Source: an optimization exercise on an open RTL-to-GDS flow (aim: small area, a short achievable clock period and few clock cycles). Production flows keep margins and buffers that such runs may drop. RTL that was checked went through simulation tests only; none was proved equivalent to the original. Some runs may be left out. An edit can pass the tests and still lose a function that they never use. For run 12, only the layout was checked, not whether the RTL still works. With no activity given, the tool overestimates toggling in this design, so its power and IR-drop figures are unreliable.

$ cat design.v
module MyDesign (
  input  wire        dut_run,
  output reg         dut_busy,
  input  wire        reset_b,
  input  wire        clk,
  output wire        input_sram_write_enable,
  output wire [11:0] input_sram_write_addresss,
  output wire [15:0] input_sram_write_data,
  output reg  [11:0] input_sram_read_address,
  input  wire [15:0] input_sram_read_data,
  output reg         output_sram_write_enable,
  output reg  [11:0] output_sram_write_addresss,
  output reg  [15:0] output_sram_write_data,
  output wire [11:0] output_sram_read_address,
  input  wire [15:0] output_sram_read_data,
  output wire        scratchpad_sram_write_enable,
  output wire [11:0] scratchpad_sram_write_addresss,
  output wire [15:0] scratchpad_sram_write_data,
  output wire [11:0] scratchpad_sram_read_address,
  input  wire [15:0] scratchpad_sram_read_data,
  output wire        weights_sram_write_enable,
  output wire [11:0] weights_sram_write_addresss,
  output wire [15:0] weights_sram_write_data,
  output wire [11:0] weights_sram_read_address,
  input  wire [15:0] weights_sram_read_data
);
  assign input_sram_write_enable = 1'b0;
  assign input_sram_write_addresss = 12'd0;
  assign input_sram_write_data = 16'd0;
  assign output_sram_read_address = 12'd0;
  assign scratchpad_sram_write_enable = 1'b0;
  assign scratchpad_sram_write_addresss = 12'd0;
  assign scratchpad_sram_write_data = 16'd0;
  assign scratchpad_sram_read_address = 12'd0;
  assign weights_sram_write_enable = 1'b0;
  assign weights_sram_write_addresss = 12'd0;
  assign weights_sram_write_data = 16'd0;
  localparam [3:0] S_IDLE = 4'd0, S_R0S = 4'd1, S_BUB = 4'd2, S_MS = 4'd3,
                   S_P0 = 4'd4, S_P1 = 4'd5, S_P2 = 4'd6, S_P3 = 4'd7,
                   S_END = 4'd9;
  reg [3:0]  sl;           
  reg [11:0] colptr;       
  reg [11:0] sb;           
  reg [6:0]  nreg;         
  reg        endflag;      
  reg [6:0]  w3m1;         
  reg [4:0]  wd;           
  reg [4:0]  prd;          
  reg i_n, i_c, i_l;
  reg a_n;
  reg p0, p1, p2, p3, p4, p5, p6, p7;
  reg l0, l1, l2, l3, l4, l5, l6, l7;
  reg [2:0]  wcnt;
  reg        half, wlast;
  wire [5:0] wv = nreg[6:1];
  reg  lastcol;            
  reg  laststrip;          
  wire [15:0] din = input_sram_read_data;
  reg  [1:0] xsel, ysel;    
  reg        cin;
  reg [11:0] xop, yop;
  always @(*) begin
    case (xsel)
      2'd0: xop = colptr;
      2'd1: xop = sb;
      default: xop = input_sram_read_address;
    endcase
    case (ysel)
      2'd0: yop = 12'd0;
      2'd1: yop = {6'd0, wv};
      2'd2: yop = {5'd0, nreg};
      default: yop = {5'd0, w3m1};
    endcase
  end
  wire [11:0] anext = xop + yop + {11'd0, cin};
  wire lc_p3 = lastcol ? 1'b0 : (wd == 5'd1);
  wire ls_p3 = lastcol ? (prd == 5'd1) : laststrip;
  always @(posedge clk or negedge reset_b) begin
    if (!reset_b) begin
      sl <= S_IDLE;
      dut_busy <= 1'b0;
      i_n <= 1'b0; i_c <= 1'b0; i_l <= 1'b0;
      a_n <= 1'b0;
      p0 <= 1'b0;
    end else begin
      a_n <= i_n;
      p0 <= i_c;
      i_n <= 1'b0; i_c <= 1'b0; i_l <= 1'b0;
      case (sl)
        S_IDLE: begin
          if (dut_run) begin
            a_n <= 1'b1;
            sl <= S_R0S;
            dut_busy <= 1'b1;
          end
        end
        S_R0S: begin
          sl <= S_BUB;
          xsel <= 2'd1; ysel <= 2'd1; cin <= 1'b0;              
        end
        S_BUB: begin
          if (endflag) sl <= S_END;
          else sl <= S_MS;
          xsel <= 2'd0; ysel <= 2'd2; cin <= 1'b0;              
        end
        S_MS: begin
          sl <= S_P0;
          xsel <= 2'd0; ysel <= 2'd0; cin <= 1'b1;              
        end
        S_P0: begin
          i_n <= lastcol && laststrip;
          sl <= S_P1;
          xsel <= 2'd0; ysel <= 2'd3; cin <= 1'b0;              
        end
        S_P1: begin
          sl <= S_P2;
          if (!lastcol)        begin xsel <= 2'd0; ysel <= 2'd1; cin <= 1'b0; end   
          else if (!laststrip) begin xsel <= 2'd1; ysel <= 2'd1; cin <= 1'b0; end   
          else                 begin xsel <= 2'd1; ysel <= 2'd0; cin <= 1'b1; end   
        end
        S_P2: begin
          sl <= (lastcol && laststrip) ? S_R0S : S_P3;
          xsel <= 2'd0; ysel <= 2'd2; cin <= 1'b0;              
        end
        S_P3: begin
          i_c <= !lastcol;
          i_l <= (wd == 5'd1) && laststrip;
          sl <= S_P0;
          if (!lc_p3)      begin xsel <= 2'd0; ysel <= 2'd0; cin <= 1'b1; end   
          else if (!ls_p3) begin xsel <= 2'd1; ysel <= 2'd2; cin <= 1'b0; end   
          else             begin xsel <= 2'd2; ysel <= 2'd1; cin <= 1'b1; end   
        end
        S_END: begin
          if (output_sram_write_enable && wlast) begin
            dut_busy <= 1'b0;
            sl <= S_IDLE;
          end
        end
        default: sl <= S_IDLE;
      endcase
    end
  end
  always @(posedge clk) begin
    l0 <= i_l;
    case (sl)
      S_IDLE: begin
        input_sram_read_address <= dut_run ? 12'd1 : 12'd0;
        colptr <= 12'd1;
        sb <= 12'd1;
      end
      S_R0S: ;
      S_END: input_sram_read_address <= 12'd0;
      default: input_sram_read_address <= anext;
    endcase
    case (sl)
      S_BUB: begin
        colptr <= sb; wd <= wv - 6'd1; prd <= wv - 6'd2;
        lastcol <= 1'b0; laststrip <= (wv == 6'd2);
      end
      S_P0: begin
        colptr <= colptr + 12'd1;
        if (lastcol && !laststrip) sb <= anext;
        if (lastcol && laststrip) sb <= anext;
      end
      S_P2: begin
        if (lastcol && !laststrip) colptr <= sb;
        if (lastcol && laststrip) sb <= anext;
      end
      S_P3: begin
        if (lastcol) begin
          wd <= wv - 6'd1; prd <= prd - 5'd1;
          end else begin
          wd <= wd - 5'd1;
        end
        lastcol <= lc_p3; laststrip <= ls_p3;
      end
      default: ;
    endcase
    if (a_n) begin
      nreg <= din[6:0];
      endflag <= (din == 16'hFFFF);
    end
    w3m1 <= {1'b0, nreg[6:1]} + nreg - 7'd1;
  end
  reg [11:0] k0, k1, k2, k3, k4, k5, k6, k7, k8;
  reg [11:0] negc;
  reg [3:0]  nsh, nsl;
  reg        nsv;
  wire [7:0] wh = weights_sram_read_data[15:8];
  wire [7:0] wl = weights_sram_read_data[7:0];
  wire [11:0] rh, rl;
  genvar gi;
  generate
    for (gi = 0; gi < 4; gi = gi + 1) begin : g_rec
      wire h0 = (gi == 0) ? 1'b0 : wh[(gi == 0) ? 0 : 2 * gi - 1];
      wire l0 = (gi == 0) ? 1'b0 : wl[(gi == 0) ? 0 : 2 * gi - 1];
      assign rh[3 * gi]     = wh[2 * gi] ^ h0;
      assign rh[3 * gi + 1] = (wh[2 * gi + 1] & ~wh[2 * gi] & ~h0) | (~wh[2 * gi + 1] & wh[2 * gi] & h0);
      assign rh[3 * gi + 2] = wh[2 * gi + 1];
      assign rl[3 * gi]     = wl[2 * gi] ^ l0;
      assign rl[3 * gi + 1] = (wl[2 * gi + 1] & ~wl[2 * gi] & ~l0) | (~wl[2 * gi + 1] & wl[2 * gi] & l0);
      assign rl[3 * gi + 2] = wl[2 * gi + 1];
    end
  endgenerate
  assign weights_sram_read_address = {9'd0, wcnt};
  always @(posedge clk) begin
    if (sl == S_IDLE) wcnt <= dut_run ? 3'd1 : 3'd0;
    else if (sl == S_END) wcnt <= 3'd0;
    else if (wcnt != 3'd7) wcnt <= wcnt + 3'd1;
    if (sl != S_IDLE) begin
      case (wcnt)
        3'd1: begin k0 <= rh; k1 <= rl; end
        3'd2: begin k2 <= rh; k3 <= rl; end
        3'd3: begin k4 <= rh; k5 <= rl; end
        3'd4: begin k6 <= rh; k7 <= rl; end
        3'd5: begin k8 <= rh; end
        default: ;
      endcase
    end
    nsh <= {wh[7], wh[5], wh[3], wh[1]};
    nsl <= (wcnt == 3'd5) ? 4'd0 : {wl[7], wl[5], wl[3], wl[1]};
    nsv <= (sl != S_IDLE) && (wcnt >= 3'd1) && (wcnt <= 3'd5);
    if (sl == S_IDLE) negc <= 12'd1536;
    else if (nsv)
      negc <= negc + {5'd0, nsh[3], 1'b0, nsh[2], 1'b0, nsh[1], 1'b0, nsh[0]}
                   + {5'd0, nsl[3], 1'b0, nsl[2], 1'b0, nsl[1], 1'b0, nsl[0]};
  end
  reg [15:0] sr0, sr1, sr2, sr3, sr4, sr5;
  reg [7:0]  sr6;
  always @(posedge clk) begin
    sr0 <= din; sr1 <= sr0; sr2 <= sr1; sr3 <= sr2;
    sr4 <= sr3; sr5 <= sr4; sr6 <= sr5[7:0];
  end
  reg s0o, s2o;
  reg [1:0] s1i;
  always @(posedge clk) begin
    s0o <= i_c | p1;
    s2o <= p1 | p3;
    s1i <= {p1 | p2, p0 | p2};
  end
  wire [23:0] opA = {sr5[15:8], sr5[7:0], sr1[15:8]};   
  wire [23:0] opB = {sr6[7:0],  sr2[15:8], sr2[7:0]};   
  wire [23:0] opC = {sr4[15:8], sr4[7:0], sr0[15:8]};   
  wire [23:0] opD = {sr5[7:0],  sr1[15:8], sr1[7:0]};   
  reg  [23:0] xs0, xs1, xs2;
  always @(posedge clk) begin
    xs0 <= s0o ? opB : opA;
    xs2 <= s2o ? opD : opC;
    case (s1i)
      2'd0: xs1 <= opC;
      2'd1: xs1 <= opD;
      2'd2: xs1 <= opA;
      default: xs1 <= opB;
    endcase
  end
  always @(posedge clk or negedge reset_b) begin
    if (!reset_b) begin
      p1 <= 1'b0; p2 <= 1'b0; p3 <= 1'b0; p4 <= 1'b0; p5 <= 1'b0; p6 <= 1'b0; p7 <= 1'b0;
    end else begin
      p1 <= p0; p2 <= p1; p3 <= p2; p4 <= p3; p5 <= p4; p6 <= p5; p7 <= p6;
    end
  end
  always @(posedge clk) begin
    l1 <= l0; l2 <= l1; l3 <= l2; l4 <= l3; l5 <= l4; l6 <= l5; l7 <= l6;
  end
  reg [18:0] cs0_0, cs0_1;
  reg [18:0] cs1_0, cs1_1;
  reg [18:0] cs2_0, cs2_1;
  reg [7:0] xd1;    
  always @(posedge clk) xd1 <= xs1[7:0];
  wire [7:0] op3_0 = xs2[7:0];
  wire pp3_0_2_0 = (k8[6] & op3_0[0]) ^ k8[8];
  wire pp3_0_2_1 = ((k8[6] & op3_0[1]) | (k8[7] & op3_0[0])) ^ k8[8];
  wire pp3_0_2_2 = ((k8[6] & op3_0[2]) | (k8[7] & op3_0[1])) ^ k8[8];
  wire pp3_0_2_3 = ((k8[6] & op3_0[3]) | (k8[7] & op3_0[2])) ^ k8[8];
  wire pp3_0_2_4 = ((k8[6] & op3_0[4]) | (k8[7] & op3_0[3])) ^ k8[8];
  wire pp3_0_2_5 = ((k8[6] & op3_0[5]) | (k8[7] & op3_0[4])) ^ k8[8];
  wire pp3_0_2_6 = ((k8[6] & op3_0[6]) | (k8[7] & op3_0[5])) ^ k8[8];
  wire pp3_0_2_7 = ((k8[6] & op3_0[7]) | (k8[7] & op3_0[6])) ^ k8[8];
  wire pp3_0_2_8 = ((k8[6] & op3_0[7]) | (k8[7] & op3_0[7])) ^ k8[8];
  wire pp3_0_2_9 = ~(((k8[6] & op3_0[7]) | (k8[7] & op3_0[7])) ^ k8[8]);
  wire [7:0] op3_1 = xs2[7:0];
  wire pp3_1_3_0 = (k8[9] & op3_1[0]) ^ k8[11];
  wire pp3_1_3_1 = ((k8[9] & op3_1[1]) | (k8[10] & op3_1[0])) ^ k8[11];
  wire pp3_1_3_2 = ((k8[9] & op3_1[2]) | (k8[10] & op3_1[1])) ^ k8[11];
  wire pp3_1_3_3 = ((k8[9] & op3_1[3]) | (k8[10] & op3_1[2])) ^ k8[11];
  wire pp3_1_3_4 = ((k8[9] & op3_1[4]) | (k8[10] & op3_1[3])) ^ k8[11];
  wire pp3_1_3_5 = ((k8[9] & op3_1[5]) | (k8[10] & op3_1[4])) ^ k8[11];
  wire pp3_1_3_6 = ((k8[9] & op3_1[6]) | (k8[10] & op3_1[5])) ^ k8[11];
  wire pp3_1_3_7 = ((k8[9] & op3_1[7]) | (k8[10] & op3_1[6])) ^ k8[11];
  wire pp3_1_3_8 = ((k8[9] & op3_1[7]) | (k8[10] & op3_1[7])) ^ k8[11];
  wire pp3_1_3_9 = ~(((k8[9] & op3_1[7]) | (k8[10] & op3_1[7])) ^ k8[11]);
  reg r_pp3_0_2_0;
  reg r_pp3_0_2_1;
  reg r_pp3_0_2_2;
  reg r_pp3_0_2_3;
  reg r_pp3_0_2_4;
  reg r_pp3_0_2_5;
  reg r_pp3_0_2_6;
  reg r_pp3_0_2_7;
  reg r_pp3_0_2_8;
  reg r_pp3_0_2_9;
  reg r_pp3_1_3_0;
  reg r_pp3_1_3_1;
  reg r_pp3_1_3_2;
  reg r_pp3_1_3_3;
  reg r_pp3_1_3_4;
  reg r_pp3_1_3_5;
  reg r_pp3_1_3_6;
  reg r_pp3_1_3_7;
  reg r_pp3_1_3_8;
  reg r_pp3_1_3_9;
  always @(posedge clk) begin
    r_pp3_0_2_0 <= pp3_0_2_0;
    r_pp3_0_2_1 <= pp3_0_2_1;
    r_pp3_0_2_2 <= pp3_0_2_2;
    r_pp3_0_2_3 <= pp3_0_2_3;
    r_pp3_0_2_4 <= pp3_0_2_4;
    r_pp3_0_2_5 <= pp3_0_2_5;
    r_pp3_0_2_6 <= pp3_0_2_6;
    r_pp3_0_2_7 <= pp3_0_2_7;
    r_pp3_0_2_8 <= pp3_0_2_8;
    r_pp3_0_2_9 <= pp3_0_2_9;
    r_pp3_1_3_0 <= pp3_1_3_0;
    r_pp3_1_3_1 <= pp3_1_3_1;
    r_pp3_1_3_2 <= pp3_1_3_2;
    r_pp3_1_3_3 <= pp3_1_3_3;
    r_pp3_1_3_4 <= pp3_1_3_4;
    r_pp3_1_3_5 <= pp3_1_3_5;
    r_pp3_1_3_6 <= pp3_1_3_6;
    r_pp3_1_3_7 <= pp3_1_3_7;
    r_pp3_1_3_8 <= pp3_1_3_8;
    r_pp3_1_3_9 <= pp3_1_3_9;
  end
  wire [7:0] op0_0 = xs0[23:16];
  wire pp0_0_0_0 = (k0[0] & op0_0[0]) ^ k0[2];
  wire pp0_0_0_1 = ((k0[0] & op0_0[1]) | (k0[1] & op0_0[0])) ^ k0[2];
  wire pp0_0_0_2 = ((k0[0] & op0_0[2]) | (k0[1] & op0_0[1])) ^ k0[2];
  wire pp0_0_0_3 = ((k0[0] & op0_0[3]) | (k0[1] & op0_0[2])) ^ k0[2];
  wire pp0_0_0_4 = ((k0[0] & op0_0[4]) | (k0[1] & op0_0[3])) ^ k0[2];
  wire pp0_0_0_5 = ((k0[0] & op0_0[5]) | (k0[1] & op0_0[4])) ^ k0[2];
  wire pp0_0_0_6 = ((k0[0] & op0_0[6]) | (k0[1] & op0_0[5])) ^ k0[2];
  wire pp0_0_0_7 = ((k0[0] & op0_0[7]) | (k0[1] & op0_0[6])) ^ k0[2];
  wire pp0_0_0_8 = ((k0[0] & op0_0[7]) | (k0[1] & op0_0[7])) ^ k0[2];
  wire pp0_0_0_9 = ~(((k0[0] & op0_0[7]) | (k0[1] & op0_0[7])) ^ k0[2]);
  wire [7:0] op0_1 = xs0[23:16];
  wire pp0_1_1_0 = (k0[3] & op0_1[0]) ^ k0[5];
  wire pp0_1_1_1 = ((k0[3] & op0_1[1]) | (k0[4] & op0_1[0])) ^ k0[5];
  wire pp0_1_1_2 = ((k0[3] & op0_1[2]) | (k0[4] & op0_1[1])) ^ k0[5];
  wire pp0_1_1_3 = ((k0[3] & op0_1[3]) | (k0[4] & op0_1[2])) ^ k0[5];
  wire pp0_1_1_4 = ((k0[3] & op0_1[4]) | (k0[4] & op0_1[3])) ^ k0[5];
  wire pp0_1_1_5 = ((k0[3] & op0_1[5]) | (k0[4] & op0_1[4])) ^ k0[5];
  wire pp0_1_1_6 = ((k0[3] & op0_1[6]) | (k0[4] & op0_1[5])) ^ k0[5];
  wire pp0_1_1_7 = ((k0[3] & op0_1[7]) | (k0[4] & op0_1[6])) ^ k0[5];
  wire pp0_1_1_8 = ((k0[3] & op0_1[7]) | (k0[4] & op0_1[7])) ^ k0[5];
  wire pp0_1_1_9 = ~(((k0[3] & op0_1[7]) | (k0[4] & op0_1[7])) ^ k0[5]);
  wire [7:0] op0_2 = xs0[23:16];
  wire pp0_2_2_0 = (k0[6] & op0_2[0]) ^ k0[8];
  wire pp0_2_2_1 = ((k0[6] & op0_2[1]) | (k0[7] & op0_2[0])) ^ k0[8];
  wire pp0_2_2_2 = ((k0[6] & op0_2[2]) | (k0[7] & op0_2[1])) ^ k0[8];
  wire pp0_2_2_3 = ((k0[6] & op0_2[3]) | (k0[7] & op0_2[2])) ^ k0[8];
  wire pp0_2_2_4 = ((k0[6] & op0_2[4]) | (k0[7] & op0_2[3])) ^ k0[8];
  wire pp0_2_2_5 = ((k0[6] & op0_2[5]) | (k0[7] & op0_2[4])) ^ k0[8];
  wire pp0_2_2_6 = ((k0[6] & op0_2[6]) | (k0[7] & op0_2[5])) ^ k0[8];
  wire pp0_2_2_7 = ((k0[6] & op0_2[7]) | (k0[7] & op0_2[6])) ^ k0[8];
  wire pp0_2_2_8 = ((k0[6] & op0_2[7]) | (k0[7] & op0_2[7])) ^ k0[8];
  wire pp0_2_2_9 = ~(((k0[6] & op0_2[7]) | (k0[7] & op0_2[7])) ^ k0[8]);
  wire [7:0] op0_3 = xs0[23:16];
  wire pp0_3_3_0 = (k0[9] & op0_3[0]) ^ k0[11];
  wire pp0_3_3_1 = ((k0[9] & op0_3[1]) | (k0[10] & op0_3[0])) ^ k0[11];
  wire pp0_3_3_2 = ((k0[9] & op0_3[2]) | (k0[10] & op0_3[1])) ^ k0[11];
  wire pp0_3_3_3 = ((k0[9] & op0_3[3]) | (k0[10] & op0_3[2])) ^ k0[11];
  wire pp0_3_3_4 = ((k0[9] & op0_3[4]) | (k0[10] & op0_3[3])) ^ k0[11];
  wire pp0_3_3_5 = ((k0[9] & op0_3[5]) | (k0[10] & op0_3[4])) ^ k0[11];
  wire pp0_3_3_6 = ((k0[9] & op0_3[6]) | (k0[10] & op0_3[5])) ^ k0[11];
  wire pp0_3_3_7 = ((k0[9] & op0_3[7]) | (k0[10] & op0_3[6])) ^ k0[11];
  wire pp0_3_3_8 = ((k0[9] & op0_3[7]) | (k0[10] & op0_3[7])) ^ k0[11];
  wire pp0_3_3_9 = ~(((k0[9] & op0_3[7]) | (k0[10] & op0_3[7])) ^ k0[11]);
  wire [7:0] op0_4 = xs0[15:8];
  wire pp0_4_0_0 = (k1[0] & op0_4[0]) ^ k1[2];
  wire pp0_4_0_1 = ((k1[0] & op0_4[1]) | (k1[1] & op0_4[0])) ^ k1[2];
  wire pp0_4_0_2 = ((k1[0] & op0_4[2]) | (k1[1] & op0_4[1])) ^ k1[2];
  wire pp0_4_0_3 = ((k1[0] & op0_4[3]) | (k1[1] & op0_4[2])) ^ k1[2];
  wire pp0_4_0_4 = ((k1[0] & op0_4[4]) | (k1[1] & op0_4[3])) ^ k1[2];
  wire pp0_4_0_5 = ((k1[0] & op0_4[5]) | (k1[1] & op0_4[4])) ^ k1[2];
  wire pp0_4_0_6 = ((k1[0] & op0_4[6]) | (k1[1] & op0_4[5])) ^ k1[2];
  wire pp0_4_0_7 = ((k1[0] & op0_4[7]) | (k1[1] & op0_4[6])) ^ k1[2];
  wire pp0_4_0_8 = ((k1[0] & op0_4[7]) | (k1[1] & op0_4[7])) ^ k1[2];
  wire pp0_4_0_9 = ~(((k1[0] & op0_4[7]) | (k1[1] & op0_4[7])) ^ k1[2]);
  wire [7:0] op0_5 = xs0[15:8];
  wire pp0_5_1_0 = (k1[3] & op0_5[0]) ^ k1[5];
  wire pp0_5_1_1 = ((k1[3] & op0_5[1]) | (k1[4] & op0_5[0])) ^ k1[5];
  wire pp0_5_1_2 = ((k1[3] & op0_5[2]) | (k1[4] & op0_5[1])) ^ k1[5];
  wire pp0_5_1_3 = ((k1[3] & op0_5[3]) | (k1[4] & op0_5[2])) ^ k1[5];
  wire pp0_5_1_4 = ((k1[3] & op0_5[4]) | (k1[4] & op0_5[3])) ^ k1[5];
  wire pp0_5_1_5 = ((k1[3] & op0_5[5]) | (k1[4] & op0_5[4])) ^ k1[5];
  wire pp0_5_1_6 = ((k1[3] & op0_5[6]) | (k1[4] & op0_5[5])) ^ k1[5];
  wire pp0_5_1_7 = ((k1[3] & op0_5[7]) | (k1[4] & op0_5[6])) ^ k1[5];
  wire pp0_5_1_8 = ((k1[3] & op0_5[7]) | (k1[4] & op0_5[7])) ^ k1[5];
  wire pp0_5_1_9 = ~(((k1[3] & op0_5[7]) | (k1[4] & op0_5[7])) ^ k1[5]);
  wire [7:0] op0_6 = xs0[15:8];
  wire pp0_6_2_0 = (k1[6] & op0_6[0]) ^ k1[8];
  wire pp0_6_2_1 = ((k1[6] & op0_6[1]) | (k1[7] & op0_6[0])) ^ k1[8];
  wire pp0_6_2_2 = ((k1[6] & op0_6[2]) | (k1[7] & op0_6[1])) ^ k1[8];
  wire pp0_6_2_3 = ((k1[6] & op0_6[3]) | (k1[7] & op0_6[2])) ^ k1[8];
  wire pp0_6_2_4 = ((k1[6] & op0_6[4]) | (k1[7] & op0_6[3])) ^ k1[8];
  wire pp0_6_2_5 = ((k1[6] & op0_6[5]) | (k1[7] & op0_6[4])) ^ k1[8];
  wire pp0_6_2_6 = ((k1[6] & op0_6[6]) | (k1[7] & op0_6[5])) ^ k1[8];
  wire pp0_6_2_7 = ((k1[6] & op0_6[7]) | (k1[7] & op0_6[6])) ^ k1[8];
  wire pp0_6_2_8 = ((k1[6] & op0_6[7]) | (k1[7] & op0_6[7])) ^ k1[8];
  wire pp0_6_2_9 = ~(((k1[6] & op0_6[7]) | (k1[7] & op0_6[7])) ^ k1[8]);
  wire [7:0] op0_7 = xs0[15:8];
  wire pp0_7_3_0 = (k1[9] & op0_7[0]) ^ k1[11];
  wire pp0_7_3_1 = ((k1[9] & op0_7[1]) | (k1[10] & op0_7[0])) ^ k1[11];
  wire pp0_7_3_2 = ((k1[9] & op0_7[2]) | (k1[10] & op0_7[1])) ^ k1[11];
  wire pp0_7_3_3 = ((k1[9] & op0_7[3]) | (k1[10] & op0_7[2])) ^ k1[11];
  wire pp0_7_3_4 = ((k1[9] & op0_7[4]) | (k1[10] & op0_7[3])) ^ k1[11];
  wire pp0_7_3_5 = ((k1[9] & op0_7[5]) | (k1[10] & op0_7[4])) ^ k1[11];
  wire pp0_7_3_6 = ((k1[9] & op0_7[6]) | (k1[10] & op0_7[5])) ^ k1[11];
  wire pp0_7_3_7 = ((k1[9] & op0_7[7]) | (k1[10] & op0_7[6])) ^ k1[11];
  wire pp0_7_3_8 = ((k1[9] & op0_7[7]) | (k1[10] & op0_7[7])) ^ k1[11];
  wire pp0_7_3_9 = ~(((k1[9] & op0_7[7]) | (k1[10] & op0_7[7])) ^ k1[11]);
  wire [7:0] op0_8 = xs0[7:0];
  wire pp0_8_0_0 = (k2[0] & op0_8[0]) ^ k2[2];
  wire pp0_8_0_1 = ((k2[0] & op0_8[1]) | (k2[1] & op0_8[0])) ^ k2[2];
  wire pp0_8_0_2 = ((k2[0] & op0_8[2]) | (k2[1] & op0_8[1])) ^ k2[2];
  wire pp0_8_0_3 = ((k2[0] & op0_8[3]) | (k2[1] & op0_8[2])) ^ k2[2];
  wire pp0_8_0_4 = ((k2[0] & op0_8[4]) | (k2[1] & op0_8[3])) ^ k2[2];
  wire pp0_8_0_5 = ((k2[0] & op0_8[5]) | (k2[1] & op0_8[4])) ^ k2[2];
  wire pp0_8_0_6 = ((k2[0] & op0_8[6]) | (k2[1] & op0_8[5])) ^ k2[2];
  wire pp0_8_0_7 = ((k2[0] & op0_8[7]) | (k2[1] & op0_8[6])) ^ k2[2];
  wire pp0_8_0_8 = ((k2[0] & op0_8[7]) | (k2[1] & op0_8[7])) ^ k2[2];
  wire pp0_8_0_9 = ~(((k2[0] & op0_8[7]) | (k2[1] & op0_8[7])) ^ k2[2]);
  wire [7:0] op0_9 = xs0[7:0];
  wire pp0_9_1_0 = (k2[3] & op0_9[0]) ^ k2[5];
  wire pp0_9_1_1 = ((k2[3] & op0_9[1]) | (k2[4] & op0_9[0])) ^ k2[5];
  wire pp0_9_1_2 = ((k2[3] & op0_9[2]) | (k2[4] & op0_9[1])) ^ k2[5];
  wire pp0_9_1_3 = ((k2[3] & op0_9[3]) | (k2[4] & op0_9[2])) ^ k2[5];
  wire pp0_9_1_4 = ((k2[3] & op0_9[4]) | (k2[4] & op0_9[3])) ^ k2[5];
  wire pp0_9_1_5 = ((k2[3] & op0_9[5]) | (k2[4] & op0_9[4])) ^ k2[5];
  wire pp0_9_1_6 = ((k2[3] & op0_9[6]) | (k2[4] & op0_9[5])) ^ k2[5];
  wire pp0_9_1_7 = ((k2[3] & op0_9[7]) | (k2[4] & op0_9[6])) ^ k2[5];
  wire pp0_9_1_8 = ((k2[3] & op0_9[7]) | (k2[4] & op0_9[7])) ^ k2[5];
  wire pp0_9_1_9 = ~(((k2[3] & op0_9[7]) | (k2[4] & op0_9[7])) ^ k2[5]);
  wire [7:0] op0_10 = xs0[7:0];
  wire pp0_10_2_0 = (k2[6] & op0_10[0]) ^ k2[8];
  wire pp0_10_2_1 = ((k2[6] & op0_10[1]) | (k2[7] & op0_10[0])) ^ k2[8];
  wire pp0_10_2_2 = ((k2[6] & op0_10[2]) | (k2[7] & op0_10[1])) ^ k2[8];
  wire pp0_10_2_3 = ((k2[6] & op0_10[3]) | (k2[7] & op0_10[2])) ^ k2[8];
  wire pp0_10_2_4 = ((k2[6] & op0_10[4]) | (k2[7] & op0_10[3])) ^ k2[8];
  wire pp0_10_2_5 = ((k2[6] & op0_10[5]) | (k2[7] & op0_10[4])) ^ k2[8];
  wire pp0_10_2_6 = ((k2[6] & op0_10[6]) | (k2[7] & op0_10[5])) ^ k2[8];
  wire pp0_10_2_7 = ((k2[6] & op0_10[7]) | (k2[7] & op0_10[6])) ^ k2[8];
  wire pp0_10_2_8 = ((k2[6] & op0_10[7]) | (k2[7] & op0_10[7])) ^ k2[8];
  wire pp0_10_2_9 = ~(((k2[6] & op0_10[7]) | (k2[7] & op0_10[7])) ^ k2[8]);
  wire [7:0] op0_11 = xs0[7:0];
  wire pp0_11_3_0 = (k2[9] & op0_11[0]) ^ k2[11];
  wire pp0_11_3_1 = ((k2[9] & op0_11[1]) | (k2[10] & op0_11[0])) ^ k2[11];
  wire pp0_11_3_2 = ((k2[9] & op0_11[2]) | (k2[10] & op0_11[1])) ^ k2[11];
  wire pp0_11_3_3 = ((k2[9] & op0_11[3]) | (k2[10] & op0_11[2])) ^ k2[11];
  wire pp0_11_3_4 = ((k2[9] & op0_11[4]) | (k2[10] & op0_11[3])) ^ k2[11];
  wire pp0_11_3_5 = ((k2[9] & op0_11[5]) | (k2[10] & op0_11[4])) ^ k2[11];
  wire pp0_11_3_6 = ((k2[9] & op0_11[6]) | (k2[10] & op0_11[5])) ^ k2[11];
  wire pp0_11_3_7 = ((k2[9] & op0_11[7]) | (k2[10] & op0_11[6])) ^ k2[11];
  wire pp0_11_3_8 = ((k2[9] & op0_11[7]) | (k2[10] & op0_11[7])) ^ k2[11];
  wire pp0_11_3_9 = ~(((k2[9] & op0_11[7]) | (k2[10] & op0_11[7])) ^ k2[11]);
  wire t0_1_x = negc[4] ^ pp0_0_0_4;
  wire t0_1 = t0_1_x ^ pp0_1_1_2;
  wire t0_2 = (negc[4] & pp0_0_0_4) | (t0_1_x & pp0_1_1_2);
  wire t0_3_x = negc[5] ^ pp0_0_0_5;
  wire t0_3 = t0_3_x ^ pp0_1_1_3;
  wire t0_4 = (negc[5] & pp0_0_0_5) | (t0_3_x & pp0_1_1_3);
  wire t0_5_x = negc[6] ^ pp0_0_0_6;
  wire t0_5 = t0_5_x ^ pp0_1_1_4;
  wire t0_6 = (negc[6] & pp0_0_0_6) | (t0_5_x & pp0_1_1_4);
  wire t0_7_x = pp0_2_2_2 ^ pp0_3_3_0;
  wire t0_7 = t0_7_x ^ pp0_4_0_6;
  wire t0_8 = (pp0_2_2_2 & pp0_3_3_0) | (t0_7_x & pp0_4_0_6);
  wire t0_9_x = pp0_5_1_4 ^ pp0_6_2_2;
  wire t0_9 = t0_9_x ^ pp0_7_3_0;
  wire t0_10 = (pp0_5_1_4 & pp0_6_2_2) | (t0_9_x & pp0_7_3_0);
  wire t0_11_x = negc[7] ^ pp0_0_0_7;
  wire t0_11 = t0_11_x ^ pp0_1_1_5;
  wire t0_12 = (negc[7] & pp0_0_0_7) | (t0_11_x & pp0_1_1_5);
  wire t0_13_x = pp0_2_2_3 ^ pp0_3_3_1;
  wire t0_13 = t0_13_x ^ pp0_4_0_7;
  wire t0_14 = (pp0_2_2_3 & pp0_3_3_1) | (t0_13_x & pp0_4_0_7);
  wire t0_15_x = pp0_5_1_5 ^ pp0_6_2_3;
  wire t0_15 = t0_15_x ^ pp0_7_3_1;
  wire t0_16 = (pp0_5_1_5 & pp0_6_2_3) | (t0_15_x & pp0_7_3_1);
  wire t0_17_x = pp0_8_0_7 ^ pp0_9_1_5;
  wire t0_17 = t0_17_x ^ pp0_10_2_3;
  wire t0_18 = (pp0_8_0_7 & pp0_9_1_5) | (t0_17_x & pp0_10_2_3);
  wire t0_19_x = negc[8] ^ pp0_0_0_8;
  wire t0_19 = t0_19_x ^ pp0_1_1_6;
  wire t0_20 = (negc[8] & pp0_0_0_8) | (t0_19_x & pp0_1_1_6);
  wire t0_21_x = pp0_2_2_4 ^ pp0_3_3_2;
  wire t0_21 = t0_21_x ^ pp0_4_0_8;
  wire t0_22 = (pp0_2_2_4 & pp0_3_3_2) | (t0_21_x & pp0_4_0_8);
  wire t0_23_x = pp0_5_1_6 ^ pp0_6_2_4;
  wire t0_23 = t0_23_x ^ pp0_7_3_2;
  wire t0_24 = (pp0_5_1_6 & pp0_6_2_4) | (t0_23_x & pp0_7_3_2);
  wire t0_25_x = pp0_8_0_8 ^ pp0_9_1_6;
  wire t0_25 = t0_25_x ^ pp0_10_2_4;
  wire t0_26 = (pp0_8_0_8 & pp0_9_1_6) | (t0_25_x & pp0_10_2_4);
  wire t0_27_x = negc[9] ^ pp0_0_0_9;
  wire t0_27 = t0_27_x ^ pp0_1_1_7;
  wire t0_28 = (negc[9] & pp0_0_0_9) | (t0_27_x & pp0_1_1_7);
  wire t0_29_x = pp0_2_2_5 ^ pp0_3_3_3;
  wire t0_29 = t0_29_x ^ pp0_4_0_9;
  wire t0_30 = (pp0_2_2_5 & pp0_3_3_3) | (t0_29_x & pp0_4_0_9);
  wire t0_31_x = pp0_5_1_7 ^ pp0_6_2_5;
  wire t0_31 = t0_31_x ^ pp0_7_3_3;
  wire t0_32 = (pp0_5_1_7 & pp0_6_2_5) | (t0_31_x & pp0_7_3_3);
  wire t0_33_x = pp0_8_0_9 ^ pp0_9_1_7;
  wire t0_33 = t0_33_x ^ pp0_10_2_5;
  wire t0_34 = (pp0_8_0_9 & pp0_9_1_7) | (t0_33_x & pp0_10_2_5);
  wire t0_35_x = negc[10] ^ pp0_1_1_8;
  wire t0_35 = t0_35_x ^ pp0_2_2_6;
  wire t0_36 = (negc[10] & pp0_1_1_8) | (t0_35_x & pp0_2_2_6);
  wire t0_37_x = pp0_3_3_4 ^ pp0_5_1_8;
  wire t0_37 = t0_37_x ^ pp0_6_2_6;
  wire t0_38 = (pp0_3_3_4 & pp0_5_1_8) | (t0_37_x & pp0_6_2_6);
  wire t0_39_x = pp0_7_3_4 ^ pp0_9_1_8;
  wire t0_39 = t0_39_x ^ pp0_10_2_6;
  wire t0_40 = (pp0_7_3_4 & pp0_9_1_8) | (t0_39_x & pp0_10_2_6);
  wire t0_41_x = negc[11] ^ pp0_1_1_9;
  wire t0_41 = t0_41_x ^ pp0_2_2_7;
  wire t0_42 = (negc[11] & pp0_1_1_9) | (t0_41_x & pp0_2_2_7);
  wire t0_43_x = pp0_3_3_5 ^ pp0_5_1_9;
  wire t0_43 = t0_43_x ^ pp0_6_2_7;
  wire t0_44 = (pp0_3_3_5 & pp0_5_1_9) | (t0_43_x & pp0_6_2_7);
  wire t0_45_x = negc[2] ^ pp0_0_0_2;
  wire t0_45 = t0_45_x ^ pp0_1_1_0;
  wire t0_46 = (negc[2] & pp0_0_0_2) | (t0_45_x & pp0_1_1_0);
  wire t0_47_x = negc[3] ^ pp0_0_0_3;
  wire t0_47 = t0_47_x ^ pp0_1_1_1;
  wire t0_48 = (negc[3] & pp0_0_0_3) | (t0_47_x & pp0_1_1_1);
  wire t0_49_x = pp0_2_2_0 ^ pp0_4_0_4;
  wire t0_49 = t0_49_x ^ pp0_5_1_2;
  wire t0_50 = (pp0_2_2_0 & pp0_4_0_4) | (t0_49_x & pp0_5_1_2);
  wire t0_51_x = pp0_6_2_0 ^ pp0_8_0_4;
  wire t0_51 = t0_51_x ^ pp0_9_1_2;
  wire t0_52 = (pp0_6_2_0 & pp0_8_0_4) | (t0_51_x & pp0_9_1_2);
  wire t0_53_x = pp0_2_2_1 ^ pp0_4_0_5;
  wire t0_53 = t0_53_x ^ pp0_5_1_3;
  wire t0_54 = (pp0_2_2_1 & pp0_4_0_5) | (t0_53_x & pp0_5_1_3);
  wire t0_55_x = pp0_6_2_1 ^ pp0_8_0_5;
  wire t0_55 = t0_55_x ^ pp0_9_1_3;
  wire t0_56 = (pp0_6_2_1 & pp0_8_0_5) | (t0_55_x & pp0_9_1_3);
  wire t0_57_x = pp0_10_2_1 ^ t0_2;
  wire t0_57 = t0_57_x ^ t0_3;
  wire t0_58 = (pp0_10_2_1 & t0_2) | (t0_57_x & t0_3);
  wire t0_59_x = pp0_8_0_6 ^ pp0_9_1_4;
  wire t0_59 = t0_59_x ^ pp0_10_2_2;
  wire t0_60 = (pp0_8_0_6 & pp0_9_1_4) | (t0_59_x & pp0_10_2_2);
  wire t0_61_x = pp0_11_3_0 ^ t0_4;
  wire t0_61 = t0_61_x ^ t0_5;
  wire t0_62 = (pp0_11_3_0 & t0_4) | (t0_61_x & t0_5);
  wire t0_63 = t0_7 ^ t0_9;
  wire t0_64 = t0_7 & t0_9;
  wire t0_65_x = pp0_11_3_1 ^ t0_6;
  wire t0_65 = t0_65_x ^ t0_8;
  wire t0_66 = (pp0_11_3_1 & t0_6) | (t0_65_x & t0_8);
  wire t0_67_x = t0_10 ^ t0_11;
  wire t0_67 = t0_67_x ^ t0_13;
  wire t0_68 = (t0_10 & t0_11) | (t0_67_x & t0_13);
  wire t0_69 = t0_15 ^ t0_17;
  wire t0_70 = t0_15 & t0_17;
  wire t0_71_x = pp0_11_3_2 ^ t0_12;
  wire t0_71 = t0_71_x ^ t0_14;
  wire t0_72 = (pp0_11_3_2 & t0_12) | (t0_71_x & t0_14);
  wire t0_73_x = t0_16 ^ t0_18;
  wire t0_73 = t0_73_x ^ t0_19;
  wire t0_74 = (t0_16 & t0_18) | (t0_73_x & t0_19);
  wire t0_75_x = t0_21 ^ t0_23;
  wire t0_75 = t0_75_x ^ t0_25;
  wire t0_76 = (t0_21 & t0_23) | (t0_75_x & t0_25);
  wire t0_77_x = pp0_11_3_3 ^ t0_20;
  wire t0_77 = t0_77_x ^ t0_22;
  wire t0_78 = (pp0_11_3_3 & t0_20) | (t0_77_x & t0_22);
  wire t0_79_x = t0_24 ^ t0_26;
  wire t0_79 = t0_79_x ^ t0_27;
  wire t0_80 = (t0_24 & t0_26) | (t0_79_x & t0_27);
  wire t0_81_x = t0_29 ^ t0_31;
  wire t0_81 = t0_81_x ^ t0_33;
  wire t0_82 = (t0_29 & t0_31) | (t0_81_x & t0_33);
  wire t0_83_x = pp0_11_3_4 ^ t0_28;
  wire t0_83 = t0_83_x ^ t0_30;
  wire t0_84 = (pp0_11_3_4 & t0_28) | (t0_83_x & t0_30);
  wire t0_85_x = t0_32 ^ t0_34;
  wire t0_85 = t0_85_x ^ t0_35;
  wire t0_86 = (t0_32 & t0_34) | (t0_85_x & t0_35);
  wire t0_87 = t0_37 ^ t0_39;
  wire t0_88 = t0_37 & t0_39;
  wire t0_89_x = pp0_7_3_5 ^ pp0_9_1_9;
  wire t0_89 = t0_89_x ^ pp0_10_2_7;
  wire t0_90 = (pp0_7_3_5 & pp0_9_1_9) | (t0_89_x & pp0_10_2_7);
  wire t0_91_x = pp0_11_3_5 ^ t0_36;
  wire t0_91 = t0_91_x ^ t0_38;
  wire t0_92 = (pp0_11_3_5 & t0_36) | (t0_91_x & t0_38);
  wire t0_93_x = t0_40 ^ t0_41;
  wire t0_93 = t0_93_x ^ t0_43;
  wire t0_94 = (t0_40 & t0_41) | (t0_93_x & t0_43);
  wire t0_95_x = pp0_2_2_8 ^ pp0_3_3_6;
  wire t0_95 = t0_95_x ^ pp0_6_2_8;
  wire t0_96 = (pp0_2_2_8 & pp0_3_3_6) | (t0_95_x & pp0_6_2_8);
  wire t0_97_x = pp0_7_3_6 ^ pp0_10_2_8;
  wire t0_97 = t0_97_x ^ pp0_11_3_6;
  wire t0_98 = (pp0_7_3_6 & pp0_10_2_8) | (t0_97_x & pp0_11_3_6);
  wire t0_99 = t0_42 ^ t0_44;
  wire t0_100 = t0_42 & t0_44;
  wire t0_101_x = pp0_2_2_9 ^ pp0_3_3_7;
  wire t0_101 = t0_101_x ^ pp0_6_2_9;
  wire t0_102 = (pp0_2_2_9 & pp0_3_3_7) | (t0_101_x & pp0_6_2_9);
  wire t0_103_x = pp0_7_3_7 ^ pp0_10_2_9;
  wire t0_103 = t0_103_x ^ pp0_11_3_7;
  wire t0_104 = (pp0_7_3_7 & pp0_10_2_9) | (t0_103_x & pp0_11_3_7);
  wire t0_105_x = pp0_4_0_2 ^ pp0_5_1_0;
  wire t0_105 = t0_105_x ^ pp0_8_0_2;
  wire t0_106 = (pp0_4_0_2 & pp0_5_1_0) | (t0_105_x & pp0_8_0_2);
  wire t0_107_x = pp0_4_0_3 ^ pp0_5_1_1;
  wire t0_107 = t0_107_x ^ pp0_8_0_3;
  wire t0_108 = (pp0_4_0_3 & pp0_5_1_1) | (t0_107_x & pp0_8_0_3);
  wire t0_109_x = pp0_9_1_1 ^ t0_46;
  wire t0_109 = t0_109_x ^ t0_47;
  wire t0_110 = (pp0_9_1_1 & t0_46) | (t0_109_x & t0_47);
  wire t0_111_x = pp0_10_2_0 ^ t0_48;
  wire t0_111 = t0_111_x ^ t0_49;
  wire t0_112 = (pp0_10_2_0 & t0_48) | (t0_111_x & t0_49);
  wire t0_113 = t0_51 ^ t0_1;
  wire t0_114 = t0_51 & t0_1;
  wire t0_115_x = t0_50 ^ t0_52;
  wire t0_115 = t0_115_x ^ t0_53;
  wire t0_116 = (t0_50 & t0_52) | (t0_115_x & t0_53);
  wire t0_117 = t0_55 ^ t0_57;
  wire t0_118 = t0_55 & t0_57;
  wire t0_119_x = t0_54 ^ t0_56;
  wire t0_119 = t0_119_x ^ t0_59;
  wire t0_120 = (t0_54 & t0_56) | (t0_119_x & t0_59);
  wire t0_121_x = t0_58 ^ t0_61;
  wire t0_121 = t0_121_x ^ t0_63;
  wire t0_122 = (t0_58 & t0_61) | (t0_121_x & t0_63);
  wire t0_123_x = t0_60 ^ t0_62;
  wire t0_123 = t0_123_x ^ t0_64;
  wire t0_124 = (t0_60 & t0_62) | (t0_123_x & t0_64);
  wire t0_125_x = t0_65 ^ t0_67;
  wire t0_125 = t0_125_x ^ t0_69;
  wire t0_126 = (t0_65 & t0_67) | (t0_125_x & t0_69);
  wire t0_127_x = t0_66 ^ t0_68;
  wire t0_127 = t0_127_x ^ t0_70;
  wire t0_128 = (t0_66 & t0_68) | (t0_127_x & t0_70);
  wire t0_129_x = t0_71 ^ t0_73;
  wire t0_129 = t0_129_x ^ t0_75;
  wire t0_130 = (t0_71 & t0_73) | (t0_129_x & t0_75);
  wire t0_131_x = t0_72 ^ t0_74;
  wire t0_131 = t0_131_x ^ t0_76;
  wire t0_132 = (t0_72 & t0_74) | (t0_131_x & t0_76);
  wire t0_133_x = t0_77 ^ t0_79;
  wire t0_133 = t0_133_x ^ t0_81;
  wire t0_134 = (t0_77 & t0_79) | (t0_133_x & t0_81);
  wire t0_135_x = t0_78 ^ t0_80;
  wire t0_135 = t0_135_x ^ t0_82;
  wire t0_136 = (t0_78 & t0_80) | (t0_135_x & t0_82);
  wire t0_137_x = t0_83 ^ t0_85;
  wire t0_137 = t0_137_x ^ t0_87;
  wire t0_138 = (t0_83 & t0_85) | (t0_137_x & t0_87);
  wire t0_139_x = t0_89 ^ t0_84;
  wire t0_139 = t0_139_x ^ t0_86;
  wire t0_140 = (t0_89 & t0_84) | (t0_139_x & t0_86);
  wire t0_141_x = t0_88 ^ t0_91;
  wire t0_141 = t0_141_x ^ t0_93;
  wire t0_142 = (t0_88 & t0_91) | (t0_141_x & t0_93);
  wire t0_143_x = t0_90 ^ t0_95;
  wire t0_143 = t0_143_x ^ t0_97;
  wire t0_144 = (t0_90 & t0_95) | (t0_143_x & t0_97);
  wire t0_145_x = t0_92 ^ t0_94;
  wire t0_145 = t0_145_x ^ t0_99;
  wire t0_146 = (t0_92 & t0_94) | (t0_145_x & t0_99);
  wire t0_147_x = t0_96 ^ t0_98;
  wire t0_147 = t0_147_x ^ t0_101;
  wire t0_148 = (t0_96 & t0_98) | (t0_147_x & t0_101);
  wire t0_149 = t0_103 ^ t0_100;
  wire t0_150 = t0_103 & t0_100;
  wire t0_151_x = pp0_3_3_8 ^ pp0_7_3_8;
  wire t0_151 = t0_151_x ^ pp0_11_3_8;
  wire t0_152 = (pp0_3_3_8 & pp0_7_3_8) | (t0_151_x & pp0_11_3_8);
  wire t0_153 = t0_102 ^ t0_104;
  wire t0_154 = t0_102 & t0_104;
  wire t0_155_x = pp0_3_3_9 ^ pp0_7_3_9;
  wire t0_155 = t0_155_x ^ pp0_11_3_9;
  wire t0_156 = (pp0_3_3_9 & pp0_7_3_9) | (t0_155_x & pp0_11_3_9);
  wire t0_157_x = negc[0] ^ pp0_0_0_0;
  wire t0_157 = t0_157_x ^ pp0_4_0_0;
  wire t0_158 = (negc[0] & pp0_0_0_0) | (t0_157_x & pp0_4_0_0);
  wire t0_159_x = negc[1] ^ pp0_0_0_1;
  wire t0_159 = t0_159_x ^ pp0_4_0_1;
  wire t0_160 = (negc[1] & pp0_0_0_1) | (t0_159_x & pp0_4_0_1);
  wire t0_161_x = pp0_9_1_0 ^ t0_105;
  wire t0_161 = t0_161_x ^ t0_45;
  wire t0_162 = (pp0_9_1_0 & t0_105) | (t0_161_x & t0_45);
  wire t0_163_x = t0_106 ^ t0_107;
  wire t0_163 = t0_163_x ^ t0_109;
  wire t0_164 = (t0_106 & t0_107) | (t0_163_x & t0_109);
  wire t0_165_x = t0_108 ^ t0_110;
  wire t0_165 = t0_165_x ^ t0_111;
  wire t0_166 = (t0_108 & t0_110) | (t0_165_x & t0_111);
  wire t0_167_x = t0_112 ^ t0_114;
  wire t0_167 = t0_167_x ^ t0_115;
  wire t0_168 = (t0_112 & t0_114) | (t0_167_x & t0_115);
  wire t0_169_x = t0_116 ^ t0_119;
  wire t0_169 = t0_169_x ^ t0_118;
  wire t0_170 = (t0_116 & t0_119) | (t0_169_x & t0_118);
  wire t0_171_x = t0_120 ^ t0_122;
  wire t0_171 = t0_171_x ^ t0_123;
  wire t0_172 = (t0_120 & t0_122) | (t0_171_x & t0_123);
  wire t0_173_x = t0_124 ^ t0_126;
  wire t0_173 = t0_173_x ^ t0_127;
  wire t0_174 = (t0_124 & t0_126) | (t0_173_x & t0_127);
  wire t0_175_x = t0_128 ^ t0_130;
  wire t0_175 = t0_175_x ^ t0_131;
  wire t0_176 = (t0_128 & t0_130) | (t0_175_x & t0_131);
  wire t0_177_x = t0_132 ^ t0_134;
  wire t0_177 = t0_177_x ^ t0_135;
  wire t0_178 = (t0_132 & t0_134) | (t0_177_x & t0_135);
  wire t0_179_x = t0_136 ^ t0_138;
  wire t0_179 = t0_179_x ^ t0_139;
  wire t0_180 = (t0_136 & t0_138) | (t0_179_x & t0_139);
  wire t0_181_x = t0_143 ^ t0_140;
  wire t0_181 = t0_181_x ^ t0_142;
  wire t0_182 = (t0_143 & t0_140) | (t0_181_x & t0_142);
  wire t0_183_x = t0_144 ^ t0_147;
  wire t0_183 = t0_183_x ^ t0_146;
  wire t0_184 = (t0_144 & t0_147) | (t0_183_x & t0_146);
  wire t0_185_x = t0_151 ^ t0_148;
  wire t0_185 = t0_185_x ^ t0_153;
  wire t0_186 = (t0_151 & t0_148) | (t0_185_x & t0_153);
  wire t0_187_x = t0_152 ^ t0_155;
  wire t0_187 = t0_187_x ^ t0_154;
  wire t0_188 = (t0_152 & t0_155) | (t0_187_x & t0_154);
  wire t0_189_x = pp0_8_0_1 ^ t0_158;
  wire t0_189 = t0_189_x ^ t0_159;
  wire t0_190 = (pp0_8_0_1 & t0_158) | (t0_189_x & t0_159);
  wire t0_191 = t0_160 ^ t0_161;
  wire t0_192 = t0_160 & t0_161;
  wire t0_193 = t0_162 ^ t0_163;
  wire t0_194 = t0_162 & t0_163;
  wire t0_195_x = t0_113 ^ t0_164;
  wire t0_195 = t0_195_x ^ t0_165;
  wire t0_196 = (t0_113 & t0_164) | (t0_195_x & t0_165);
  wire t0_197_x = t0_166 ^ t0_167;
  wire t0_197 = t0_197_x ^ t0_117;
  wire t0_198 = (t0_166 & t0_167) | (t0_197_x & t0_117);
  wire t0_199_x = t0_168 ^ t0_121;
  wire t0_199 = t0_199_x ^ t0_169;
  wire t0_200 = (t0_168 & t0_121) | (t0_199_x & t0_169);
  wire t0_201_x = t0_125 ^ t0_170;
  wire t0_201 = t0_201_x ^ t0_171;
  wire t0_202 = (t0_125 & t0_170) | (t0_201_x & t0_171);
  wire t0_203_x = t0_129 ^ t0_172;
  wire t0_203 = t0_203_x ^ t0_173;
  wire t0_204 = (t0_129 & t0_172) | (t0_203_x & t0_173);
  wire t0_205_x = t0_133 ^ t0_174;
  wire t0_205 = t0_205_x ^ t0_175;
  wire t0_206 = (t0_133 & t0_174) | (t0_205_x & t0_175);
  wire t0_207_x = t0_137 ^ t0_176;
  wire t0_207 = t0_207_x ^ t0_177;
  wire t0_208 = (t0_137 & t0_176) | (t0_207_x & t0_177);
  wire t0_209_x = t0_141 ^ t0_178;
  wire t0_209 = t0_209_x ^ t0_179;
  wire t0_210 = (t0_141 & t0_178) | (t0_209_x & t0_179);
  wire t0_211_x = t0_145 ^ t0_180;
  wire t0_211 = t0_211_x ^ t0_181;
  wire t0_212 = (t0_145 & t0_180) | (t0_211_x & t0_181);
  wire t0_213_x = t0_149 ^ t0_182;
  wire t0_213 = t0_213_x ^ t0_183;
  wire t0_214 = (t0_149 & t0_182) | (t0_213_x & t0_183);
  wire t0_215_x = t0_185 ^ t0_150;
  wire t0_215 = t0_215_x ^ t0_184;
  wire t0_216 = (t0_185 & t0_150) | (t0_215_x & t0_184);
  wire t0_217 = t0_186 ^ t0_187;
  wire t0_218 = t0_186 & t0_187;
  wire t0_219 = t0_156 ^ t0_188;
  wire t0_220 = t0_156 & t0_188;
  wire [18:0] cs0_0_d, cs0_1_d;
  assign cs0_0_d[0] = ~(pp0_8_0_0);
  assign cs0_1_d[0] = ~(t0_157);
  assign cs0_0_d[1] = ~(t0_189);
  assign cs0_0_d[2] = ~(t0_190);
  assign cs0_1_d[2] = ~(t0_191);
  assign cs0_0_d[3] = ~(t0_192);
  assign cs0_1_d[3] = ~(t0_193);
  assign cs0_0_d[4] = ~(t0_194);
  assign cs0_1_d[4] = ~(t0_195);
  assign cs0_0_d[5] = ~(t0_196);
  assign cs0_1_d[5] = ~(t0_197);
  assign cs0_0_d[6] = ~(t0_198);
  assign cs0_1_d[6] = ~(t0_199);
  assign cs0_0_d[7] = ~(t0_200);
  assign cs0_1_d[7] = ~(t0_201);
  assign cs0_0_d[8] = ~(t0_202);
  assign cs0_1_d[8] = ~(t0_203);
  assign cs0_0_d[9] = ~(t0_204);
  assign cs0_1_d[9] = ~(t0_205);
  assign cs0_0_d[10] = ~(t0_206);
  assign cs0_1_d[10] = ~(t0_207);
  assign cs0_0_d[11] = ~(t0_208);
  assign cs0_1_d[11] = ~(t0_209);
  assign cs0_0_d[12] = ~(t0_210);
  assign cs0_1_d[12] = ~(t0_211);
  assign cs0_0_d[13] = ~(t0_212);
  assign cs0_1_d[13] = ~(t0_213);
  assign cs0_0_d[14] = ~(t0_214);
  assign cs0_1_d[14] = ~(t0_215);
  assign cs0_0_d[15] = ~(t0_216);
  assign cs0_1_d[15] = ~(t0_217);
  assign cs0_0_d[16] = ~(t0_218);
  assign cs0_1_d[16] = ~(t0_219);
  assign cs0_0_d[17] = ~(t0_220);
  assign cs0_1_d[17] = ~(1'b1);
  assign cs0_1_d[1] = 1'b1;
  assign cs0_0_d[18] = 1'b1;
  assign cs0_1_d[18] = 1'b1;
  always @(posedge clk) begin cs0_0 <= cs0_0_d; cs0_1 <= cs0_1_d; end
  wire [7:0] op1_0 = xs1[23:16];
  wire pp1_0_0_0 = (k3[0] & op1_0[0]) ^ k3[2];
  wire pp1_0_0_1 = ((k3[0] & op1_0[1]) | (k3[1] & op1_0[0])) ^ k3[2];
  wire pp1_0_0_2 = ((k3[0] & op1_0[2]) | (k3[1] & op1_0[1])) ^ k3[2];
  wire pp1_0_0_3 = ((k3[0] & op1_0[3]) | (k3[1] & op1_0[2])) ^ k3[2];
  wire pp1_0_0_4 = ((k3[0] & op1_0[4]) | (k3[1] & op1_0[3])) ^ k3[2];
  wire pp1_0_0_5 = ((k3[0] & op1_0[5]) | (k3[1] & op1_0[4])) ^ k3[2];
  wire pp1_0_0_6 = ((k3[0] & op1_0[6]) | (k3[1] & op1_0[5])) ^ k3[2];
  wire pp1_0_0_7 = ((k3[0] & op1_0[7]) | (k3[1] & op1_0[6])) ^ k3[2];
  wire pp1_0_0_8 = ((k3[0] & op1_0[7]) | (k3[1] & op1_0[7])) ^ k3[2];
  wire pp1_0_0_9 = ~(((k3[0] & op1_0[7]) | (k3[1] & op1_0[7])) ^ k3[2]);
  wire [7:0] op1_1 = xs1[23:16];
  wire pp1_1_1_0 = (k3[3] & op1_1[0]) ^ k3[5];
  wire pp1_1_1_1 = ((k3[3] & op1_1[1]) | (k3[4] & op1_1[0])) ^ k3[5];
  wire pp1_1_1_2 = ((k3[3] & op1_1[2]) | (k3[4] & op1_1[1])) ^ k3[5];
  wire pp1_1_1_3 = ((k3[3] & op1_1[3]) | (k3[4] & op1_1[2])) ^ k3[5];
  wire pp1_1_1_4 = ((k3[3] & op1_1[4]) | (k3[4] & op1_1[3])) ^ k3[5];
  wire pp1_1_1_5 = ((k3[3] & op1_1[5]) | (k3[4] & op1_1[4])) ^ k3[5];
  wire pp1_1_1_6 = ((k3[3] & op1_1[6]) | (k3[4] & op1_1[5])) ^ k3[5];
  wire pp1_1_1_7 = ((k3[3] & op1_1[7]) | (k3[4] & op1_1[6])) ^ k3[5];
  wire pp1_1_1_8 = ((k3[3] & op1_1[7]) | (k3[4] & op1_1[7])) ^ k3[5];
  wire pp1_1_1_9 = ~(((k3[3] & op1_1[7]) | (k3[4] & op1_1[7])) ^ k3[5]);
  wire [7:0] op1_2 = xs1[23:16];
  wire pp1_2_2_0 = (k3[6] & op1_2[0]) ^ k3[8];
  wire pp1_2_2_1 = ((k3[6] & op1_2[1]) | (k3[7] & op1_2[0])) ^ k3[8];
  wire pp1_2_2_2 = ((k3[6] & op1_2[2]) | (k3[7] & op1_2[1])) ^ k3[8];
  wire pp1_2_2_3 = ((k3[6] & op1_2[3]) | (k3[7] & op1_2[2])) ^ k3[8];
  wire pp1_2_2_4 = ((k3[6] & op1_2[4]) | (k3[7] & op1_2[3])) ^ k3[8];
  wire pp1_2_2_5 = ((k3[6] & op1_2[5]) | (k3[7] & op1_2[4])) ^ k3[8];
  wire pp1_2_2_6 = ((k3[6] & op1_2[6]) | (k3[7] & op1_2[5])) ^ k3[8];
  wire pp1_2_2_7 = ((k3[6] & op1_2[7]) | (k3[7] & op1_2[6])) ^ k3[8];
  wire pp1_2_2_8 = ((k3[6] & op1_2[7]) | (k3[7] & op1_2[7])) ^ k3[8];
  wire pp1_2_2_9 = ~(((k3[6] & op1_2[7]) | (k3[7] & op1_2[7])) ^ k3[8]);
  wire [7:0] op1_3 = xs1[23:16];
  wire pp1_3_3_0 = (k3[9] & op1_3[0]) ^ k3[11];
  wire pp1_3_3_1 = ((k3[9] & op1_3[1]) | (k3[10] & op1_3[0])) ^ k3[11];
  wire pp1_3_3_2 = ((k3[9] & op1_3[2]) | (k3[10] & op1_3[1])) ^ k3[11];
  wire pp1_3_3_3 = ((k3[9] & op1_3[3]) | (k3[10] & op1_3[2])) ^ k3[11];
  wire pp1_3_3_4 = ((k3[9] & op1_3[4]) | (k3[10] & op1_3[3])) ^ k3[11];
  wire pp1_3_3_5 = ((k3[9] & op1_3[5]) | (k3[10] & op1_3[4])) ^ k3[11];
  wire pp1_3_3_6 = ((k3[9] & op1_3[6]) | (k3[10] & op1_3[5])) ^ k3[11];
  wire pp1_3_3_7 = ((k3[9] & op1_3[7]) | (k3[10] & op1_3[6])) ^ k3[11];
  wire pp1_3_3_8 = ((k3[9] & op1_3[7]) | (k3[10] & op1_3[7])) ^ k3[11];
  wire pp1_3_3_9 = ~(((k3[9] & op1_3[7]) | (k3[10] & op1_3[7])) ^ k3[11]);
  wire [7:0] op1_4 = xs1[15:8];
  wire pp1_4_0_0 = (k4[0] & op1_4[0]) ^ k4[2];
  wire pp1_4_0_1 = ((k4[0] & op1_4[1]) | (k4[1] & op1_4[0])) ^ k4[2];
  wire pp1_4_0_2 = ((k4[0] & op1_4[2]) | (k4[1] & op1_4[1])) ^ k4[2];
  wire pp1_4_0_3 = ((k4[0] & op1_4[3]) | (k4[1] & op1_4[2])) ^ k4[2];
  wire pp1_4_0_4 = ((k4[0] & op1_4[4]) | (k4[1] & op1_4[3])) ^ k4[2];
  wire pp1_4_0_5 = ((k4[0] & op1_4[5]) | (k4[1] & op1_4[4])) ^ k4[2];
  wire pp1_4_0_6 = ((k4[0] & op1_4[6]) | (k4[1] & op1_4[5])) ^ k4[2];
  wire pp1_4_0_7 = ((k4[0] & op1_4[7]) | (k4[1] & op1_4[6])) ^ k4[2];
  wire pp1_4_0_8 = ((k4[0] & op1_4[7]) | (k4[1] & op1_4[7])) ^ k4[2];
  wire pp1_4_0_9 = ~(((k4[0] & op1_4[7]) | (k4[1] & op1_4[7])) ^ k4[2]);
  wire [7:0] op1_5 = xs1[15:8];
  wire pp1_5_1_0 = (k4[3] & op1_5[0]) ^ k4[5];
  wire pp1_5_1_1 = ((k4[3] & op1_5[1]) | (k4[4] & op1_5[0])) ^ k4[5];
  wire pp1_5_1_2 = ((k4[3] & op1_5[2]) | (k4[4] & op1_5[1])) ^ k4[5];
  wire pp1_5_1_3 = ((k4[3] & op1_5[3]) | (k4[4] & op1_5[2])) ^ k4[5];
  wire pp1_5_1_4 = ((k4[3] & op1_5[4]) | (k4[4] & op1_5[3])) ^ k4[5];
  wire pp1_5_1_5 = ((k4[3] & op1_5[5]) | (k4[4] & op1_5[4])) ^ k4[5];
  wire pp1_5_1_6 = ((k4[3] & op1_5[6]) | (k4[4] & op1_5[5])) ^ k4[5];
  wire pp1_5_1_7 = ((k4[3] & op1_5[7]) | (k4[4] & op1_5[6])) ^ k4[5];
  wire pp1_5_1_8 = ((k4[3] & op1_5[7]) | (k4[4] & op1_5[7])) ^ k4[5];
  wire pp1_5_1_9 = ~(((k4[3] & op1_5[7]) | (k4[4] & op1_5[7])) ^ k4[5]);
  wire [7:0] op1_6 = xs1[15:8];
  wire pp1_6_2_0 = (k4[6] & op1_6[0]) ^ k4[8];
  wire pp1_6_2_1 = ((k4[6] & op1_6[1]) | (k4[7] & op1_6[0])) ^ k4[8];
  wire pp1_6_2_2 = ((k4[6] & op1_6[2]) | (k4[7] & op1_6[1])) ^ k4[8];
  wire pp1_6_2_3 = ((k4[6] & op1_6[3]) | (k4[7] & op1_6[2])) ^ k4[8];
  wire pp1_6_2_4 = ((k4[6] & op1_6[4]) | (k4[7] & op1_6[3])) ^ k4[8];
  wire pp1_6_2_5 = ((k4[6] & op1_6[5]) | (k4[7] & op1_6[4])) ^ k4[8];
  wire pp1_6_2_6 = ((k4[6] & op1_6[6]) | (k4[7] & op1_6[5])) ^ k4[8];
  wire pp1_6_2_7 = ((k4[6] & op1_6[7]) | (k4[7] & op1_6[6])) ^ k4[8];
  wire pp1_6_2_8 = ((k4[6] & op1_6[7]) | (k4[7] & op1_6[7])) ^ k4[8];
  wire pp1_6_2_9 = ~(((k4[6] & op1_6[7]) | (k4[7] & op1_6[7])) ^ k4[8]);
  wire [7:0] op1_7 = xs1[15:8];
  wire pp1_7_3_0 = (k4[9] & op1_7[0]) ^ k4[11];
  wire pp1_7_3_1 = ((k4[9] & op1_7[1]) | (k4[10] & op1_7[0])) ^ k4[11];
  wire pp1_7_3_2 = ((k4[9] & op1_7[2]) | (k4[10] & op1_7[1])) ^ k4[11];
  wire pp1_7_3_3 = ((k4[9] & op1_7[3]) | (k4[10] & op1_7[2])) ^ k4[11];
  wire pp1_7_3_4 = ((k4[9] & op1_7[4]) | (k4[10] & op1_7[3])) ^ k4[11];
  wire pp1_7_3_5 = ((k4[9] & op1_7[5]) | (k4[10] & op1_7[4])) ^ k4[11];
  wire pp1_7_3_6 = ((k4[9] & op1_7[6]) | (k4[10] & op1_7[5])) ^ k4[11];
  wire pp1_7_3_7 = ((k4[9] & op1_7[7]) | (k4[10] & op1_7[6])) ^ k4[11];
  wire pp1_7_3_8 = ((k4[9] & op1_7[7]) | (k4[10] & op1_7[7])) ^ k4[11];
  wire pp1_7_3_9 = ~(((k4[9] & op1_7[7]) | (k4[10] & op1_7[7])) ^ k4[11]);
  wire [7:0] op1_8 = xs1[7:0];
  wire pp1_8_0_0 = (k5[0] & op1_8[0]) ^ k5[2];
  wire pp1_8_0_1 = ((k5[0] & op1_8[1]) | (k5[1] & op1_8[0])) ^ k5[2];
  wire pp1_8_0_2 = ((k5[0] & op1_8[2]) | (k5[1] & op1_8[1])) ^ k5[2];
  wire pp1_8_0_3 = ((k5[0] & op1_8[3]) | (k5[1] & op1_8[2])) ^ k5[2];
  wire pp1_8_0_4 = ((k5[0] & op1_8[4]) | (k5[1] & op1_8[3])) ^ k5[2];
  wire pp1_8_0_5 = ((k5[0] & op1_8[5]) | (k5[1] & op1_8[4])) ^ k5[2];
  wire pp1_8_0_6 = ((k5[0] & op1_8[6]) | (k5[1] & op1_8[5])) ^ k5[2];
  wire pp1_8_0_7 = ((k5[0] & op1_8[7]) | (k5[1] & op1_8[6])) ^ k5[2];
  wire pp1_8_0_8 = ((k5[0] & op1_8[7]) | (k5[1] & op1_8[7])) ^ k5[2];
  wire pp1_8_0_9 = ~(((k5[0] & op1_8[7]) | (k5[1] & op1_8[7])) ^ k5[2]);
  wire [7:0] op1_9 = xs1[7:0];
  wire pp1_9_1_0 = (k5[3] & op1_9[0]) ^ k5[5];
  wire pp1_9_1_1 = ((k5[3] & op1_9[1]) | (k5[4] & op1_9[0])) ^ k5[5];
  wire pp1_9_1_2 = ((k5[3] & op1_9[2]) | (k5[4] & op1_9[1])) ^ k5[5];
  wire pp1_9_1_3 = ((k5[3] & op1_9[3]) | (k5[4] & op1_9[2])) ^ k5[5];
  wire pp1_9_1_4 = ((k5[3] & op1_9[4]) | (k5[4] & op1_9[3])) ^ k5[5];
  wire pp1_9_1_5 = ((k5[3] & op1_9[5]) | (k5[4] & op1_9[4])) ^ k5[5];
  wire pp1_9_1_6 = ((k5[3] & op1_9[6]) | (k5[4] & op1_9[5])) ^ k5[5];
  wire pp1_9_1_7 = ((k5[3] & op1_9[7]) | (k5[4] & op1_9[6])) ^ k5[5];
  wire pp1_9_1_8 = ((k5[3] & op1_9[7]) | (k5[4] & op1_9[7])) ^ k5[5];
  wire pp1_9_1_9 = ~(((k5[3] & op1_9[7]) | (k5[4] & op1_9[7])) ^ k5[5]);
  wire [7:0] op1_10 = xs1[7:0];
  wire pp1_10_2_0 = (k5[6] & op1_10[0]) ^ k5[8];
  wire pp1_10_2_1 = ((k5[6] & op1_10[1]) | (k5[7] & op1_10[0])) ^ k5[8];
  wire pp1_10_2_2 = ((k5[6] & op1_10[2]) | (k5[7] & op1_10[1])) ^ k5[8];
  wire pp1_10_2_3 = ((k5[6] & op1_10[3]) | (k5[7] & op1_10[2])) ^ k5[8];
  wire pp1_10_2_4 = ((k5[6] & op1_10[4]) | (k5[7] & op1_10[3])) ^ k5[8];
  wire pp1_10_2_5 = ((k5[6] & op1_10[5]) | (k5[7] & op1_10[4])) ^ k5[8];
  wire pp1_10_2_6 = ((k5[6] & op1_10[6]) | (k5[7] & op1_10[5])) ^ k5[8];
  wire pp1_10_2_7 = ((k5[6] & op1_10[7]) | (k5[7] & op1_10[6])) ^ k5[8];
  wire pp1_10_2_8 = ((k5[6] & op1_10[7]) | (k5[7] & op1_10[7])) ^ k5[8];
  wire pp1_10_2_9 = ~(((k5[6] & op1_10[7]) | (k5[7] & op1_10[7])) ^ k5[8]);
  wire t1_1_x = ~cs0_0[4] ^ ~cs0_1[4];
  wire t1_1 = t1_1_x ^ pp1_0_0_4;
  wire t1_2 = (~cs0_0[4] & ~cs0_1[4]) | (t1_1_x & pp1_0_0_4);
  wire t1_3_x = ~cs0_0[5] ^ ~cs0_1[5];
  wire t1_3 = t1_3_x ^ pp1_0_0_5;
  wire t1_4 = (~cs0_0[5] & ~cs0_1[5]) | (t1_3_x & pp1_0_0_5);
  wire t1_5_x = pp1_1_1_3 ^ pp1_2_2_1;
  wire t1_5 = t1_5_x ^ pp1_4_0_5;
  wire t1_6 = (pp1_1_1_3 & pp1_2_2_1) | (t1_5_x & pp1_4_0_5);
  wire t1_7_x = ~cs0_0[6] ^ ~cs0_1[6];
  wire t1_7 = t1_7_x ^ pp1_0_0_6;
  wire t1_8 = (~cs0_0[6] & ~cs0_1[6]) | (t1_7_x & pp1_0_0_6);
  wire t1_9_x = pp1_1_1_4 ^ pp1_2_2_2;
  wire t1_9 = t1_9_x ^ pp1_3_3_0;
  wire t1_10 = (pp1_1_1_4 & pp1_2_2_2) | (t1_9_x & pp1_3_3_0);
  wire t1_11_x = pp1_4_0_6 ^ pp1_5_1_4;
  wire t1_11 = t1_11_x ^ pp1_6_2_2;
  wire t1_12 = (pp1_4_0_6 & pp1_5_1_4) | (t1_11_x & pp1_6_2_2);
  wire t1_13_x = ~cs0_0[7] ^ ~cs0_1[7];
  wire t1_13 = t1_13_x ^ pp1_0_0_7;
  wire t1_14 = (~cs0_0[7] & ~cs0_1[7]) | (t1_13_x & pp1_0_0_7);
  wire t1_15_x = pp1_1_1_5 ^ pp1_2_2_3;
  wire t1_15 = t1_15_x ^ pp1_3_3_1;
  wire t1_16 = (pp1_1_1_5 & pp1_2_2_3) | (t1_15_x & pp1_3_3_1);
  wire t1_17_x = pp1_4_0_7 ^ pp1_5_1_5;
  wire t1_17 = t1_17_x ^ pp1_6_2_3;
  wire t1_18 = (pp1_4_0_7 & pp1_5_1_5) | (t1_17_x & pp1_6_2_3);
  wire t1_19_x = pp1_7_3_1 ^ pp1_8_0_7;
  wire t1_19 = t1_19_x ^ pp1_9_1_5;
  wire t1_20 = (pp1_7_3_1 & pp1_8_0_7) | (t1_19_x & pp1_9_1_5);
  wire t1_21_x = ~cs0_0[8] ^ ~cs0_1[8];
  wire t1_21 = t1_21_x ^ pp1_0_0_8;
  wire t1_22 = (~cs0_0[8] & ~cs0_1[8]) | (t1_21_x & pp1_0_0_8);
  wire t1_23_x = pp1_1_1_6 ^ pp1_2_2_4;
  wire t1_23 = t1_23_x ^ pp1_3_3_2;
  wire t1_24 = (pp1_1_1_6 & pp1_2_2_4) | (t1_23_x & pp1_3_3_2);
  wire t1_25_x = pp1_4_0_8 ^ pp1_5_1_6;
  wire t1_25 = t1_25_x ^ pp1_6_2_4;
  wire t1_26 = (pp1_4_0_8 & pp1_5_1_6) | (t1_25_x & pp1_6_2_4);
  wire t1_27_x = pp1_7_3_2 ^ pp1_8_0_8;
  wire t1_27 = t1_27_x ^ pp1_9_1_6;
  wire t1_28 = (pp1_7_3_2 & pp1_8_0_8) | (t1_27_x & pp1_9_1_6);
  wire t1_29_x = ~cs0_0[9] ^ ~cs0_1[9];
  wire t1_29 = t1_29_x ^ pp1_0_0_9;
  wire t1_30 = (~cs0_0[9] & ~cs0_1[9]) | (t1_29_x & pp1_0_0_9);
  wire t1_31_x = pp1_1_1_7 ^ pp1_2_2_5;
  wire t1_31 = t1_31_x ^ pp1_3_3_3;
  wire t1_32 = (pp1_1_1_7 & pp1_2_2_5) | (t1_31_x & pp1_3_3_3);
  wire t1_33_x = pp1_4_0_9 ^ pp1_5_1_7;
  wire t1_33 = t1_33_x ^ pp1_6_2_5;
  wire t1_34 = (pp1_4_0_9 & pp1_5_1_7) | (t1_33_x & pp1_6_2_5);
  wire t1_35_x = pp1_7_3_3 ^ pp1_8_0_9;
  wire t1_35 = t1_35_x ^ pp1_9_1_7;
  wire t1_36 = (pp1_7_3_3 & pp1_8_0_9) | (t1_35_x & pp1_9_1_7);
  wire t1_37_x = ~cs0_0[10] ^ ~cs0_1[10];
  wire t1_37 = t1_37_x ^ pp1_1_1_8;
  wire t1_38 = (~cs0_0[10] & ~cs0_1[10]) | (t1_37_x & pp1_1_1_8);
  wire t1_39_x = pp1_2_2_6 ^ pp1_3_3_4;
  wire t1_39 = t1_39_x ^ pp1_5_1_8;
  wire t1_40 = (pp1_2_2_6 & pp1_3_3_4) | (t1_39_x & pp1_5_1_8);
  wire t1_41_x = pp1_6_2_6 ^ pp1_7_3_4;
  wire t1_41 = t1_41_x ^ pp1_9_1_8;
  wire t1_42 = (pp1_6_2_6 & pp1_7_3_4) | (t1_41_x & pp1_9_1_8);
  wire t1_43_x = ~cs0_0[11] ^ ~cs0_1[11];
  wire t1_43 = t1_43_x ^ pp1_1_1_9;
  wire t1_44 = (~cs0_0[11] & ~cs0_1[11]) | (t1_43_x & pp1_1_1_9);
  wire t1_45_x = pp1_2_2_7 ^ pp1_3_3_5;
  wire t1_45 = t1_45_x ^ pp1_5_1_9;
  wire t1_46 = (pp1_2_2_7 & pp1_3_3_5) | (t1_45_x & pp1_5_1_9);
  wire t1_47_x = ~cs0_0[2] ^ ~cs0_1[2];
  wire t1_47 = t1_47_x ^ pp1_0_0_2;
  wire t1_48 = (~cs0_0[2] & ~cs0_1[2]) | (t1_47_x & pp1_0_0_2);
  wire t1_49_x = ~cs0_0[3] ^ ~cs0_1[3];
  wire t1_49 = t1_49_x ^ pp1_0_0_3;
  wire t1_50 = (~cs0_0[3] & ~cs0_1[3]) | (t1_49_x & pp1_0_0_3);
  wire t1_51_x = pp1_1_1_1 ^ pp1_4_0_3;
  wire t1_51 = t1_51_x ^ pp1_5_1_1;
  wire t1_52 = (pp1_1_1_1 & pp1_4_0_3) | (t1_51_x & pp1_5_1_1);
  wire t1_53_x = pp1_1_1_2 ^ pp1_2_2_0;
  wire t1_53 = t1_53_x ^ pp1_4_0_4;
  wire t1_54 = (pp1_1_1_2 & pp1_2_2_0) | (t1_53_x & pp1_4_0_4);
  wire t1_55_x = pp1_5_1_2 ^ pp1_6_2_0;
  wire t1_55 = t1_55_x ^ pp1_8_0_4;
  wire t1_56 = (pp1_5_1_2 & pp1_6_2_0) | (t1_55_x & pp1_8_0_4);
  wire t1_57_x = pp1_9_1_2 ^ pp1_10_2_0;
  wire t1_57 = t1_57_x ^ t1_1;
  wire t1_58 = (pp1_9_1_2 & pp1_10_2_0) | (t1_57_x & t1_1);
  wire t1_59_x = pp1_5_1_3 ^ pp1_6_2_1;
  wire t1_59 = t1_59_x ^ pp1_8_0_5;
  wire t1_60 = (pp1_5_1_3 & pp1_6_2_1) | (t1_59_x & pp1_8_0_5);
  wire t1_61_x = pp1_9_1_3 ^ pp1_10_2_1;
  wire t1_61 = t1_61_x ^ t1_2;
  wire t1_62 = (pp1_9_1_3 & pp1_10_2_1) | (t1_61_x & t1_2);
  wire t1_63 = t1_3 ^ t1_5;
  wire t1_64 = t1_3 & t1_5;
  wire t1_65_x = pp1_7_3_0 ^ pp1_8_0_6;
  wire t1_65 = t1_65_x ^ pp1_9_1_4;
  wire t1_66 = (pp1_7_3_0 & pp1_8_0_6) | (t1_65_x & pp1_9_1_4);
  wire t1_67_x = pp1_10_2_2 ^ t1_4;
  wire t1_67 = t1_67_x ^ t1_6;
  wire t1_68 = (pp1_10_2_2 & t1_4) | (t1_67_x & t1_6);
  wire t1_69_x = t1_7 ^ t1_9;
  wire t1_69 = t1_69_x ^ t1_11;
  wire t1_70 = (t1_7 & t1_9) | (t1_69_x & t1_11);
  wire t1_71_x = pp1_10_2_3 ^ t1_8;
  wire t1_71 = t1_71_x ^ t1_10;
  wire t1_72 = (pp1_10_2_3 & t1_8) | (t1_71_x & t1_10);
  wire t1_73_x = t1_12 ^ t1_13;
  wire t1_73 = t1_73_x ^ t1_15;
  wire t1_74 = (t1_12 & t1_13) | (t1_73_x & t1_15);
  wire t1_75 = t1_17 ^ t1_19;
  wire t1_76 = t1_17 & t1_19;
  wire t1_77_x = pp1_10_2_4 ^ t1_14;
  wire t1_77 = t1_77_x ^ t1_16;
  wire t1_78 = (pp1_10_2_4 & t1_14) | (t1_77_x & t1_16);
  wire t1_79_x = t1_18 ^ t1_20;
  wire t1_79 = t1_79_x ^ t1_21;
  wire t1_80 = (t1_18 & t1_20) | (t1_79_x & t1_21);
  wire t1_81_x = t1_23 ^ t1_25;
  wire t1_81 = t1_81_x ^ t1_27;
  wire t1_82 = (t1_23 & t1_25) | (t1_81_x & t1_27);
  wire t1_83_x = pp1_10_2_5 ^ t1_22;
  wire t1_83 = t1_83_x ^ t1_24;
  wire t1_84 = (pp1_10_2_5 & t1_22) | (t1_83_x & t1_24);
  wire t1_85_x = t1_26 ^ t1_28;
  wire t1_85 = t1_85_x ^ t1_29;
  wire t1_86 = (t1_26 & t1_28) | (t1_85_x & t1_29);
  wire t1_87_x = t1_31 ^ t1_33;
  wire t1_87 = t1_87_x ^ t1_35;
  wire t1_88 = (t1_31 & t1_33) | (t1_87_x & t1_35);
  wire t1_89_x = pp1_10_2_6 ^ t1_30;
  wire t1_89 = t1_89_x ^ t1_32;
  wire t1_90 = (pp1_10_2_6 & t1_30) | (t1_89_x & t1_32);
  wire t1_91_x = t1_34 ^ t1_36;
  wire t1_91 = t1_91_x ^ t1_37;
  wire t1_92 = (t1_34 & t1_36) | (t1_91_x & t1_37);
  wire t1_93 = t1_39 ^ t1_41;
  wire t1_94 = t1_39 & t1_41;
  wire t1_95_x = pp1_6_2_7 ^ pp1_7_3_5;
  wire t1_95 = t1_95_x ^ pp1_9_1_9;
  wire t1_96 = (pp1_6_2_7 & pp1_7_3_5) | (t1_95_x & pp1_9_1_9);
  wire t1_97_x = pp1_10_2_7 ^ t1_38;
  wire t1_97 = t1_97_x ^ t1_40;
  wire t1_98 = (pp1_10_2_7 & t1_38) | (t1_97_x & t1_40);
  wire t1_99_x = t1_42 ^ t1_43;
  wire t1_99 = t1_99_x ^ t1_45;
  wire t1_100 = (t1_42 & t1_43) | (t1_99_x & t1_45);
  wire t1_101_x = ~cs0_0[12] ^ ~cs0_1[12];
  wire t1_101 = t1_101_x ^ pp1_2_2_8;
  wire t1_102 = (~cs0_0[12] & ~cs0_1[12]) | (t1_101_x & pp1_2_2_8);
  wire t1_103_x = pp1_3_3_6 ^ pp1_6_2_8;
  wire t1_103 = t1_103_x ^ pp1_7_3_6;
  wire t1_104 = (pp1_3_3_6 & pp1_6_2_8) | (t1_103_x & pp1_7_3_6);
  wire t1_105_x = pp1_10_2_8 ^ t1_44;
  wire t1_105 = t1_105_x ^ t1_46;
  wire t1_106 = (pp1_10_2_8 & t1_44) | (t1_105_x & t1_46);
  wire t1_107_x = ~cs0_0[13] ^ ~cs0_1[13];
  wire t1_107 = t1_107_x ^ pp1_2_2_9;
  wire t1_108 = (~cs0_0[13] & ~cs0_1[13]) | (t1_107_x & pp1_2_2_9);
  wire t1_109_x = pp1_3_3_7 ^ pp1_6_2_9;
  wire t1_109 = t1_109_x ^ pp1_7_3_7;
  wire t1_110 = (pp1_3_3_7 & pp1_6_2_9) | (t1_109_x & pp1_7_3_7);
  wire t1_111_x = ~cs0_0[0] ^ ~cs0_1[0];
  wire t1_111 = t1_111_x ^ pp1_0_0_0;
  wire t1_112 = (~cs0_0[0] & ~cs0_1[0]) | (t1_111_x & pp1_0_0_0);
  wire t1_113_x = ~cs0_0[1] ^ pp1_0_0_1;
  wire t1_113 = t1_113_x ^ pp1_4_0_1;
  wire t1_114 = (~cs0_0[1] & pp1_0_0_1) | (t1_113_x & pp1_4_0_1);
  wire t1_115_x = pp1_1_1_0 ^ pp1_4_0_2;
  wire t1_115 = t1_115_x ^ pp1_5_1_0;
  wire t1_116 = (pp1_1_1_0 & pp1_4_0_2) | (t1_115_x & pp1_5_1_0);
  wire t1_117_x = pp1_8_0_2 ^ pp1_9_1_0;
  wire t1_117 = t1_117_x ^ t1_47;
  wire t1_118 = (pp1_8_0_2 & pp1_9_1_0) | (t1_117_x & t1_47);
  wire t1_119_x = pp1_8_0_3 ^ pp1_9_1_1;
  wire t1_119 = t1_119_x ^ t1_48;
  wire t1_120 = (pp1_8_0_3 & pp1_9_1_1) | (t1_119_x & t1_48);
  wire t1_121 = t1_49 ^ t1_51;
  wire t1_122 = t1_49 & t1_51;
  wire t1_123_x = t1_50 ^ t1_52;
  wire t1_123 = t1_123_x ^ t1_53;
  wire t1_124 = (t1_50 & t1_52) | (t1_123_x & t1_53);
  wire t1_125 = t1_55 ^ t1_57;
  wire t1_126 = t1_55 & t1_57;
  wire t1_127_x = t1_54 ^ t1_56;
  wire t1_127 = t1_127_x ^ t1_59;
  wire t1_128 = (t1_54 & t1_56) | (t1_127_x & t1_59);
  wire t1_129_x = t1_58 ^ t1_61;
  wire t1_129 = t1_129_x ^ t1_63;
  wire t1_130 = (t1_58 & t1_61) | (t1_129_x & t1_63);
  wire t1_131_x = t1_60 ^ t1_65;
  wire t1_131 = t1_131_x ^ t1_62;
  wire t1_132 = (t1_60 & t1_65) | (t1_131_x & t1_62);
  wire t1_133_x = t1_64 ^ t1_67;
  wire t1_133 = t1_133_x ^ t1_69;
  wire t1_134 = (t1_64 & t1_67) | (t1_133_x & t1_69);
  wire t1_135_x = t1_66 ^ t1_68;
  wire t1_135 = t1_135_x ^ t1_70;
  wire t1_136 = (t1_66 & t1_68) | (t1_135_x & t1_70);
  wire t1_137_x = t1_71 ^ t1_73;
  wire t1_137 = t1_137_x ^ t1_75;
  wire t1_138 = (t1_71 & t1_73) | (t1_137_x & t1_75);
  wire t1_139_x = t1_72 ^ t1_74;
  wire t1_139 = t1_139_x ^ t1_76;
  wire t1_140 = (t1_72 & t1_74) | (t1_139_x & t1_76);
  wire t1_141_x = t1_77 ^ t1_79;
  wire t1_141 = t1_141_x ^ t1_81;
  wire t1_142 = (t1_77 & t1_79) | (t1_141_x & t1_81);
  wire t1_143_x = t1_78 ^ t1_80;
  wire t1_143 = t1_143_x ^ t1_82;
  wire t1_144 = (t1_78 & t1_80) | (t1_143_x & t1_82);
  wire t1_145_x = t1_83 ^ t1_85;
  wire t1_145 = t1_145_x ^ t1_87;
  wire t1_146 = (t1_83 & t1_85) | (t1_145_x & t1_87);
  wire t1_147_x = t1_84 ^ t1_86;
  wire t1_147 = t1_147_x ^ t1_88;
  wire t1_148 = (t1_84 & t1_86) | (t1_147_x & t1_88);
  wire t1_149_x = t1_89 ^ t1_91;
  wire t1_149 = t1_149_x ^ t1_93;
  wire t1_150 = (t1_89 & t1_91) | (t1_149_x & t1_93);
  wire t1_151_x = t1_95 ^ t1_90;
  wire t1_151 = t1_151_x ^ t1_92;
  wire t1_152 = (t1_95 & t1_90) | (t1_151_x & t1_92);
  wire t1_153_x = t1_94 ^ t1_97;
  wire t1_153 = t1_153_x ^ t1_99;
  wire t1_154 = (t1_94 & t1_97) | (t1_153_x & t1_99);
  wire t1_155_x = t1_96 ^ t1_101;
  wire t1_155 = t1_155_x ^ t1_103;
  wire t1_156 = (t1_96 & t1_101) | (t1_155_x & t1_103);
  wire t1_157_x = t1_98 ^ t1_100;
  wire t1_157 = t1_157_x ^ t1_105;
  wire t1_158 = (t1_98 & t1_100) | (t1_157_x & t1_105);
  wire t1_159_x = pp1_10_2_9 ^ t1_102;
  wire t1_159 = t1_159_x ^ t1_104;
  wire t1_160 = (pp1_10_2_9 & t1_102) | (t1_159_x & t1_104);
  wire t1_161_x = t1_107 ^ t1_109;
  wire t1_161 = t1_161_x ^ t1_106;
  wire t1_162 = (t1_107 & t1_109) | (t1_161_x & t1_106);
  wire t1_163_x = ~cs0_0[14] ^ ~cs0_1[14];
  wire t1_163 = t1_163_x ^ pp1_3_3_8;
  wire t1_164 = (~cs0_0[14] & ~cs0_1[14]) | (t1_163_x & pp1_3_3_8);
  wire t1_165_x = pp1_7_3_8 ^ t1_108;
  wire t1_165 = t1_165_x ^ t1_110;
  wire t1_166 = (pp1_7_3_8 & t1_108) | (t1_165_x & t1_110);
  wire t1_167_x = ~cs0_0[15] ^ ~cs0_1[15];
  wire t1_167 = t1_167_x ^ pp1_3_3_9;
  wire t1_168 = (~cs0_0[15] & ~cs0_1[15]) | (t1_167_x & pp1_3_3_9);
  wire t1_169_x = t1_116 ^ t1_118;
  wire t1_169 = t1_169_x ^ t1_119;
  wire t1_170 = (t1_116 & t1_118) | (t1_169_x & t1_119);
  wire t1_171_x = t1_120 ^ t1_122;
  wire t1_171 = t1_171_x ^ t1_123;
  wire t1_172 = (t1_120 & t1_122) | (t1_171_x & t1_123);
  wire t1_173_x = t1_124 ^ t1_127;
  wire t1_173 = t1_173_x ^ t1_126;
  wire t1_174 = (t1_124 & t1_127) | (t1_173_x & t1_126);
  wire t1_175_x = t1_128 ^ t1_130;
  wire t1_175 = t1_175_x ^ t1_131;
  wire t1_176 = (t1_128 & t1_130) | (t1_175_x & t1_131);
  wire t1_177_x = t1_132 ^ t1_134;
  wire t1_177 = t1_177_x ^ t1_135;
  wire t1_178 = (t1_132 & t1_134) | (t1_177_x & t1_135);
  wire t1_179_x = t1_136 ^ t1_138;
  wire t1_179 = t1_179_x ^ t1_139;
  wire t1_180 = (t1_136 & t1_138) | (t1_179_x & t1_139);
  wire t1_181_x = t1_140 ^ t1_142;
  wire t1_181 = t1_181_x ^ t1_143;
  wire t1_182 = (t1_140 & t1_142) | (t1_181_x & t1_143);
  wire t1_183_x = t1_144 ^ t1_146;
  wire t1_183 = t1_183_x ^ t1_147;
  wire t1_184 = (t1_144 & t1_146) | (t1_183_x & t1_147);
  wire t1_185_x = t1_148 ^ t1_150;
  wire t1_185 = t1_185_x ^ t1_151;
  wire t1_186 = (t1_148 & t1_150) | (t1_185_x & t1_151);
  wire t1_187_x = t1_155 ^ t1_152;
  wire t1_187 = t1_187_x ^ t1_154;
  wire t1_188 = (t1_155 & t1_152) | (t1_187_x & t1_154);
  wire t1_189_x = t1_156 ^ t1_159;
  wire t1_189 = t1_189_x ^ t1_158;
  wire t1_190 = (t1_156 & t1_159) | (t1_189_x & t1_158);
  wire t1_191_x = t1_163 ^ t1_160;
  wire t1_191 = t1_191_x ^ t1_165;
  wire t1_192 = (t1_163 & t1_160) | (t1_191_x & t1_165);
  wire t1_193_x = pp1_7_3_9 ^ t1_164;
  wire t1_193 = t1_193_x ^ t1_167;
  wire t1_194 = (pp1_7_3_9 & t1_164) | (t1_193_x & t1_167);
  wire t1_195_x = ~cs0_0[16] ^ ~cs0_1[16];
  wire t1_195 = t1_195_x ^ t1_168;
  wire t1_196 = (~cs0_0[16] & ~cs0_1[16]) | (t1_195_x & t1_168);
  wire t1_197_x = pp1_4_0_0 ^ pp1_8_0_0;
  wire t1_197 = t1_197_x ^ t1_111;
  wire t1_198 = (pp1_4_0_0 & pp1_8_0_0) | (t1_197_x & t1_111);
  wire t1_199_x = pp1_8_0_1 ^ t1_112;
  wire t1_199 = t1_199_x ^ t1_113;
  wire t1_200 = (pp1_8_0_1 & t1_112) | (t1_199_x & t1_113);
  wire t1_201_x = t1_114 ^ t1_115;
  wire t1_201 = t1_201_x ^ t1_117;
  wire t1_202 = (t1_114 & t1_115) | (t1_201_x & t1_117);
  wire t1_203 = t1_121 ^ t1_169;
  wire t1_204 = t1_121 & t1_169;
  wire t1_205_x = t1_170 ^ t1_171;
  wire t1_205 = t1_205_x ^ t1_125;
  wire t1_206 = (t1_170 & t1_171) | (t1_205_x & t1_125);
  wire t1_207_x = t1_172 ^ t1_129;
  wire t1_207 = t1_207_x ^ t1_173;
  wire t1_208 = (t1_172 & t1_129) | (t1_207_x & t1_173);
  wire t1_209_x = t1_133 ^ t1_174;
  wire t1_209 = t1_209_x ^ t1_175;
  wire t1_210 = (t1_133 & t1_174) | (t1_209_x & t1_175);
  wire t1_211_x = t1_137 ^ t1_176;
  wire t1_211 = t1_211_x ^ t1_177;
  wire t1_212 = (t1_137 & t1_176) | (t1_211_x & t1_177);
  wire t1_213_x = t1_141 ^ t1_178;
  wire t1_213 = t1_213_x ^ t1_179;
  wire t1_214 = (t1_141 & t1_178) | (t1_213_x & t1_179);
  wire t1_215_x = t1_145 ^ t1_180;
  wire t1_215 = t1_215_x ^ t1_181;
  wire t1_216 = (t1_145 & t1_180) | (t1_215_x & t1_181);
  wire t1_217_x = t1_149 ^ t1_182;
  wire t1_217 = t1_217_x ^ t1_183;
  wire t1_218 = (t1_149 & t1_182) | (t1_217_x & t1_183);
  wire t1_219_x = t1_153 ^ t1_184;
  wire t1_219 = t1_219_x ^ t1_185;
  wire t1_220 = (t1_153 & t1_184) | (t1_219_x & t1_185);
  wire t1_221_x = t1_157 ^ t1_186;
  wire t1_221 = t1_221_x ^ t1_187;
  wire t1_222 = (t1_157 & t1_186) | (t1_221_x & t1_187);
  wire t1_223_x = t1_161 ^ t1_188;
  wire t1_223 = t1_223_x ^ t1_189;
  wire t1_224 = (t1_161 & t1_188) | (t1_223_x & t1_189);
  wire t1_225_x = t1_191 ^ t1_162;
  wire t1_225 = t1_225_x ^ t1_190;
  wire t1_226 = (t1_191 & t1_162) | (t1_225_x & t1_190);
  wire t1_227_x = t1_193 ^ t1_166;
  wire t1_227 = t1_227_x ^ t1_192;
  wire t1_228 = (t1_193 & t1_166) | (t1_227_x & t1_192);
  wire t1_229 = t1_194 ^ t1_195;
  wire t1_230 = t1_194 & t1_195;
  wire t1_231_x = ~cs0_0[17] ^ ~cs0_1[17];
  wire t1_231 = t1_231_x ^ t1_196;
  wire t1_232 = (~cs0_0[17] & ~cs0_1[17]) | (t1_231_x & t1_196);
  wire [18:0] cs1_0_d, cs1_1_d;
  assign cs1_0_d[0] = ~(t1_197);
  assign cs1_0_d[1] = ~(t1_198);
  assign cs1_1_d[1] = ~(t1_199);
  assign cs1_0_d[2] = ~(t1_200);
  assign cs1_1_d[2] = ~(t1_201);
  assign cs1_0_d[3] = ~(t1_202);
  assign cs1_1_d[3] = ~(t1_203);
  assign cs1_0_d[4] = ~(t1_204);
  assign cs1_1_d[4] = ~(t1_205);
  assign cs1_0_d[5] = ~(t1_206);
  assign cs1_1_d[5] = ~(t1_207);
  assign cs1_0_d[6] = ~(t1_208);
  assign cs1_1_d[6] = ~(t1_209);
  assign cs1_0_d[7] = ~(t1_210);
  assign cs1_1_d[7] = ~(t1_211);
  assign cs1_0_d[8] = ~(t1_212);
  assign cs1_1_d[8] = ~(t1_213);
  assign cs1_0_d[9] = ~(t1_214);
  assign cs1_1_d[9] = ~(t1_215);
  assign cs1_0_d[10] = ~(t1_216);
  assign cs1_1_d[10] = ~(t1_217);
  assign cs1_0_d[11] = ~(t1_218);
  assign cs1_1_d[11] = ~(t1_219);
  assign cs1_0_d[12] = ~(t1_220);
  assign cs1_1_d[12] = ~(t1_221);
  assign cs1_0_d[13] = ~(t1_222);
  assign cs1_1_d[13] = ~(t1_223);
  assign cs1_0_d[14] = ~(t1_224);
  assign cs1_1_d[14] = ~(t1_225);
  assign cs1_0_d[15] = ~(t1_226);
  assign cs1_1_d[15] = ~(t1_227);
  assign cs1_0_d[16] = ~(t1_228);
  assign cs1_1_d[16] = ~(t1_229);
  assign cs1_0_d[17] = ~(t1_230);
  assign cs1_1_d[17] = ~(t1_231);
  assign cs1_0_d[18] = ~(t1_232);
  assign cs1_1_d[0] = 1'b1;
  assign cs1_1_d[18] = 1'b1;
  always @(posedge clk) begin cs1_0 <= cs1_0_d; cs1_1 <= cs1_1_d; end
  wire [7:0] op2_0 = xs2[23:16];
  wire pp2_0_0_0 = (k6[0] & op2_0[0]) ^ k6[2];
  wire pp2_0_0_1 = ((k6[0] & op2_0[1]) | (k6[1] & op2_0[0])) ^ k6[2];
  wire pp2_0_0_2 = ((k6[0] & op2_0[2]) | (k6[1] & op2_0[1])) ^ k6[2];
  wire pp2_0_0_3 = ((k6[0] & op2_0[3]) | (k6[1] & op2_0[2])) ^ k6[2];
  wire pp2_0_0_4 = ((k6[0] & op2_0[4]) | (k6[1] & op2_0[3])) ^ k6[2];
  wire pp2_0_0_5 = ((k6[0] & op2_0[5]) | (k6[1] & op2_0[4])) ^ k6[2];
  wire pp2_0_0_6 = ((k6[0] & op2_0[6]) | (k6[1] & op2_0[5])) ^ k6[2];
  wire pp2_0_0_7 = ((k6[0] & op2_0[7]) | (k6[1] & op2_0[6])) ^ k6[2];
  wire pp2_0_0_8 = ((k6[0] & op2_0[7]) | (k6[1] & op2_0[7])) ^ k6[2];
  wire pp2_0_0_9 = ~(((k6[0] & op2_0[7]) | (k6[1] & op2_0[7])) ^ k6[2]);
  wire [7:0] op2_1 = xs2[23:16];
  wire pp2_1_1_0 = (k6[3] & op2_1[0]) ^ k6[5];
  wire pp2_1_1_1 = ((k6[3] & op2_1[1]) | (k6[4] & op2_1[0])) ^ k6[5];
  wire pp2_1_1_2 = ((k6[3] & op2_1[2]) | (k6[4] & op2_1[1])) ^ k6[5];
  wire pp2_1_1_3 = ((k6[3] & op2_1[3]) | (k6[4] & op2_1[2])) ^ k6[5];
  wire pp2_1_1_4 = ((k6[3] & op2_1[4]) | (k6[4] & op2_1[3])) ^ k6[5];
  wire pp2_1_1_5 = ((k6[3] & op2_1[5]) | (k6[4] & op2_1[4])) ^ k6[5];
  wire pp2_1_1_6 = ((k6[3] & op2_1[6]) | (k6[4] & op2_1[5])) ^ k6[5];
  wire pp2_1_1_7 = ((k6[3] & op2_1[7]) | (k6[4] & op2_1[6])) ^ k6[5];
  wire pp2_1_1_8 = ((k6[3] & op2_1[7]) | (k6[4] & op2_1[7])) ^ k6[5];
  wire pp2_1_1_9 = ~(((k6[3] & op2_1[7]) | (k6[4] & op2_1[7])) ^ k6[5]);
  wire [7:0] op2_2 = xs2[23:16];
  wire pp2_2_2_0 = (k6[6] & op2_2[0]) ^ k6[8];
  wire pp2_2_2_1 = ((k6[6] & op2_2[1]) | (k6[7] & op2_2[0])) ^ k6[8];
  wire pp2_2_2_2 = ((k6[6] & op2_2[2]) | (k6[7] & op2_2[1])) ^ k6[8];
  wire pp2_2_2_3 = ((k6[6] & op2_2[3]) | (k6[7] & op2_2[2])) ^ k6[8];
  wire pp2_2_2_4 = ((k6[6] & op2_2[4]) | (k6[7] & op2_2[3])) ^ k6[8];
  wire pp2_2_2_5 = ((k6[6] & op2_2[5]) | (k6[7] & op2_2[4])) ^ k6[8];
  wire pp2_2_2_6 = ((k6[6] & op2_2[6]) | (k6[7] & op2_2[5])) ^ k6[8];
  wire pp2_2_2_7 = ((k6[6] & op2_2[7]) | (k6[7] & op2_2[6])) ^ k6[8];
  wire pp2_2_2_8 = ((k6[6] & op2_2[7]) | (k6[7] & op2_2[7])) ^ k6[8];
  wire pp2_2_2_9 = ~(((k6[6] & op2_2[7]) | (k6[7] & op2_2[7])) ^ k6[8]);
  wire [7:0] op2_3 = xs2[23:16];
  wire pp2_3_3_0 = (k6[9] & op2_3[0]) ^ k6[11];
  wire pp2_3_3_1 = ((k6[9] & op2_3[1]) | (k6[10] & op2_3[0])) ^ k6[11];
  wire pp2_3_3_2 = ((k6[9] & op2_3[2]) | (k6[10] & op2_3[1])) ^ k6[11];
  wire pp2_3_3_3 = ((k6[9] & op2_3[3]) | (k6[10] & op2_3[2])) ^ k6[11];
  wire pp2_3_3_4 = ((k6[9] & op2_3[4]) | (k6[10] & op2_3[3])) ^ k6[11];
  wire pp2_3_3_5 = ((k6[9] & op2_3[5]) | (k6[10] & op2_3[4])) ^ k6[11];
  wire pp2_3_3_6 = ((k6[9] & op2_3[6]) | (k6[10] & op2_3[5])) ^ k6[11];
  wire pp2_3_3_7 = ((k6[9] & op2_3[7]) | (k6[10] & op2_3[6])) ^ k6[11];
  wire pp2_3_3_8 = ((k6[9] & op2_3[7]) | (k6[10] & op2_3[7])) ^ k6[11];
  wire pp2_3_3_9 = ~(((k6[9] & op2_3[7]) | (k6[10] & op2_3[7])) ^ k6[11]);
  wire [7:0] op2_4 = xs2[15:8];
  wire pp2_4_0_0 = (k7[0] & op2_4[0]) ^ k7[2];
  wire pp2_4_0_1 = ((k7[0] & op2_4[1]) | (k7[1] & op2_4[0])) ^ k7[2];
  wire pp2_4_0_2 = ((k7[0] & op2_4[2]) | (k7[1] & op2_4[1])) ^ k7[2];
  wire pp2_4_0_3 = ((k7[0] & op2_4[3]) | (k7[1] & op2_4[2])) ^ k7[2];
  wire pp2_4_0_4 = ((k7[0] & op2_4[4]) | (k7[1] & op2_4[3])) ^ k7[2];
  wire pp2_4_0_5 = ((k7[0] & op2_4[5]) | (k7[1] & op2_4[4])) ^ k7[2];
  wire pp2_4_0_6 = ((k7[0] & op2_4[6]) | (k7[1] & op2_4[5])) ^ k7[2];
  wire pp2_4_0_7 = ((k7[0] & op2_4[7]) | (k7[1] & op2_4[6])) ^ k7[2];
  wire pp2_4_0_8 = ((k7[0] & op2_4[7]) | (k7[1] & op2_4[7])) ^ k7[2];
  wire pp2_4_0_9 = ~(((k7[0] & op2_4[7]) | (k7[1] & op2_4[7])) ^ k7[2]);
  wire [7:0] op2_5 = xs2[15:8];
  wire pp2_5_1_0 = (k7[3] & op2_5[0]) ^ k7[5];
  wire pp2_5_1_1 = ((k7[3] & op2_5[1]) | (k7[4] & op2_5[0])) ^ k7[5];
  wire pp2_5_1_2 = ((k7[3] & op2_5[2]) | (k7[4] & op2_5[1])) ^ k7[5];
  wire pp2_5_1_3 = ((k7[3] & op2_5[3]) | (k7[4] & op2_5[2])) ^ k7[5];
  wire pp2_5_1_4 = ((k7[3] & op2_5[4]) | (k7[4] & op2_5[3])) ^ k7[5];
  wire pp2_5_1_5 = ((k7[3] & op2_5[5]) | (k7[4] & op2_5[4])) ^ k7[5];
  wire pp2_5_1_6 = ((k7[3] & op2_5[6]) | (k7[4] & op2_5[5])) ^ k7[5];
  wire pp2_5_1_7 = ((k7[3] & op2_5[7]) | (k7[4] & op2_5[6])) ^ k7[5];
  wire pp2_5_1_8 = ((k7[3] & op2_5[7]) | (k7[4] & op2_5[7])) ^ k7[5];
  wire pp2_5_1_9 = ~(((k7[3] & op2_5[7]) | (k7[4] & op2_5[7])) ^ k7[5]);
  wire [7:0] op2_6 = xs2[15:8];
  wire pp2_6_2_0 = (k7[6] & op2_6[0]) ^ k7[8];
  wire pp2_6_2_1 = ((k7[6] & op2_6[1]) | (k7[7] & op2_6[0])) ^ k7[8];
  wire pp2_6_2_2 = ((k7[6] & op2_6[2]) | (k7[7] & op2_6[1])) ^ k7[8];
  wire pp2_6_2_3 = ((k7[6] & op2_6[3]) | (k7[7] & op2_6[2])) ^ k7[8];
  wire pp2_6_2_4 = ((k7[6] & op2_6[4]) | (k7[7] & op2_6[3])) ^ k7[8];
  wire pp2_6_2_5 = ((k7[6] & op2_6[5]) | (k7[7] & op2_6[4])) ^ k7[8];
  wire pp2_6_2_6 = ((k7[6] & op2_6[6]) | (k7[7] & op2_6[5])) ^ k7[8];
  wire pp2_6_2_7 = ((k7[6] & op2_6[7]) | (k7[7] & op2_6[6])) ^ k7[8];
  wire pp2_6_2_8 = ((k7[6] & op2_6[7]) | (k7[7] & op2_6[7])) ^ k7[8];
  wire pp2_6_2_9 = ~(((k7[6] & op2_6[7]) | (k7[7] & op2_6[7])) ^ k7[8]);
  wire [7:0] op2_7 = xs2[15:8];
  wire pp2_7_3_0 = (k7[9] & op2_7[0]) ^ k7[11];
  wire pp2_7_3_1 = ((k7[9] & op2_7[1]) | (k7[10] & op2_7[0])) ^ k7[11];
  wire pp2_7_3_2 = ((k7[9] & op2_7[2]) | (k7[10] & op2_7[1])) ^ k7[11];
  wire pp2_7_3_3 = ((k7[9] & op2_7[3]) | (k7[10] & op2_7[2])) ^ k7[11];
  wire pp2_7_3_4 = ((k7[9] & op2_7[4]) | (k7[10] & op2_7[3])) ^ k7[11];
  wire pp2_7_3_5 = ((k7[9] & op2_7[5]) | (k7[10] & op2_7[4])) ^ k7[11];
  wire pp2_7_3_6 = ((k7[9] & op2_7[6]) | (k7[10] & op2_7[5])) ^ k7[11];
  wire pp2_7_3_7 = ((k7[9] & op2_7[7]) | (k7[10] & op2_7[6])) ^ k7[11];
  wire pp2_7_3_8 = ((k7[9] & op2_7[7]) | (k7[10] & op2_7[7])) ^ k7[11];
  wire pp2_7_3_9 = ~(((k7[9] & op2_7[7]) | (k7[10] & op2_7[7])) ^ k7[11]);
  wire [7:0] op2_8 = xs2[7:0];
  wire pp2_8_0_0 = (k8[0] & op2_8[0]) ^ k8[2];
  wire pp2_8_0_1 = ((k8[0] & op2_8[1]) | (k8[1] & op2_8[0])) ^ k8[2];
  wire pp2_8_0_2 = ((k8[0] & op2_8[2]) | (k8[1] & op2_8[1])) ^ k8[2];
  wire pp2_8_0_3 = ((k8[0] & op2_8[3]) | (k8[1] & op2_8[2])) ^ k8[2];
  wire pp2_8_0_4 = ((k8[0] & op2_8[4]) | (k8[1] & op2_8[3])) ^ k8[2];
  wire pp2_8_0_5 = ((k8[0] & op2_8[5]) | (k8[1] & op2_8[4])) ^ k8[2];
  wire pp2_8_0_6 = ((k8[0] & op2_8[6]) | (k8[1] & op2_8[5])) ^ k8[2];
  wire pp2_8_0_7 = ((k8[0] & op2_8[7]) | (k8[1] & op2_8[6])) ^ k8[2];
  wire pp2_8_0_8 = ((k8[0] & op2_8[7]) | (k8[1] & op2_8[7])) ^ k8[2];
  wire pp2_8_0_9 = ~(((k8[0] & op2_8[7]) | (k8[1] & op2_8[7])) ^ k8[2]);
  wire [7:0] op2_9 = xs2[7:0];
  wire pp2_9_1_0 = (k8[3] & op2_9[0]) ^ k8[5];
  wire pp2_9_1_1 = ((k8[3] & op2_9[1]) | (k8[4] & op2_9[0])) ^ k8[5];
  wire pp2_9_1_2 = ((k8[3] & op2_9[2]) | (k8[4] & op2_9[1])) ^ k8[5];
  wire pp2_9_1_3 = ((k8[3] & op2_9[3]) | (k8[4] & op2_9[2])) ^ k8[5];
  wire pp2_9_1_4 = ((k8[3] & op2_9[4]) | (k8[4] & op2_9[3])) ^ k8[5];
  wire pp2_9_1_5 = ((k8[3] & op2_9[5]) | (k8[4] & op2_9[4])) ^ k8[5];
  wire pp2_9_1_6 = ((k8[3] & op2_9[6]) | (k8[4] & op2_9[5])) ^ k8[5];
  wire pp2_9_1_7 = ((k8[3] & op2_9[7]) | (k8[4] & op2_9[6])) ^ k8[5];
  wire pp2_9_1_8 = ((k8[3] & op2_9[7]) | (k8[4] & op2_9[7])) ^ k8[5];
  wire pp2_9_1_9 = ~(((k8[3] & op2_9[7]) | (k8[4] & op2_9[7])) ^ k8[5]);
  wire [7:0] op2_10 = xd1;
  wire pp2_10_3_0 = (k5[9] & op2_10[0]) ^ k5[11];
  wire pp2_10_3_1 = ((k5[9] & op2_10[1]) | (k5[10] & op2_10[0])) ^ k5[11];
  wire pp2_10_3_2 = ((k5[9] & op2_10[2]) | (k5[10] & op2_10[1])) ^ k5[11];
  wire pp2_10_3_3 = ((k5[9] & op2_10[3]) | (k5[10] & op2_10[2])) ^ k5[11];
  wire pp2_10_3_4 = ((k5[9] & op2_10[4]) | (k5[10] & op2_10[3])) ^ k5[11];
  wire pp2_10_3_5 = ((k5[9] & op2_10[5]) | (k5[10] & op2_10[4])) ^ k5[11];
  wire pp2_10_3_6 = ((k5[9] & op2_10[6]) | (k5[10] & op2_10[5])) ^ k5[11];
  wire pp2_10_3_7 = ((k5[9] & op2_10[7]) | (k5[10] & op2_10[6])) ^ k5[11];
  wire pp2_10_3_8 = ((k5[9] & op2_10[7]) | (k5[10] & op2_10[7])) ^ k5[11];
  wire pp2_10_3_9 = ~(((k5[9] & op2_10[7]) | (k5[10] & op2_10[7])) ^ k5[11]);
  wire t2_1_x = ~cs1_0[4] ^ ~cs1_1[4];
  wire t2_1 = t2_1_x ^ pp2_0_0_4;
  wire t2_2 = (~cs1_0[4] & ~cs1_1[4]) | (t2_1_x & pp2_0_0_4);
  wire t2_3_x = ~cs1_0[5] ^ ~cs1_1[5];
  wire t2_3 = t2_3_x ^ pp2_0_0_5;
  wire t2_4 = (~cs1_0[5] & ~cs1_1[5]) | (t2_3_x & pp2_0_0_5);
  wire t2_5_x = ~cs1_0[6] ^ ~cs1_1[6];
  wire t2_5 = t2_5_x ^ pp2_0_0_6;
  wire t2_6 = (~cs1_0[6] & ~cs1_1[6]) | (t2_5_x & pp2_0_0_6);
  wire t2_7_x = pp2_1_1_4 ^ pp2_2_2_2;
  wire t2_7 = t2_7_x ^ pp2_3_3_0;
  wire t2_8 = (pp2_1_1_4 & pp2_2_2_2) | (t2_7_x & pp2_3_3_0);
  wire t2_9_x = pp2_4_0_6 ^ pp2_5_1_4;
  wire t2_9 = t2_9_x ^ pp2_6_2_2;
  wire t2_10 = (pp2_4_0_6 & pp2_5_1_4) | (t2_9_x & pp2_6_2_2);
  wire t2_11_x = ~cs1_0[7] ^ ~cs1_1[7];
  wire t2_11 = t2_11_x ^ pp2_0_0_7;
  wire t2_12 = (~cs1_0[7] & ~cs1_1[7]) | (t2_11_x & pp2_0_0_7);
  wire t2_13_x = pp2_1_1_5 ^ pp2_2_2_3;
  wire t2_13 = t2_13_x ^ pp2_3_3_1;
  wire t2_14 = (pp2_1_1_5 & pp2_2_2_3) | (t2_13_x & pp2_3_3_1);
  wire t2_15_x = pp2_4_0_7 ^ pp2_5_1_5;
  wire t2_15 = t2_15_x ^ pp2_6_2_3;
  wire t2_16 = (pp2_4_0_7 & pp2_5_1_5) | (t2_15_x & pp2_6_2_3);
  wire t2_17_x = pp2_7_3_1 ^ pp2_8_0_7;
  wire t2_17 = t2_17_x ^ pp2_9_1_5;
  wire t2_18 = (pp2_7_3_1 & pp2_8_0_7) | (t2_17_x & pp2_9_1_5);
  wire t2_19_x = ~cs1_0[8] ^ ~cs1_1[8];
  wire t2_19 = t2_19_x ^ pp2_0_0_8;
  wire t2_20 = (~cs1_0[8] & ~cs1_1[8]) | (t2_19_x & pp2_0_0_8);
  wire t2_21_x = pp2_1_1_6 ^ pp2_2_2_4;
  wire t2_21 = t2_21_x ^ pp2_3_3_2;
  wire t2_22 = (pp2_1_1_6 & pp2_2_2_4) | (t2_21_x & pp2_3_3_2);
  wire t2_23_x = pp2_4_0_8 ^ pp2_5_1_6;
  wire t2_23 = t2_23_x ^ pp2_6_2_4;
  wire t2_24 = (pp2_4_0_8 & pp2_5_1_6) | (t2_23_x & pp2_6_2_4);
  wire t2_25_x = pp2_7_3_2 ^ pp2_8_0_8;
  wire t2_25 = t2_25_x ^ pp2_9_1_6;
  wire t2_26 = (pp2_7_3_2 & pp2_8_0_8) | (t2_25_x & pp2_9_1_6);
  wire t2_27_x = ~cs1_0[9] ^ ~cs1_1[9];
  wire t2_27 = t2_27_x ^ pp2_0_0_9;
  wire t2_28 = (~cs1_0[9] & ~cs1_1[9]) | (t2_27_x & pp2_0_0_9);
  wire t2_29_x = pp2_1_1_7 ^ pp2_2_2_5;
  wire t2_29 = t2_29_x ^ pp2_3_3_3;
  wire t2_30 = (pp2_1_1_7 & pp2_2_2_5) | (t2_29_x & pp2_3_3_3);
  wire t2_31_x = pp2_4_0_9 ^ pp2_5_1_7;
  wire t2_31 = t2_31_x ^ pp2_6_2_5;
  wire t2_32 = (pp2_4_0_9 & pp2_5_1_7) | (t2_31_x & pp2_6_2_5);
  wire t2_33_x = pp2_7_3_3 ^ pp2_8_0_9;
  wire t2_33 = t2_33_x ^ pp2_9_1_7;
  wire t2_34 = (pp2_7_3_3 & pp2_8_0_9) | (t2_33_x & pp2_9_1_7);
  wire t2_35_x = ~cs1_0[10] ^ ~cs1_1[10];
  wire t2_35 = t2_35_x ^ pp2_1_1_8;
  wire t2_36 = (~cs1_0[10] & ~cs1_1[10]) | (t2_35_x & pp2_1_1_8);
  wire t2_37_x = pp2_2_2_6 ^ pp2_3_3_4;
  wire t2_37 = t2_37_x ^ pp2_5_1_8;
  wire t2_38 = (pp2_2_2_6 & pp2_3_3_4) | (t2_37_x & pp2_5_1_8);
  wire t2_39_x = pp2_6_2_6 ^ pp2_7_3_4;
  wire t2_39 = t2_39_x ^ pp2_9_1_8;
  wire t2_40 = (pp2_6_2_6 & pp2_7_3_4) | (t2_39_x & pp2_9_1_8);
  wire t2_41_x = ~cs1_0[11] ^ ~cs1_1[11];
  wire t2_41 = t2_41_x ^ pp2_1_1_9;
  wire t2_42 = (~cs1_0[11] & ~cs1_1[11]) | (t2_41_x & pp2_1_1_9);
  wire t2_43_x = pp2_2_2_7 ^ pp2_3_3_5;
  wire t2_43 = t2_43_x ^ pp2_5_1_9;
  wire t2_44 = (pp2_2_2_7 & pp2_3_3_5) | (t2_43_x & pp2_5_1_9);
  wire t2_45_x = ~cs1_0[2] ^ ~cs1_1[2];
  wire t2_45 = t2_45_x ^ pp2_0_0_2;
  wire t2_46 = (~cs1_0[2] & ~cs1_1[2]) | (t2_45_x & pp2_0_0_2);
  wire t2_47_x = ~cs1_0[3] ^ ~cs1_1[3];
  wire t2_47 = t2_47_x ^ pp2_0_0_3;
  wire t2_48 = (~cs1_0[3] & ~cs1_1[3]) | (t2_47_x & pp2_0_0_3);
  wire t2_49_x = pp2_1_1_1 ^ pp2_4_0_3;
  wire t2_49 = t2_49_x ^ pp2_5_1_1;
  wire t2_50 = (pp2_1_1_1 & pp2_4_0_3) | (t2_49_x & pp2_5_1_1);
  wire t2_51_x = pp2_1_1_2 ^ pp2_2_2_0;
  wire t2_51 = t2_51_x ^ pp2_4_0_4;
  wire t2_52 = (pp2_1_1_2 & pp2_2_2_0) | (t2_51_x & pp2_4_0_4);
  wire t2_53_x = pp2_5_1_2 ^ pp2_6_2_0;
  wire t2_53 = t2_53_x ^ pp2_8_0_4;
  wire t2_54 = (pp2_5_1_2 & pp2_6_2_0) | (t2_53_x & pp2_8_0_4);
  wire t2_55_x = pp2_1_1_3 ^ pp2_2_2_1;
  wire t2_55 = t2_55_x ^ pp2_4_0_5;
  wire t2_56 = (pp2_1_1_3 & pp2_2_2_1) | (t2_55_x & pp2_4_0_5);
  wire t2_57_x = pp2_5_1_3 ^ pp2_6_2_1;
  wire t2_57 = t2_57_x ^ pp2_8_0_5;
  wire t2_58 = (pp2_5_1_3 & pp2_6_2_1) | (t2_57_x & pp2_8_0_5);
  wire t2_59_x = pp2_9_1_3 ^ t2_2;
  wire t2_59 = t2_59_x ^ t2_3;
  wire t2_60 = (pp2_9_1_3 & t2_2) | (t2_59_x & t2_3);
  wire t2_61_x = pp2_7_3_0 ^ pp2_8_0_6;
  wire t2_61 = t2_61_x ^ pp2_9_1_4;
  wire t2_62 = (pp2_7_3_0 & pp2_8_0_6) | (t2_61_x & pp2_9_1_4);
  wire t2_63_x = pp2_10_3_0 ^ t2_4;
  wire t2_63 = t2_63_x ^ t2_5;
  wire t2_64 = (pp2_10_3_0 & t2_4) | (t2_63_x & t2_5);
  wire t2_65 = t2_7 ^ t2_9;
  wire t2_66 = t2_7 & t2_9;
  wire t2_67_x = pp2_10_3_1 ^ t2_6;
  wire t2_67 = t2_67_x ^ t2_8;
  wire t2_68 = (pp2_10_3_1 & t2_6) | (t2_67_x & t2_8);
  wire t2_69_x = t2_10 ^ t2_11;
  wire t2_69 = t2_69_x ^ t2_13;
  wire t2_70 = (t2_10 & t2_11) | (t2_69_x & t2_13);
  wire t2_71 = t2_15 ^ t2_17;
  wire t2_72 = t2_15 & t2_17;
  wire t2_73_x = pp2_10_3_2 ^ t2_12;
  wire t2_73 = t2_73_x ^ t2_14;
  wire t2_74 = (pp2_10_3_2 & t2_12) | (t2_73_x & t2_14);
  wire t2_75_x = t2_16 ^ t2_18;
  wire t2_75 = t2_75_x ^ t2_19;
  wire t2_76 = (t2_16 & t2_18) | (t2_75_x & t2_19);
  wire t2_77_x = t2_21 ^ t2_23;
  wire t2_77 = t2_77_x ^ t2_25;
  wire t2_78 = (t2_21 & t2_23) | (t2_77_x & t2_25);
  wire t2_79_x = pp2_10_3_3 ^ t2_20;
  wire t2_79 = t2_79_x ^ t2_22;
  wire t2_80 = (pp2_10_3_3 & t2_20) | (t2_79_x & t2_22);
  wire t2_81_x = t2_24 ^ t2_26;
  wire t2_81 = t2_81_x ^ t2_27;
  wire t2_82 = (t2_24 & t2_26) | (t2_81_x & t2_27);
  wire t2_83_x = t2_29 ^ t2_31;
  wire t2_83 = t2_83_x ^ t2_33;
  wire t2_84 = (t2_29 & t2_31) | (t2_83_x & t2_33);
  wire t2_85_x = pp2_10_3_4 ^ t2_28;
  wire t2_85 = t2_85_x ^ t2_30;
  wire t2_86 = (pp2_10_3_4 & t2_28) | (t2_85_x & t2_30);
  wire t2_87_x = t2_32 ^ t2_34;
  wire t2_87 = t2_87_x ^ t2_35;
  wire t2_88 = (t2_32 & t2_34) | (t2_87_x & t2_35);
  wire t2_89 = t2_37 ^ t2_39;
  wire t2_90 = t2_37 & t2_39;
  wire t2_91_x = pp2_6_2_7 ^ pp2_7_3_5;
  wire t2_91 = t2_91_x ^ pp2_9_1_9;
  wire t2_92 = (pp2_6_2_7 & pp2_7_3_5) | (t2_91_x & pp2_9_1_9);
  wire t2_93_x = pp2_10_3_5 ^ t2_36;
  wire t2_93 = t2_93_x ^ t2_38;
  wire t2_94 = (pp2_10_3_5 & t2_36) | (t2_93_x & t2_38);
  wire t2_95_x = t2_40 ^ t2_41;
  wire t2_95 = t2_95_x ^ t2_43;
  wire t2_96 = (t2_40 & t2_41) | (t2_95_x & t2_43);
  wire t2_97_x = ~cs1_0[12] ^ ~cs1_1[12];
  wire t2_97 = t2_97_x ^ pp2_2_2_8;
  wire t2_98 = (~cs1_0[12] & ~cs1_1[12]) | (t2_97_x & pp2_2_2_8);
  wire t2_99_x = pp2_3_3_6 ^ pp2_6_2_8;
  wire t2_99 = t2_99_x ^ pp2_7_3_6;
  wire t2_100 = (pp2_3_3_6 & pp2_6_2_8) | (t2_99_x & pp2_7_3_6);
  wire t2_101_x = pp2_10_3_6 ^ t2_42;
  wire t2_101 = t2_101_x ^ t2_44;
  wire t2_102 = (pp2_10_3_6 & t2_42) | (t2_101_x & t2_44);
  wire t2_103_x = ~cs1_0[13] ^ ~cs1_1[13];
  wire t2_103 = t2_103_x ^ pp2_2_2_9;
  wire t2_104 = (~cs1_0[13] & ~cs1_1[13]) | (t2_103_x & pp2_2_2_9);
  wire t2_105_x = pp2_3_3_7 ^ pp2_6_2_9;
  wire t2_105 = t2_105_x ^ pp2_7_3_7;
  wire t2_106 = (pp2_3_3_7 & pp2_6_2_9) | (t2_105_x & pp2_7_3_7);
  wire t2_107_x = ~cs1_0[14] ^ ~cs1_1[14];
  wire t2_107 = t2_107_x ^ pp2_3_3_8;
  wire t2_108 = (~cs1_0[14] & ~cs1_1[14]) | (t2_107_x & pp2_3_3_8);
  wire t2_109_x = ~cs1_0[1] ^ ~cs1_1[1];
  wire t2_109 = t2_109_x ^ pp2_0_0_1;
  wire t2_110 = (~cs1_0[1] & ~cs1_1[1]) | (t2_109_x & pp2_0_0_1);
  wire t2_111_x = pp2_1_1_0 ^ pp2_4_0_2;
  wire t2_111 = t2_111_x ^ pp2_5_1_0;
  wire t2_112 = (pp2_1_1_0 & pp2_4_0_2) | (t2_111_x & pp2_5_1_0);
  wire t2_113_x = pp2_8_0_2 ^ pp2_9_1_0;
  wire t2_113 = t2_113_x ^ t2_45;
  wire t2_114 = (pp2_8_0_2 & pp2_9_1_0) | (t2_113_x & t2_45);
  wire t2_115_x = pp2_8_0_3 ^ pp2_9_1_1;
  wire t2_115 = t2_115_x ^ t2_46;
  wire t2_116 = (pp2_8_0_3 & pp2_9_1_1) | (t2_115_x & t2_46);
  wire t2_117 = t2_47 ^ t2_49;
  wire t2_118 = t2_47 & t2_49;
  wire t2_119_x = pp2_9_1_2 ^ t2_48;
  wire t2_119 = t2_119_x ^ t2_50;
  wire t2_120 = (pp2_9_1_2 & t2_48) | (t2_119_x & t2_50);
  wire t2_121_x = t2_51 ^ t2_53;
  wire t2_121 = t2_121_x ^ t2_1;
  wire t2_122 = (t2_51 & t2_53) | (t2_121_x & t2_1);
  wire t2_123_x = t2_52 ^ t2_54;
  wire t2_123 = t2_123_x ^ t2_55;
  wire t2_124 = (t2_52 & t2_54) | (t2_123_x & t2_55);
  wire t2_125 = t2_57 ^ t2_59;
  wire t2_126 = t2_57 & t2_59;
  wire t2_127_x = t2_56 ^ t2_58;
  wire t2_127 = t2_127_x ^ t2_61;
  wire t2_128 = (t2_56 & t2_58) | (t2_127_x & t2_61);
  wire t2_129_x = t2_60 ^ t2_63;
  wire t2_129 = t2_129_x ^ t2_65;
  wire t2_130 = (t2_60 & t2_63) | (t2_129_x & t2_65);
  wire t2_131_x = t2_62 ^ t2_64;
  wire t2_131 = t2_131_x ^ t2_66;
  wire t2_132 = (t2_62 & t2_64) | (t2_131_x & t2_66);
  wire t2_133_x = t2_67 ^ t2_69;
  wire t2_133 = t2_133_x ^ t2_71;
  wire t2_134 = (t2_67 & t2_69) | (t2_133_x & t2_71);
  wire t2_135_x = t2_68 ^ t2_70;
  wire t2_135 = t2_135_x ^ t2_72;
  wire t2_136 = (t2_68 & t2_70) | (t2_135_x & t2_72);
  wire t2_137_x = t2_73 ^ t2_75;
  wire t2_137 = t2_137_x ^ t2_77;
  wire t2_138 = (t2_73 & t2_75) | (t2_137_x & t2_77);
  wire t2_139_x = t2_74 ^ t2_76;
  wire t2_139 = t2_139_x ^ t2_78;
  wire t2_140 = (t2_74 & t2_76) | (t2_139_x & t2_78);
  wire t2_141_x = t2_79 ^ t2_81;
  wire t2_141 = t2_141_x ^ t2_83;
  wire t2_142 = (t2_79 & t2_81) | (t2_141_x & t2_83);
  wire t2_143_x = t2_80 ^ t2_82;
  wire t2_143 = t2_143_x ^ t2_84;
  wire t2_144 = (t2_80 & t2_82) | (t2_143_x & t2_84);
  wire t2_145_x = t2_85 ^ t2_87;
  wire t2_145 = t2_145_x ^ t2_89;
  wire t2_146 = (t2_85 & t2_87) | (t2_145_x & t2_89);
  wire t2_147_x = t2_91 ^ t2_86;
  wire t2_147 = t2_147_x ^ t2_88;
  wire t2_148 = (t2_91 & t2_86) | (t2_147_x & t2_88);
  wire t2_149_x = t2_90 ^ t2_93;
  wire t2_149 = t2_149_x ^ t2_95;
  wire t2_150 = (t2_90 & t2_93) | (t2_149_x & t2_95);
  wire t2_151_x = t2_92 ^ t2_97;
  wire t2_151 = t2_151_x ^ t2_99;
  wire t2_152 = (t2_92 & t2_97) | (t2_151_x & t2_99);
  wire t2_153_x = t2_94 ^ t2_96;
  wire t2_153 = t2_153_x ^ t2_101;
  wire t2_154 = (t2_94 & t2_96) | (t2_153_x & t2_101);
  wire t2_155_x = pp2_10_3_7 ^ t2_98;
  wire t2_155 = t2_155_x ^ t2_100;
  wire t2_156 = (pp2_10_3_7 & t2_98) | (t2_155_x & t2_100);
  wire t2_157_x = t2_103 ^ t2_105;
  wire t2_157 = t2_157_x ^ t2_102;
  wire t2_158 = (t2_103 & t2_105) | (t2_157_x & t2_102);
  wire t2_159_x = pp2_7_3_8 ^ pp2_10_3_8;
  wire t2_159 = t2_159_x ^ t2_104;
  wire t2_160 = (pp2_7_3_8 & pp2_10_3_8) | (t2_159_x & t2_104);
  wire t2_161 = t2_106 ^ t2_107;
  wire t2_162 = t2_106 & t2_107;
  wire t2_163_x = ~cs1_0[15] ^ ~cs1_1[15];
  wire t2_163 = t2_163_x ^ pp2_3_3_9;
  wire t2_164 = (~cs1_0[15] & ~cs1_1[15]) | (t2_163_x & pp2_3_3_9);
  wire t2_165_x = pp2_7_3_9 ^ pp2_10_3_9;
  wire t2_165 = t2_165_x ^ t2_108;
  wire t2_166 = (pp2_7_3_9 & pp2_10_3_9) | (t2_165_x & t2_108);
  wire t2_167_x = ~cs1_0[0] ^ pp2_0_0_0;
  wire t2_167 = t2_167_x ^ pp2_4_0_0;
  wire t2_168 = (~cs1_0[0] & pp2_0_0_0) | (t2_167_x & pp2_4_0_0);
  wire t2_169_x = pp2_4_0_1 ^ pp2_8_0_1;
  wire t2_169 = t2_169_x ^ t2_109;
  wire t2_170 = (pp2_4_0_1 & pp2_8_0_1) | (t2_169_x & t2_109);
  wire t2_171_x = t2_110 ^ t2_111;
  wire t2_171 = t2_171_x ^ t2_113;
  wire t2_172 = (t2_110 & t2_111) | (t2_171_x & t2_113);
  wire t2_173_x = t2_112 ^ t2_114;
  wire t2_173 = t2_173_x ^ t2_115;
  wire t2_174 = (t2_112 & t2_114) | (t2_173_x & t2_115);
  wire t2_175_x = t2_116 ^ t2_118;
  wire t2_175 = t2_175_x ^ t2_119;
  wire t2_176 = (t2_116 & t2_118) | (t2_175_x & t2_119);
  wire t2_177_x = t2_120 ^ t2_122;
  wire t2_177 = t2_177_x ^ t2_123;
  wire t2_178 = (t2_120 & t2_122) | (t2_177_x & t2_123);
  wire t2_179_x = t2_124 ^ t2_127;
  wire t2_179 = t2_179_x ^ t2_126;
  wire t2_180 = (t2_124 & t2_127) | (t2_179_x & t2_126);
  wire t2_181_x = t2_128 ^ t2_130;
  wire t2_181 = t2_181_x ^ t2_131;
  wire t2_182 = (t2_128 & t2_130) | (t2_181_x & t2_131);
  wire t2_183_x = t2_132 ^ t2_134;
  wire t2_183 = t2_183_x ^ t2_135;
  wire t2_184 = (t2_132 & t2_134) | (t2_183_x & t2_135);
  wire t2_185_x = t2_136 ^ t2_138;
  wire t2_185 = t2_185_x ^ t2_139;
  wire t2_186 = (t2_136 & t2_138) | (t2_185_x & t2_139);
  wire t2_187_x = t2_140 ^ t2_142;
  wire t2_187 = t2_187_x ^ t2_143;
  wire t2_188 = (t2_140 & t2_142) | (t2_187_x & t2_143);
  wire t2_189_x = t2_144 ^ t2_146;
  wire t2_189 = t2_189_x ^ t2_147;
  wire t2_190 = (t2_144 & t2_146) | (t2_189_x & t2_147);
  wire t2_191_x = t2_151 ^ t2_148;
  wire t2_191 = t2_191_x ^ t2_150;
  wire t2_192 = (t2_151 & t2_148) | (t2_191_x & t2_150);
  wire t2_193_x = t2_152 ^ t2_155;
  wire t2_193 = t2_193_x ^ t2_154;
  wire t2_194 = (t2_152 & t2_155) | (t2_193_x & t2_154);
  wire t2_195_x = t2_156 ^ t2_159;
  wire t2_195 = t2_195_x ^ t2_161;
  wire t2_196 = (t2_156 & t2_159) | (t2_195_x & t2_161);
  wire t2_197_x = t2_163 ^ t2_160;
  wire t2_197 = t2_197_x ^ t2_162;
  wire t2_198 = (t2_163 & t2_160) | (t2_197_x & t2_162);
  wire t2_199_x = ~cs1_0[16] ^ ~cs1_1[16];
  wire t2_199 = t2_199_x ^ t2_164;
  wire t2_200 = (~cs1_0[16] & ~cs1_1[16]) | (t2_199_x & t2_164);
  wire t2_201_x = t2_117 ^ t2_172;
  wire t2_201 = t2_201_x ^ t2_173;
  wire t2_202 = (t2_117 & t2_172) | (t2_201_x & t2_173);
  wire t2_203_x = t2_121 ^ t2_174;
  wire t2_203 = t2_203_x ^ t2_175;
  wire t2_204 = (t2_121 & t2_174) | (t2_203_x & t2_175);
  wire t2_205_x = t2_176 ^ t2_177;
  wire t2_205 = t2_205_x ^ t2_125;
  wire t2_206 = (t2_176 & t2_177) | (t2_205_x & t2_125);
  wire t2_207_x = t2_178 ^ t2_129;
  wire t2_207 = t2_207_x ^ t2_179;
  wire t2_208 = (t2_178 & t2_129) | (t2_207_x & t2_179);
  wire t2_209_x = t2_133 ^ t2_180;
  wire t2_209 = t2_209_x ^ t2_181;
  wire t2_210 = (t2_133 & t2_180) | (t2_209_x & t2_181);
  wire t2_211_x = t2_137 ^ t2_182;
  wire t2_211 = t2_211_x ^ t2_183;
  wire t2_212 = (t2_137 & t2_182) | (t2_211_x & t2_183);
  wire t2_213_x = t2_141 ^ t2_184;
  wire t2_213 = t2_213_x ^ t2_185;
  wire t2_214 = (t2_141 & t2_184) | (t2_213_x & t2_185);
  wire t2_215_x = t2_145 ^ t2_186;
  wire t2_215 = t2_215_x ^ t2_187;
  wire t2_216 = (t2_145 & t2_186) | (t2_215_x & t2_187);
  wire t2_217_x = t2_149 ^ t2_188;
  wire t2_217 = t2_217_x ^ t2_189;
  wire t2_218 = (t2_149 & t2_188) | (t2_217_x & t2_189);
  wire t2_219_x = t2_153 ^ t2_190;
  wire t2_219 = t2_219_x ^ t2_191;
  wire t2_220 = (t2_153 & t2_190) | (t2_219_x & t2_191);
  wire t2_221_x = t2_157 ^ t2_192;
  wire t2_221 = t2_221_x ^ t2_193;
  wire t2_222 = (t2_157 & t2_192) | (t2_221_x & t2_193);
  wire t2_223_x = t2_195 ^ t2_158;
  wire t2_223 = t2_223_x ^ t2_194;
  wire t2_224 = (t2_195 & t2_158) | (t2_223_x & t2_194);
  wire t2_225_x = t2_165 ^ t2_196;
  wire t2_225 = t2_225_x ^ t2_197;
  wire t2_226 = (t2_165 & t2_196) | (t2_225_x & t2_197);
  wire t2_227_x = t2_199 ^ t2_166;
  wire t2_227 = t2_227_x ^ t2_198;
  wire t2_228 = (t2_199 & t2_166) | (t2_227_x & t2_198);
  wire t2_229_x = ~cs1_0[17] ^ ~cs1_1[17];
  wire t2_229 = t2_229_x ^ t2_200;
  wire t2_230 = (~cs1_0[17] & ~cs1_1[17]) | (t2_229_x & t2_200);
  wire [18:0] cs2_0_d, cs2_1_d;
  assign cs2_0_d[0] = ~(pp2_8_0_0);
  assign cs2_1_d[0] = ~(t2_167);
  assign cs2_0_d[1] = ~(t2_168);
  assign cs2_1_d[1] = ~(t2_169);
  assign cs2_0_d[2] = ~(t2_170);
  assign cs2_1_d[2] = ~(t2_171);
  assign cs2_0_d[3] = ~(t2_201);
  assign cs2_0_d[4] = ~(t2_202);
  assign cs2_1_d[4] = ~(t2_203);
  assign cs2_0_d[5] = ~(t2_204);
  assign cs2_1_d[5] = ~(t2_205);
  assign cs2_0_d[6] = ~(t2_206);
  assign cs2_1_d[6] = ~(t2_207);
  assign cs2_0_d[7] = ~(t2_208);
  assign cs2_1_d[7] = ~(t2_209);
  assign cs2_0_d[8] = ~(t2_210);
  assign cs2_1_d[8] = ~(t2_211);
  assign cs2_0_d[9] = ~(t2_212);
  assign cs2_1_d[9] = ~(t2_213);
  assign cs2_0_d[10] = ~(t2_214);
  assign cs2_1_d[10] = ~(t2_215);
  assign cs2_0_d[11] = ~(t2_216);
  assign cs2_1_d[11] = ~(t2_217);
  assign cs2_0_d[12] = ~(t2_218);
  assign cs2_1_d[12] = ~(t2_219);
  assign cs2_0_d[13] = ~(t2_220);
  assign cs2_1_d[13] = ~(t2_221);
  assign cs2_0_d[14] = ~(t2_222);
  assign cs2_1_d[14] = ~(t2_223);
  assign cs2_0_d[15] = ~(t2_224);
  assign cs2_1_d[15] = ~(t2_225);
  assign cs2_0_d[16] = ~(t2_226);
  assign cs2_1_d[16] = ~(t2_227);
  assign cs2_0_d[17] = ~(t2_228);
  assign cs2_1_d[17] = ~(t2_229);
  assign cs2_0_d[18] = ~(t2_230);
  assign cs2_1_d[18] = ~(~cs1_0[18]);
  assign cs2_1_d[3] = 1'b1;
  always @(posedge clk) begin cs2_0 <= cs2_0_d; cs2_1 <= cs2_1_d; end
  wire t3_1_x = r_pp3_0_2_2 ^ r_pp3_1_3_0;
  wire t3_1 = t3_1_x ^ ~cs2_0[6];
  wire t3_2 = (r_pp3_0_2_2 & r_pp3_1_3_0) | (t3_1_x & ~cs2_0[6]);
  wire t3_3_x = r_pp3_0_2_3 ^ r_pp3_1_3_1;
  wire t3_3 = t3_3_x ^ ~cs2_0[7];
  wire t3_4 = (r_pp3_0_2_3 & r_pp3_1_3_1) | (t3_3_x & ~cs2_0[7]);
  wire t3_5_x = r_pp3_0_2_4 ^ r_pp3_1_3_2;
  wire t3_5 = t3_5_x ^ ~cs2_0[8];
  wire t3_6 = (r_pp3_0_2_4 & r_pp3_1_3_2) | (t3_5_x & ~cs2_0[8]);
  wire t3_7_x = r_pp3_0_2_5 ^ r_pp3_1_3_3;
  wire t3_7 = t3_7_x ^ ~cs2_0[9];
  wire t3_8 = (r_pp3_0_2_5 & r_pp3_1_3_3) | (t3_7_x & ~cs2_0[9]);
  wire t3_9_x = r_pp3_0_2_6 ^ r_pp3_1_3_4;
  wire t3_9 = t3_9_x ^ ~cs2_0[10];
  wire t3_10 = (r_pp3_0_2_6 & r_pp3_1_3_4) | (t3_9_x & ~cs2_0[10]);
  wire t3_11_x = r_pp3_0_2_7 ^ r_pp3_1_3_5;
  wire t3_11 = t3_11_x ^ ~cs2_0[11];
  wire t3_12 = (r_pp3_0_2_7 & r_pp3_1_3_5) | (t3_11_x & ~cs2_0[11]);
  wire t3_13_x = r_pp3_0_2_8 ^ r_pp3_1_3_6;
  wire t3_13 = t3_13_x ^ ~cs2_0[12];
  wire t3_14 = (r_pp3_0_2_8 & r_pp3_1_3_6) | (t3_13_x & ~cs2_0[12]);
  wire t3_15_x = r_pp3_0_2_9 ^ r_pp3_1_3_7;
  wire t3_15 = t3_15_x ^ ~cs2_0[13];
  wire t3_16 = (r_pp3_0_2_9 & r_pp3_1_3_7) | (t3_15_x & ~cs2_0[13]);
  wire t3_17_x = r_pp3_1_3_8 ^ ~cs2_0[14];
  wire t3_17 = t3_17_x ^ ~cs2_1[14];
  wire t3_18 = (r_pp3_1_3_8 & ~cs2_0[14]) | (t3_17_x & ~cs2_1[14]);
  wire t3_19_x = r_pp3_1_3_9 ^ ~cs2_0[15];
  wire t3_19 = t3_19_x ^ ~cs2_1[15];
  wire t3_20 = (r_pp3_1_3_9 & ~cs2_0[15]) | (t3_19_x & ~cs2_1[15]);
  wire t3_21_x = r_pp3_0_2_0 ^ ~cs2_0[4];
  wire t3_21 = t3_21_x ^ ~cs2_1[4];
  wire t3_22 = (r_pp3_0_2_0 & ~cs2_0[4]) | (t3_21_x & ~cs2_1[4]);
  wire t3_23_x = r_pp3_0_2_1 ^ ~cs2_0[5];
  wire t3_23 = t3_23_x ^ ~cs2_1[5];
  wire t3_24 = (r_pp3_0_2_1 & ~cs2_0[5]) | (t3_23_x & ~cs2_1[5]);
  wire t3_25 = ~cs2_1[6] ^ t3_1;
  wire t3_26 = ~cs2_1[6] & t3_1;
  wire t3_27_x = ~cs2_1[7] ^ t3_2;
  wire t3_27 = t3_27_x ^ t3_3;
  wire t3_28 = (~cs2_1[7] & t3_2) | (t3_27_x & t3_3);
  wire t3_29_x = ~cs2_1[8] ^ t3_4;
  wire t3_29 = t3_29_x ^ t3_5;
  wire t3_30 = (~cs2_1[8] & t3_4) | (t3_29_x & t3_5);
  wire t3_31_x = ~cs2_1[9] ^ t3_6;
  wire t3_31 = t3_31_x ^ t3_7;
  wire t3_32 = (~cs2_1[9] & t3_6) | (t3_31_x & t3_7);
  wire t3_33_x = ~cs2_1[10] ^ t3_8;
  wire t3_33 = t3_33_x ^ t3_9;
  wire t3_34 = (~cs2_1[10] & t3_8) | (t3_33_x & t3_9);
  wire t3_35_x = ~cs2_1[11] ^ t3_10;
  wire t3_35 = t3_35_x ^ t3_11;
  wire t3_36 = (~cs2_1[11] & t3_10) | (t3_35_x & t3_11);
  wire t3_37_x = ~cs2_1[12] ^ t3_12;
  wire t3_37 = t3_37_x ^ t3_13;
  wire t3_38 = (~cs2_1[12] & t3_12) | (t3_37_x & t3_13);
  wire t3_39_x = ~cs2_1[13] ^ t3_14;
  wire t3_39 = t3_39_x ^ t3_15;
  wire t3_40 = (~cs2_1[13] & t3_14) | (t3_39_x & t3_15);
  wire t3_41 = t3_16 ^ t3_17;
  wire t3_42 = t3_16 & t3_17;
  wire t3_43 = t3_18 ^ t3_19;
  wire t3_44 = t3_18 & t3_19;
  wire t3_45_x = ~cs2_0[16] ^ ~cs2_1[16];
  wire t3_45 = t3_45_x ^ t3_20;
  wire t3_46 = (~cs2_0[16] & ~cs2_1[16]) | (t3_45_x & t3_20);
  wire t3_47 = ~cs2_0[17] ^ ~cs2_1[17];
  wire t3_48 = ~cs2_0[17] & ~cs2_1[17];
  wire t3_49 = ~cs2_0[18] ^ ~cs2_1[18];
  wire t3_50 = ~cs2_0[18] & ~cs2_1[18];
  wire [18:0] cs3_0_d, cs3_1_d;
  assign cs3_0_d[0] = ~cs2_0[0];
  assign cs3_1_d[0] = ~cs2_1[0];
  assign cs3_0_d[1] = ~cs2_0[1];
  assign cs3_1_d[1] = ~cs2_1[1];
  assign cs3_0_d[2] = ~cs2_0[2];
  assign cs3_1_d[2] = ~cs2_1[2];
  assign cs3_0_d[3] = ~cs2_0[3];
  assign cs3_0_d[4] = t3_21;
  assign cs3_0_d[5] = t3_22;
  assign cs3_1_d[5] = t3_23;
  assign cs3_0_d[6] = t3_24;
  assign cs3_1_d[6] = t3_25;
  assign cs3_0_d[7] = t3_26;
  assign cs3_1_d[7] = t3_27;
  assign cs3_0_d[8] = t3_28;
  assign cs3_1_d[8] = t3_29;
  assign cs3_0_d[9] = t3_30;
  assign cs3_1_d[9] = t3_31;
  assign cs3_0_d[10] = t3_32;
  assign cs3_1_d[10] = t3_33;
  assign cs3_0_d[11] = t3_34;
  assign cs3_1_d[11] = t3_35;
  assign cs3_0_d[12] = t3_36;
  assign cs3_1_d[12] = t3_37;
  assign cs3_0_d[13] = t3_38;
  assign cs3_1_d[13] = t3_39;
  assign cs3_0_d[14] = t3_40;
  assign cs3_1_d[14] = t3_41;
  assign cs3_0_d[15] = t3_42;
  assign cs3_1_d[15] = t3_43;
  assign cs3_0_d[16] = t3_44;
  assign cs3_1_d[16] = t3_45;
  assign cs3_0_d[17] = t3_46;
  assign cs3_1_d[17] = t3_47;
  assign cs3_0_d[18] = t3_48;
  assign cs3_1_d[18] = t3_49;
  assign cs3_1_d[3] = 1'b0;
  assign cs3_1_d[4] = 1'b0;
  wire [18:0] csum = cs3_0_d + cs3_1_d;
  reg  [6:0] vr;    
  always @(posedge clk)
    vr <= csum[18] ? 7'd0 : ((|csum[17:7]) ? 7'd127 : csum[6:0]);
  reg  [6:0] mx;
  wire [6:0] mxv = (vr > mx) ? vr : mx;
  always @(posedge clk) begin
    if (p4) mx <= vr;
    else if (p5 || p6) mx <= mxv;
  end
  always @(posedge clk or negedge reset_b) begin
    if (!reset_b) output_sram_write_enable <= 1'b0;
    else output_sram_write_enable <= p7 && (half || l7);
  end
  always @(posedge clk) begin
    if (!dut_busy) begin
      half <= 1'b0;
      wlast <= 1'b0;
    end else if (p7) begin
      if (!half) begin
        output_sram_write_data[15:8] <= {1'b0, mxv};
        if (l7) output_sram_write_data[7:0] <= 8'd0;
        else half <= 1'b1;
        wlast <= l7;
      end else begin
        output_sram_write_data[7:0] <= {1'b0, mxv};
        half <= 1'b0;
        wlast <= 1'b0;
      end
    end
    if (!dut_busy) output_sram_write_addresss <= 12'd0;
    else if (output_sram_write_enable) output_sram_write_addresss <= output_sram_write_addresss + 12'd1;
  end
endmodule
$ cat run.sh
#!/bin/bash
# synth_recipe.tcl (not shown) runs the flow's synth.tcl, then flattens the netlist and writes it again
# the make line also repeats each setting of config.mk as NAME=value (left out here)
make -C /OpenROAD-flow-scripts/flow DESIGN_CONFIG=/design/flow/config.mk WORK_HOME=/design/flow/orfs CLKGATE_MAP_FILE= SYNTH_SCRIPT=/design/flow/synth_recipe.tcl finish
$ cat config.mk
export PLATFORM = sky130hd
export DESIGN_NAME = MyDesign
export DESIGN_NICKNAME = MyDesign
export VERILOG_FILES = /design/flow/design.v
export SDC_FILE = /design/flow/constraint.sdc
export NUM_CORES = 4
export LEC_CHECK = 0
export CAP_MARGIN = 20
export CORE_MARGIN = 2
export CORE_UTILIZATION = 40
export CTS_CLUSTER_DIAMETER = 50
export CTS_CLUSTER_SIZE = 40
export PLACE_DENSITY = 0.6
export SETUP_SLACK_MARGIN = 4.75
export SLEW_MARGIN = 20
$ cat constraint.sdc
create_clock -name core_clock -period 8.5 [get_ports {clk}]
set_input_delay 1.7000 -clock core_clock [delete_from_list [all_inputs] [get_ports {clk}]]
set_output_delay 1.7000 -clock core_clock [all_outputs]
set_load 0.01 [all_outputs]
Figure 1. Clock wires, drivers and flops (run 1).
(2 px per um)
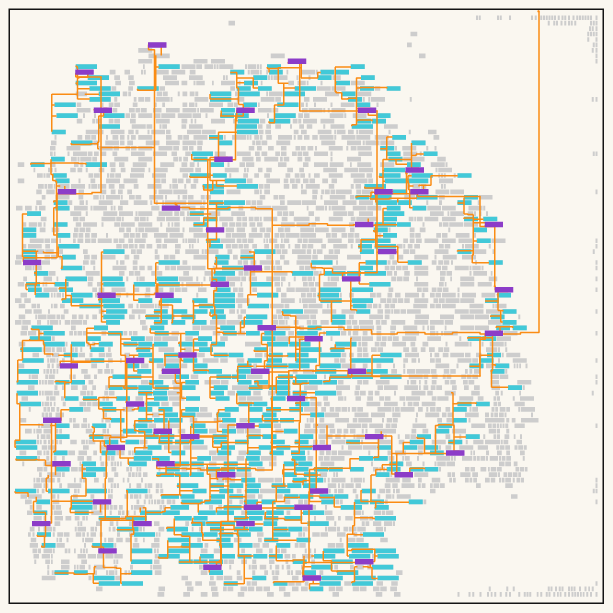
[clock drivers] purple | count: 57
[flip-flops] cyan | count: 583
[clock wires] orange | length: 6950 um
routed clock nets	58

Figure 2. Local utilization (run 1).
(1 px per um) The die is cut into 30 by 30 equal tiles; dark blue is low, red is high, 0 to 100% covered.
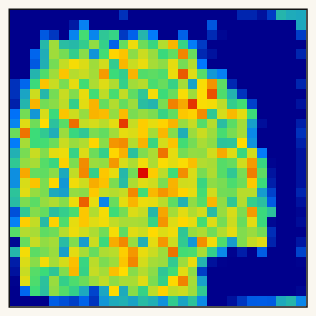
emptiest ninth of the die	upper right
tiles over 75% full	11%
nearly empty tiles	24%
densest ninth of the die	center

==> flow_summary.toml, run 1 <==
[die]
die_y_um = 296
die_area_um2 = 87800
nWellTaps = 1144

[layout]
final_common_cell = "dfxtp_1"
reg_top3 = "xs0: 24 flops, xs1: 24 flops, xs2: 24 flops"
final-seq-area_um2 = 13500
fin_util_pct = 45.0
nonClockInverterCount = 317
mostFrequentLayoutCells = "dfxtp_1, fa_1, inv_1"
comb.multi_input.count = 1866
nClkBuffers = 57
area_delta_synth_final_pct = 11.7
multi_input_area_um2 = 18400
area_dominant_class = "multi-input gates"
clk_share_pct = 5.80

[setup_path]
path_class = "register to register"
crit_path_end = "cs1_1[9]"
cp-start-kind = "register"
critPathArrivalTime_ps = 4130
rr_worst_depth = 7
reg2reg_slack_ps = 4850

[placed_design]
portBuffers = 77
pre_cts_slack_ps = 4430

[grt]
track_usage_pct = 18.5

[logic_synthesis]
syn_avg_cell_area_um2 = 11.5
muxShareOfSynthArea_pct = 4.27
yosysMostFrequentCell = "dfxtp_1"
synth_ff_type = "dfxtp_1"
synth_adder_area_share_pct = 23.3
synth.area.top_cells = "dfxtp_1, fa_1, edfxtp_1"
async_reset_ff_share_pct = 3.09

[timing]
tightest_slew_ps = 1010
finalSetupTns_ps = 0
hold_viol = 0
report.final.setup_viol = 0

[cts]
holdBufCountCts = 0
htree_levels = 2
worstSkewPairLatency_ps = 680
path_clk_slew_ps = 90

[status]
status = "finished clean"

[routing]
num_vias = 20536
wl_per_cell_um = 19.2
drcViolationCount = 0

[hold_path]
whs_path_depth = 0
Testbench counts for the RTL of run 1, summed over its fixed seeds: cycles 100,730.
Figure 3. IR drop map (run 1).
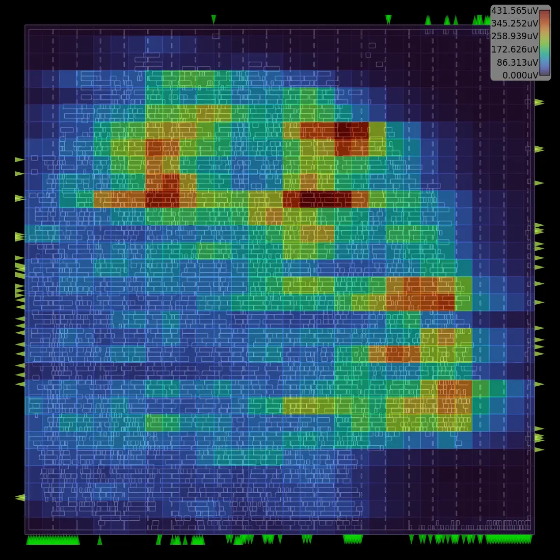

[run 1: metrics by stage]
stage | instances | instance area, um^2
after floorplan | 3099 | 34600
after global placement | 4004 | 35200
after detailed placement | 4007 | 35300
after CTS | 4120 | 37600
after global routing | 4182 | 38200
final | 4182 | 38200
[run 1: worst max-delay path: stages, from the launching register on]
cell and delay [ps]:
dfxtp_1 580, a22oi_1 170, xor2_1 190, fa_1 620
fa_2 470, fa_1 460, fa_1 490, fa_1 470
[run 1: routing by layer]
metal / track usage (%) / wire, um / up-vias
met5: 0 / 0 / -
met4: 5.49 / 2350 / 0
met3: 2.45 / 4370 / 136
met2: 30.5 / 38400 / 604
met1: 25.3 / 35300 / 10179
li1: - / - / 9617
--- run 2 (diff from run 1) ---
--- a/config.mk
+++ b/config.mk
@@ -8,8 +8,8 @@
 export CAP_MARGIN = 20
 export CORE_MARGIN = 2
 export CORE_UTILIZATION = 40
-export CTS_CLUSTER_DIAMETER = 50
-export CTS_CLUSTER_SIZE = 40
+export CTS_CLUSTER_DIAMETER = 45
+export CTS_CLUSTER_SIZE = 50
 export PLACE_DENSITY = 0.6
 export SETUP_SLACK_MARGIN = 4.75
 export SLEW_MARGIN = 20
==> run 2 against run 1 <==
  * Global-route usage is 0.14 points higher
  * Die area stayed put
  * Register-to-register slack worse by 30 ps
  * Flip-flop and latch count stayed put
  * Critical path type unchanged
  * Critical endpoint is now cs1_1[8]
  * Highest routed layer unchanged
==> flow_summary.toml, run 2 <==
[setup_path]
reg2reg_from = "k3[1]"
crit_path_end = "cs1_1[8]"
cp_slowest_stage_delay_ps = 520
path_class = "register to register"
worstReg2RegEnd = "cs1_1[8]"
required_ps = 8980
cpMostUsedCell = "fa_1"
cp_top_family = "adder cells"
cp.depth = 8
crit_chain = "buf_4 > a22oi_1 > xor2_1 > fa_1 > fa_1 > fa_1 > fa_1 > fa_1"
critPathMaxFanout = 7
slowest_stage = "fa_1"
worst-path-buf-inv = 1
reg2reg_slack_ps = 4820
endpoint_kind = "register"
critical_path.startpoint = "k3[1]"
critPathArrivalTime_ps = 4160
cp-start-kind = "register"
rr_worst_depth = 8

[cts]
cts_setup_buffers = 5
cts.sinks = 583
path_clk_slew_ps = 70
ctsResizeCount = 9
cts_root_buffer = "clkbuf_16"
htree_levels = 3
cts_buffers = 73
cts_buffer_depth = 3
worstSkewPairLatency_ps = 640
holdBufCountCts = 0
cts_tree = "built"

[die]
ios = 232
row_count = 107
core_um2 = 84900
die_area_um2 = 87800
fp.dieW_um = 296
die_y_um = 296
start_util_pct = 40.3

[routing]
drcViolationCount = 0
dr.pass1.iters = 6
wl_um = 80700
num_vias = 20606
via_per_inst = 4.92
wl_per_cell_um = 19.3
dr.first_iter.drc_count = 1390
detail-route-antenna-nets = 0

[layout]
fin_util_pct = 45.2
final_cells = 4191
fin_nets = 3485
finalInstanceArea_um2 = 38300
fill_cells = 7799
area_delta_synth_final_pct = 12.2
reg_top3 = "xs0: 24 flops, xs1: 24 flops, xs2: 24 flops"
final_common_cell = "dfxtp_1"
diodes = 0
layout-drive-gt1-share_pct = 11.1
mostFrequentLayoutCells = "dfxtp_1, fa_1, inv_1"

[logic_synthesis]
ys_seq_area_share_pct = 39.4
ys_warn_count = 1
ys_seq_elements = 583
synth_top_area_share_pct = 23.2
ys_types = 61
yosysMostFrequentCell = "dfxtp_1"
syn_inst = 2978
syn_area_um2 = 34200
synth-edff-count = 169
syn_avg_cell_area_um2 = 11.5
yosysTopAreaCell = "dfxtp_1"
async_reset_ff_share_pct = 3.09
synth_ff_type = "dfxtp_1"
synth.area.top_cells = "dfxtp_1, fa_1, edfxtp_1"
synth_common_cells = "dfxtp_1, fa_1, inv_1, xor2_1, a22oi_1"

[timing]
tightest_slew_ps = 1060
drv_slew = 0
min_period_ps = 3680
hold_viol = 0
fin_crit_sh_pct = 43.3
rsz0062_at_grt = "yes"
finalSetupTns_ps = 0
setup_ws_ps = 4820
max_freq_ghz = 0.272
timing.hold.ws_ps = 320
max-slew-margin-rel_pct = 29.3
fin_skew_ps = 41.0
report.final.setup_viol = 0

[placed_design]
pre_cts_slack_ps = 4430
portBuffers = 77
dp.cells = 4007
dp_hpwl_um = 63100
place.gp.congestion = 0.881
dpl_cell_area_um2 = 35300

[grt]
track_usage_pct = 18.6
grt_overflow = 0
grt_max_degree = 25
grt_pass1_vias = 20812
grt_first_pass_wirelength_um = 124000
antenna_found_initial = 8

[hold_path]
hold_start = "sr3[15]"
min_to = "sr4[15]"
whs_path_depth = 0
hold_path_class = "register to register"

[job]
maxCapViolCount = 0

[status]
status = "finished clean"
## run 2: cell types whose count changed in the layout (fill, tap and decap cells not counted), sizes merged
cell,change
clkinv,+12
buf,-19
clkinvlp,+4
inv,-12
clkbuf,+24
## run 2: cell type report
type                            instances  area (um^2)  area share (%)
Clock buffer                           81         1970            5.14
Clock inverter                         55          617            1.61
Inverter                              317         1190            3.10
Multi-Input combinational cell       1866        18400            47.9
Sequential cell                       583        13500            35.1
Tap cell                             1144         1430            3.73
Timing Repair Buffer                  145         1290            3.36
## run 2: cells by family after synthesis
logic type      Yosys count  share of synthesized area, %
simple gates            334                          4.95
mux                     108                          4.27
compound gates          478                          9.50
fa+ha+maj               432                          23.3
buf+inv                 650                          8.52
xor+xnor                392                          10.0
flops                   583                          39.4
other cells               1                        0.0110
## run 2: routing by layer
layer	global-route usage (%)	share of wire (%)
met4	6.59	3.1
met1	25.4	44
met5	0	0
met3	2.62	5.8
met2	30.3	47
Figure 4. Local utilization (run 2).
(1 px per um) The die is cut into 30 by 30 equal tiles; dark blue is low, red is high, 0 to 100% covered.
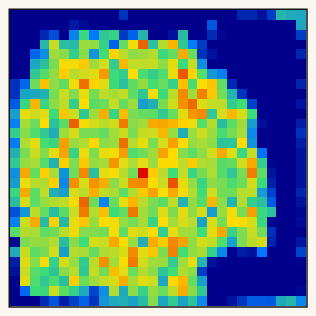
nearly empty tiles	24%
mean over tiles	42%
emptiest ninth of the die	upper right

Figure 5. Wiring by layer (run 2).
(2 px per um) Only two layers are drawn.
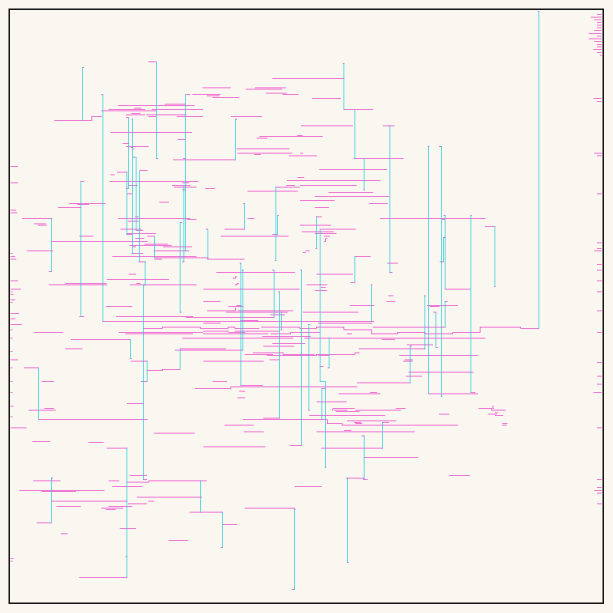
layer	color	wire length
metal 4	cyan	2480 um
metal 3	magenta	4670 um

--- run 3 (diff from run 2) ---
--- a/config.mk
+++ b/config.mk
@@ -8,8 +8,6 @@
 export CAP_MARGIN = 20
 export CORE_MARGIN = 2
 export CORE_UTILIZATION = 40
-export CTS_CLUSTER_DIAMETER = 45
-export CTS_CLUSTER_SIZE = 50
 export PLACE_DENSITY = 0.6
 export SETUP_SLACK_MARGIN = 4.75
 export SLEW_MARGIN = 20
==> run 3 against run 2 <==
  * Still clean on timing, DRC and antenna
  * Register-to-register slack about the same
  * Final cell count shrank 0.45%
  * Largest cell class unchanged
==> flow_summary.toml, run 3 <==
[routing]
dr.pass1.iters = 5
top_layer = "met4"
detail-route-antenna-nets = 0
dr.first_iter.drc_count = 1567
drcViolationCount = 0
wl_met2_um = 38200
met3WireLength_um = 4010
wl_met1_um = 35800

[die]
ios = 232
die_area_um2 = 87800
fp.dieW_um = 296
die_y_um = 296
start_util_pct = 40.3
core_um2 = 84900

[logic_synthesis]
synth-edff-count = 169
ys_seq_area_share_pct = 39.4
syn_avg_cell_area_um2 = 11.5
synth_adder_area_share_pct = 23.3
synth_common_cells = "dfxtp_1, fa_1, inv_1, xor2_1, a22oi_1"
async_reset_ff_share_pct = 3.09
ys_warn_count = 1
synth.area.top_cells = "dfxtp_1, fa_1, edfxtp_1"
yosysTopAreaCell = "dfxtp_1"
synth_compound_area_share_pct = 9.50
synth_ff_type = "dfxtp_1"
muxShareOfSynthArea_pct = 4.27

[timing]
setup_ws_ps = 4830
tightest_slew_ps = 1090
report.final.setup_viol = 0
max-slew-margin-rel_pct = 27.3
fin_skew_ps = 65.0
drv_slew = 0
fin_crit_sh_pct = 43.2
hold_viol = 0
timing.hold.ws_ps = 323
max_freq_ghz = 0.272
finalSetupTns_ps = 0

[cts]
path_clk_slew_ps = 60
cts_root_buffer = "clkbuf_16"
htree_levels = 2
cts_tree = "built"

[layout]
finalInstanceArea_um2 = 37800
reg_top3 = "xs0: 24 flops, xs1: 24 flops, xs2: 24 flops"
layout-drive-gt1-share_pct = 10.1
final_common_cell = "dfxtp_1"
area_delta_synth_final_pct = 10.8
fin_util_pct = 44.6
final_cells = 4172
fill_cells = 7848
fin_nets = 3472

[setup_path]
slowest_stage = "fa_1"
rr_worst_depth = 8
cpMostUsedCell = "fa_1"
crit_chain = "buf_4 > a22oi_1 > xor2_1 > fa_1 > fa_1 > fa_1 > fa_1 > fa_1"
endpoint_kind = "register"
critPathArrivalTime_ps = 4150
path_class = "register to register"
cp_top_family = "adder cells"
required_ps = 8980
cp-start-kind = "register"
worst-path-buf-inv = 1
cp.depth = 8
cp_slowest_stage_delay_ps = 550

[hold_path]
whs_path_depth = 0
hold_path_class = "register to register"

[grt]
met3_usage_pct = 2.17
antenna_found_initial = 6
use_met1_pct = 25.6
grt_max_degree = 25
top_usage_layer = "met2"
grtUsageMet2_pct = 30.2

[placed_design]
portBuffers = 77
dp.cells = 4007
place.gp.congestion = 0.881
dpl_cell_area_um2 = 35300
pre_cts_slack_ps = 4430

[status]
status = "finished clean"
run 3: cell counts after synthesis:
No cell type changed its count.
run 3: final timing paths:
check	from	endpoint	slack (ps)
hold reg to reg	sr0[4]	sr1[4]	320
hold / removal	sr0[4]	sr1[4]	320
setup reg to reg	k3[1]	cs1_0[8]	4830
max in group asynchronous	reset_b	dut_busy	6310
setup / recovery	k3[1]	cs1_0[8]	4830
min in group asynchronous	reset_b	sl[1]	1560
run 3: cell type report:
cell class,count,area share [%]
Clock buffer,84,4.62
Sequential cell,583,35.6
Antenna cell,2,0.0132
Tap cell,1144,3.78
Inverter,317,3.14
Timing Repair Buffer,144,3.39
Multi-Input combinational cell,1866,48.6
Clock inverter,32,0.912
run 3: timing repair:
| action | in CTS | in global routing |
|---|---|---|
| pin swaps | 0 | 1 |
| hold buffers | 0 | 0 |
| gates resized for setup | 10 | 34 |
| gates cloned | 0 | 0 |
| setup endpoints to repair | 19 | 38 |
| buffers inserted | 5 | 42 |
Figure 6. Clock wires, drivers and flops (run 3).
(2 px per um)
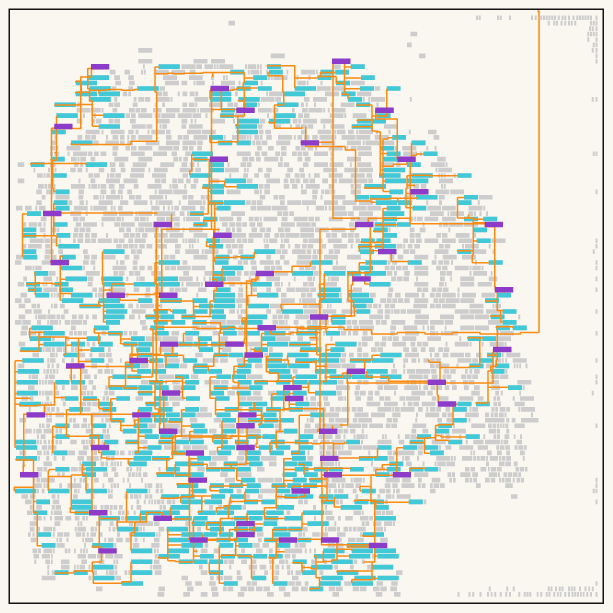
later-pin clock latency in the skew report: 670 ps

Figure 7. Wiring by layer (run 3).
(2 px per um) Only two layers are drawn.
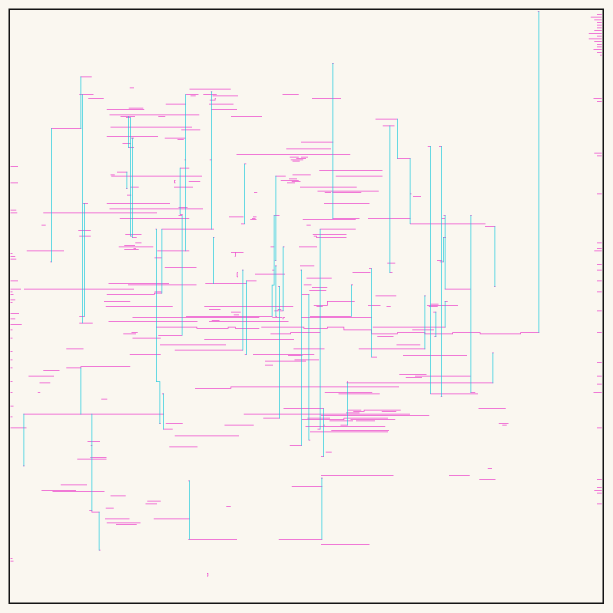
final WL: 80500 um
DR vias: 20423
gr usage total: 18.5%
wire per inst: 19.3 um

--- run 4 (diff from run 3) ---
--- a/config.mk
+++ b/config.mk
@@ -8,6 +8,8 @@
 export CAP_MARGIN = 20
 export CORE_MARGIN = 2
 export CORE_UTILIZATION = 40
+export CTS_CLUSTER_DIAMETER = 80
+export CTS_CLUSTER_SIZE = 30
 export PLACE_DENSITY = 0.6
 export SETUP_SLACK_MARGIN = 4.75
 export SLEW_MARGIN = 20
==> run 4 against run 3 <==
  * Still clean on timing, DRC and antenna
  * Synthesized cell count is the same
  * Critical path depth unchanged
  * Register-to-register slack worse by 20 ps
==> flow_summary.toml, run 4 <==
[status]
status = "finished clean"

[routing]
via_per_inst = 4.91
wl_met1_um = 35500
num_vias = 20268
wl_met2_um = 38600
wl_um = 79800
top_layer = "met4"

[cts]
holdBufCountCts = 0

[timing]
finalSetupTns_ps = 0
setup_ws_ps = 4810
max_freq_ghz = 0.271
hold_viol = 0

[setup_path]
slowest_stage = "fa_1"
cp_slowest_stage_delay_ps = 520
required_ps = 8950
crit_path_end = "cs1_1[8]"
critPathArrivalTime_ps = 4140
cp_top_family = "adder cells"
reg2reg_from = "k3[1]"
worstReg2RegEnd = "cs1_1[8]"

[layout]
reg_top3 = "xs0: 24 flops, xs1: 24 flops, xs2: 24 flops"
layout-drive-gt1-share_pct = 9.14
fin_nets = 3460
mostFrequentLayoutCells = "dfxtp_1, fa_1, inv_1"

[die]
die_y_um = 296
core_um2 = 84900
row_count = 107
ios = 232

[grt]
top_usage_layer = "met2"
grt_pass1_vias = 20312
grt_overflow = 0
use_met1_pct = 25.6

[logic_synthesis]
ys_warn_count = 1
syn_inst = 2978
syn_area_um2 = 34200
synth.area.top_cells = "dfxtp_1, fa_1, edfxtp_1"
async_reset_ff_share_pct = 3.09
synth_common_cells = "dfxtp_1, fa_1, inv_1, xor2_1, a22oi_1"
synth-edff-count = 169

[placed_design]
dp.cells = 4007
dp_hpwl_um = 63100
portBuffers = 77

[job]
maxCapViolCount = 0
## run 4: cell counts after synthesis
Identical to the previous run, type by type.
## run 4: kinds of logic (layout without fill, tap and decap cells)
group	after synthesis	after routing	share of synthesized area (%)
xor gates and xnor gates	392	392	10.0
muxes	108	108	4.27
other	1	123	0.0110
AOI/OAI and AO/OA	478	478	9.50
adders and majority gates	432	432	23.3
and+or+nand+nor	334	334	4.95
DFF	583	583	39.4
buffers and inverters	650	538	8.52
## run 4: worst min-delay path by stage
stage / start / to / slack, ps
2_1_floorplan: cs1_0[18] / cs2_1[18] / 310
3_3_place_gp: l6 / l7 / 310
3_5_place_dp: l0 / l1 / 310
4_1_cts: l1 / l2 / 340
5_1_grt: cs1_0[18] / cs2_1[18] / 340
6_report: cs1_0[18] / cs2_1[18] / 330
## run 4: area by class of cell
| cell class | count | area [um^2] |
|---|---|---|
| Inverter | 317 | 1190 |
| Timing Repair Buffer | 159 | 1400 |
| Fill cell | 7936 | 47800 |
| Clock buffer | 41 | 887 |
| Antenna cell | 1 | 2.50 |
| Clock inverter | 21 | 354 |
| Multi-Input combinational cell | 1866 | 18400 |
| Tap cell | 1144 | 1430 |
| Sequential cell | 583 | 13500 |
Figure 8. Clock wires, drivers and flops (run 4).
(2 px per um)
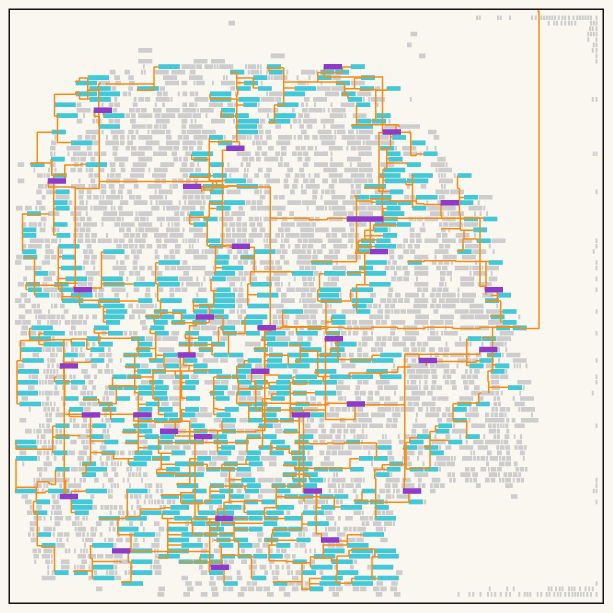
[clock drivers] purple | count: 34
[clock wires] orange | length: 6550 um
[flip-flops] cyan | count: 583
routed clock nets	35

Figure 9. Congestion heat map (run 4).
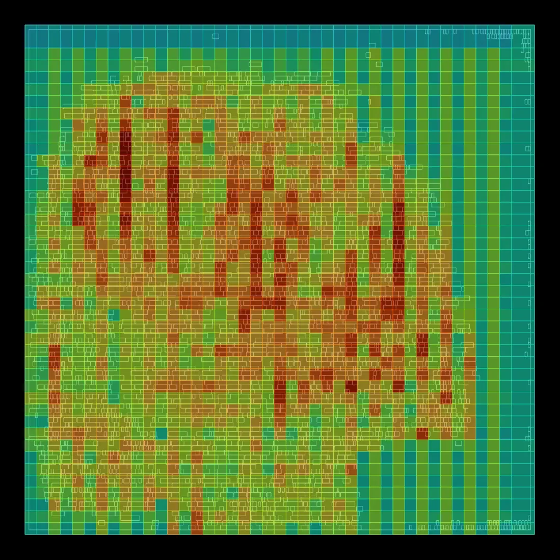
Final Util: 43.7%
wire per inst: 19.3 um
gr usage total: 18.3%

--- run 5 (diff from run 4) ---
--- a/config.mk
+++ b/config.mk
@@ -8,8 +8,8 @@
 export CAP_MARGIN = 20
 export CORE_MARGIN = 2
 export CORE_UTILIZATION = 40
-export CTS_CLUSTER_DIAMETER = 80
-export CTS_CLUSTER_SIZE = 30
+export CTS_CLUSTER_DIAMETER = 70
+export CTS_CLUSTER_SIZE = 35
 export PLACE_DENSITY = 0.6
 export SETUP_SLACK_MARGIN = 4.75
 export SLEW_MARGIN = 20
==> run 5 against run 4 <==
  * Register-to-register slack improved by 20 ps
  * Fmax up 0.47%
  * Flip-flop and latch count unchanged
  * Non-clock buffer count unchanged
==> flow_summary.toml, run 5 <==
[layout]
clk_share_pct = 4.13
finalInstanceArea_um2 = 37400
final_cells = 4140
seq_cell_count = 583
buf_share_pct = 3.77
area_delta_synth_final_pct = 9.56
seq_area_share_pct = 36.0
mostFrequentLayoutCells = "dfxtp_1, fa_1, inv_1"
nClkBuffers = 41
layout-drive-gt1-share_pct = 9.75
final_common_cell = "dfxtp_1"
fin_nets = 3464
diodes = 1
final-seq-area_um2 = 13500
nonClockInverterCount = 317
reg_top3 = "xs0: 24 flops, xs1: 24 flops, xs2: 24 flops"
fill_cells = 7876
buffers_excl_clock = 159
multi_input_area_share_pct = 49.1
multi_input_area_um2 = 18400

[logic_synthesis]
synth_top_area_share_pct = 23.2
ys_seq_area_share_pct = 39.4
synth_ff_type = "dfxtp_1"
syn_inst = 2978
yosysTopAreaCell = "dfxtp_1"
synth_common_cells = "dfxtp_1, fa_1, inv_1, xor2_1, a22oi_1"
synth_adder_area_share_pct = 23.3
ys_warn_count = 1
synth.area.top_cells = "dfxtp_1, fa_1, edfxtp_1"
synth_top_family_by_area = "adder cells"
synthXorXnorAreaFrac_pct = 10.0
synth-edff-count = 169
synth-simple-area-share_pct = 4.95
syn_avg_cell_area_um2 = 11.5
async_reset_ff_share_pct = 3.09

[setup_path]
critPathMaxFanout = 5
worst-path-buf-inv = 1
cp_top_family = "adder cells"
cp_slowest_stage_delay_ps = 520
critPathArrivalTime_ps = 4120
slowest_stage = "fa_1"
cpMostUsedCell = "fa_1"
required_ps = 8950

[timing]
finalSetupTns_ps = 0
rsz0062_at_grt = "yes"
tightest_slew_ps = 1040
min_period_ps = 3670
max_freq_ghz = 0.272
timing.hold.ws_ps = 327
setup_ws_ps = 4830
hold_viol = 0
max-slew-margin-rel_pct = 30.7
report.final.setup_viol = 0
fin_crit_sh_pct = 43.2
drv_slew = 0
fin_skew_ps = 69.0

[grt]
use_met1_pct = 25.4
grt_overflow = 0
top_usage_layer = "met2"
antenna_found_initial = 6
grtUsageMet2_pct = 30.4
track_usage_pct = 18.3
grt_pass1_vias = 20272
grt_first_pass_wirelength_um = 122000

[routing]
num_vias = 20344
met3WireLength_um = 3940
via_per_inst = 4.91
wl_met1_um = 35500
dr.pass1.iters = 5
wl_met2_um = 38300
drcViolationCount = 0
top_layer = "met4"

[placed_design]
place.gp.congestion = 0.881
dp.cells = 4007
portBuffers = 77
pre_cts_slack_ps = 4430

[cts]
worstSkewPairLatency_ps = 630
cts_tree = "built"
htree_levels = 2
cts_buffer_depth = 3
cts_buffers = 38
cts.sinks = 583

[die]
fp.dieW_um = 296
die_y_um = 296
start_util_pct = 40.3
die_area_um2 = 87800
ios = 232
nWellTaps = 1144
row_count = 107
core_um2 = 84900

[job]
maxCapViolCount = 0

[status]
status = "finished clean"
-- run 5: what timing repair did --
action,CTS,global route
setup buffers,7,55
gates resized for setup,9,43
pin swaps,0,6
endpoints found under the setup margin,20,40
hold endpoints to repair,0,0
-- run 5: final timing paths --
path | from | endpoint | cells past startpoint | slack, ps
hold reg to reg | l0 | l1 | 0 | 330
max in group asynchronous | reset_b | dut_busy | 1 | 6280
min in group asynchronous | reset_b | p1 | 1 | 1590
setup / recovery | k3[0] | cs1_1[8] | 8 | 4830
hold / removal | l0 | l1 | 0 | 330
setup reg to reg | k3[0] | cs1_1[8] | 8 | 4830
-- run 5: worst reg2reg max path, delay by kind of cell, from the launching register on --
kind | cells | cell delay (ps)
xor+xnor | 1 | 200
compound gates | 1 | 180
fa+ha+maj | 5 | 2440
flops | 1 | 470
buf+inv | 1 | 190
Figure 10. Clock wires, drivers and flops (run 5).
(2 px per um)
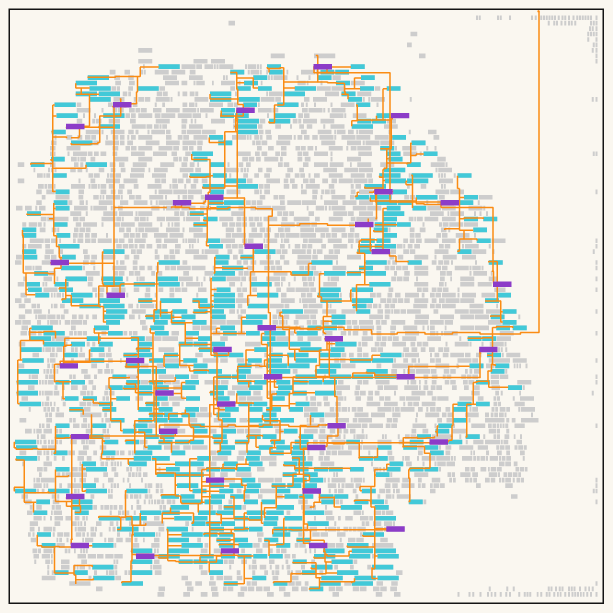
[clock wires] orange | length: 6650 um
[flip-flops] cyan | count: 583
[clock drivers] purple | count: 38
routed clock nets	39

Figure 11. Congestion heat map (run 5).
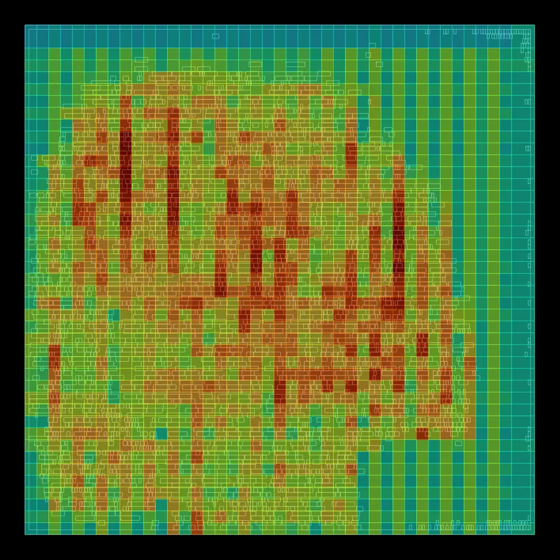
global routing usage on met3: 2.39%
Final Util: 44.1%

--- run 6 (diff from run 5) ---
--- a/config.mk
+++ b/config.mk
@@ -8,8 +8,8 @@
 export CAP_MARGIN = 20
 export CORE_MARGIN = 2
 export CORE_UTILIZATION = 40
-export CTS_CLUSTER_DIAMETER = 70
-export CTS_CLUSTER_SIZE = 35
+export CTS_CLUSTER_DIAMETER = 60
+export CTS_CLUSTER_SIZE = 30
 export PLACE_DENSITY = 0.6
-export SETUP_SLACK_MARGIN = 4.75
+export SETUP_SLACK_MARGIN = 4.6
 export SLEW_MARGIN = 20
==> run 6 against run 5 <==
  * Final cell count down 1.2%
  * Cell area shrank 1.5%
  * Synthesized cell count stayed put
  * Count of clock-buffer cells in the layout up 9
  * Still clean on timing, DRC and antenna
  * Via count is 1.1% lower
  * Register-to-register slack worse by 90 ps
  * Die area unchanged
  * Largest cell class unchanged
==> flow_summary.toml, run 6 <==
[status]
status = "finished clean"

[logic_synthesis]
synth.area.top_cells = "dfxtp_1, fa_1, edfxtp_1"
syn_inst = 2978
synth_compound_area_share_pct = 9.50
synth-edff-count = 169
yosysMostFrequentCell = "dfxtp_1"
synthXorXnorAreaFrac_pct = 10.0
synth_ff_type = "dfxtp_1"
synth_common_cells = "dfxtp_1, fa_1, inv_1, xor2_1, a22oi_1"
ys_warn_count = 1
syn_area_um2 = 34200
ys_types = 61
ys_seq_area_share_pct = 39.4
synth_top_family_by_area = "adder cells"
yosysTopAreaCell = "dfxtp_1"
ys_seq_elements = 583
syn_avg_cell_area_um2 = 11.5
synth_adder_area_share_pct = 23.3

[timing]
min_period_ps = 3760
report.final.setup_viol = 0
max_freq_ghz = 0.266
rsz0062_at_grt = "yes"
hold_viol = 0
finalSetupTns_ps = 0
fin_crit_sh_pct = 44.2
max-slew-margin-rel_pct = 31.1
drv_slew = 0
setup_ws_ps = 4740
fin_skew_ps = 67.2

[grt]
met3_usage_pct = 2.02
grt_overflow = 0
grt_first_pass_wirelength_um = 123000
antenna_found_initial = 5
track_usage_pct = 18.5
grt_pass1_vias = 20454

[routing]
dr.first_iter.drc_count = 1486
via_per_inst = 4.92
num_vias = 20111
drcViolationCount = 0
wl_met2_um = 38700
wl_per_cell_um = 19.5

[setup_path]
cp-start-kind = "register"
critPathArrivalTime_ps = 4250
critPathMaxFanout = 8
endpoint_kind = "register"
rr_worst_depth = 9
reg2reg_from = "k1[1]"
reg2reg_slack_ps = 4740
required_ps = 8990
crit_path_end = "cs0_1[10]"
critical_path.startpoint = "k1[1]"

[layout]
fin_nets = 3411
finalInstanceArea_um2 = 36900
final_common_cell = "dfxtp_1"
layout-drive-gt1-share_pct = 7.23
reg_top3 = "xs0: 24 flops, xs1: 24 flops, xs2: 24 flops"
area_delta_synth_final_pct = 7.95
mostFrequentLayoutCells = "dfxtp_1, fa_1, inv_1"

[placed_design]
pre_cts_slack_ps = 4430
dpl_cell_area_um2 = 35300
dp_hpwl_um = 63100
portBuffers = 77
place.gp.congestion = 0.881

[die]
row_count = 107
start_util_pct = 40.3
ios = 232

[cts]
cts_buffers = 42
cts_buffer_depth = 3
cts_root_buffer = "clkbuf_16"

[hold_path]
min_to = "cs2_1[18]"
hold_start = "cs1_0[18]"
run 6: layout make-up:
cell class / count / area, um^2
tap: 1144 / 1430
antenna: 1 / 2.50
timing repair buffer: 102 / 970
sequential: 583 / 13500
inverter: 317 / 1190
multi-input combinational: 1866 / 18300
clock buffer: 50 / 1100
clock inverter: 28 / 402
fill: 7940 / 48000
run 6: cell families after synthesis:
logic type      after synthesis
buf+inv                     650
flops                       583
other cells                   1
fa+ha+maj                   432
mux                         108
compound gates              478
simple gates                334
xor+xnor                    392
run 6: worst max-delay path: stages (launching register included):
cell,delay (ps)
edfxtp_1,520
o21ai_0,310
xor2_1,120
buf_4,180
fa_1,530
inv_1,60
fa_1,490
fa_1,410
fa_1,560
fa_1,420
run 6: metrics by stage:
stage          hold slack, ps  utilization, %  std cells
6_report                  330            43.5       4091
5_1_grt                   339            43.5       4090
4_1_cts                   335            43.3       4085
3_5_place_dp              312            41.6       4007
3_3_place_gp              310            41.5       4004
2_1_floorplan             310               -       3099
run 6: what timing repair did:
item,4_1_cts,5_1_grt
setup endpoints to repair,5,21
buffers inserted,0,5
hold buffers,0,0
gates resized for setup,1,14
Figure 12. Clock wires, drivers and flops (run 6).
(2 px per um)
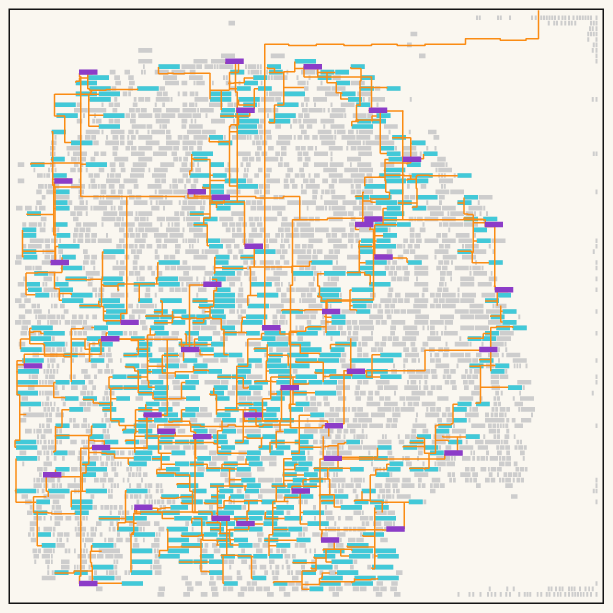
[flip-flops] cyan | count: 583
[clock wires] orange | length: 6910 um
[clock drivers] purple | count: 42
routed clock nets	43

Figure 13. Wiring by layer (run 6).
(2 px per um) Only two layers are drawn.
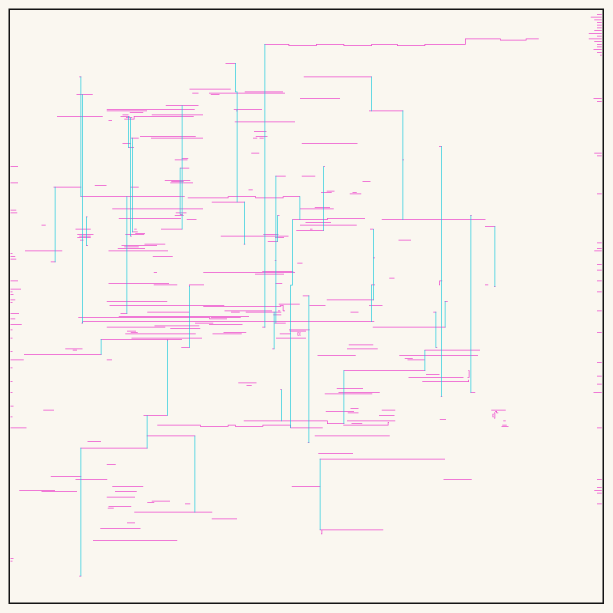
layer	color	wire length
metal 3	magenta	3670 um
metal 4	cyan	1730 um

--- run 7 (diff from run 6) ---
--- a/config.mk
+++ b/config.mk
@@ -5,11 +5,12 @@
 export SDC_FILE = /design/flow/constraint.sdc
 export NUM_CORES = 4
 export LEC_CHECK = 0
+export ABC_AREA = 1
 export CAP_MARGIN = 20
 export CORE_MARGIN = 2
 export CORE_UTILIZATION = 40
 export CTS_CLUSTER_DIAMETER = 60
 export CTS_CLUSTER_SIZE = 30
 export PLACE_DENSITY = 0.6
-export SETUP_SLACK_MARGIN = 4.6
+export SETUP_SLACK_MARGIN = 4.9
 export SLEW_MARGIN = 20
==> run 7 against run 6 <==
  * Still clean
  * Clock skew down 8.8 ps
  * Worst hold slack lost 9.9 ps
  * Via count increased by 13%
  * Non-clock buffer count grew 37
  * Utilization rose by 1.8 points
  * First-iteration DRC count up 15%
  * Synthesized cell count grew 13%
  * Critical path depth down 1
==> flow_summary.toml, run 7 <==
[setup_path]
crit_chain = "clkinvlp_4 > o22ai_2 > xor2_1 > fa_1 > fa_2 > fa_1 > fa_1 > fa_1"
cp_slowest_stage_delay_ps = 530
endpoint_kind = "register"
cp.depth = 8
rr_worst_depth = 8
required_ps = 8980
path_class = "register to register"
critPathMaxFanout = 8
cp_top_family = "adder cells"
worst-path-buf-inv = 1
critPathArrivalTime_ps = 4070

[logic_synthesis]
yosysTopAreaCell = "dfxtp_1"
synthXorXnorAreaFrac_pct = 9.13
synth-simple-area-share_pct = 7.09
yosysMostFrequentCell = "inv_1"
muxShareOfSynthArea_pct = 0.231
ys_seq_area_share_pct = 39.5
async_reset_ff_share_pct = 3.09
synth_top_area_share_pct = 23.3
synth_adder_area_share_pct = 23.4
synth_ff_type = "dfxtp_1"
ys_warn_count = 1
synth-edff-count = 169
ys_types = 57
synth_top_family_by_area = "adder cells"
synth_compound_area_share_pct = 9.97
syn_area_um2 = 34100

[cts]
htree_levels = 2
cts_root_buffer = "clkbuf_16"
cts.sinks = 583
holdBufCountCts = 0
cts_buffers = 41
cts_tree = "built"
path_clk_slew_ps = 100
cts_buffer_depth = 3

[routing]
wl_um = 87900
num_vias = 22714
via_per_inst = 4.85
detail-route-antenna-nets = 0

[layout]
final_common_cell = "inv_1"
comb.multi_input.count = 2061
layout-drive-gt1-share_pct = 10.3
final_cells = 4684
final-seq-area_um2 = 13500
area_dominant_class = "multi-input gates"
buffers_excl_clock = 139
reg_top3 = "xs0: 24 flops, xs1: 24 flops, xs2: 24 flops"
multi_input_area_um2 = 17900
buf_share_pct = 3.26

[die]
ios = 232
fp.dieW_um = 296
nWellTaps = 1144
die_area_um2 = 87500
core_um2 = 84700

[hold_path]
hold_start = "sr0[4]"
whs_path_depth = 0
hold_path_class = "register to register"
min_to = "sr1[4]"

[placed_design]
place.gp.congestion = 0.915
pre_cts_slack_ps = 4630
portBuffers = 77
dp_hpwl_um = 69700

[timing]
rsz0062_at_grt = "yes"
fin_skew_ps = 58.4
setup_ws_ps = 4920
timing.hold.ws_ps = 320
hold_viol = 0
fin_crit_sh_pct = 42.2
drv_slew = 0
report.final.setup_viol = 0
finalSetupTns_ps = 0
min_period_ps = 3580

[grt]
grt_overflow = 0
antenna_found_initial = 5

[job]
maxCapViolCount = 0

[status]
status = "finished clean"
==> run 7: changes by cell type in the layout (fill, tap and decap cells not counted), sizes merged, moves of 67 or more <==
cell / delta
xor2: +67
inv: +346
a22oi: -259
nand2: +218
xnor2: -106
o22ai: +278
nor2: +95
==> run 7: how the worst max path moves through the flow <==
stage,slack [ps],from,to
floorplan,4940,k4[8],cs1_1[7]
global placement,4600,weights_sram_read_data[7],k5[10]
detailed placement,4630,weights_sram_read_data[7],k7[10]
CTS,4870,k5[0],cs1_1[9]
global route,4810,xs1[22],cs1_1[10]
finish,4920,xs1[20],cs1_1[7]
==> run 7: what timing repair did <==
item	CTS	global route
setup buffers	4	42
pin swaps	6	55
gates resized for setup	49	149
gates cloned	0	0
hold endpoints to repair	0	0
endpoints found under the setup margin	30	50
==> run 7: per-layer routing <==
| layer | part of all wire (%) | up-vias | GRT usage [%] |
|---|---|---|---|
| li1 | - | 10808 | - |
| met1 | 43 | 11010 | 27.0 |
| met2 | 47 | 749 | 32.8 |
| met3 | 6.3 | 147 | 3.04 |
| met4 | 3.6 | 0 | 6.61 |
| met5 | 0 | - | 0 |
Figure 14. IR drop map (run 7).
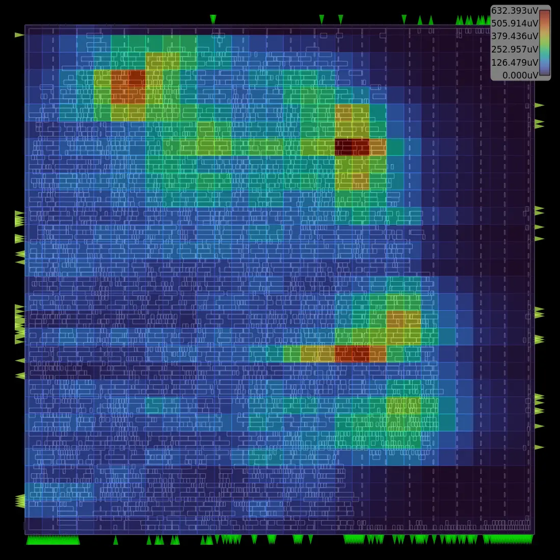

Figure 15. Congestion heat map (run 7).
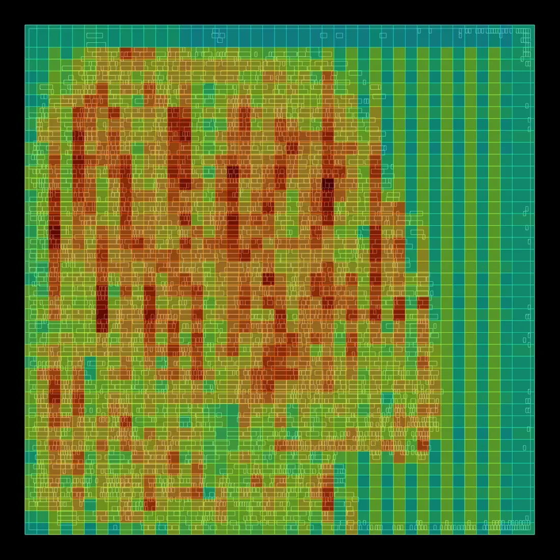
global routing usage on met3: 3.04%
wire per inst: 18.8 um
Final Util: 45.2%
gr usage total: 20.0%
GR peak layer: met2

--- run 8 (diff from run 7) ---
--- a/config.mk
+++ b/config.mk
@@ -5,7 +5,6 @@
 export SDC_FILE = /design/flow/constraint.sdc
 export NUM_CORES = 4
 export LEC_CHECK = 0
-export ABC_AREA = 1
 export CAP_MARGIN = 20
 export CORE_MARGIN = 2
 export CORE_UTILIZATION = 40
==> run 8 against run 7 <==
  * Still clean on timing, DRC and antenna
  * Synthesized cell count shrank 12%
  * Global-route usage shrank 1.3 points
  * Synthesized area grew 0.31%
  * Flip-flop and latch count is the same
  * Register-to-register slack gained 20 ps
  * Worst hold slack gained 9.7 ps
  * Utilization is essentially flat
  * Critical path type unchanged
  * Highest routed layer unchanged
==> flow_summary.toml, run 8 <==
[setup_path]
slowest_stage = "edfxtp_1"
cp_top_family = "adder cells"
cp.depth = 8
rr_worst_depth = 8
reg2reg_slack_ps = 4940
critPathMaxFanout = 7
cp_slowest_stage_delay_ps = 520
path_class = "register to register"
critPathArrivalTime_ps = 4040

[timing]
report.final.setup_viol = 0
drv_slew = 0
timing.hold.ws_ps = 330
hold_viol = 0
tightest_slew_ps = 1060
min_period_ps = 3560
max_freq_ghz = 0.281

[logic_synthesis]
synth_common_cells = "dfxtp_1, fa_1, inv_1, xor2_1, a22oi_1"
synth.area.top_cells = "dfxtp_1, fa_1, edfxtp_1"
ys_seq_elements = 583

[placed_design]
place.gp.congestion = 0.881
dp_hpwl_um = 63100

[status]
status = "finished clean"

[grt]
use_met1_pct = 25.8
grt_pass1_vias = 20727
grt_first_pass_wirelength_um = 125000
grtUsageMet2_pct = 31.5
grt_max_degree = 32

[layout]
final_common_cell = "dfxtp_1"
fin_util_pct = 45.2
nClkBuffers = 50
buffers_excl_clock = 229
layout-drive-gt1-share_pct = 15.4
reg_top3 = "xs0: 24 flops, xs1: 24 flops, xs2: 24 flops"
multi_input_area_um2 = 18800

[routing]
met3WireLength_um = 3950
top_layer = "met4"
num_vias = 20861
dr.pass1.iters = 5
dr.first_iter.drc_count = 1396
detail-route-antenna-nets = 0

[hold_path]
hold_path_class = "register to register"

[die]
nWellTaps = 1144

[cts]
path_clk_slew_ps = 70
cts_buffer_depth = 3
run 8: per-stage QoR:
stage          std cells  instance area [um^2]
4_1_cts             4135                 37200
3_5_place_dp        4007                 35300
5_1_grt             4217                 38400
6_report            4217                 38400
2_1_floorplan       3099                 34600
3_3_place_gp        4004                 35200
run 8: cell families (layout without fill, tap and decap cells):
logic type                 Yosys count  after routing  synth area share, %
other                                1            122               0.0110
xor gates and xnor gates           392            392                 10.0
buffers and inverters              650            624                 8.52
muxes                              108            108                 4.27
DFF                                583            583                 39.4
adders and majority gates          432            432                 23.3
and+or+nand+nor                    334            334                 4.95
AOI/OAI and AO/OA                  478            478                 9.50
run 8: repair_timing:
action / CTS / global route
resized for setup: 39 / 145
setup endpoints to repair: 42 / 55
setup buffers: 50 / 82
pin swaps: 2 / 53
run 8: worst min-delay path by stage:
stage               from         to  slack (ps)  cells past startpoint
2_1_floorplan  cs1_0[18]  cs2_1[18]         310                      0
3_3_place_gp          l6         l7         310                      0
3_5_place_dp          l0         l1         310                      0
4_1_cts               l6         l7         330                      0
5_1_grt        cs1_0[18]  cs2_1[18]         340                      0
6_report       cs1_0[18]  cs2_1[18]         330                      0
Figure 16. IR drop map (run 8).
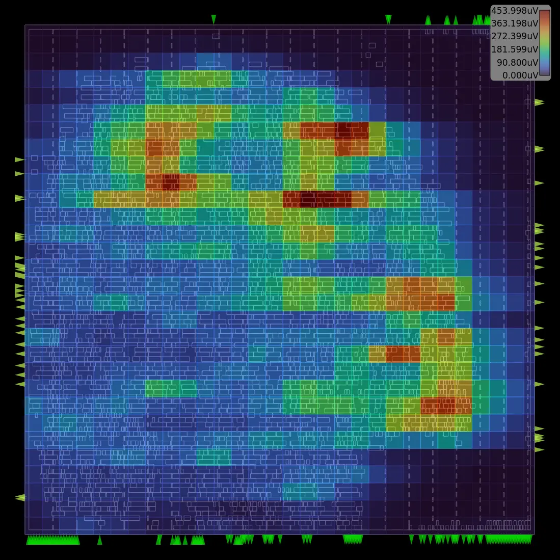

Figure 17. Clock wires, drivers and flops (run 8).
(2 px per um)
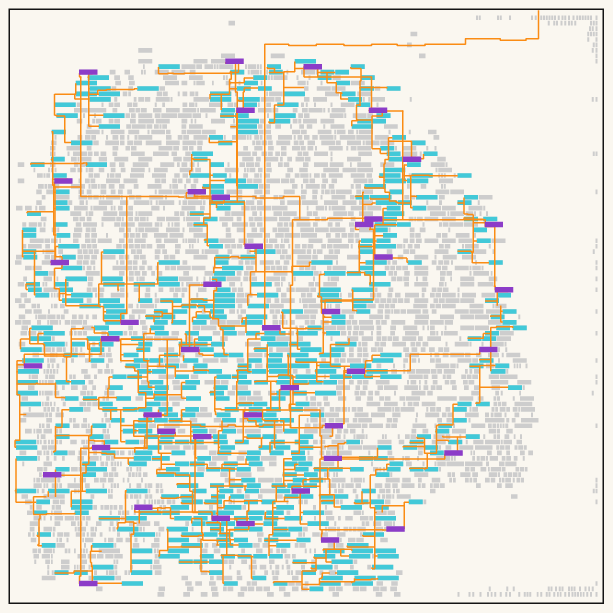
[clock drivers] purple | count: 42
[flip-flops] cyan | count: 583
[clock wires] orange | length: 6890 um
routed clock nets	43

--- run 9 (diff from run 8) ---
--- a/design.v
+++ b/design.v
@@ -43,6 +43,7 @@
   reg [11:0] sb;           
   reg [6:0]  nreg;         
   reg        endflag;      
+  reg        fm;           
   reg [6:0]  w3m1;         
   reg [4:0]  wd;           
   reg [4:0]  prd;          
@@ -56,6 +57,7 @@
   reg  lastcol;            
   reg  laststrip;          
   wire [15:0] din = input_sram_read_data;
+  wire empty = (sl == S_BUB) && endflag && fm;    
   reg  [1:0] xsel, ysel;    
   reg        cin;
   reg [11:0] xop, yop;
@@ -99,7 +101,8 @@
           xsel <= 2'd1; ysel <= 2'd1; cin <= 1'b0;              
         end
         S_BUB: begin
-          if (endflag) sl <= S_END;
+          if (empty) begin sl <= S_IDLE; dut_busy <= 1'b0; end   
+          else if (endflag) sl <= S_END;
           else sl <= S_MS;
           xsel <= 2'd0; ysel <= 2'd2; cin <= 1'b0;              
         end
@@ -147,8 +150,13 @@
         input_sram_read_address <= dut_run ? 12'd1 : 12'd0;
         colptr <= 12'd1;
         sb <= 12'd1;
+        fm <= 1'b1;
       end
       S_R0S: ;
+      S_BUB: begin
+        input_sram_read_address <= empty ? 12'd0 : anext;
+        fm <= 1'b0;
+      end
       S_END: input_sram_read_address <= 12'd0;
       default: input_sram_read_address <= anext;
     endcase
@@ -205,7 +213,7 @@
   assign weights_sram_read_address = {9'd0, wcnt};
   always @(posedge clk) begin
     if (sl == S_IDLE) wcnt <= dut_run ? 3'd1 : 3'd0;
-    else if (sl == S_END) wcnt <= 3'd0;
+    else if (sl == S_END || empty) wcnt <= 3'd0;
     else if (wcnt != 3'd7) wcnt <= wcnt + 3'd1;
     if (sl != S_IDLE) begin
       case (wcnt)
--- a/config.mk
+++ b/config.mk
@@ -11,5 +11,5 @@
 export CTS_CLUSTER_DIAMETER = 60
 export CTS_CLUSTER_SIZE = 30
 export PLACE_DENSITY = 0.6
-export SETUP_SLACK_MARGIN = 4.9
+export SETUP_SLACK_MARGIN = 5.0
 export SLEW_MARGIN = 20
==> run 9 against run 8 <==
  * Still clean on timing, DRC and antenna
  * Synthesized cell count fell by 0.74%
  * Fmax fell by 0.34%
  * Clock skew fell by 8.8 ps
  * Largest cell class unchanged
==> flow_summary.toml, run 9 <==
[routing]
wl_um = 82600
wl_met2_um = 40200
dr.first_iter.drc_count = 1450
wl_per_cell_um = 19.8
dr.pass1.iters = 5
num_vias = 20648
wl_met1_um = 35300
via_per_inst = 4.95
top_layer = "met4"
met3WireLength_um = 4440

[timing]
min_period_ps = 3580
report.final.setup_viol = 0
drv_slew = 0
finalSetupTns_ps = 0
rsz0062_at_grt = "yes"
max_freq_ghz = 0.280
hold_viol = 0
fin_skew_ps = 57.3
setup_ws_ps = 4920
timing.hold.ws_ps = 322
fin_crit_sh_pct = 42.1

[setup_path]
endpoint_kind = "register"
critPathArrivalTime_ps = 4050
cpMostUsedCell = "fa_2"
crit_path_end = "cs1_1[11]"
worstReg2RegEnd = "cs1_1[11]"
rr_worst_depth = 9
cp.depth = 9
required_ps = 8970
cp-start-kind = "register"
reg2reg_slack_ps = 4920
crit_chain = "buf_6 > o21ai_2 > xor2_1 > buf_4 > fa_2 > fa_2 > fa_2 > fa_1 > fa_1"
reg2reg_from = "k3[3]"
slowest_stage = "fa_2"
worst-path-buf-inv = 2
critPathMaxFanout = 4
critical_path.startpoint = "k3[3]"
cp_top_family = "adder cells"

[placed_design]
dp_hpwl_um = 63700
dp.cells = 3986
pre_cts_slack_ps = 4540
place.gp.congestion = 0.881
portBuffers = 77

[layout]
diodes = 1
final_cells = 4169
nClkBuffers = 46
nonClockInverterCount = 318
area_dominant_class = "multi-input gates"
seq_cell_count = 584
multi_input_area_um2 = 19000
fin_nets = 3490
seq_area_share_pct = 35.2
comb.multi_input.count = 1849
final-seq-area_um2 = 13500
finalInstanceArea_um2 = 38400
buffers_excl_clock = 197
fill_cells = 7861
buf_share_pct = 4.47
reg_top3 = "xs0: 24 flops, xs1: 24 flops, xs2: 24 flops"
mostFrequentLayoutCells = "dfxtp_1, inv_1, fa_1"
multi_input_area_share_pct = 49.5
layout-drive-gt1-share_pct = 16.4
final_common_cell = "dfxtp_1"
area_delta_synth_final_pct = 12.4

[cts]
holdBufCountCts = 0
cts_buffers = 41
worstSkewPairLatency_ps = 640
cts_buffer_depth = 3
path_clk_slew_ps = 110
htree_levels = 2
cts.sinks = 584
cts_tree = "built"

[die]
row_count = 107
start_util_pct = 40.2
nWellTaps = 1144
ios = 232
core_um2 = 84900
die_y_um = 296
fp.dieW_um = 296

[grt]
antenna_found_initial = 3
grt_overflow = 0
grtUsageMet2_pct = 32.1
grt_first_pass_wirelength_um = 126000
top_usage_layer = "met2"
met3_usage_pct = 2.86

[logic_synthesis]
synth_ff_type = "dfxtp_1"
synth.area.top_cells = "dfxtp_1, fa_1, edfxtp_1"
async_reset_ff_share_pct = 3.08
ys_types = 68
ys_seq_elements = 584
syn_area_um2 = 34200
synth_top_area_share_pct = 23.2
syn_avg_cell_area_um2 = 11.6
synth_common_cells = "dfxtp_1, fa_1, inv_1, xor2_1, a22oi_1"
ys_seq_area_share_pct = 39.5
ys_warn_count = 1

[status]
status = "finished clean"

[hold_path]
min_to = "sr1[2]"
hold_start = "sr0[2]"
hold_path_class = "register to register"
Testbench counts for the RTL of run 9, summed over its fixed seeds: cycles 100,730.
[run 9: kinds of logic (layout without fill, tap and decap cells)]
kind of cell    Yosys count  after routing  share of synthesized area (%)
simple gates            319            319                           4.62
other cells               1            123                         0.0110
fa+ha+maj               432            432                           23.3
flops                   584            584                           39.5
mux                     113            113                           4.43
compound gates          474            474                           9.72
xor+xnor                389            389                           9.97
buf+inv                 644            591                           8.45
[run 9: repair_timing]
item	CTS	global route
buffers inserted	70	36
pin swaps	55	74
setup endpoints to repair	55	59
gates resized for setup	99	130
[run 9: worst reg2reg max path, stage by stage, from the launching register on]
cell,delay (ps)
edfxtp_1,530
buf_6,170
o21ai_2,110
xor2_1,70
buf_4,170
fa_2,560
fa_2,460
fa_2,360
fa_1,550
fa_1,410
Figure 18. Congestion heat map (run 9).
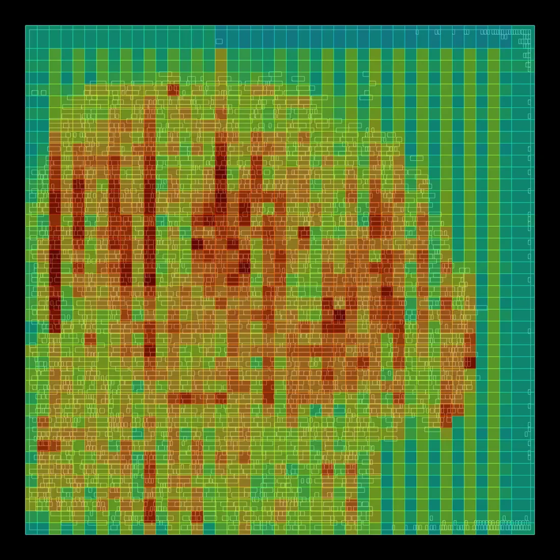
gr usage total: 18.9%
met1 Resource Use GR: 25.0%

Figure 19. Clock wires, drivers and flops (run 9).
(2 px per um)
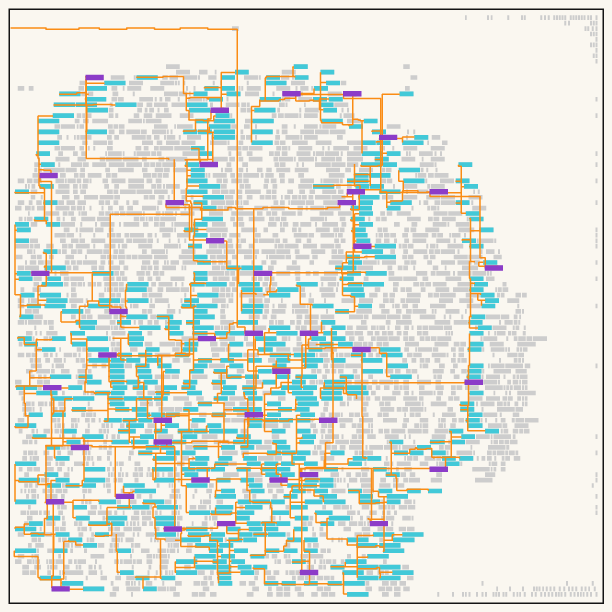
[flip-flops] cyan | count: 584
[clock drivers] purple | count: 41
[clock wires] orange | length: 6760 um
routed clock nets	42

--- run 10 (diff from run 9) ---
--- a/config.mk
+++ b/config.mk
@@ -11,5 +11,5 @@
 export CTS_CLUSTER_DIAMETER = 60
 export CTS_CLUSTER_SIZE = 30
 export PLACE_DENSITY = 0.6
-export SETUP_SLACK_MARGIN = 5.0
+export SETUP_SLACK_MARGIN = 4.9
 export SLEW_MARGIN = 20
==> run 10 against run 9 <==
  * Count of clock-buffer cells in the layout down 1
  * Utilization is 0.18 points lower
  * Via count grew 0.71%
  * Synthesized cell count stayed put
  * Clock skew barely moved
  * First-iteration DRC count is 2.5% higher
  * Flip-flop and latch count is the same
  * Final cell count is 0.31% higher
  * Highest routed layer unchanged
==> flow_summary.toml, run 10 <==
[status]
status = "finished clean"

[logic_synthesis]
synth_common_cells = "dfxtp_1, fa_1, inv_1, xor2_1, a22oi_1"
synth-edff-count = 170
yosysTopAreaCell = "dfxtp_1"
syn_area_um2 = 34200
syn_inst = 2956

[die]
die_y_um = 296
start_util_pct = 40.2
die_area_um2 = 87800
row_count = 107

[routing]
wl_met1_um = 35900
wl_per_cell_um = 19.7
detail-route-antenna-nets = 0
drcViolationCount = 0

[grt]
antenna_found_initial = 2
grtUsageMet2_pct = 32.0
grt_first_pass_wirelength_um = 125000
grt_pass1_vias = 21073
top_usage_layer = "met2"

[timing]
rsz0062_at_grt = "yes"
hold_viol = 0
fin_crit_sh_pct = 42.5
max-slew-margin-rel_pct = 30.9
timing.hold.ws_ps = 327

[layout]
final_cells = 4182
final-seq-area_um2 = 13500
fin_nets = 3503
finalInstanceArea_um2 = 38300
mostFrequentLayoutCells = "dfxtp_1, inv_1, fa_1"
multi_input_area_um2 = 18700

[setup_path]
crit_path_end = "cs1_1[9]"
critPathArrivalTime_ps = 4130
reg2reg_slack_ps = 4880

[cts]
path_clk_slew_ps = 110
worstSkewPairLatency_ps = 630
cts_tree = "built"
cts.sinks = 584

[placed_design]
dp.cells = 3987
dpl_cell_area_um2 = 35300

[hold_path]
hold_start = "sr3[10]"
whs_path_depth = 0
==> run 10: cell counts after synthesis <==
Identical to the previous run, type by type.
==> run 10: worst max-delay path: stages (launching register included) <==
cell	delay, ps
edfxtp_1	500
o21ai_2	220
xor2_2	200
fa_1	490
fa_1	490
fa_1	490
fa_1	530
fa_2	580
==> run 10: cell families after synthesis <==
kind of cell / synth area share, %
and+or+nand+nor: 4.62
other: 0.0110
buffers and inverters: 8.45
adders and majority gates: 23.3
muxes: 4.43
AOI/OAI and AO/OA: 9.72
DFF: 39.5
xor gates and xnor gates: 9.97
==> run 10: area by class of cell <==
cell class	count	area share [%]
well taps	1144	3.74
inverters	318	3.12
multi-input cells	1849	48.9
flip-flops and latches	584	35.4
clock inverters	33	1.29
repair buffers	209	4.74
clock buffers	45	2.78
==> run 10: what timing repair did <==
item                                    in CTS  in global routing
resized for setup                           37                133
endpoints found under the setup margin      43                 56
pin swaps                                   14                 69
hold buffers                                 0                  0
setup buffers                               47                 70
gates cloned                                 0                  0
Figure 20. Congestion heat map (run 10).
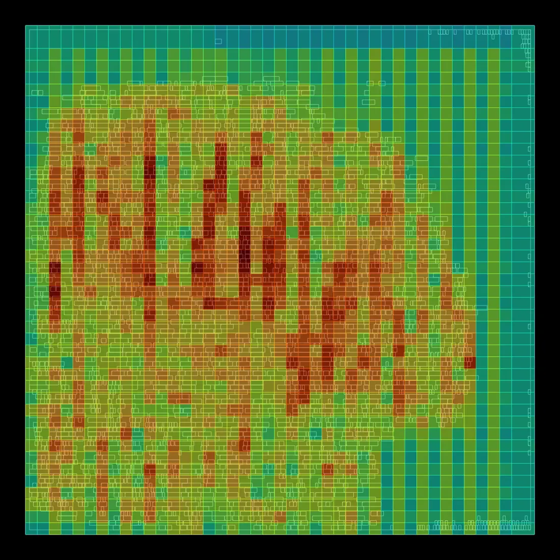
met1 Resource Use GR: 25.3%
gr usage total: 18.8%
Final Util: 45.1%

Figure 21. IR drop map (run 10).
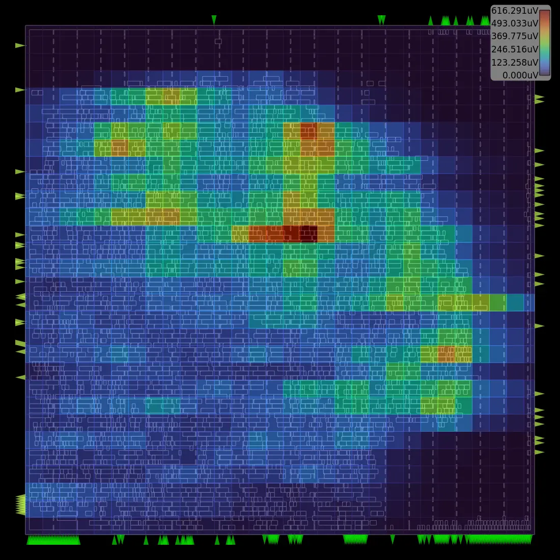

--- run 11 (diff from run 10) ---
--- a/config.mk
+++ b/config.mk
@@ -7,9 +7,9 @@
 export LEC_CHECK = 0
 export CAP_MARGIN = 20
 export CORE_MARGIN = 2
-export CORE_UTILIZATION = 40
+export CORE_UTILIZATION = 50
 export CTS_CLUSTER_DIAMETER = 60
 export CTS_CLUSTER_SIZE = 30
-export PLACE_DENSITY = 0.6
+export PLACE_DENSITY = 0.7
 export SETUP_SLACK_MARGIN = 4.9
 export SLEW_MARGIN = 20
==> run 11 against run 10 <==
  * Via count rose by 3.0%
  * Non-clock buffer count rose by 22
  * Die area fell by 20%
  * Critical path depth rose by 1
  * Worst hold slack improved by 2.9 ps
  * Count of clock-buffer cells in the layout fell by 3
  * Clock skew rose by 6.0 ps
  * Critical endpoint is now cs1_1[8]
  * First-iteration DRC count rose by 17%
  * Routed wire length rose by 1.2%
  * Synthesized cell count did not move
  * Register-to-register slack got worse by 70 ps
  * Sequential share of layout area rose by 0.18 points
==> flow_summary.toml, run 11 <==
[grt]
grt_pass1_vias = 22177
grtUsageMet2_pct = 41.1
top_usage_layer = "met2"
grt_first_pass_wirelength_um = 127000
use_met1_pct = 30.1
met3_usage_pct = 2.61

[layout]
final_cells = 3927
multi_input_area_share_pct = 49.3
buffers_excl_clock = 231
area_delta_synth_final_pct = 11.4
seq_area_share_pct = 35.6
seq_cell_count = 584
fin_nets = 3522
fin_util_pct = 56.5
nClkBuffers = 42
fill_cells = 5439
layout-drive-gt1-share_pct = 15.8
mostFrequentLayoutCells = "dfxtp_1, inv_1, fa_1"
clk_share_pct = 3.94
reg_top3 = "xs0: 24 flops, xs1: 24 flops, xs2: 24 flops"
area_dominant_class = "multi-input gates"
finalInstanceArea_um2 = 38100
final-seq-area_um2 = 13500

[cts]
worstSkewPairLatency_ps = 630
cts_buffers = 39
cts_setup_buffers = 72
holdBufCountCts = 0
cts.sinks = 584
htree_levels = 2
ctsResizeCount = 51

[routing]
met3WireLength_um = 4390
wl_per_cell_um = 21.2
drcViolationCount = 0
num_vias = 21428
wl_um = 83400
dr.pass1.iters = 5

[timing]
rsz0062_at_grt = "yes"
tightest_slew_ps = 1040
fin_skew_ps = 63.5
timing.hold.ws_ps = 330
fin_crit_sh_pct = 43.3

[placed_design]
dpl_cell_area_um2 = 34900
dp.cells = 3714
place.gp.congestion = 0.916

[setup_path]
critPathMaxFanout = 5
cpMostUsedCell = "fa_2"
path_class = "register to register"
slowest_stage = "fa_2"
worst-path-buf-inv = 1
crit_chain = "buf_6 > a22oi_1 > xor2_1 > fa_2 > fa_2 > fa_2 > fa_2 > fa_1"

[logic_synthesis]
syn_avg_cell_area_um2 = 11.6
ys_types = 68
synth.area.top_cells = "dfxtp_1, fa_1, edfxtp_1"
synth_ff_type = "dfxtp_1"
yosysMostFrequentCell = "dfxtp_1"
yosysTopAreaCell = "dfxtp_1"
syn_area_um2 = 34200
ys_seq_area_share_pct = 39.5
synth_top_area_share_pct = 23.2
synth-edff-count = 170

[hold_path]
hold_path_class = "register to register"

[status]
status = "finished clean"

[die]
ios = 232
core_um2 = 67400
row_count = 95
die_y_um = 265
fp.dieW_um = 265
==> run 11: cell types whose count changed in the layout (fill, tap and decap cells not counted), sizes merged <==
cell / previous run / this run
clkdlybuf4s50: 77 / 76
bufinv: 1 / 0
buf: 129 / 154
inv: 344 / 334
clkbuf: 47 / 43
clkinv: 6 / 14
dlymetal6s2s: 1 / 0
==> run 11: path summary, 6_finish.rpt <==
kind	startpoint	to	slack, ps	cells after the start
worst max-delay path	k3[4]	cs1_1[8]	4820	8
worst min-delay path	sr3[6]	sr4[6]	330	0
worst max register to register	k3[4]	cs1_1[8]	4820	8
worst min register to register	sr3[6]	sr4[6]	330	0
max in group asynchronous	reset_b	output_sram_write_enable	7100	1
min in group asynchronous	reset_b	sl[0]	1020	1
==> run 11: logic make-up after synthesis <==
kind of cell	Yosys count	share of synthesized area [%]
other	1	0.0110
multiplexers	113	4.43
AND/OR/NAND/NOR	319	4.62
flip-flops	584	39.5
AO/OA/AOI/OAI	474	9.72
buffers and inverters	644	8.45
XOR/XNOR	389	9.97
adder cells (fa/ha/maj)	432	23.3
Figure 22. Drive-strength map (run 11).
(1.5 px per um)
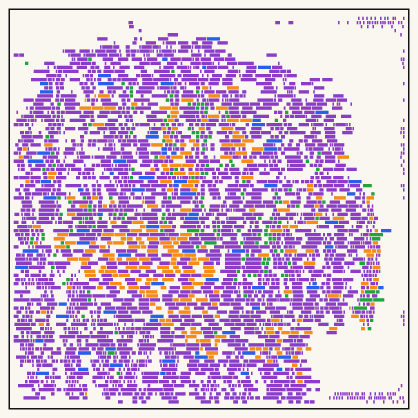
size	color	cells	share	most used
_3 and _4 cells	green	155	5.1%	buf_4
_6 and larger	blue	75	2.5%	clkbuf_16
_0 and _1 cells	purple	2570	84%	dfxtp_1
_2 cells	orange	254	8.3%	mux2_2

Figure 23. Wiring by layer (run 11).
(2 px per um) Only two layers are drawn.
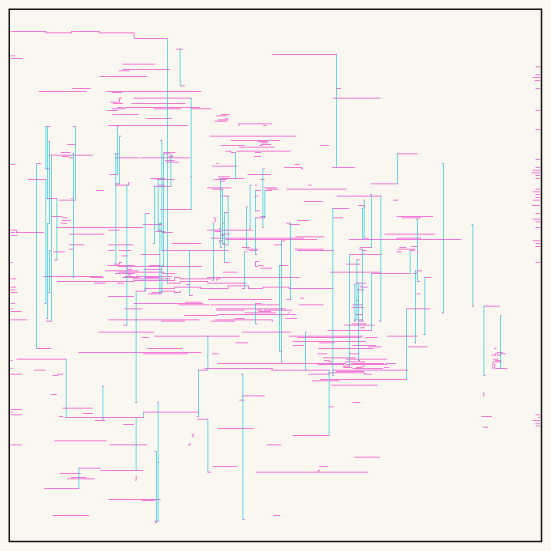
layer	color	wire length
metal 3	magenta	4390 um
metal 4	cyan	2860 um

--- run 12: outline of the changes from run 11 ---
design.v: 1977 -> 2013 lines; modules unchanged: 0
  MyDesign: edited, 1977 -> 2013 lines
--- a/config.mk
+++ b/config.mk
@@ -8,8 +8,8 @@
 export CAP_MARGIN = 20
 export CORE_MARGIN = 2
-export CORE_UTILIZATION = 50
+export CORE_UTILIZATION = 40
 export CTS_CLUSTER_DIAMETER = 60
 export CTS_CLUSTER_SIZE = 30
-export PLACE_DENSITY = 0.7
+export PLACE_DENSITY = 0.6
 export SETUP_SLACK_MARGIN = 4.9
 export SLEW_MARGIN = 20
==> run 12 against run 11 <==
  * Routed wire length up 1.2%
  * Synthesized cell count up 0.24%
  * Register-to-register slack better by 90 ps
  * Critical path type unchanged
  * Sequential share of layout area down 0.57 points
==> flow_summary.toml, run 12 <==
[layout]
fin_nets = 3530
comb.multi_input.count = 1895
multi_input_area_share_pct = 49.6
mostFrequentLayoutCells = "dfxtp_1, inv_1, fa_1"
final_cells = 4204
clk_share_pct = 4.44
multi_input_area_um2 = 19200
seq_area_share_pct = 35.0
reg_top3 = "xs0: 24 flops, xs1: 24 flops, xs2: 24 flops"
area_dominant_class = "multi-input gates"
final_common_cell = "dfxtp_1"
buffers_excl_clock = 188
area_delta_synth_final_pct = 12.7
final-seq-area_um2 = 13500

[logic_synthesis]
syn_avg_cell_area_um2 = 11.6
synth_top_family_by_area = "adder cells"
syn_area_um2 = 34300
synth-simple-area-share_pct = 5.31
syn_inst = 2963
synth-edff-count = 170
async_reset_ff_share_pct = 3.08
ys_seq_area_share_pct = 39.3
ys_seq_elements = 584
synth_ff_type = "dfxtp_1"
synth.area.top_cells = "dfxtp_1, fa_1, edfxtp_1"
ys_types = 65

[cts]
cts.sinks = 584
cts_buffers = 42
worstSkewPairLatency_ps = 640
cts_buffer_depth = 3
path_clk_slew_ps = 110
htree_levels = 2

[routing]
via_per_inst = 5.05
wl_per_cell_um = 20.1
num_vias = 21229
wl_um = 84400
dr.pass1.iters = 8
dr.first_iter.drc_count = 1446
drcViolationCount = 0

[grt]
grt_overflow = 0
grt_pass1_vias = 21228
antenna_found_initial = 3

[setup_path]
cpMostUsedCell = "fa_1"
slowest_stage = "fa_2"
cp-start-kind = "register"
path_class = "register to register"
required_ps = 8980
cp_top_family = "adder cells"
worst-path-buf-inv = 1
critPathArrivalTime_ps = 4070
cp_slowest_stage_delay_ps = 590
endpoint_kind = "register"

[die]
die_area_um2 = 88100
start_util_pct = 40.3
nWellTaps = 1144
fp.dieW_um = 297

[placed_design]
pre_cts_slack_ps = 4680
dp.cells = 4034
dp_hpwl_um = 67100

[timing]
fin_crit_sh_pct = 42.3
report.final.setup_viol = 0
timing.hold.ws_ps = 330
hold_viol = 0
max-slew-margin-rel_pct = 21.0
rsz0062_at_grt = "yes"
tightest_slew_ps = 1180
min_period_ps = 3590
finalSetupTns_ps = 0

[status]
status = "finished clean"

[job]
maxCapViolCount = 0
run 12: changes by cell type in the layout (fill, tap and decap cells not counted), sizes merged, moves of 9 or more:
cell	before	now
a31oi	7	27
a221oi	0	18
a22oi	263	213
a221o	0	15
nand2b	16	42
xor2	274	284
a21oi	34	43
xnor2	115	33
o21a	3	12
buf	154	111
o221ai	0	11
nor2	58	67
a22o	13	55
nor2b	20	31
run 12: worst paths after layout:
kind	slack [ps]	cells past startpoint	from	endpoint
worst max register to register	4910	8	k0[8]	cs0_1[11]
worst max-delay path	4910	8	k0[8]	cs0_1[11]
worst min-delay path	330	0	sr3[2]	sr4[2]
min in group asynchronous	1030	1	reset_b	sl[1]
worst min register to register	330	0	sr3[2]	sr4[2]
max in group asynchronous	7110	1	reset_b	output_sram_write_enable
run 12: per-layer routing:
layer / part of all wire [%] / track usage, %
met5: 0 / 0
met4: 2.1 / 4.48
met3: 4.1 / 2.21
met2: 51 / 33.0
met1: 43 / 24.5
run 12: repair_timing:
| action | in CTS | in global routing |
|---|---|---|
| setup buffers | 60 | 31 |
| setup endpoints to repair | 51 | 56 |
| pin swaps | 22 | 69 |
| resized for setup | 48 | 144 |
| hold endpoints to repair | 0 | 0 |
Figure 24. Congestion heat map (run 12).
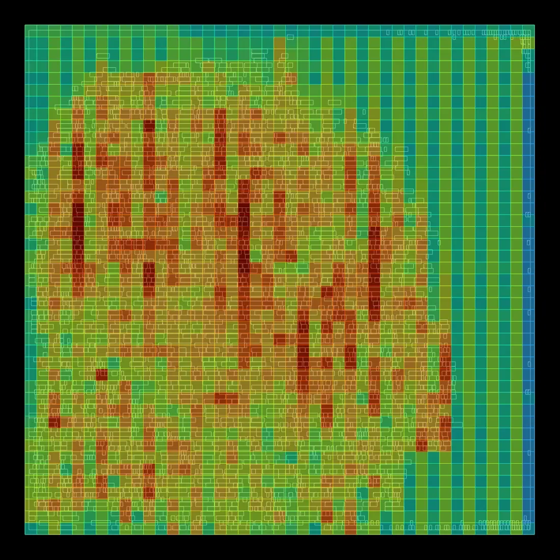
gr usage total: 18.7%
global routing usage on met3: 2.21%

Figure 25. Clock wires, drivers and flops (run 12).
(2 px per um)
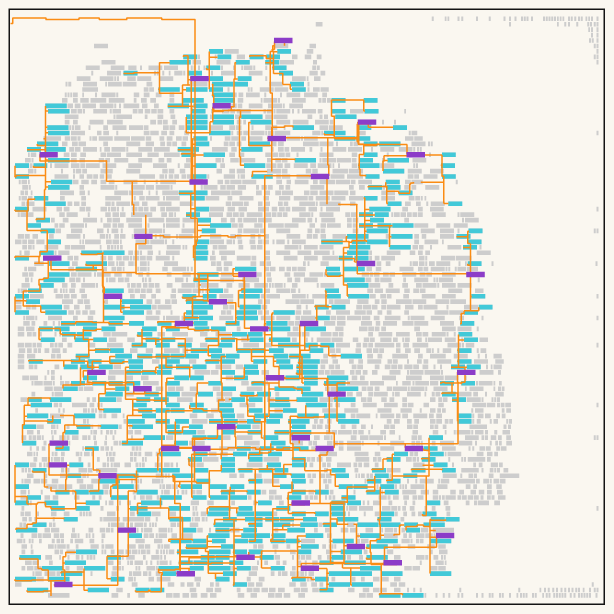
[clock wires] orange | length: 6750 um
[flip-flops] cyan | count: 584
[clock drivers] purple | count: 42
routed clock nets	43


==> gallery <==
Wiring by layer.
(2 px per um) Only two layers are drawn.
picture 1
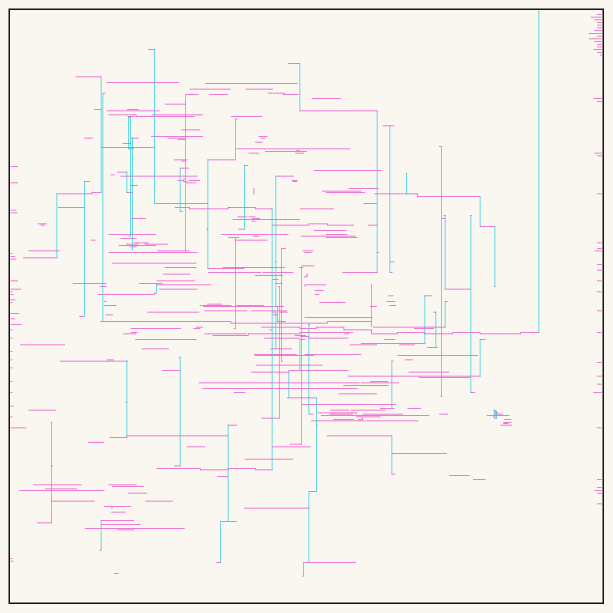
picture 2
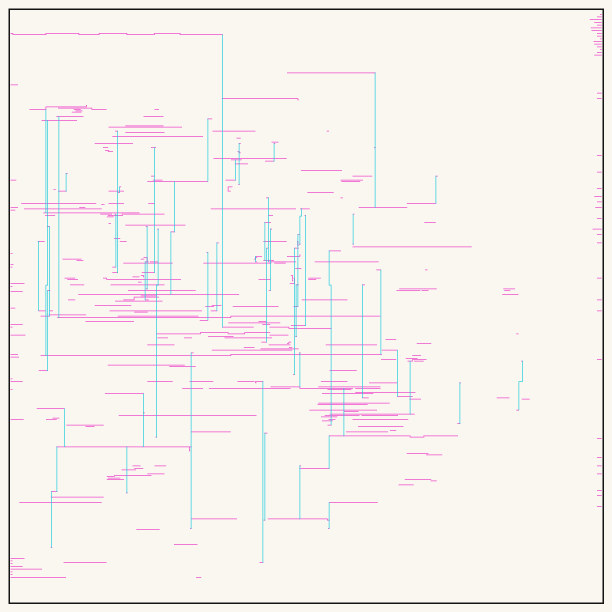
picture 3
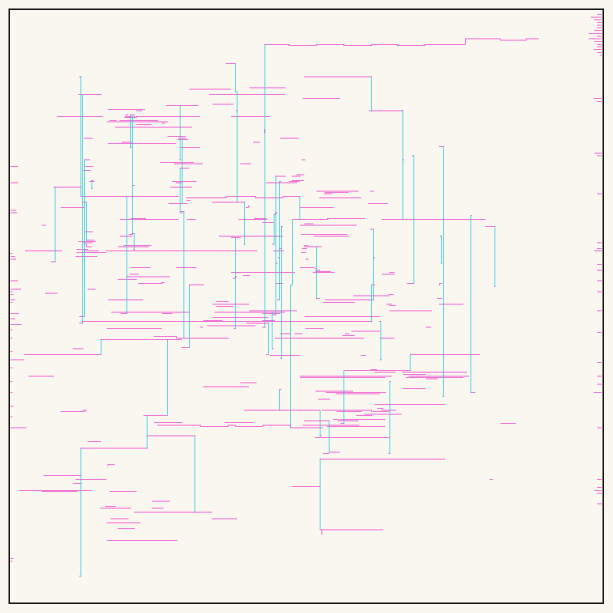
| picture | from |
|---|---|
| picture 2 | run 10 |
| picture 3 | run 8 |
| picture 1 | run 1 |

Key to picture 1:
layer	color	wire length
metal 4	cyan	2350 um
metal 3	magenta	4370 um


==> screenshots <==
Clock wires, drivers and flops.
panel A
(2 px per um)
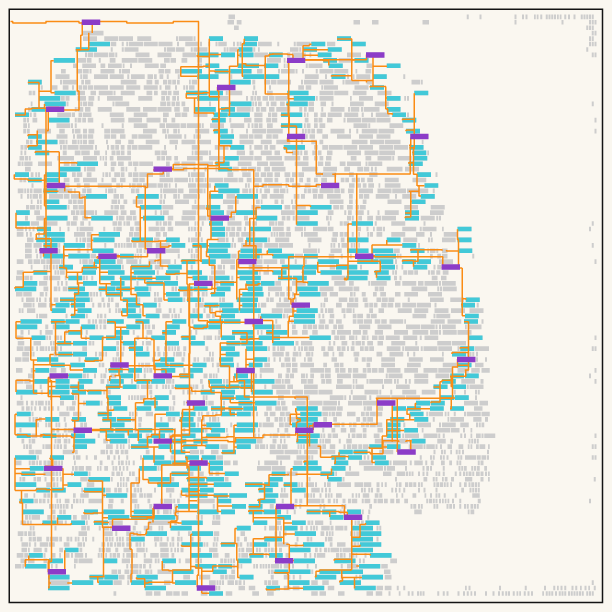
panel B
(3 px per um)
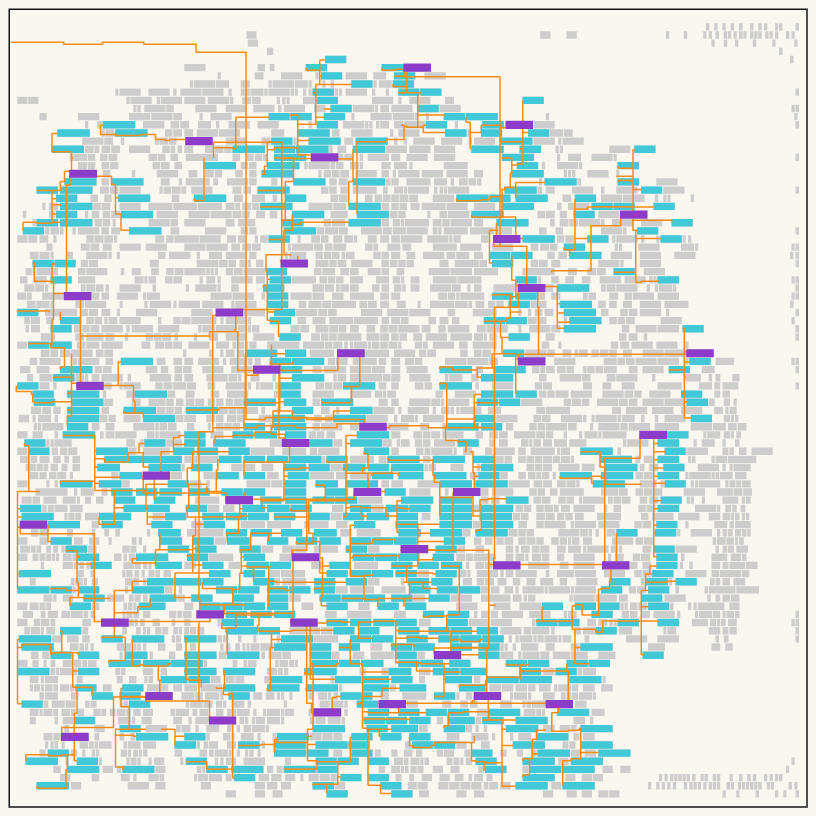
panel C
(2 px per um)
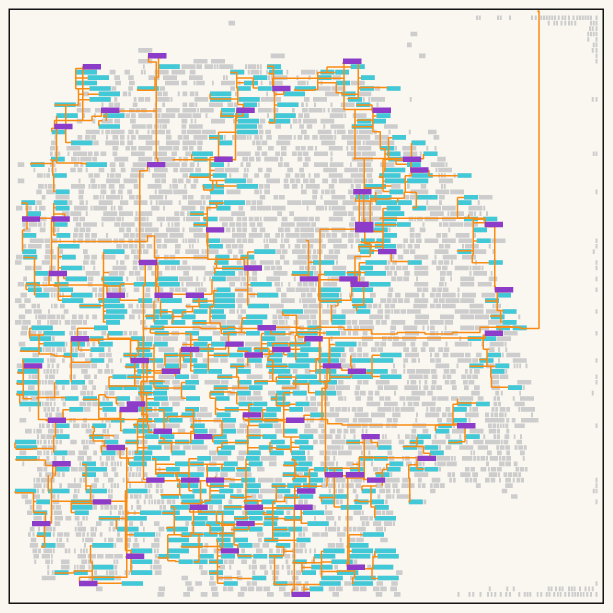
- run 7 = panel A
- run 2 = panel C
- run 11 = panel B
- smallest die: panel B

Key to panel A:
[clock drivers] purple | count: 41
[flip-flops] cyan | count: 583
[clock wires] orange | length: 6790 um
routed clock nets	42

## what the ideal ports hide
The results above use ideal ports. As a check the final layouts listed here were re-extracted and re-timed, cells and wires unchanged.
Step 1 sets driving cells, clkbuf_16 on the clock port and buf_2 on the other inputs (assumed; they add their load-dependent delay and slew).
Step 2 moves the port delays by t, midway between the first and last clock arrival at a register: inputs arrive t later, outputs are due t later. That takes back most of the time a late clock gives input paths.
a / b / c = no drivers / after step 1 / after step 2; a / b = the first two.
| run | t (ns) | setup slack, ns | worst slew at a driven data input, ns |
|---|---|---|---|
| run 1 | 0.703 | 4.848 / 4.848 / 4.387 | 0.05 |
| run 2 | 0.684 | 4.819 / 4.819 / 4.321 | 0.05 |
| run 3 | 0.707 | 4.828 / 4.828 / 4.318 | 0.05 |
| run 4 | 0.654 | 4.811 / 4.811 / 4.331 | 0.05 |
| run 5 | 0.662 | 4.829 / 4.829 / 4.304 | 0.05 |
| run 6 | 0.680 | 4.740 / 4.740 / 4.370 | 0.05 |
| run 7 | 0.680 | 4.917 / 4.917 / 4.544 | 0.07 |
| run 8 | 0.681 | 4.937 / 4.899 / 4.358 | 0.05 |
| run 9 | 0.676 | 4.925 / 4.925 / 4.423 | 0.04 |
| run 10 | 0.661 | 4.884 / 4.884 / 4.529 | 0.04 |
| run 11 | 0.656 | 4.817 / 4.817 / 4.597 | 0.04 |
| run 12 | 0.674 | 4.908 / 4.908 / 4.722 | 0.05 |
After both steps setup and hold are still met in every run listed. For run 8, which loses most, drivers alone change the setup slack by -0.038 ns; drivers and shift together by -0.579 ns.
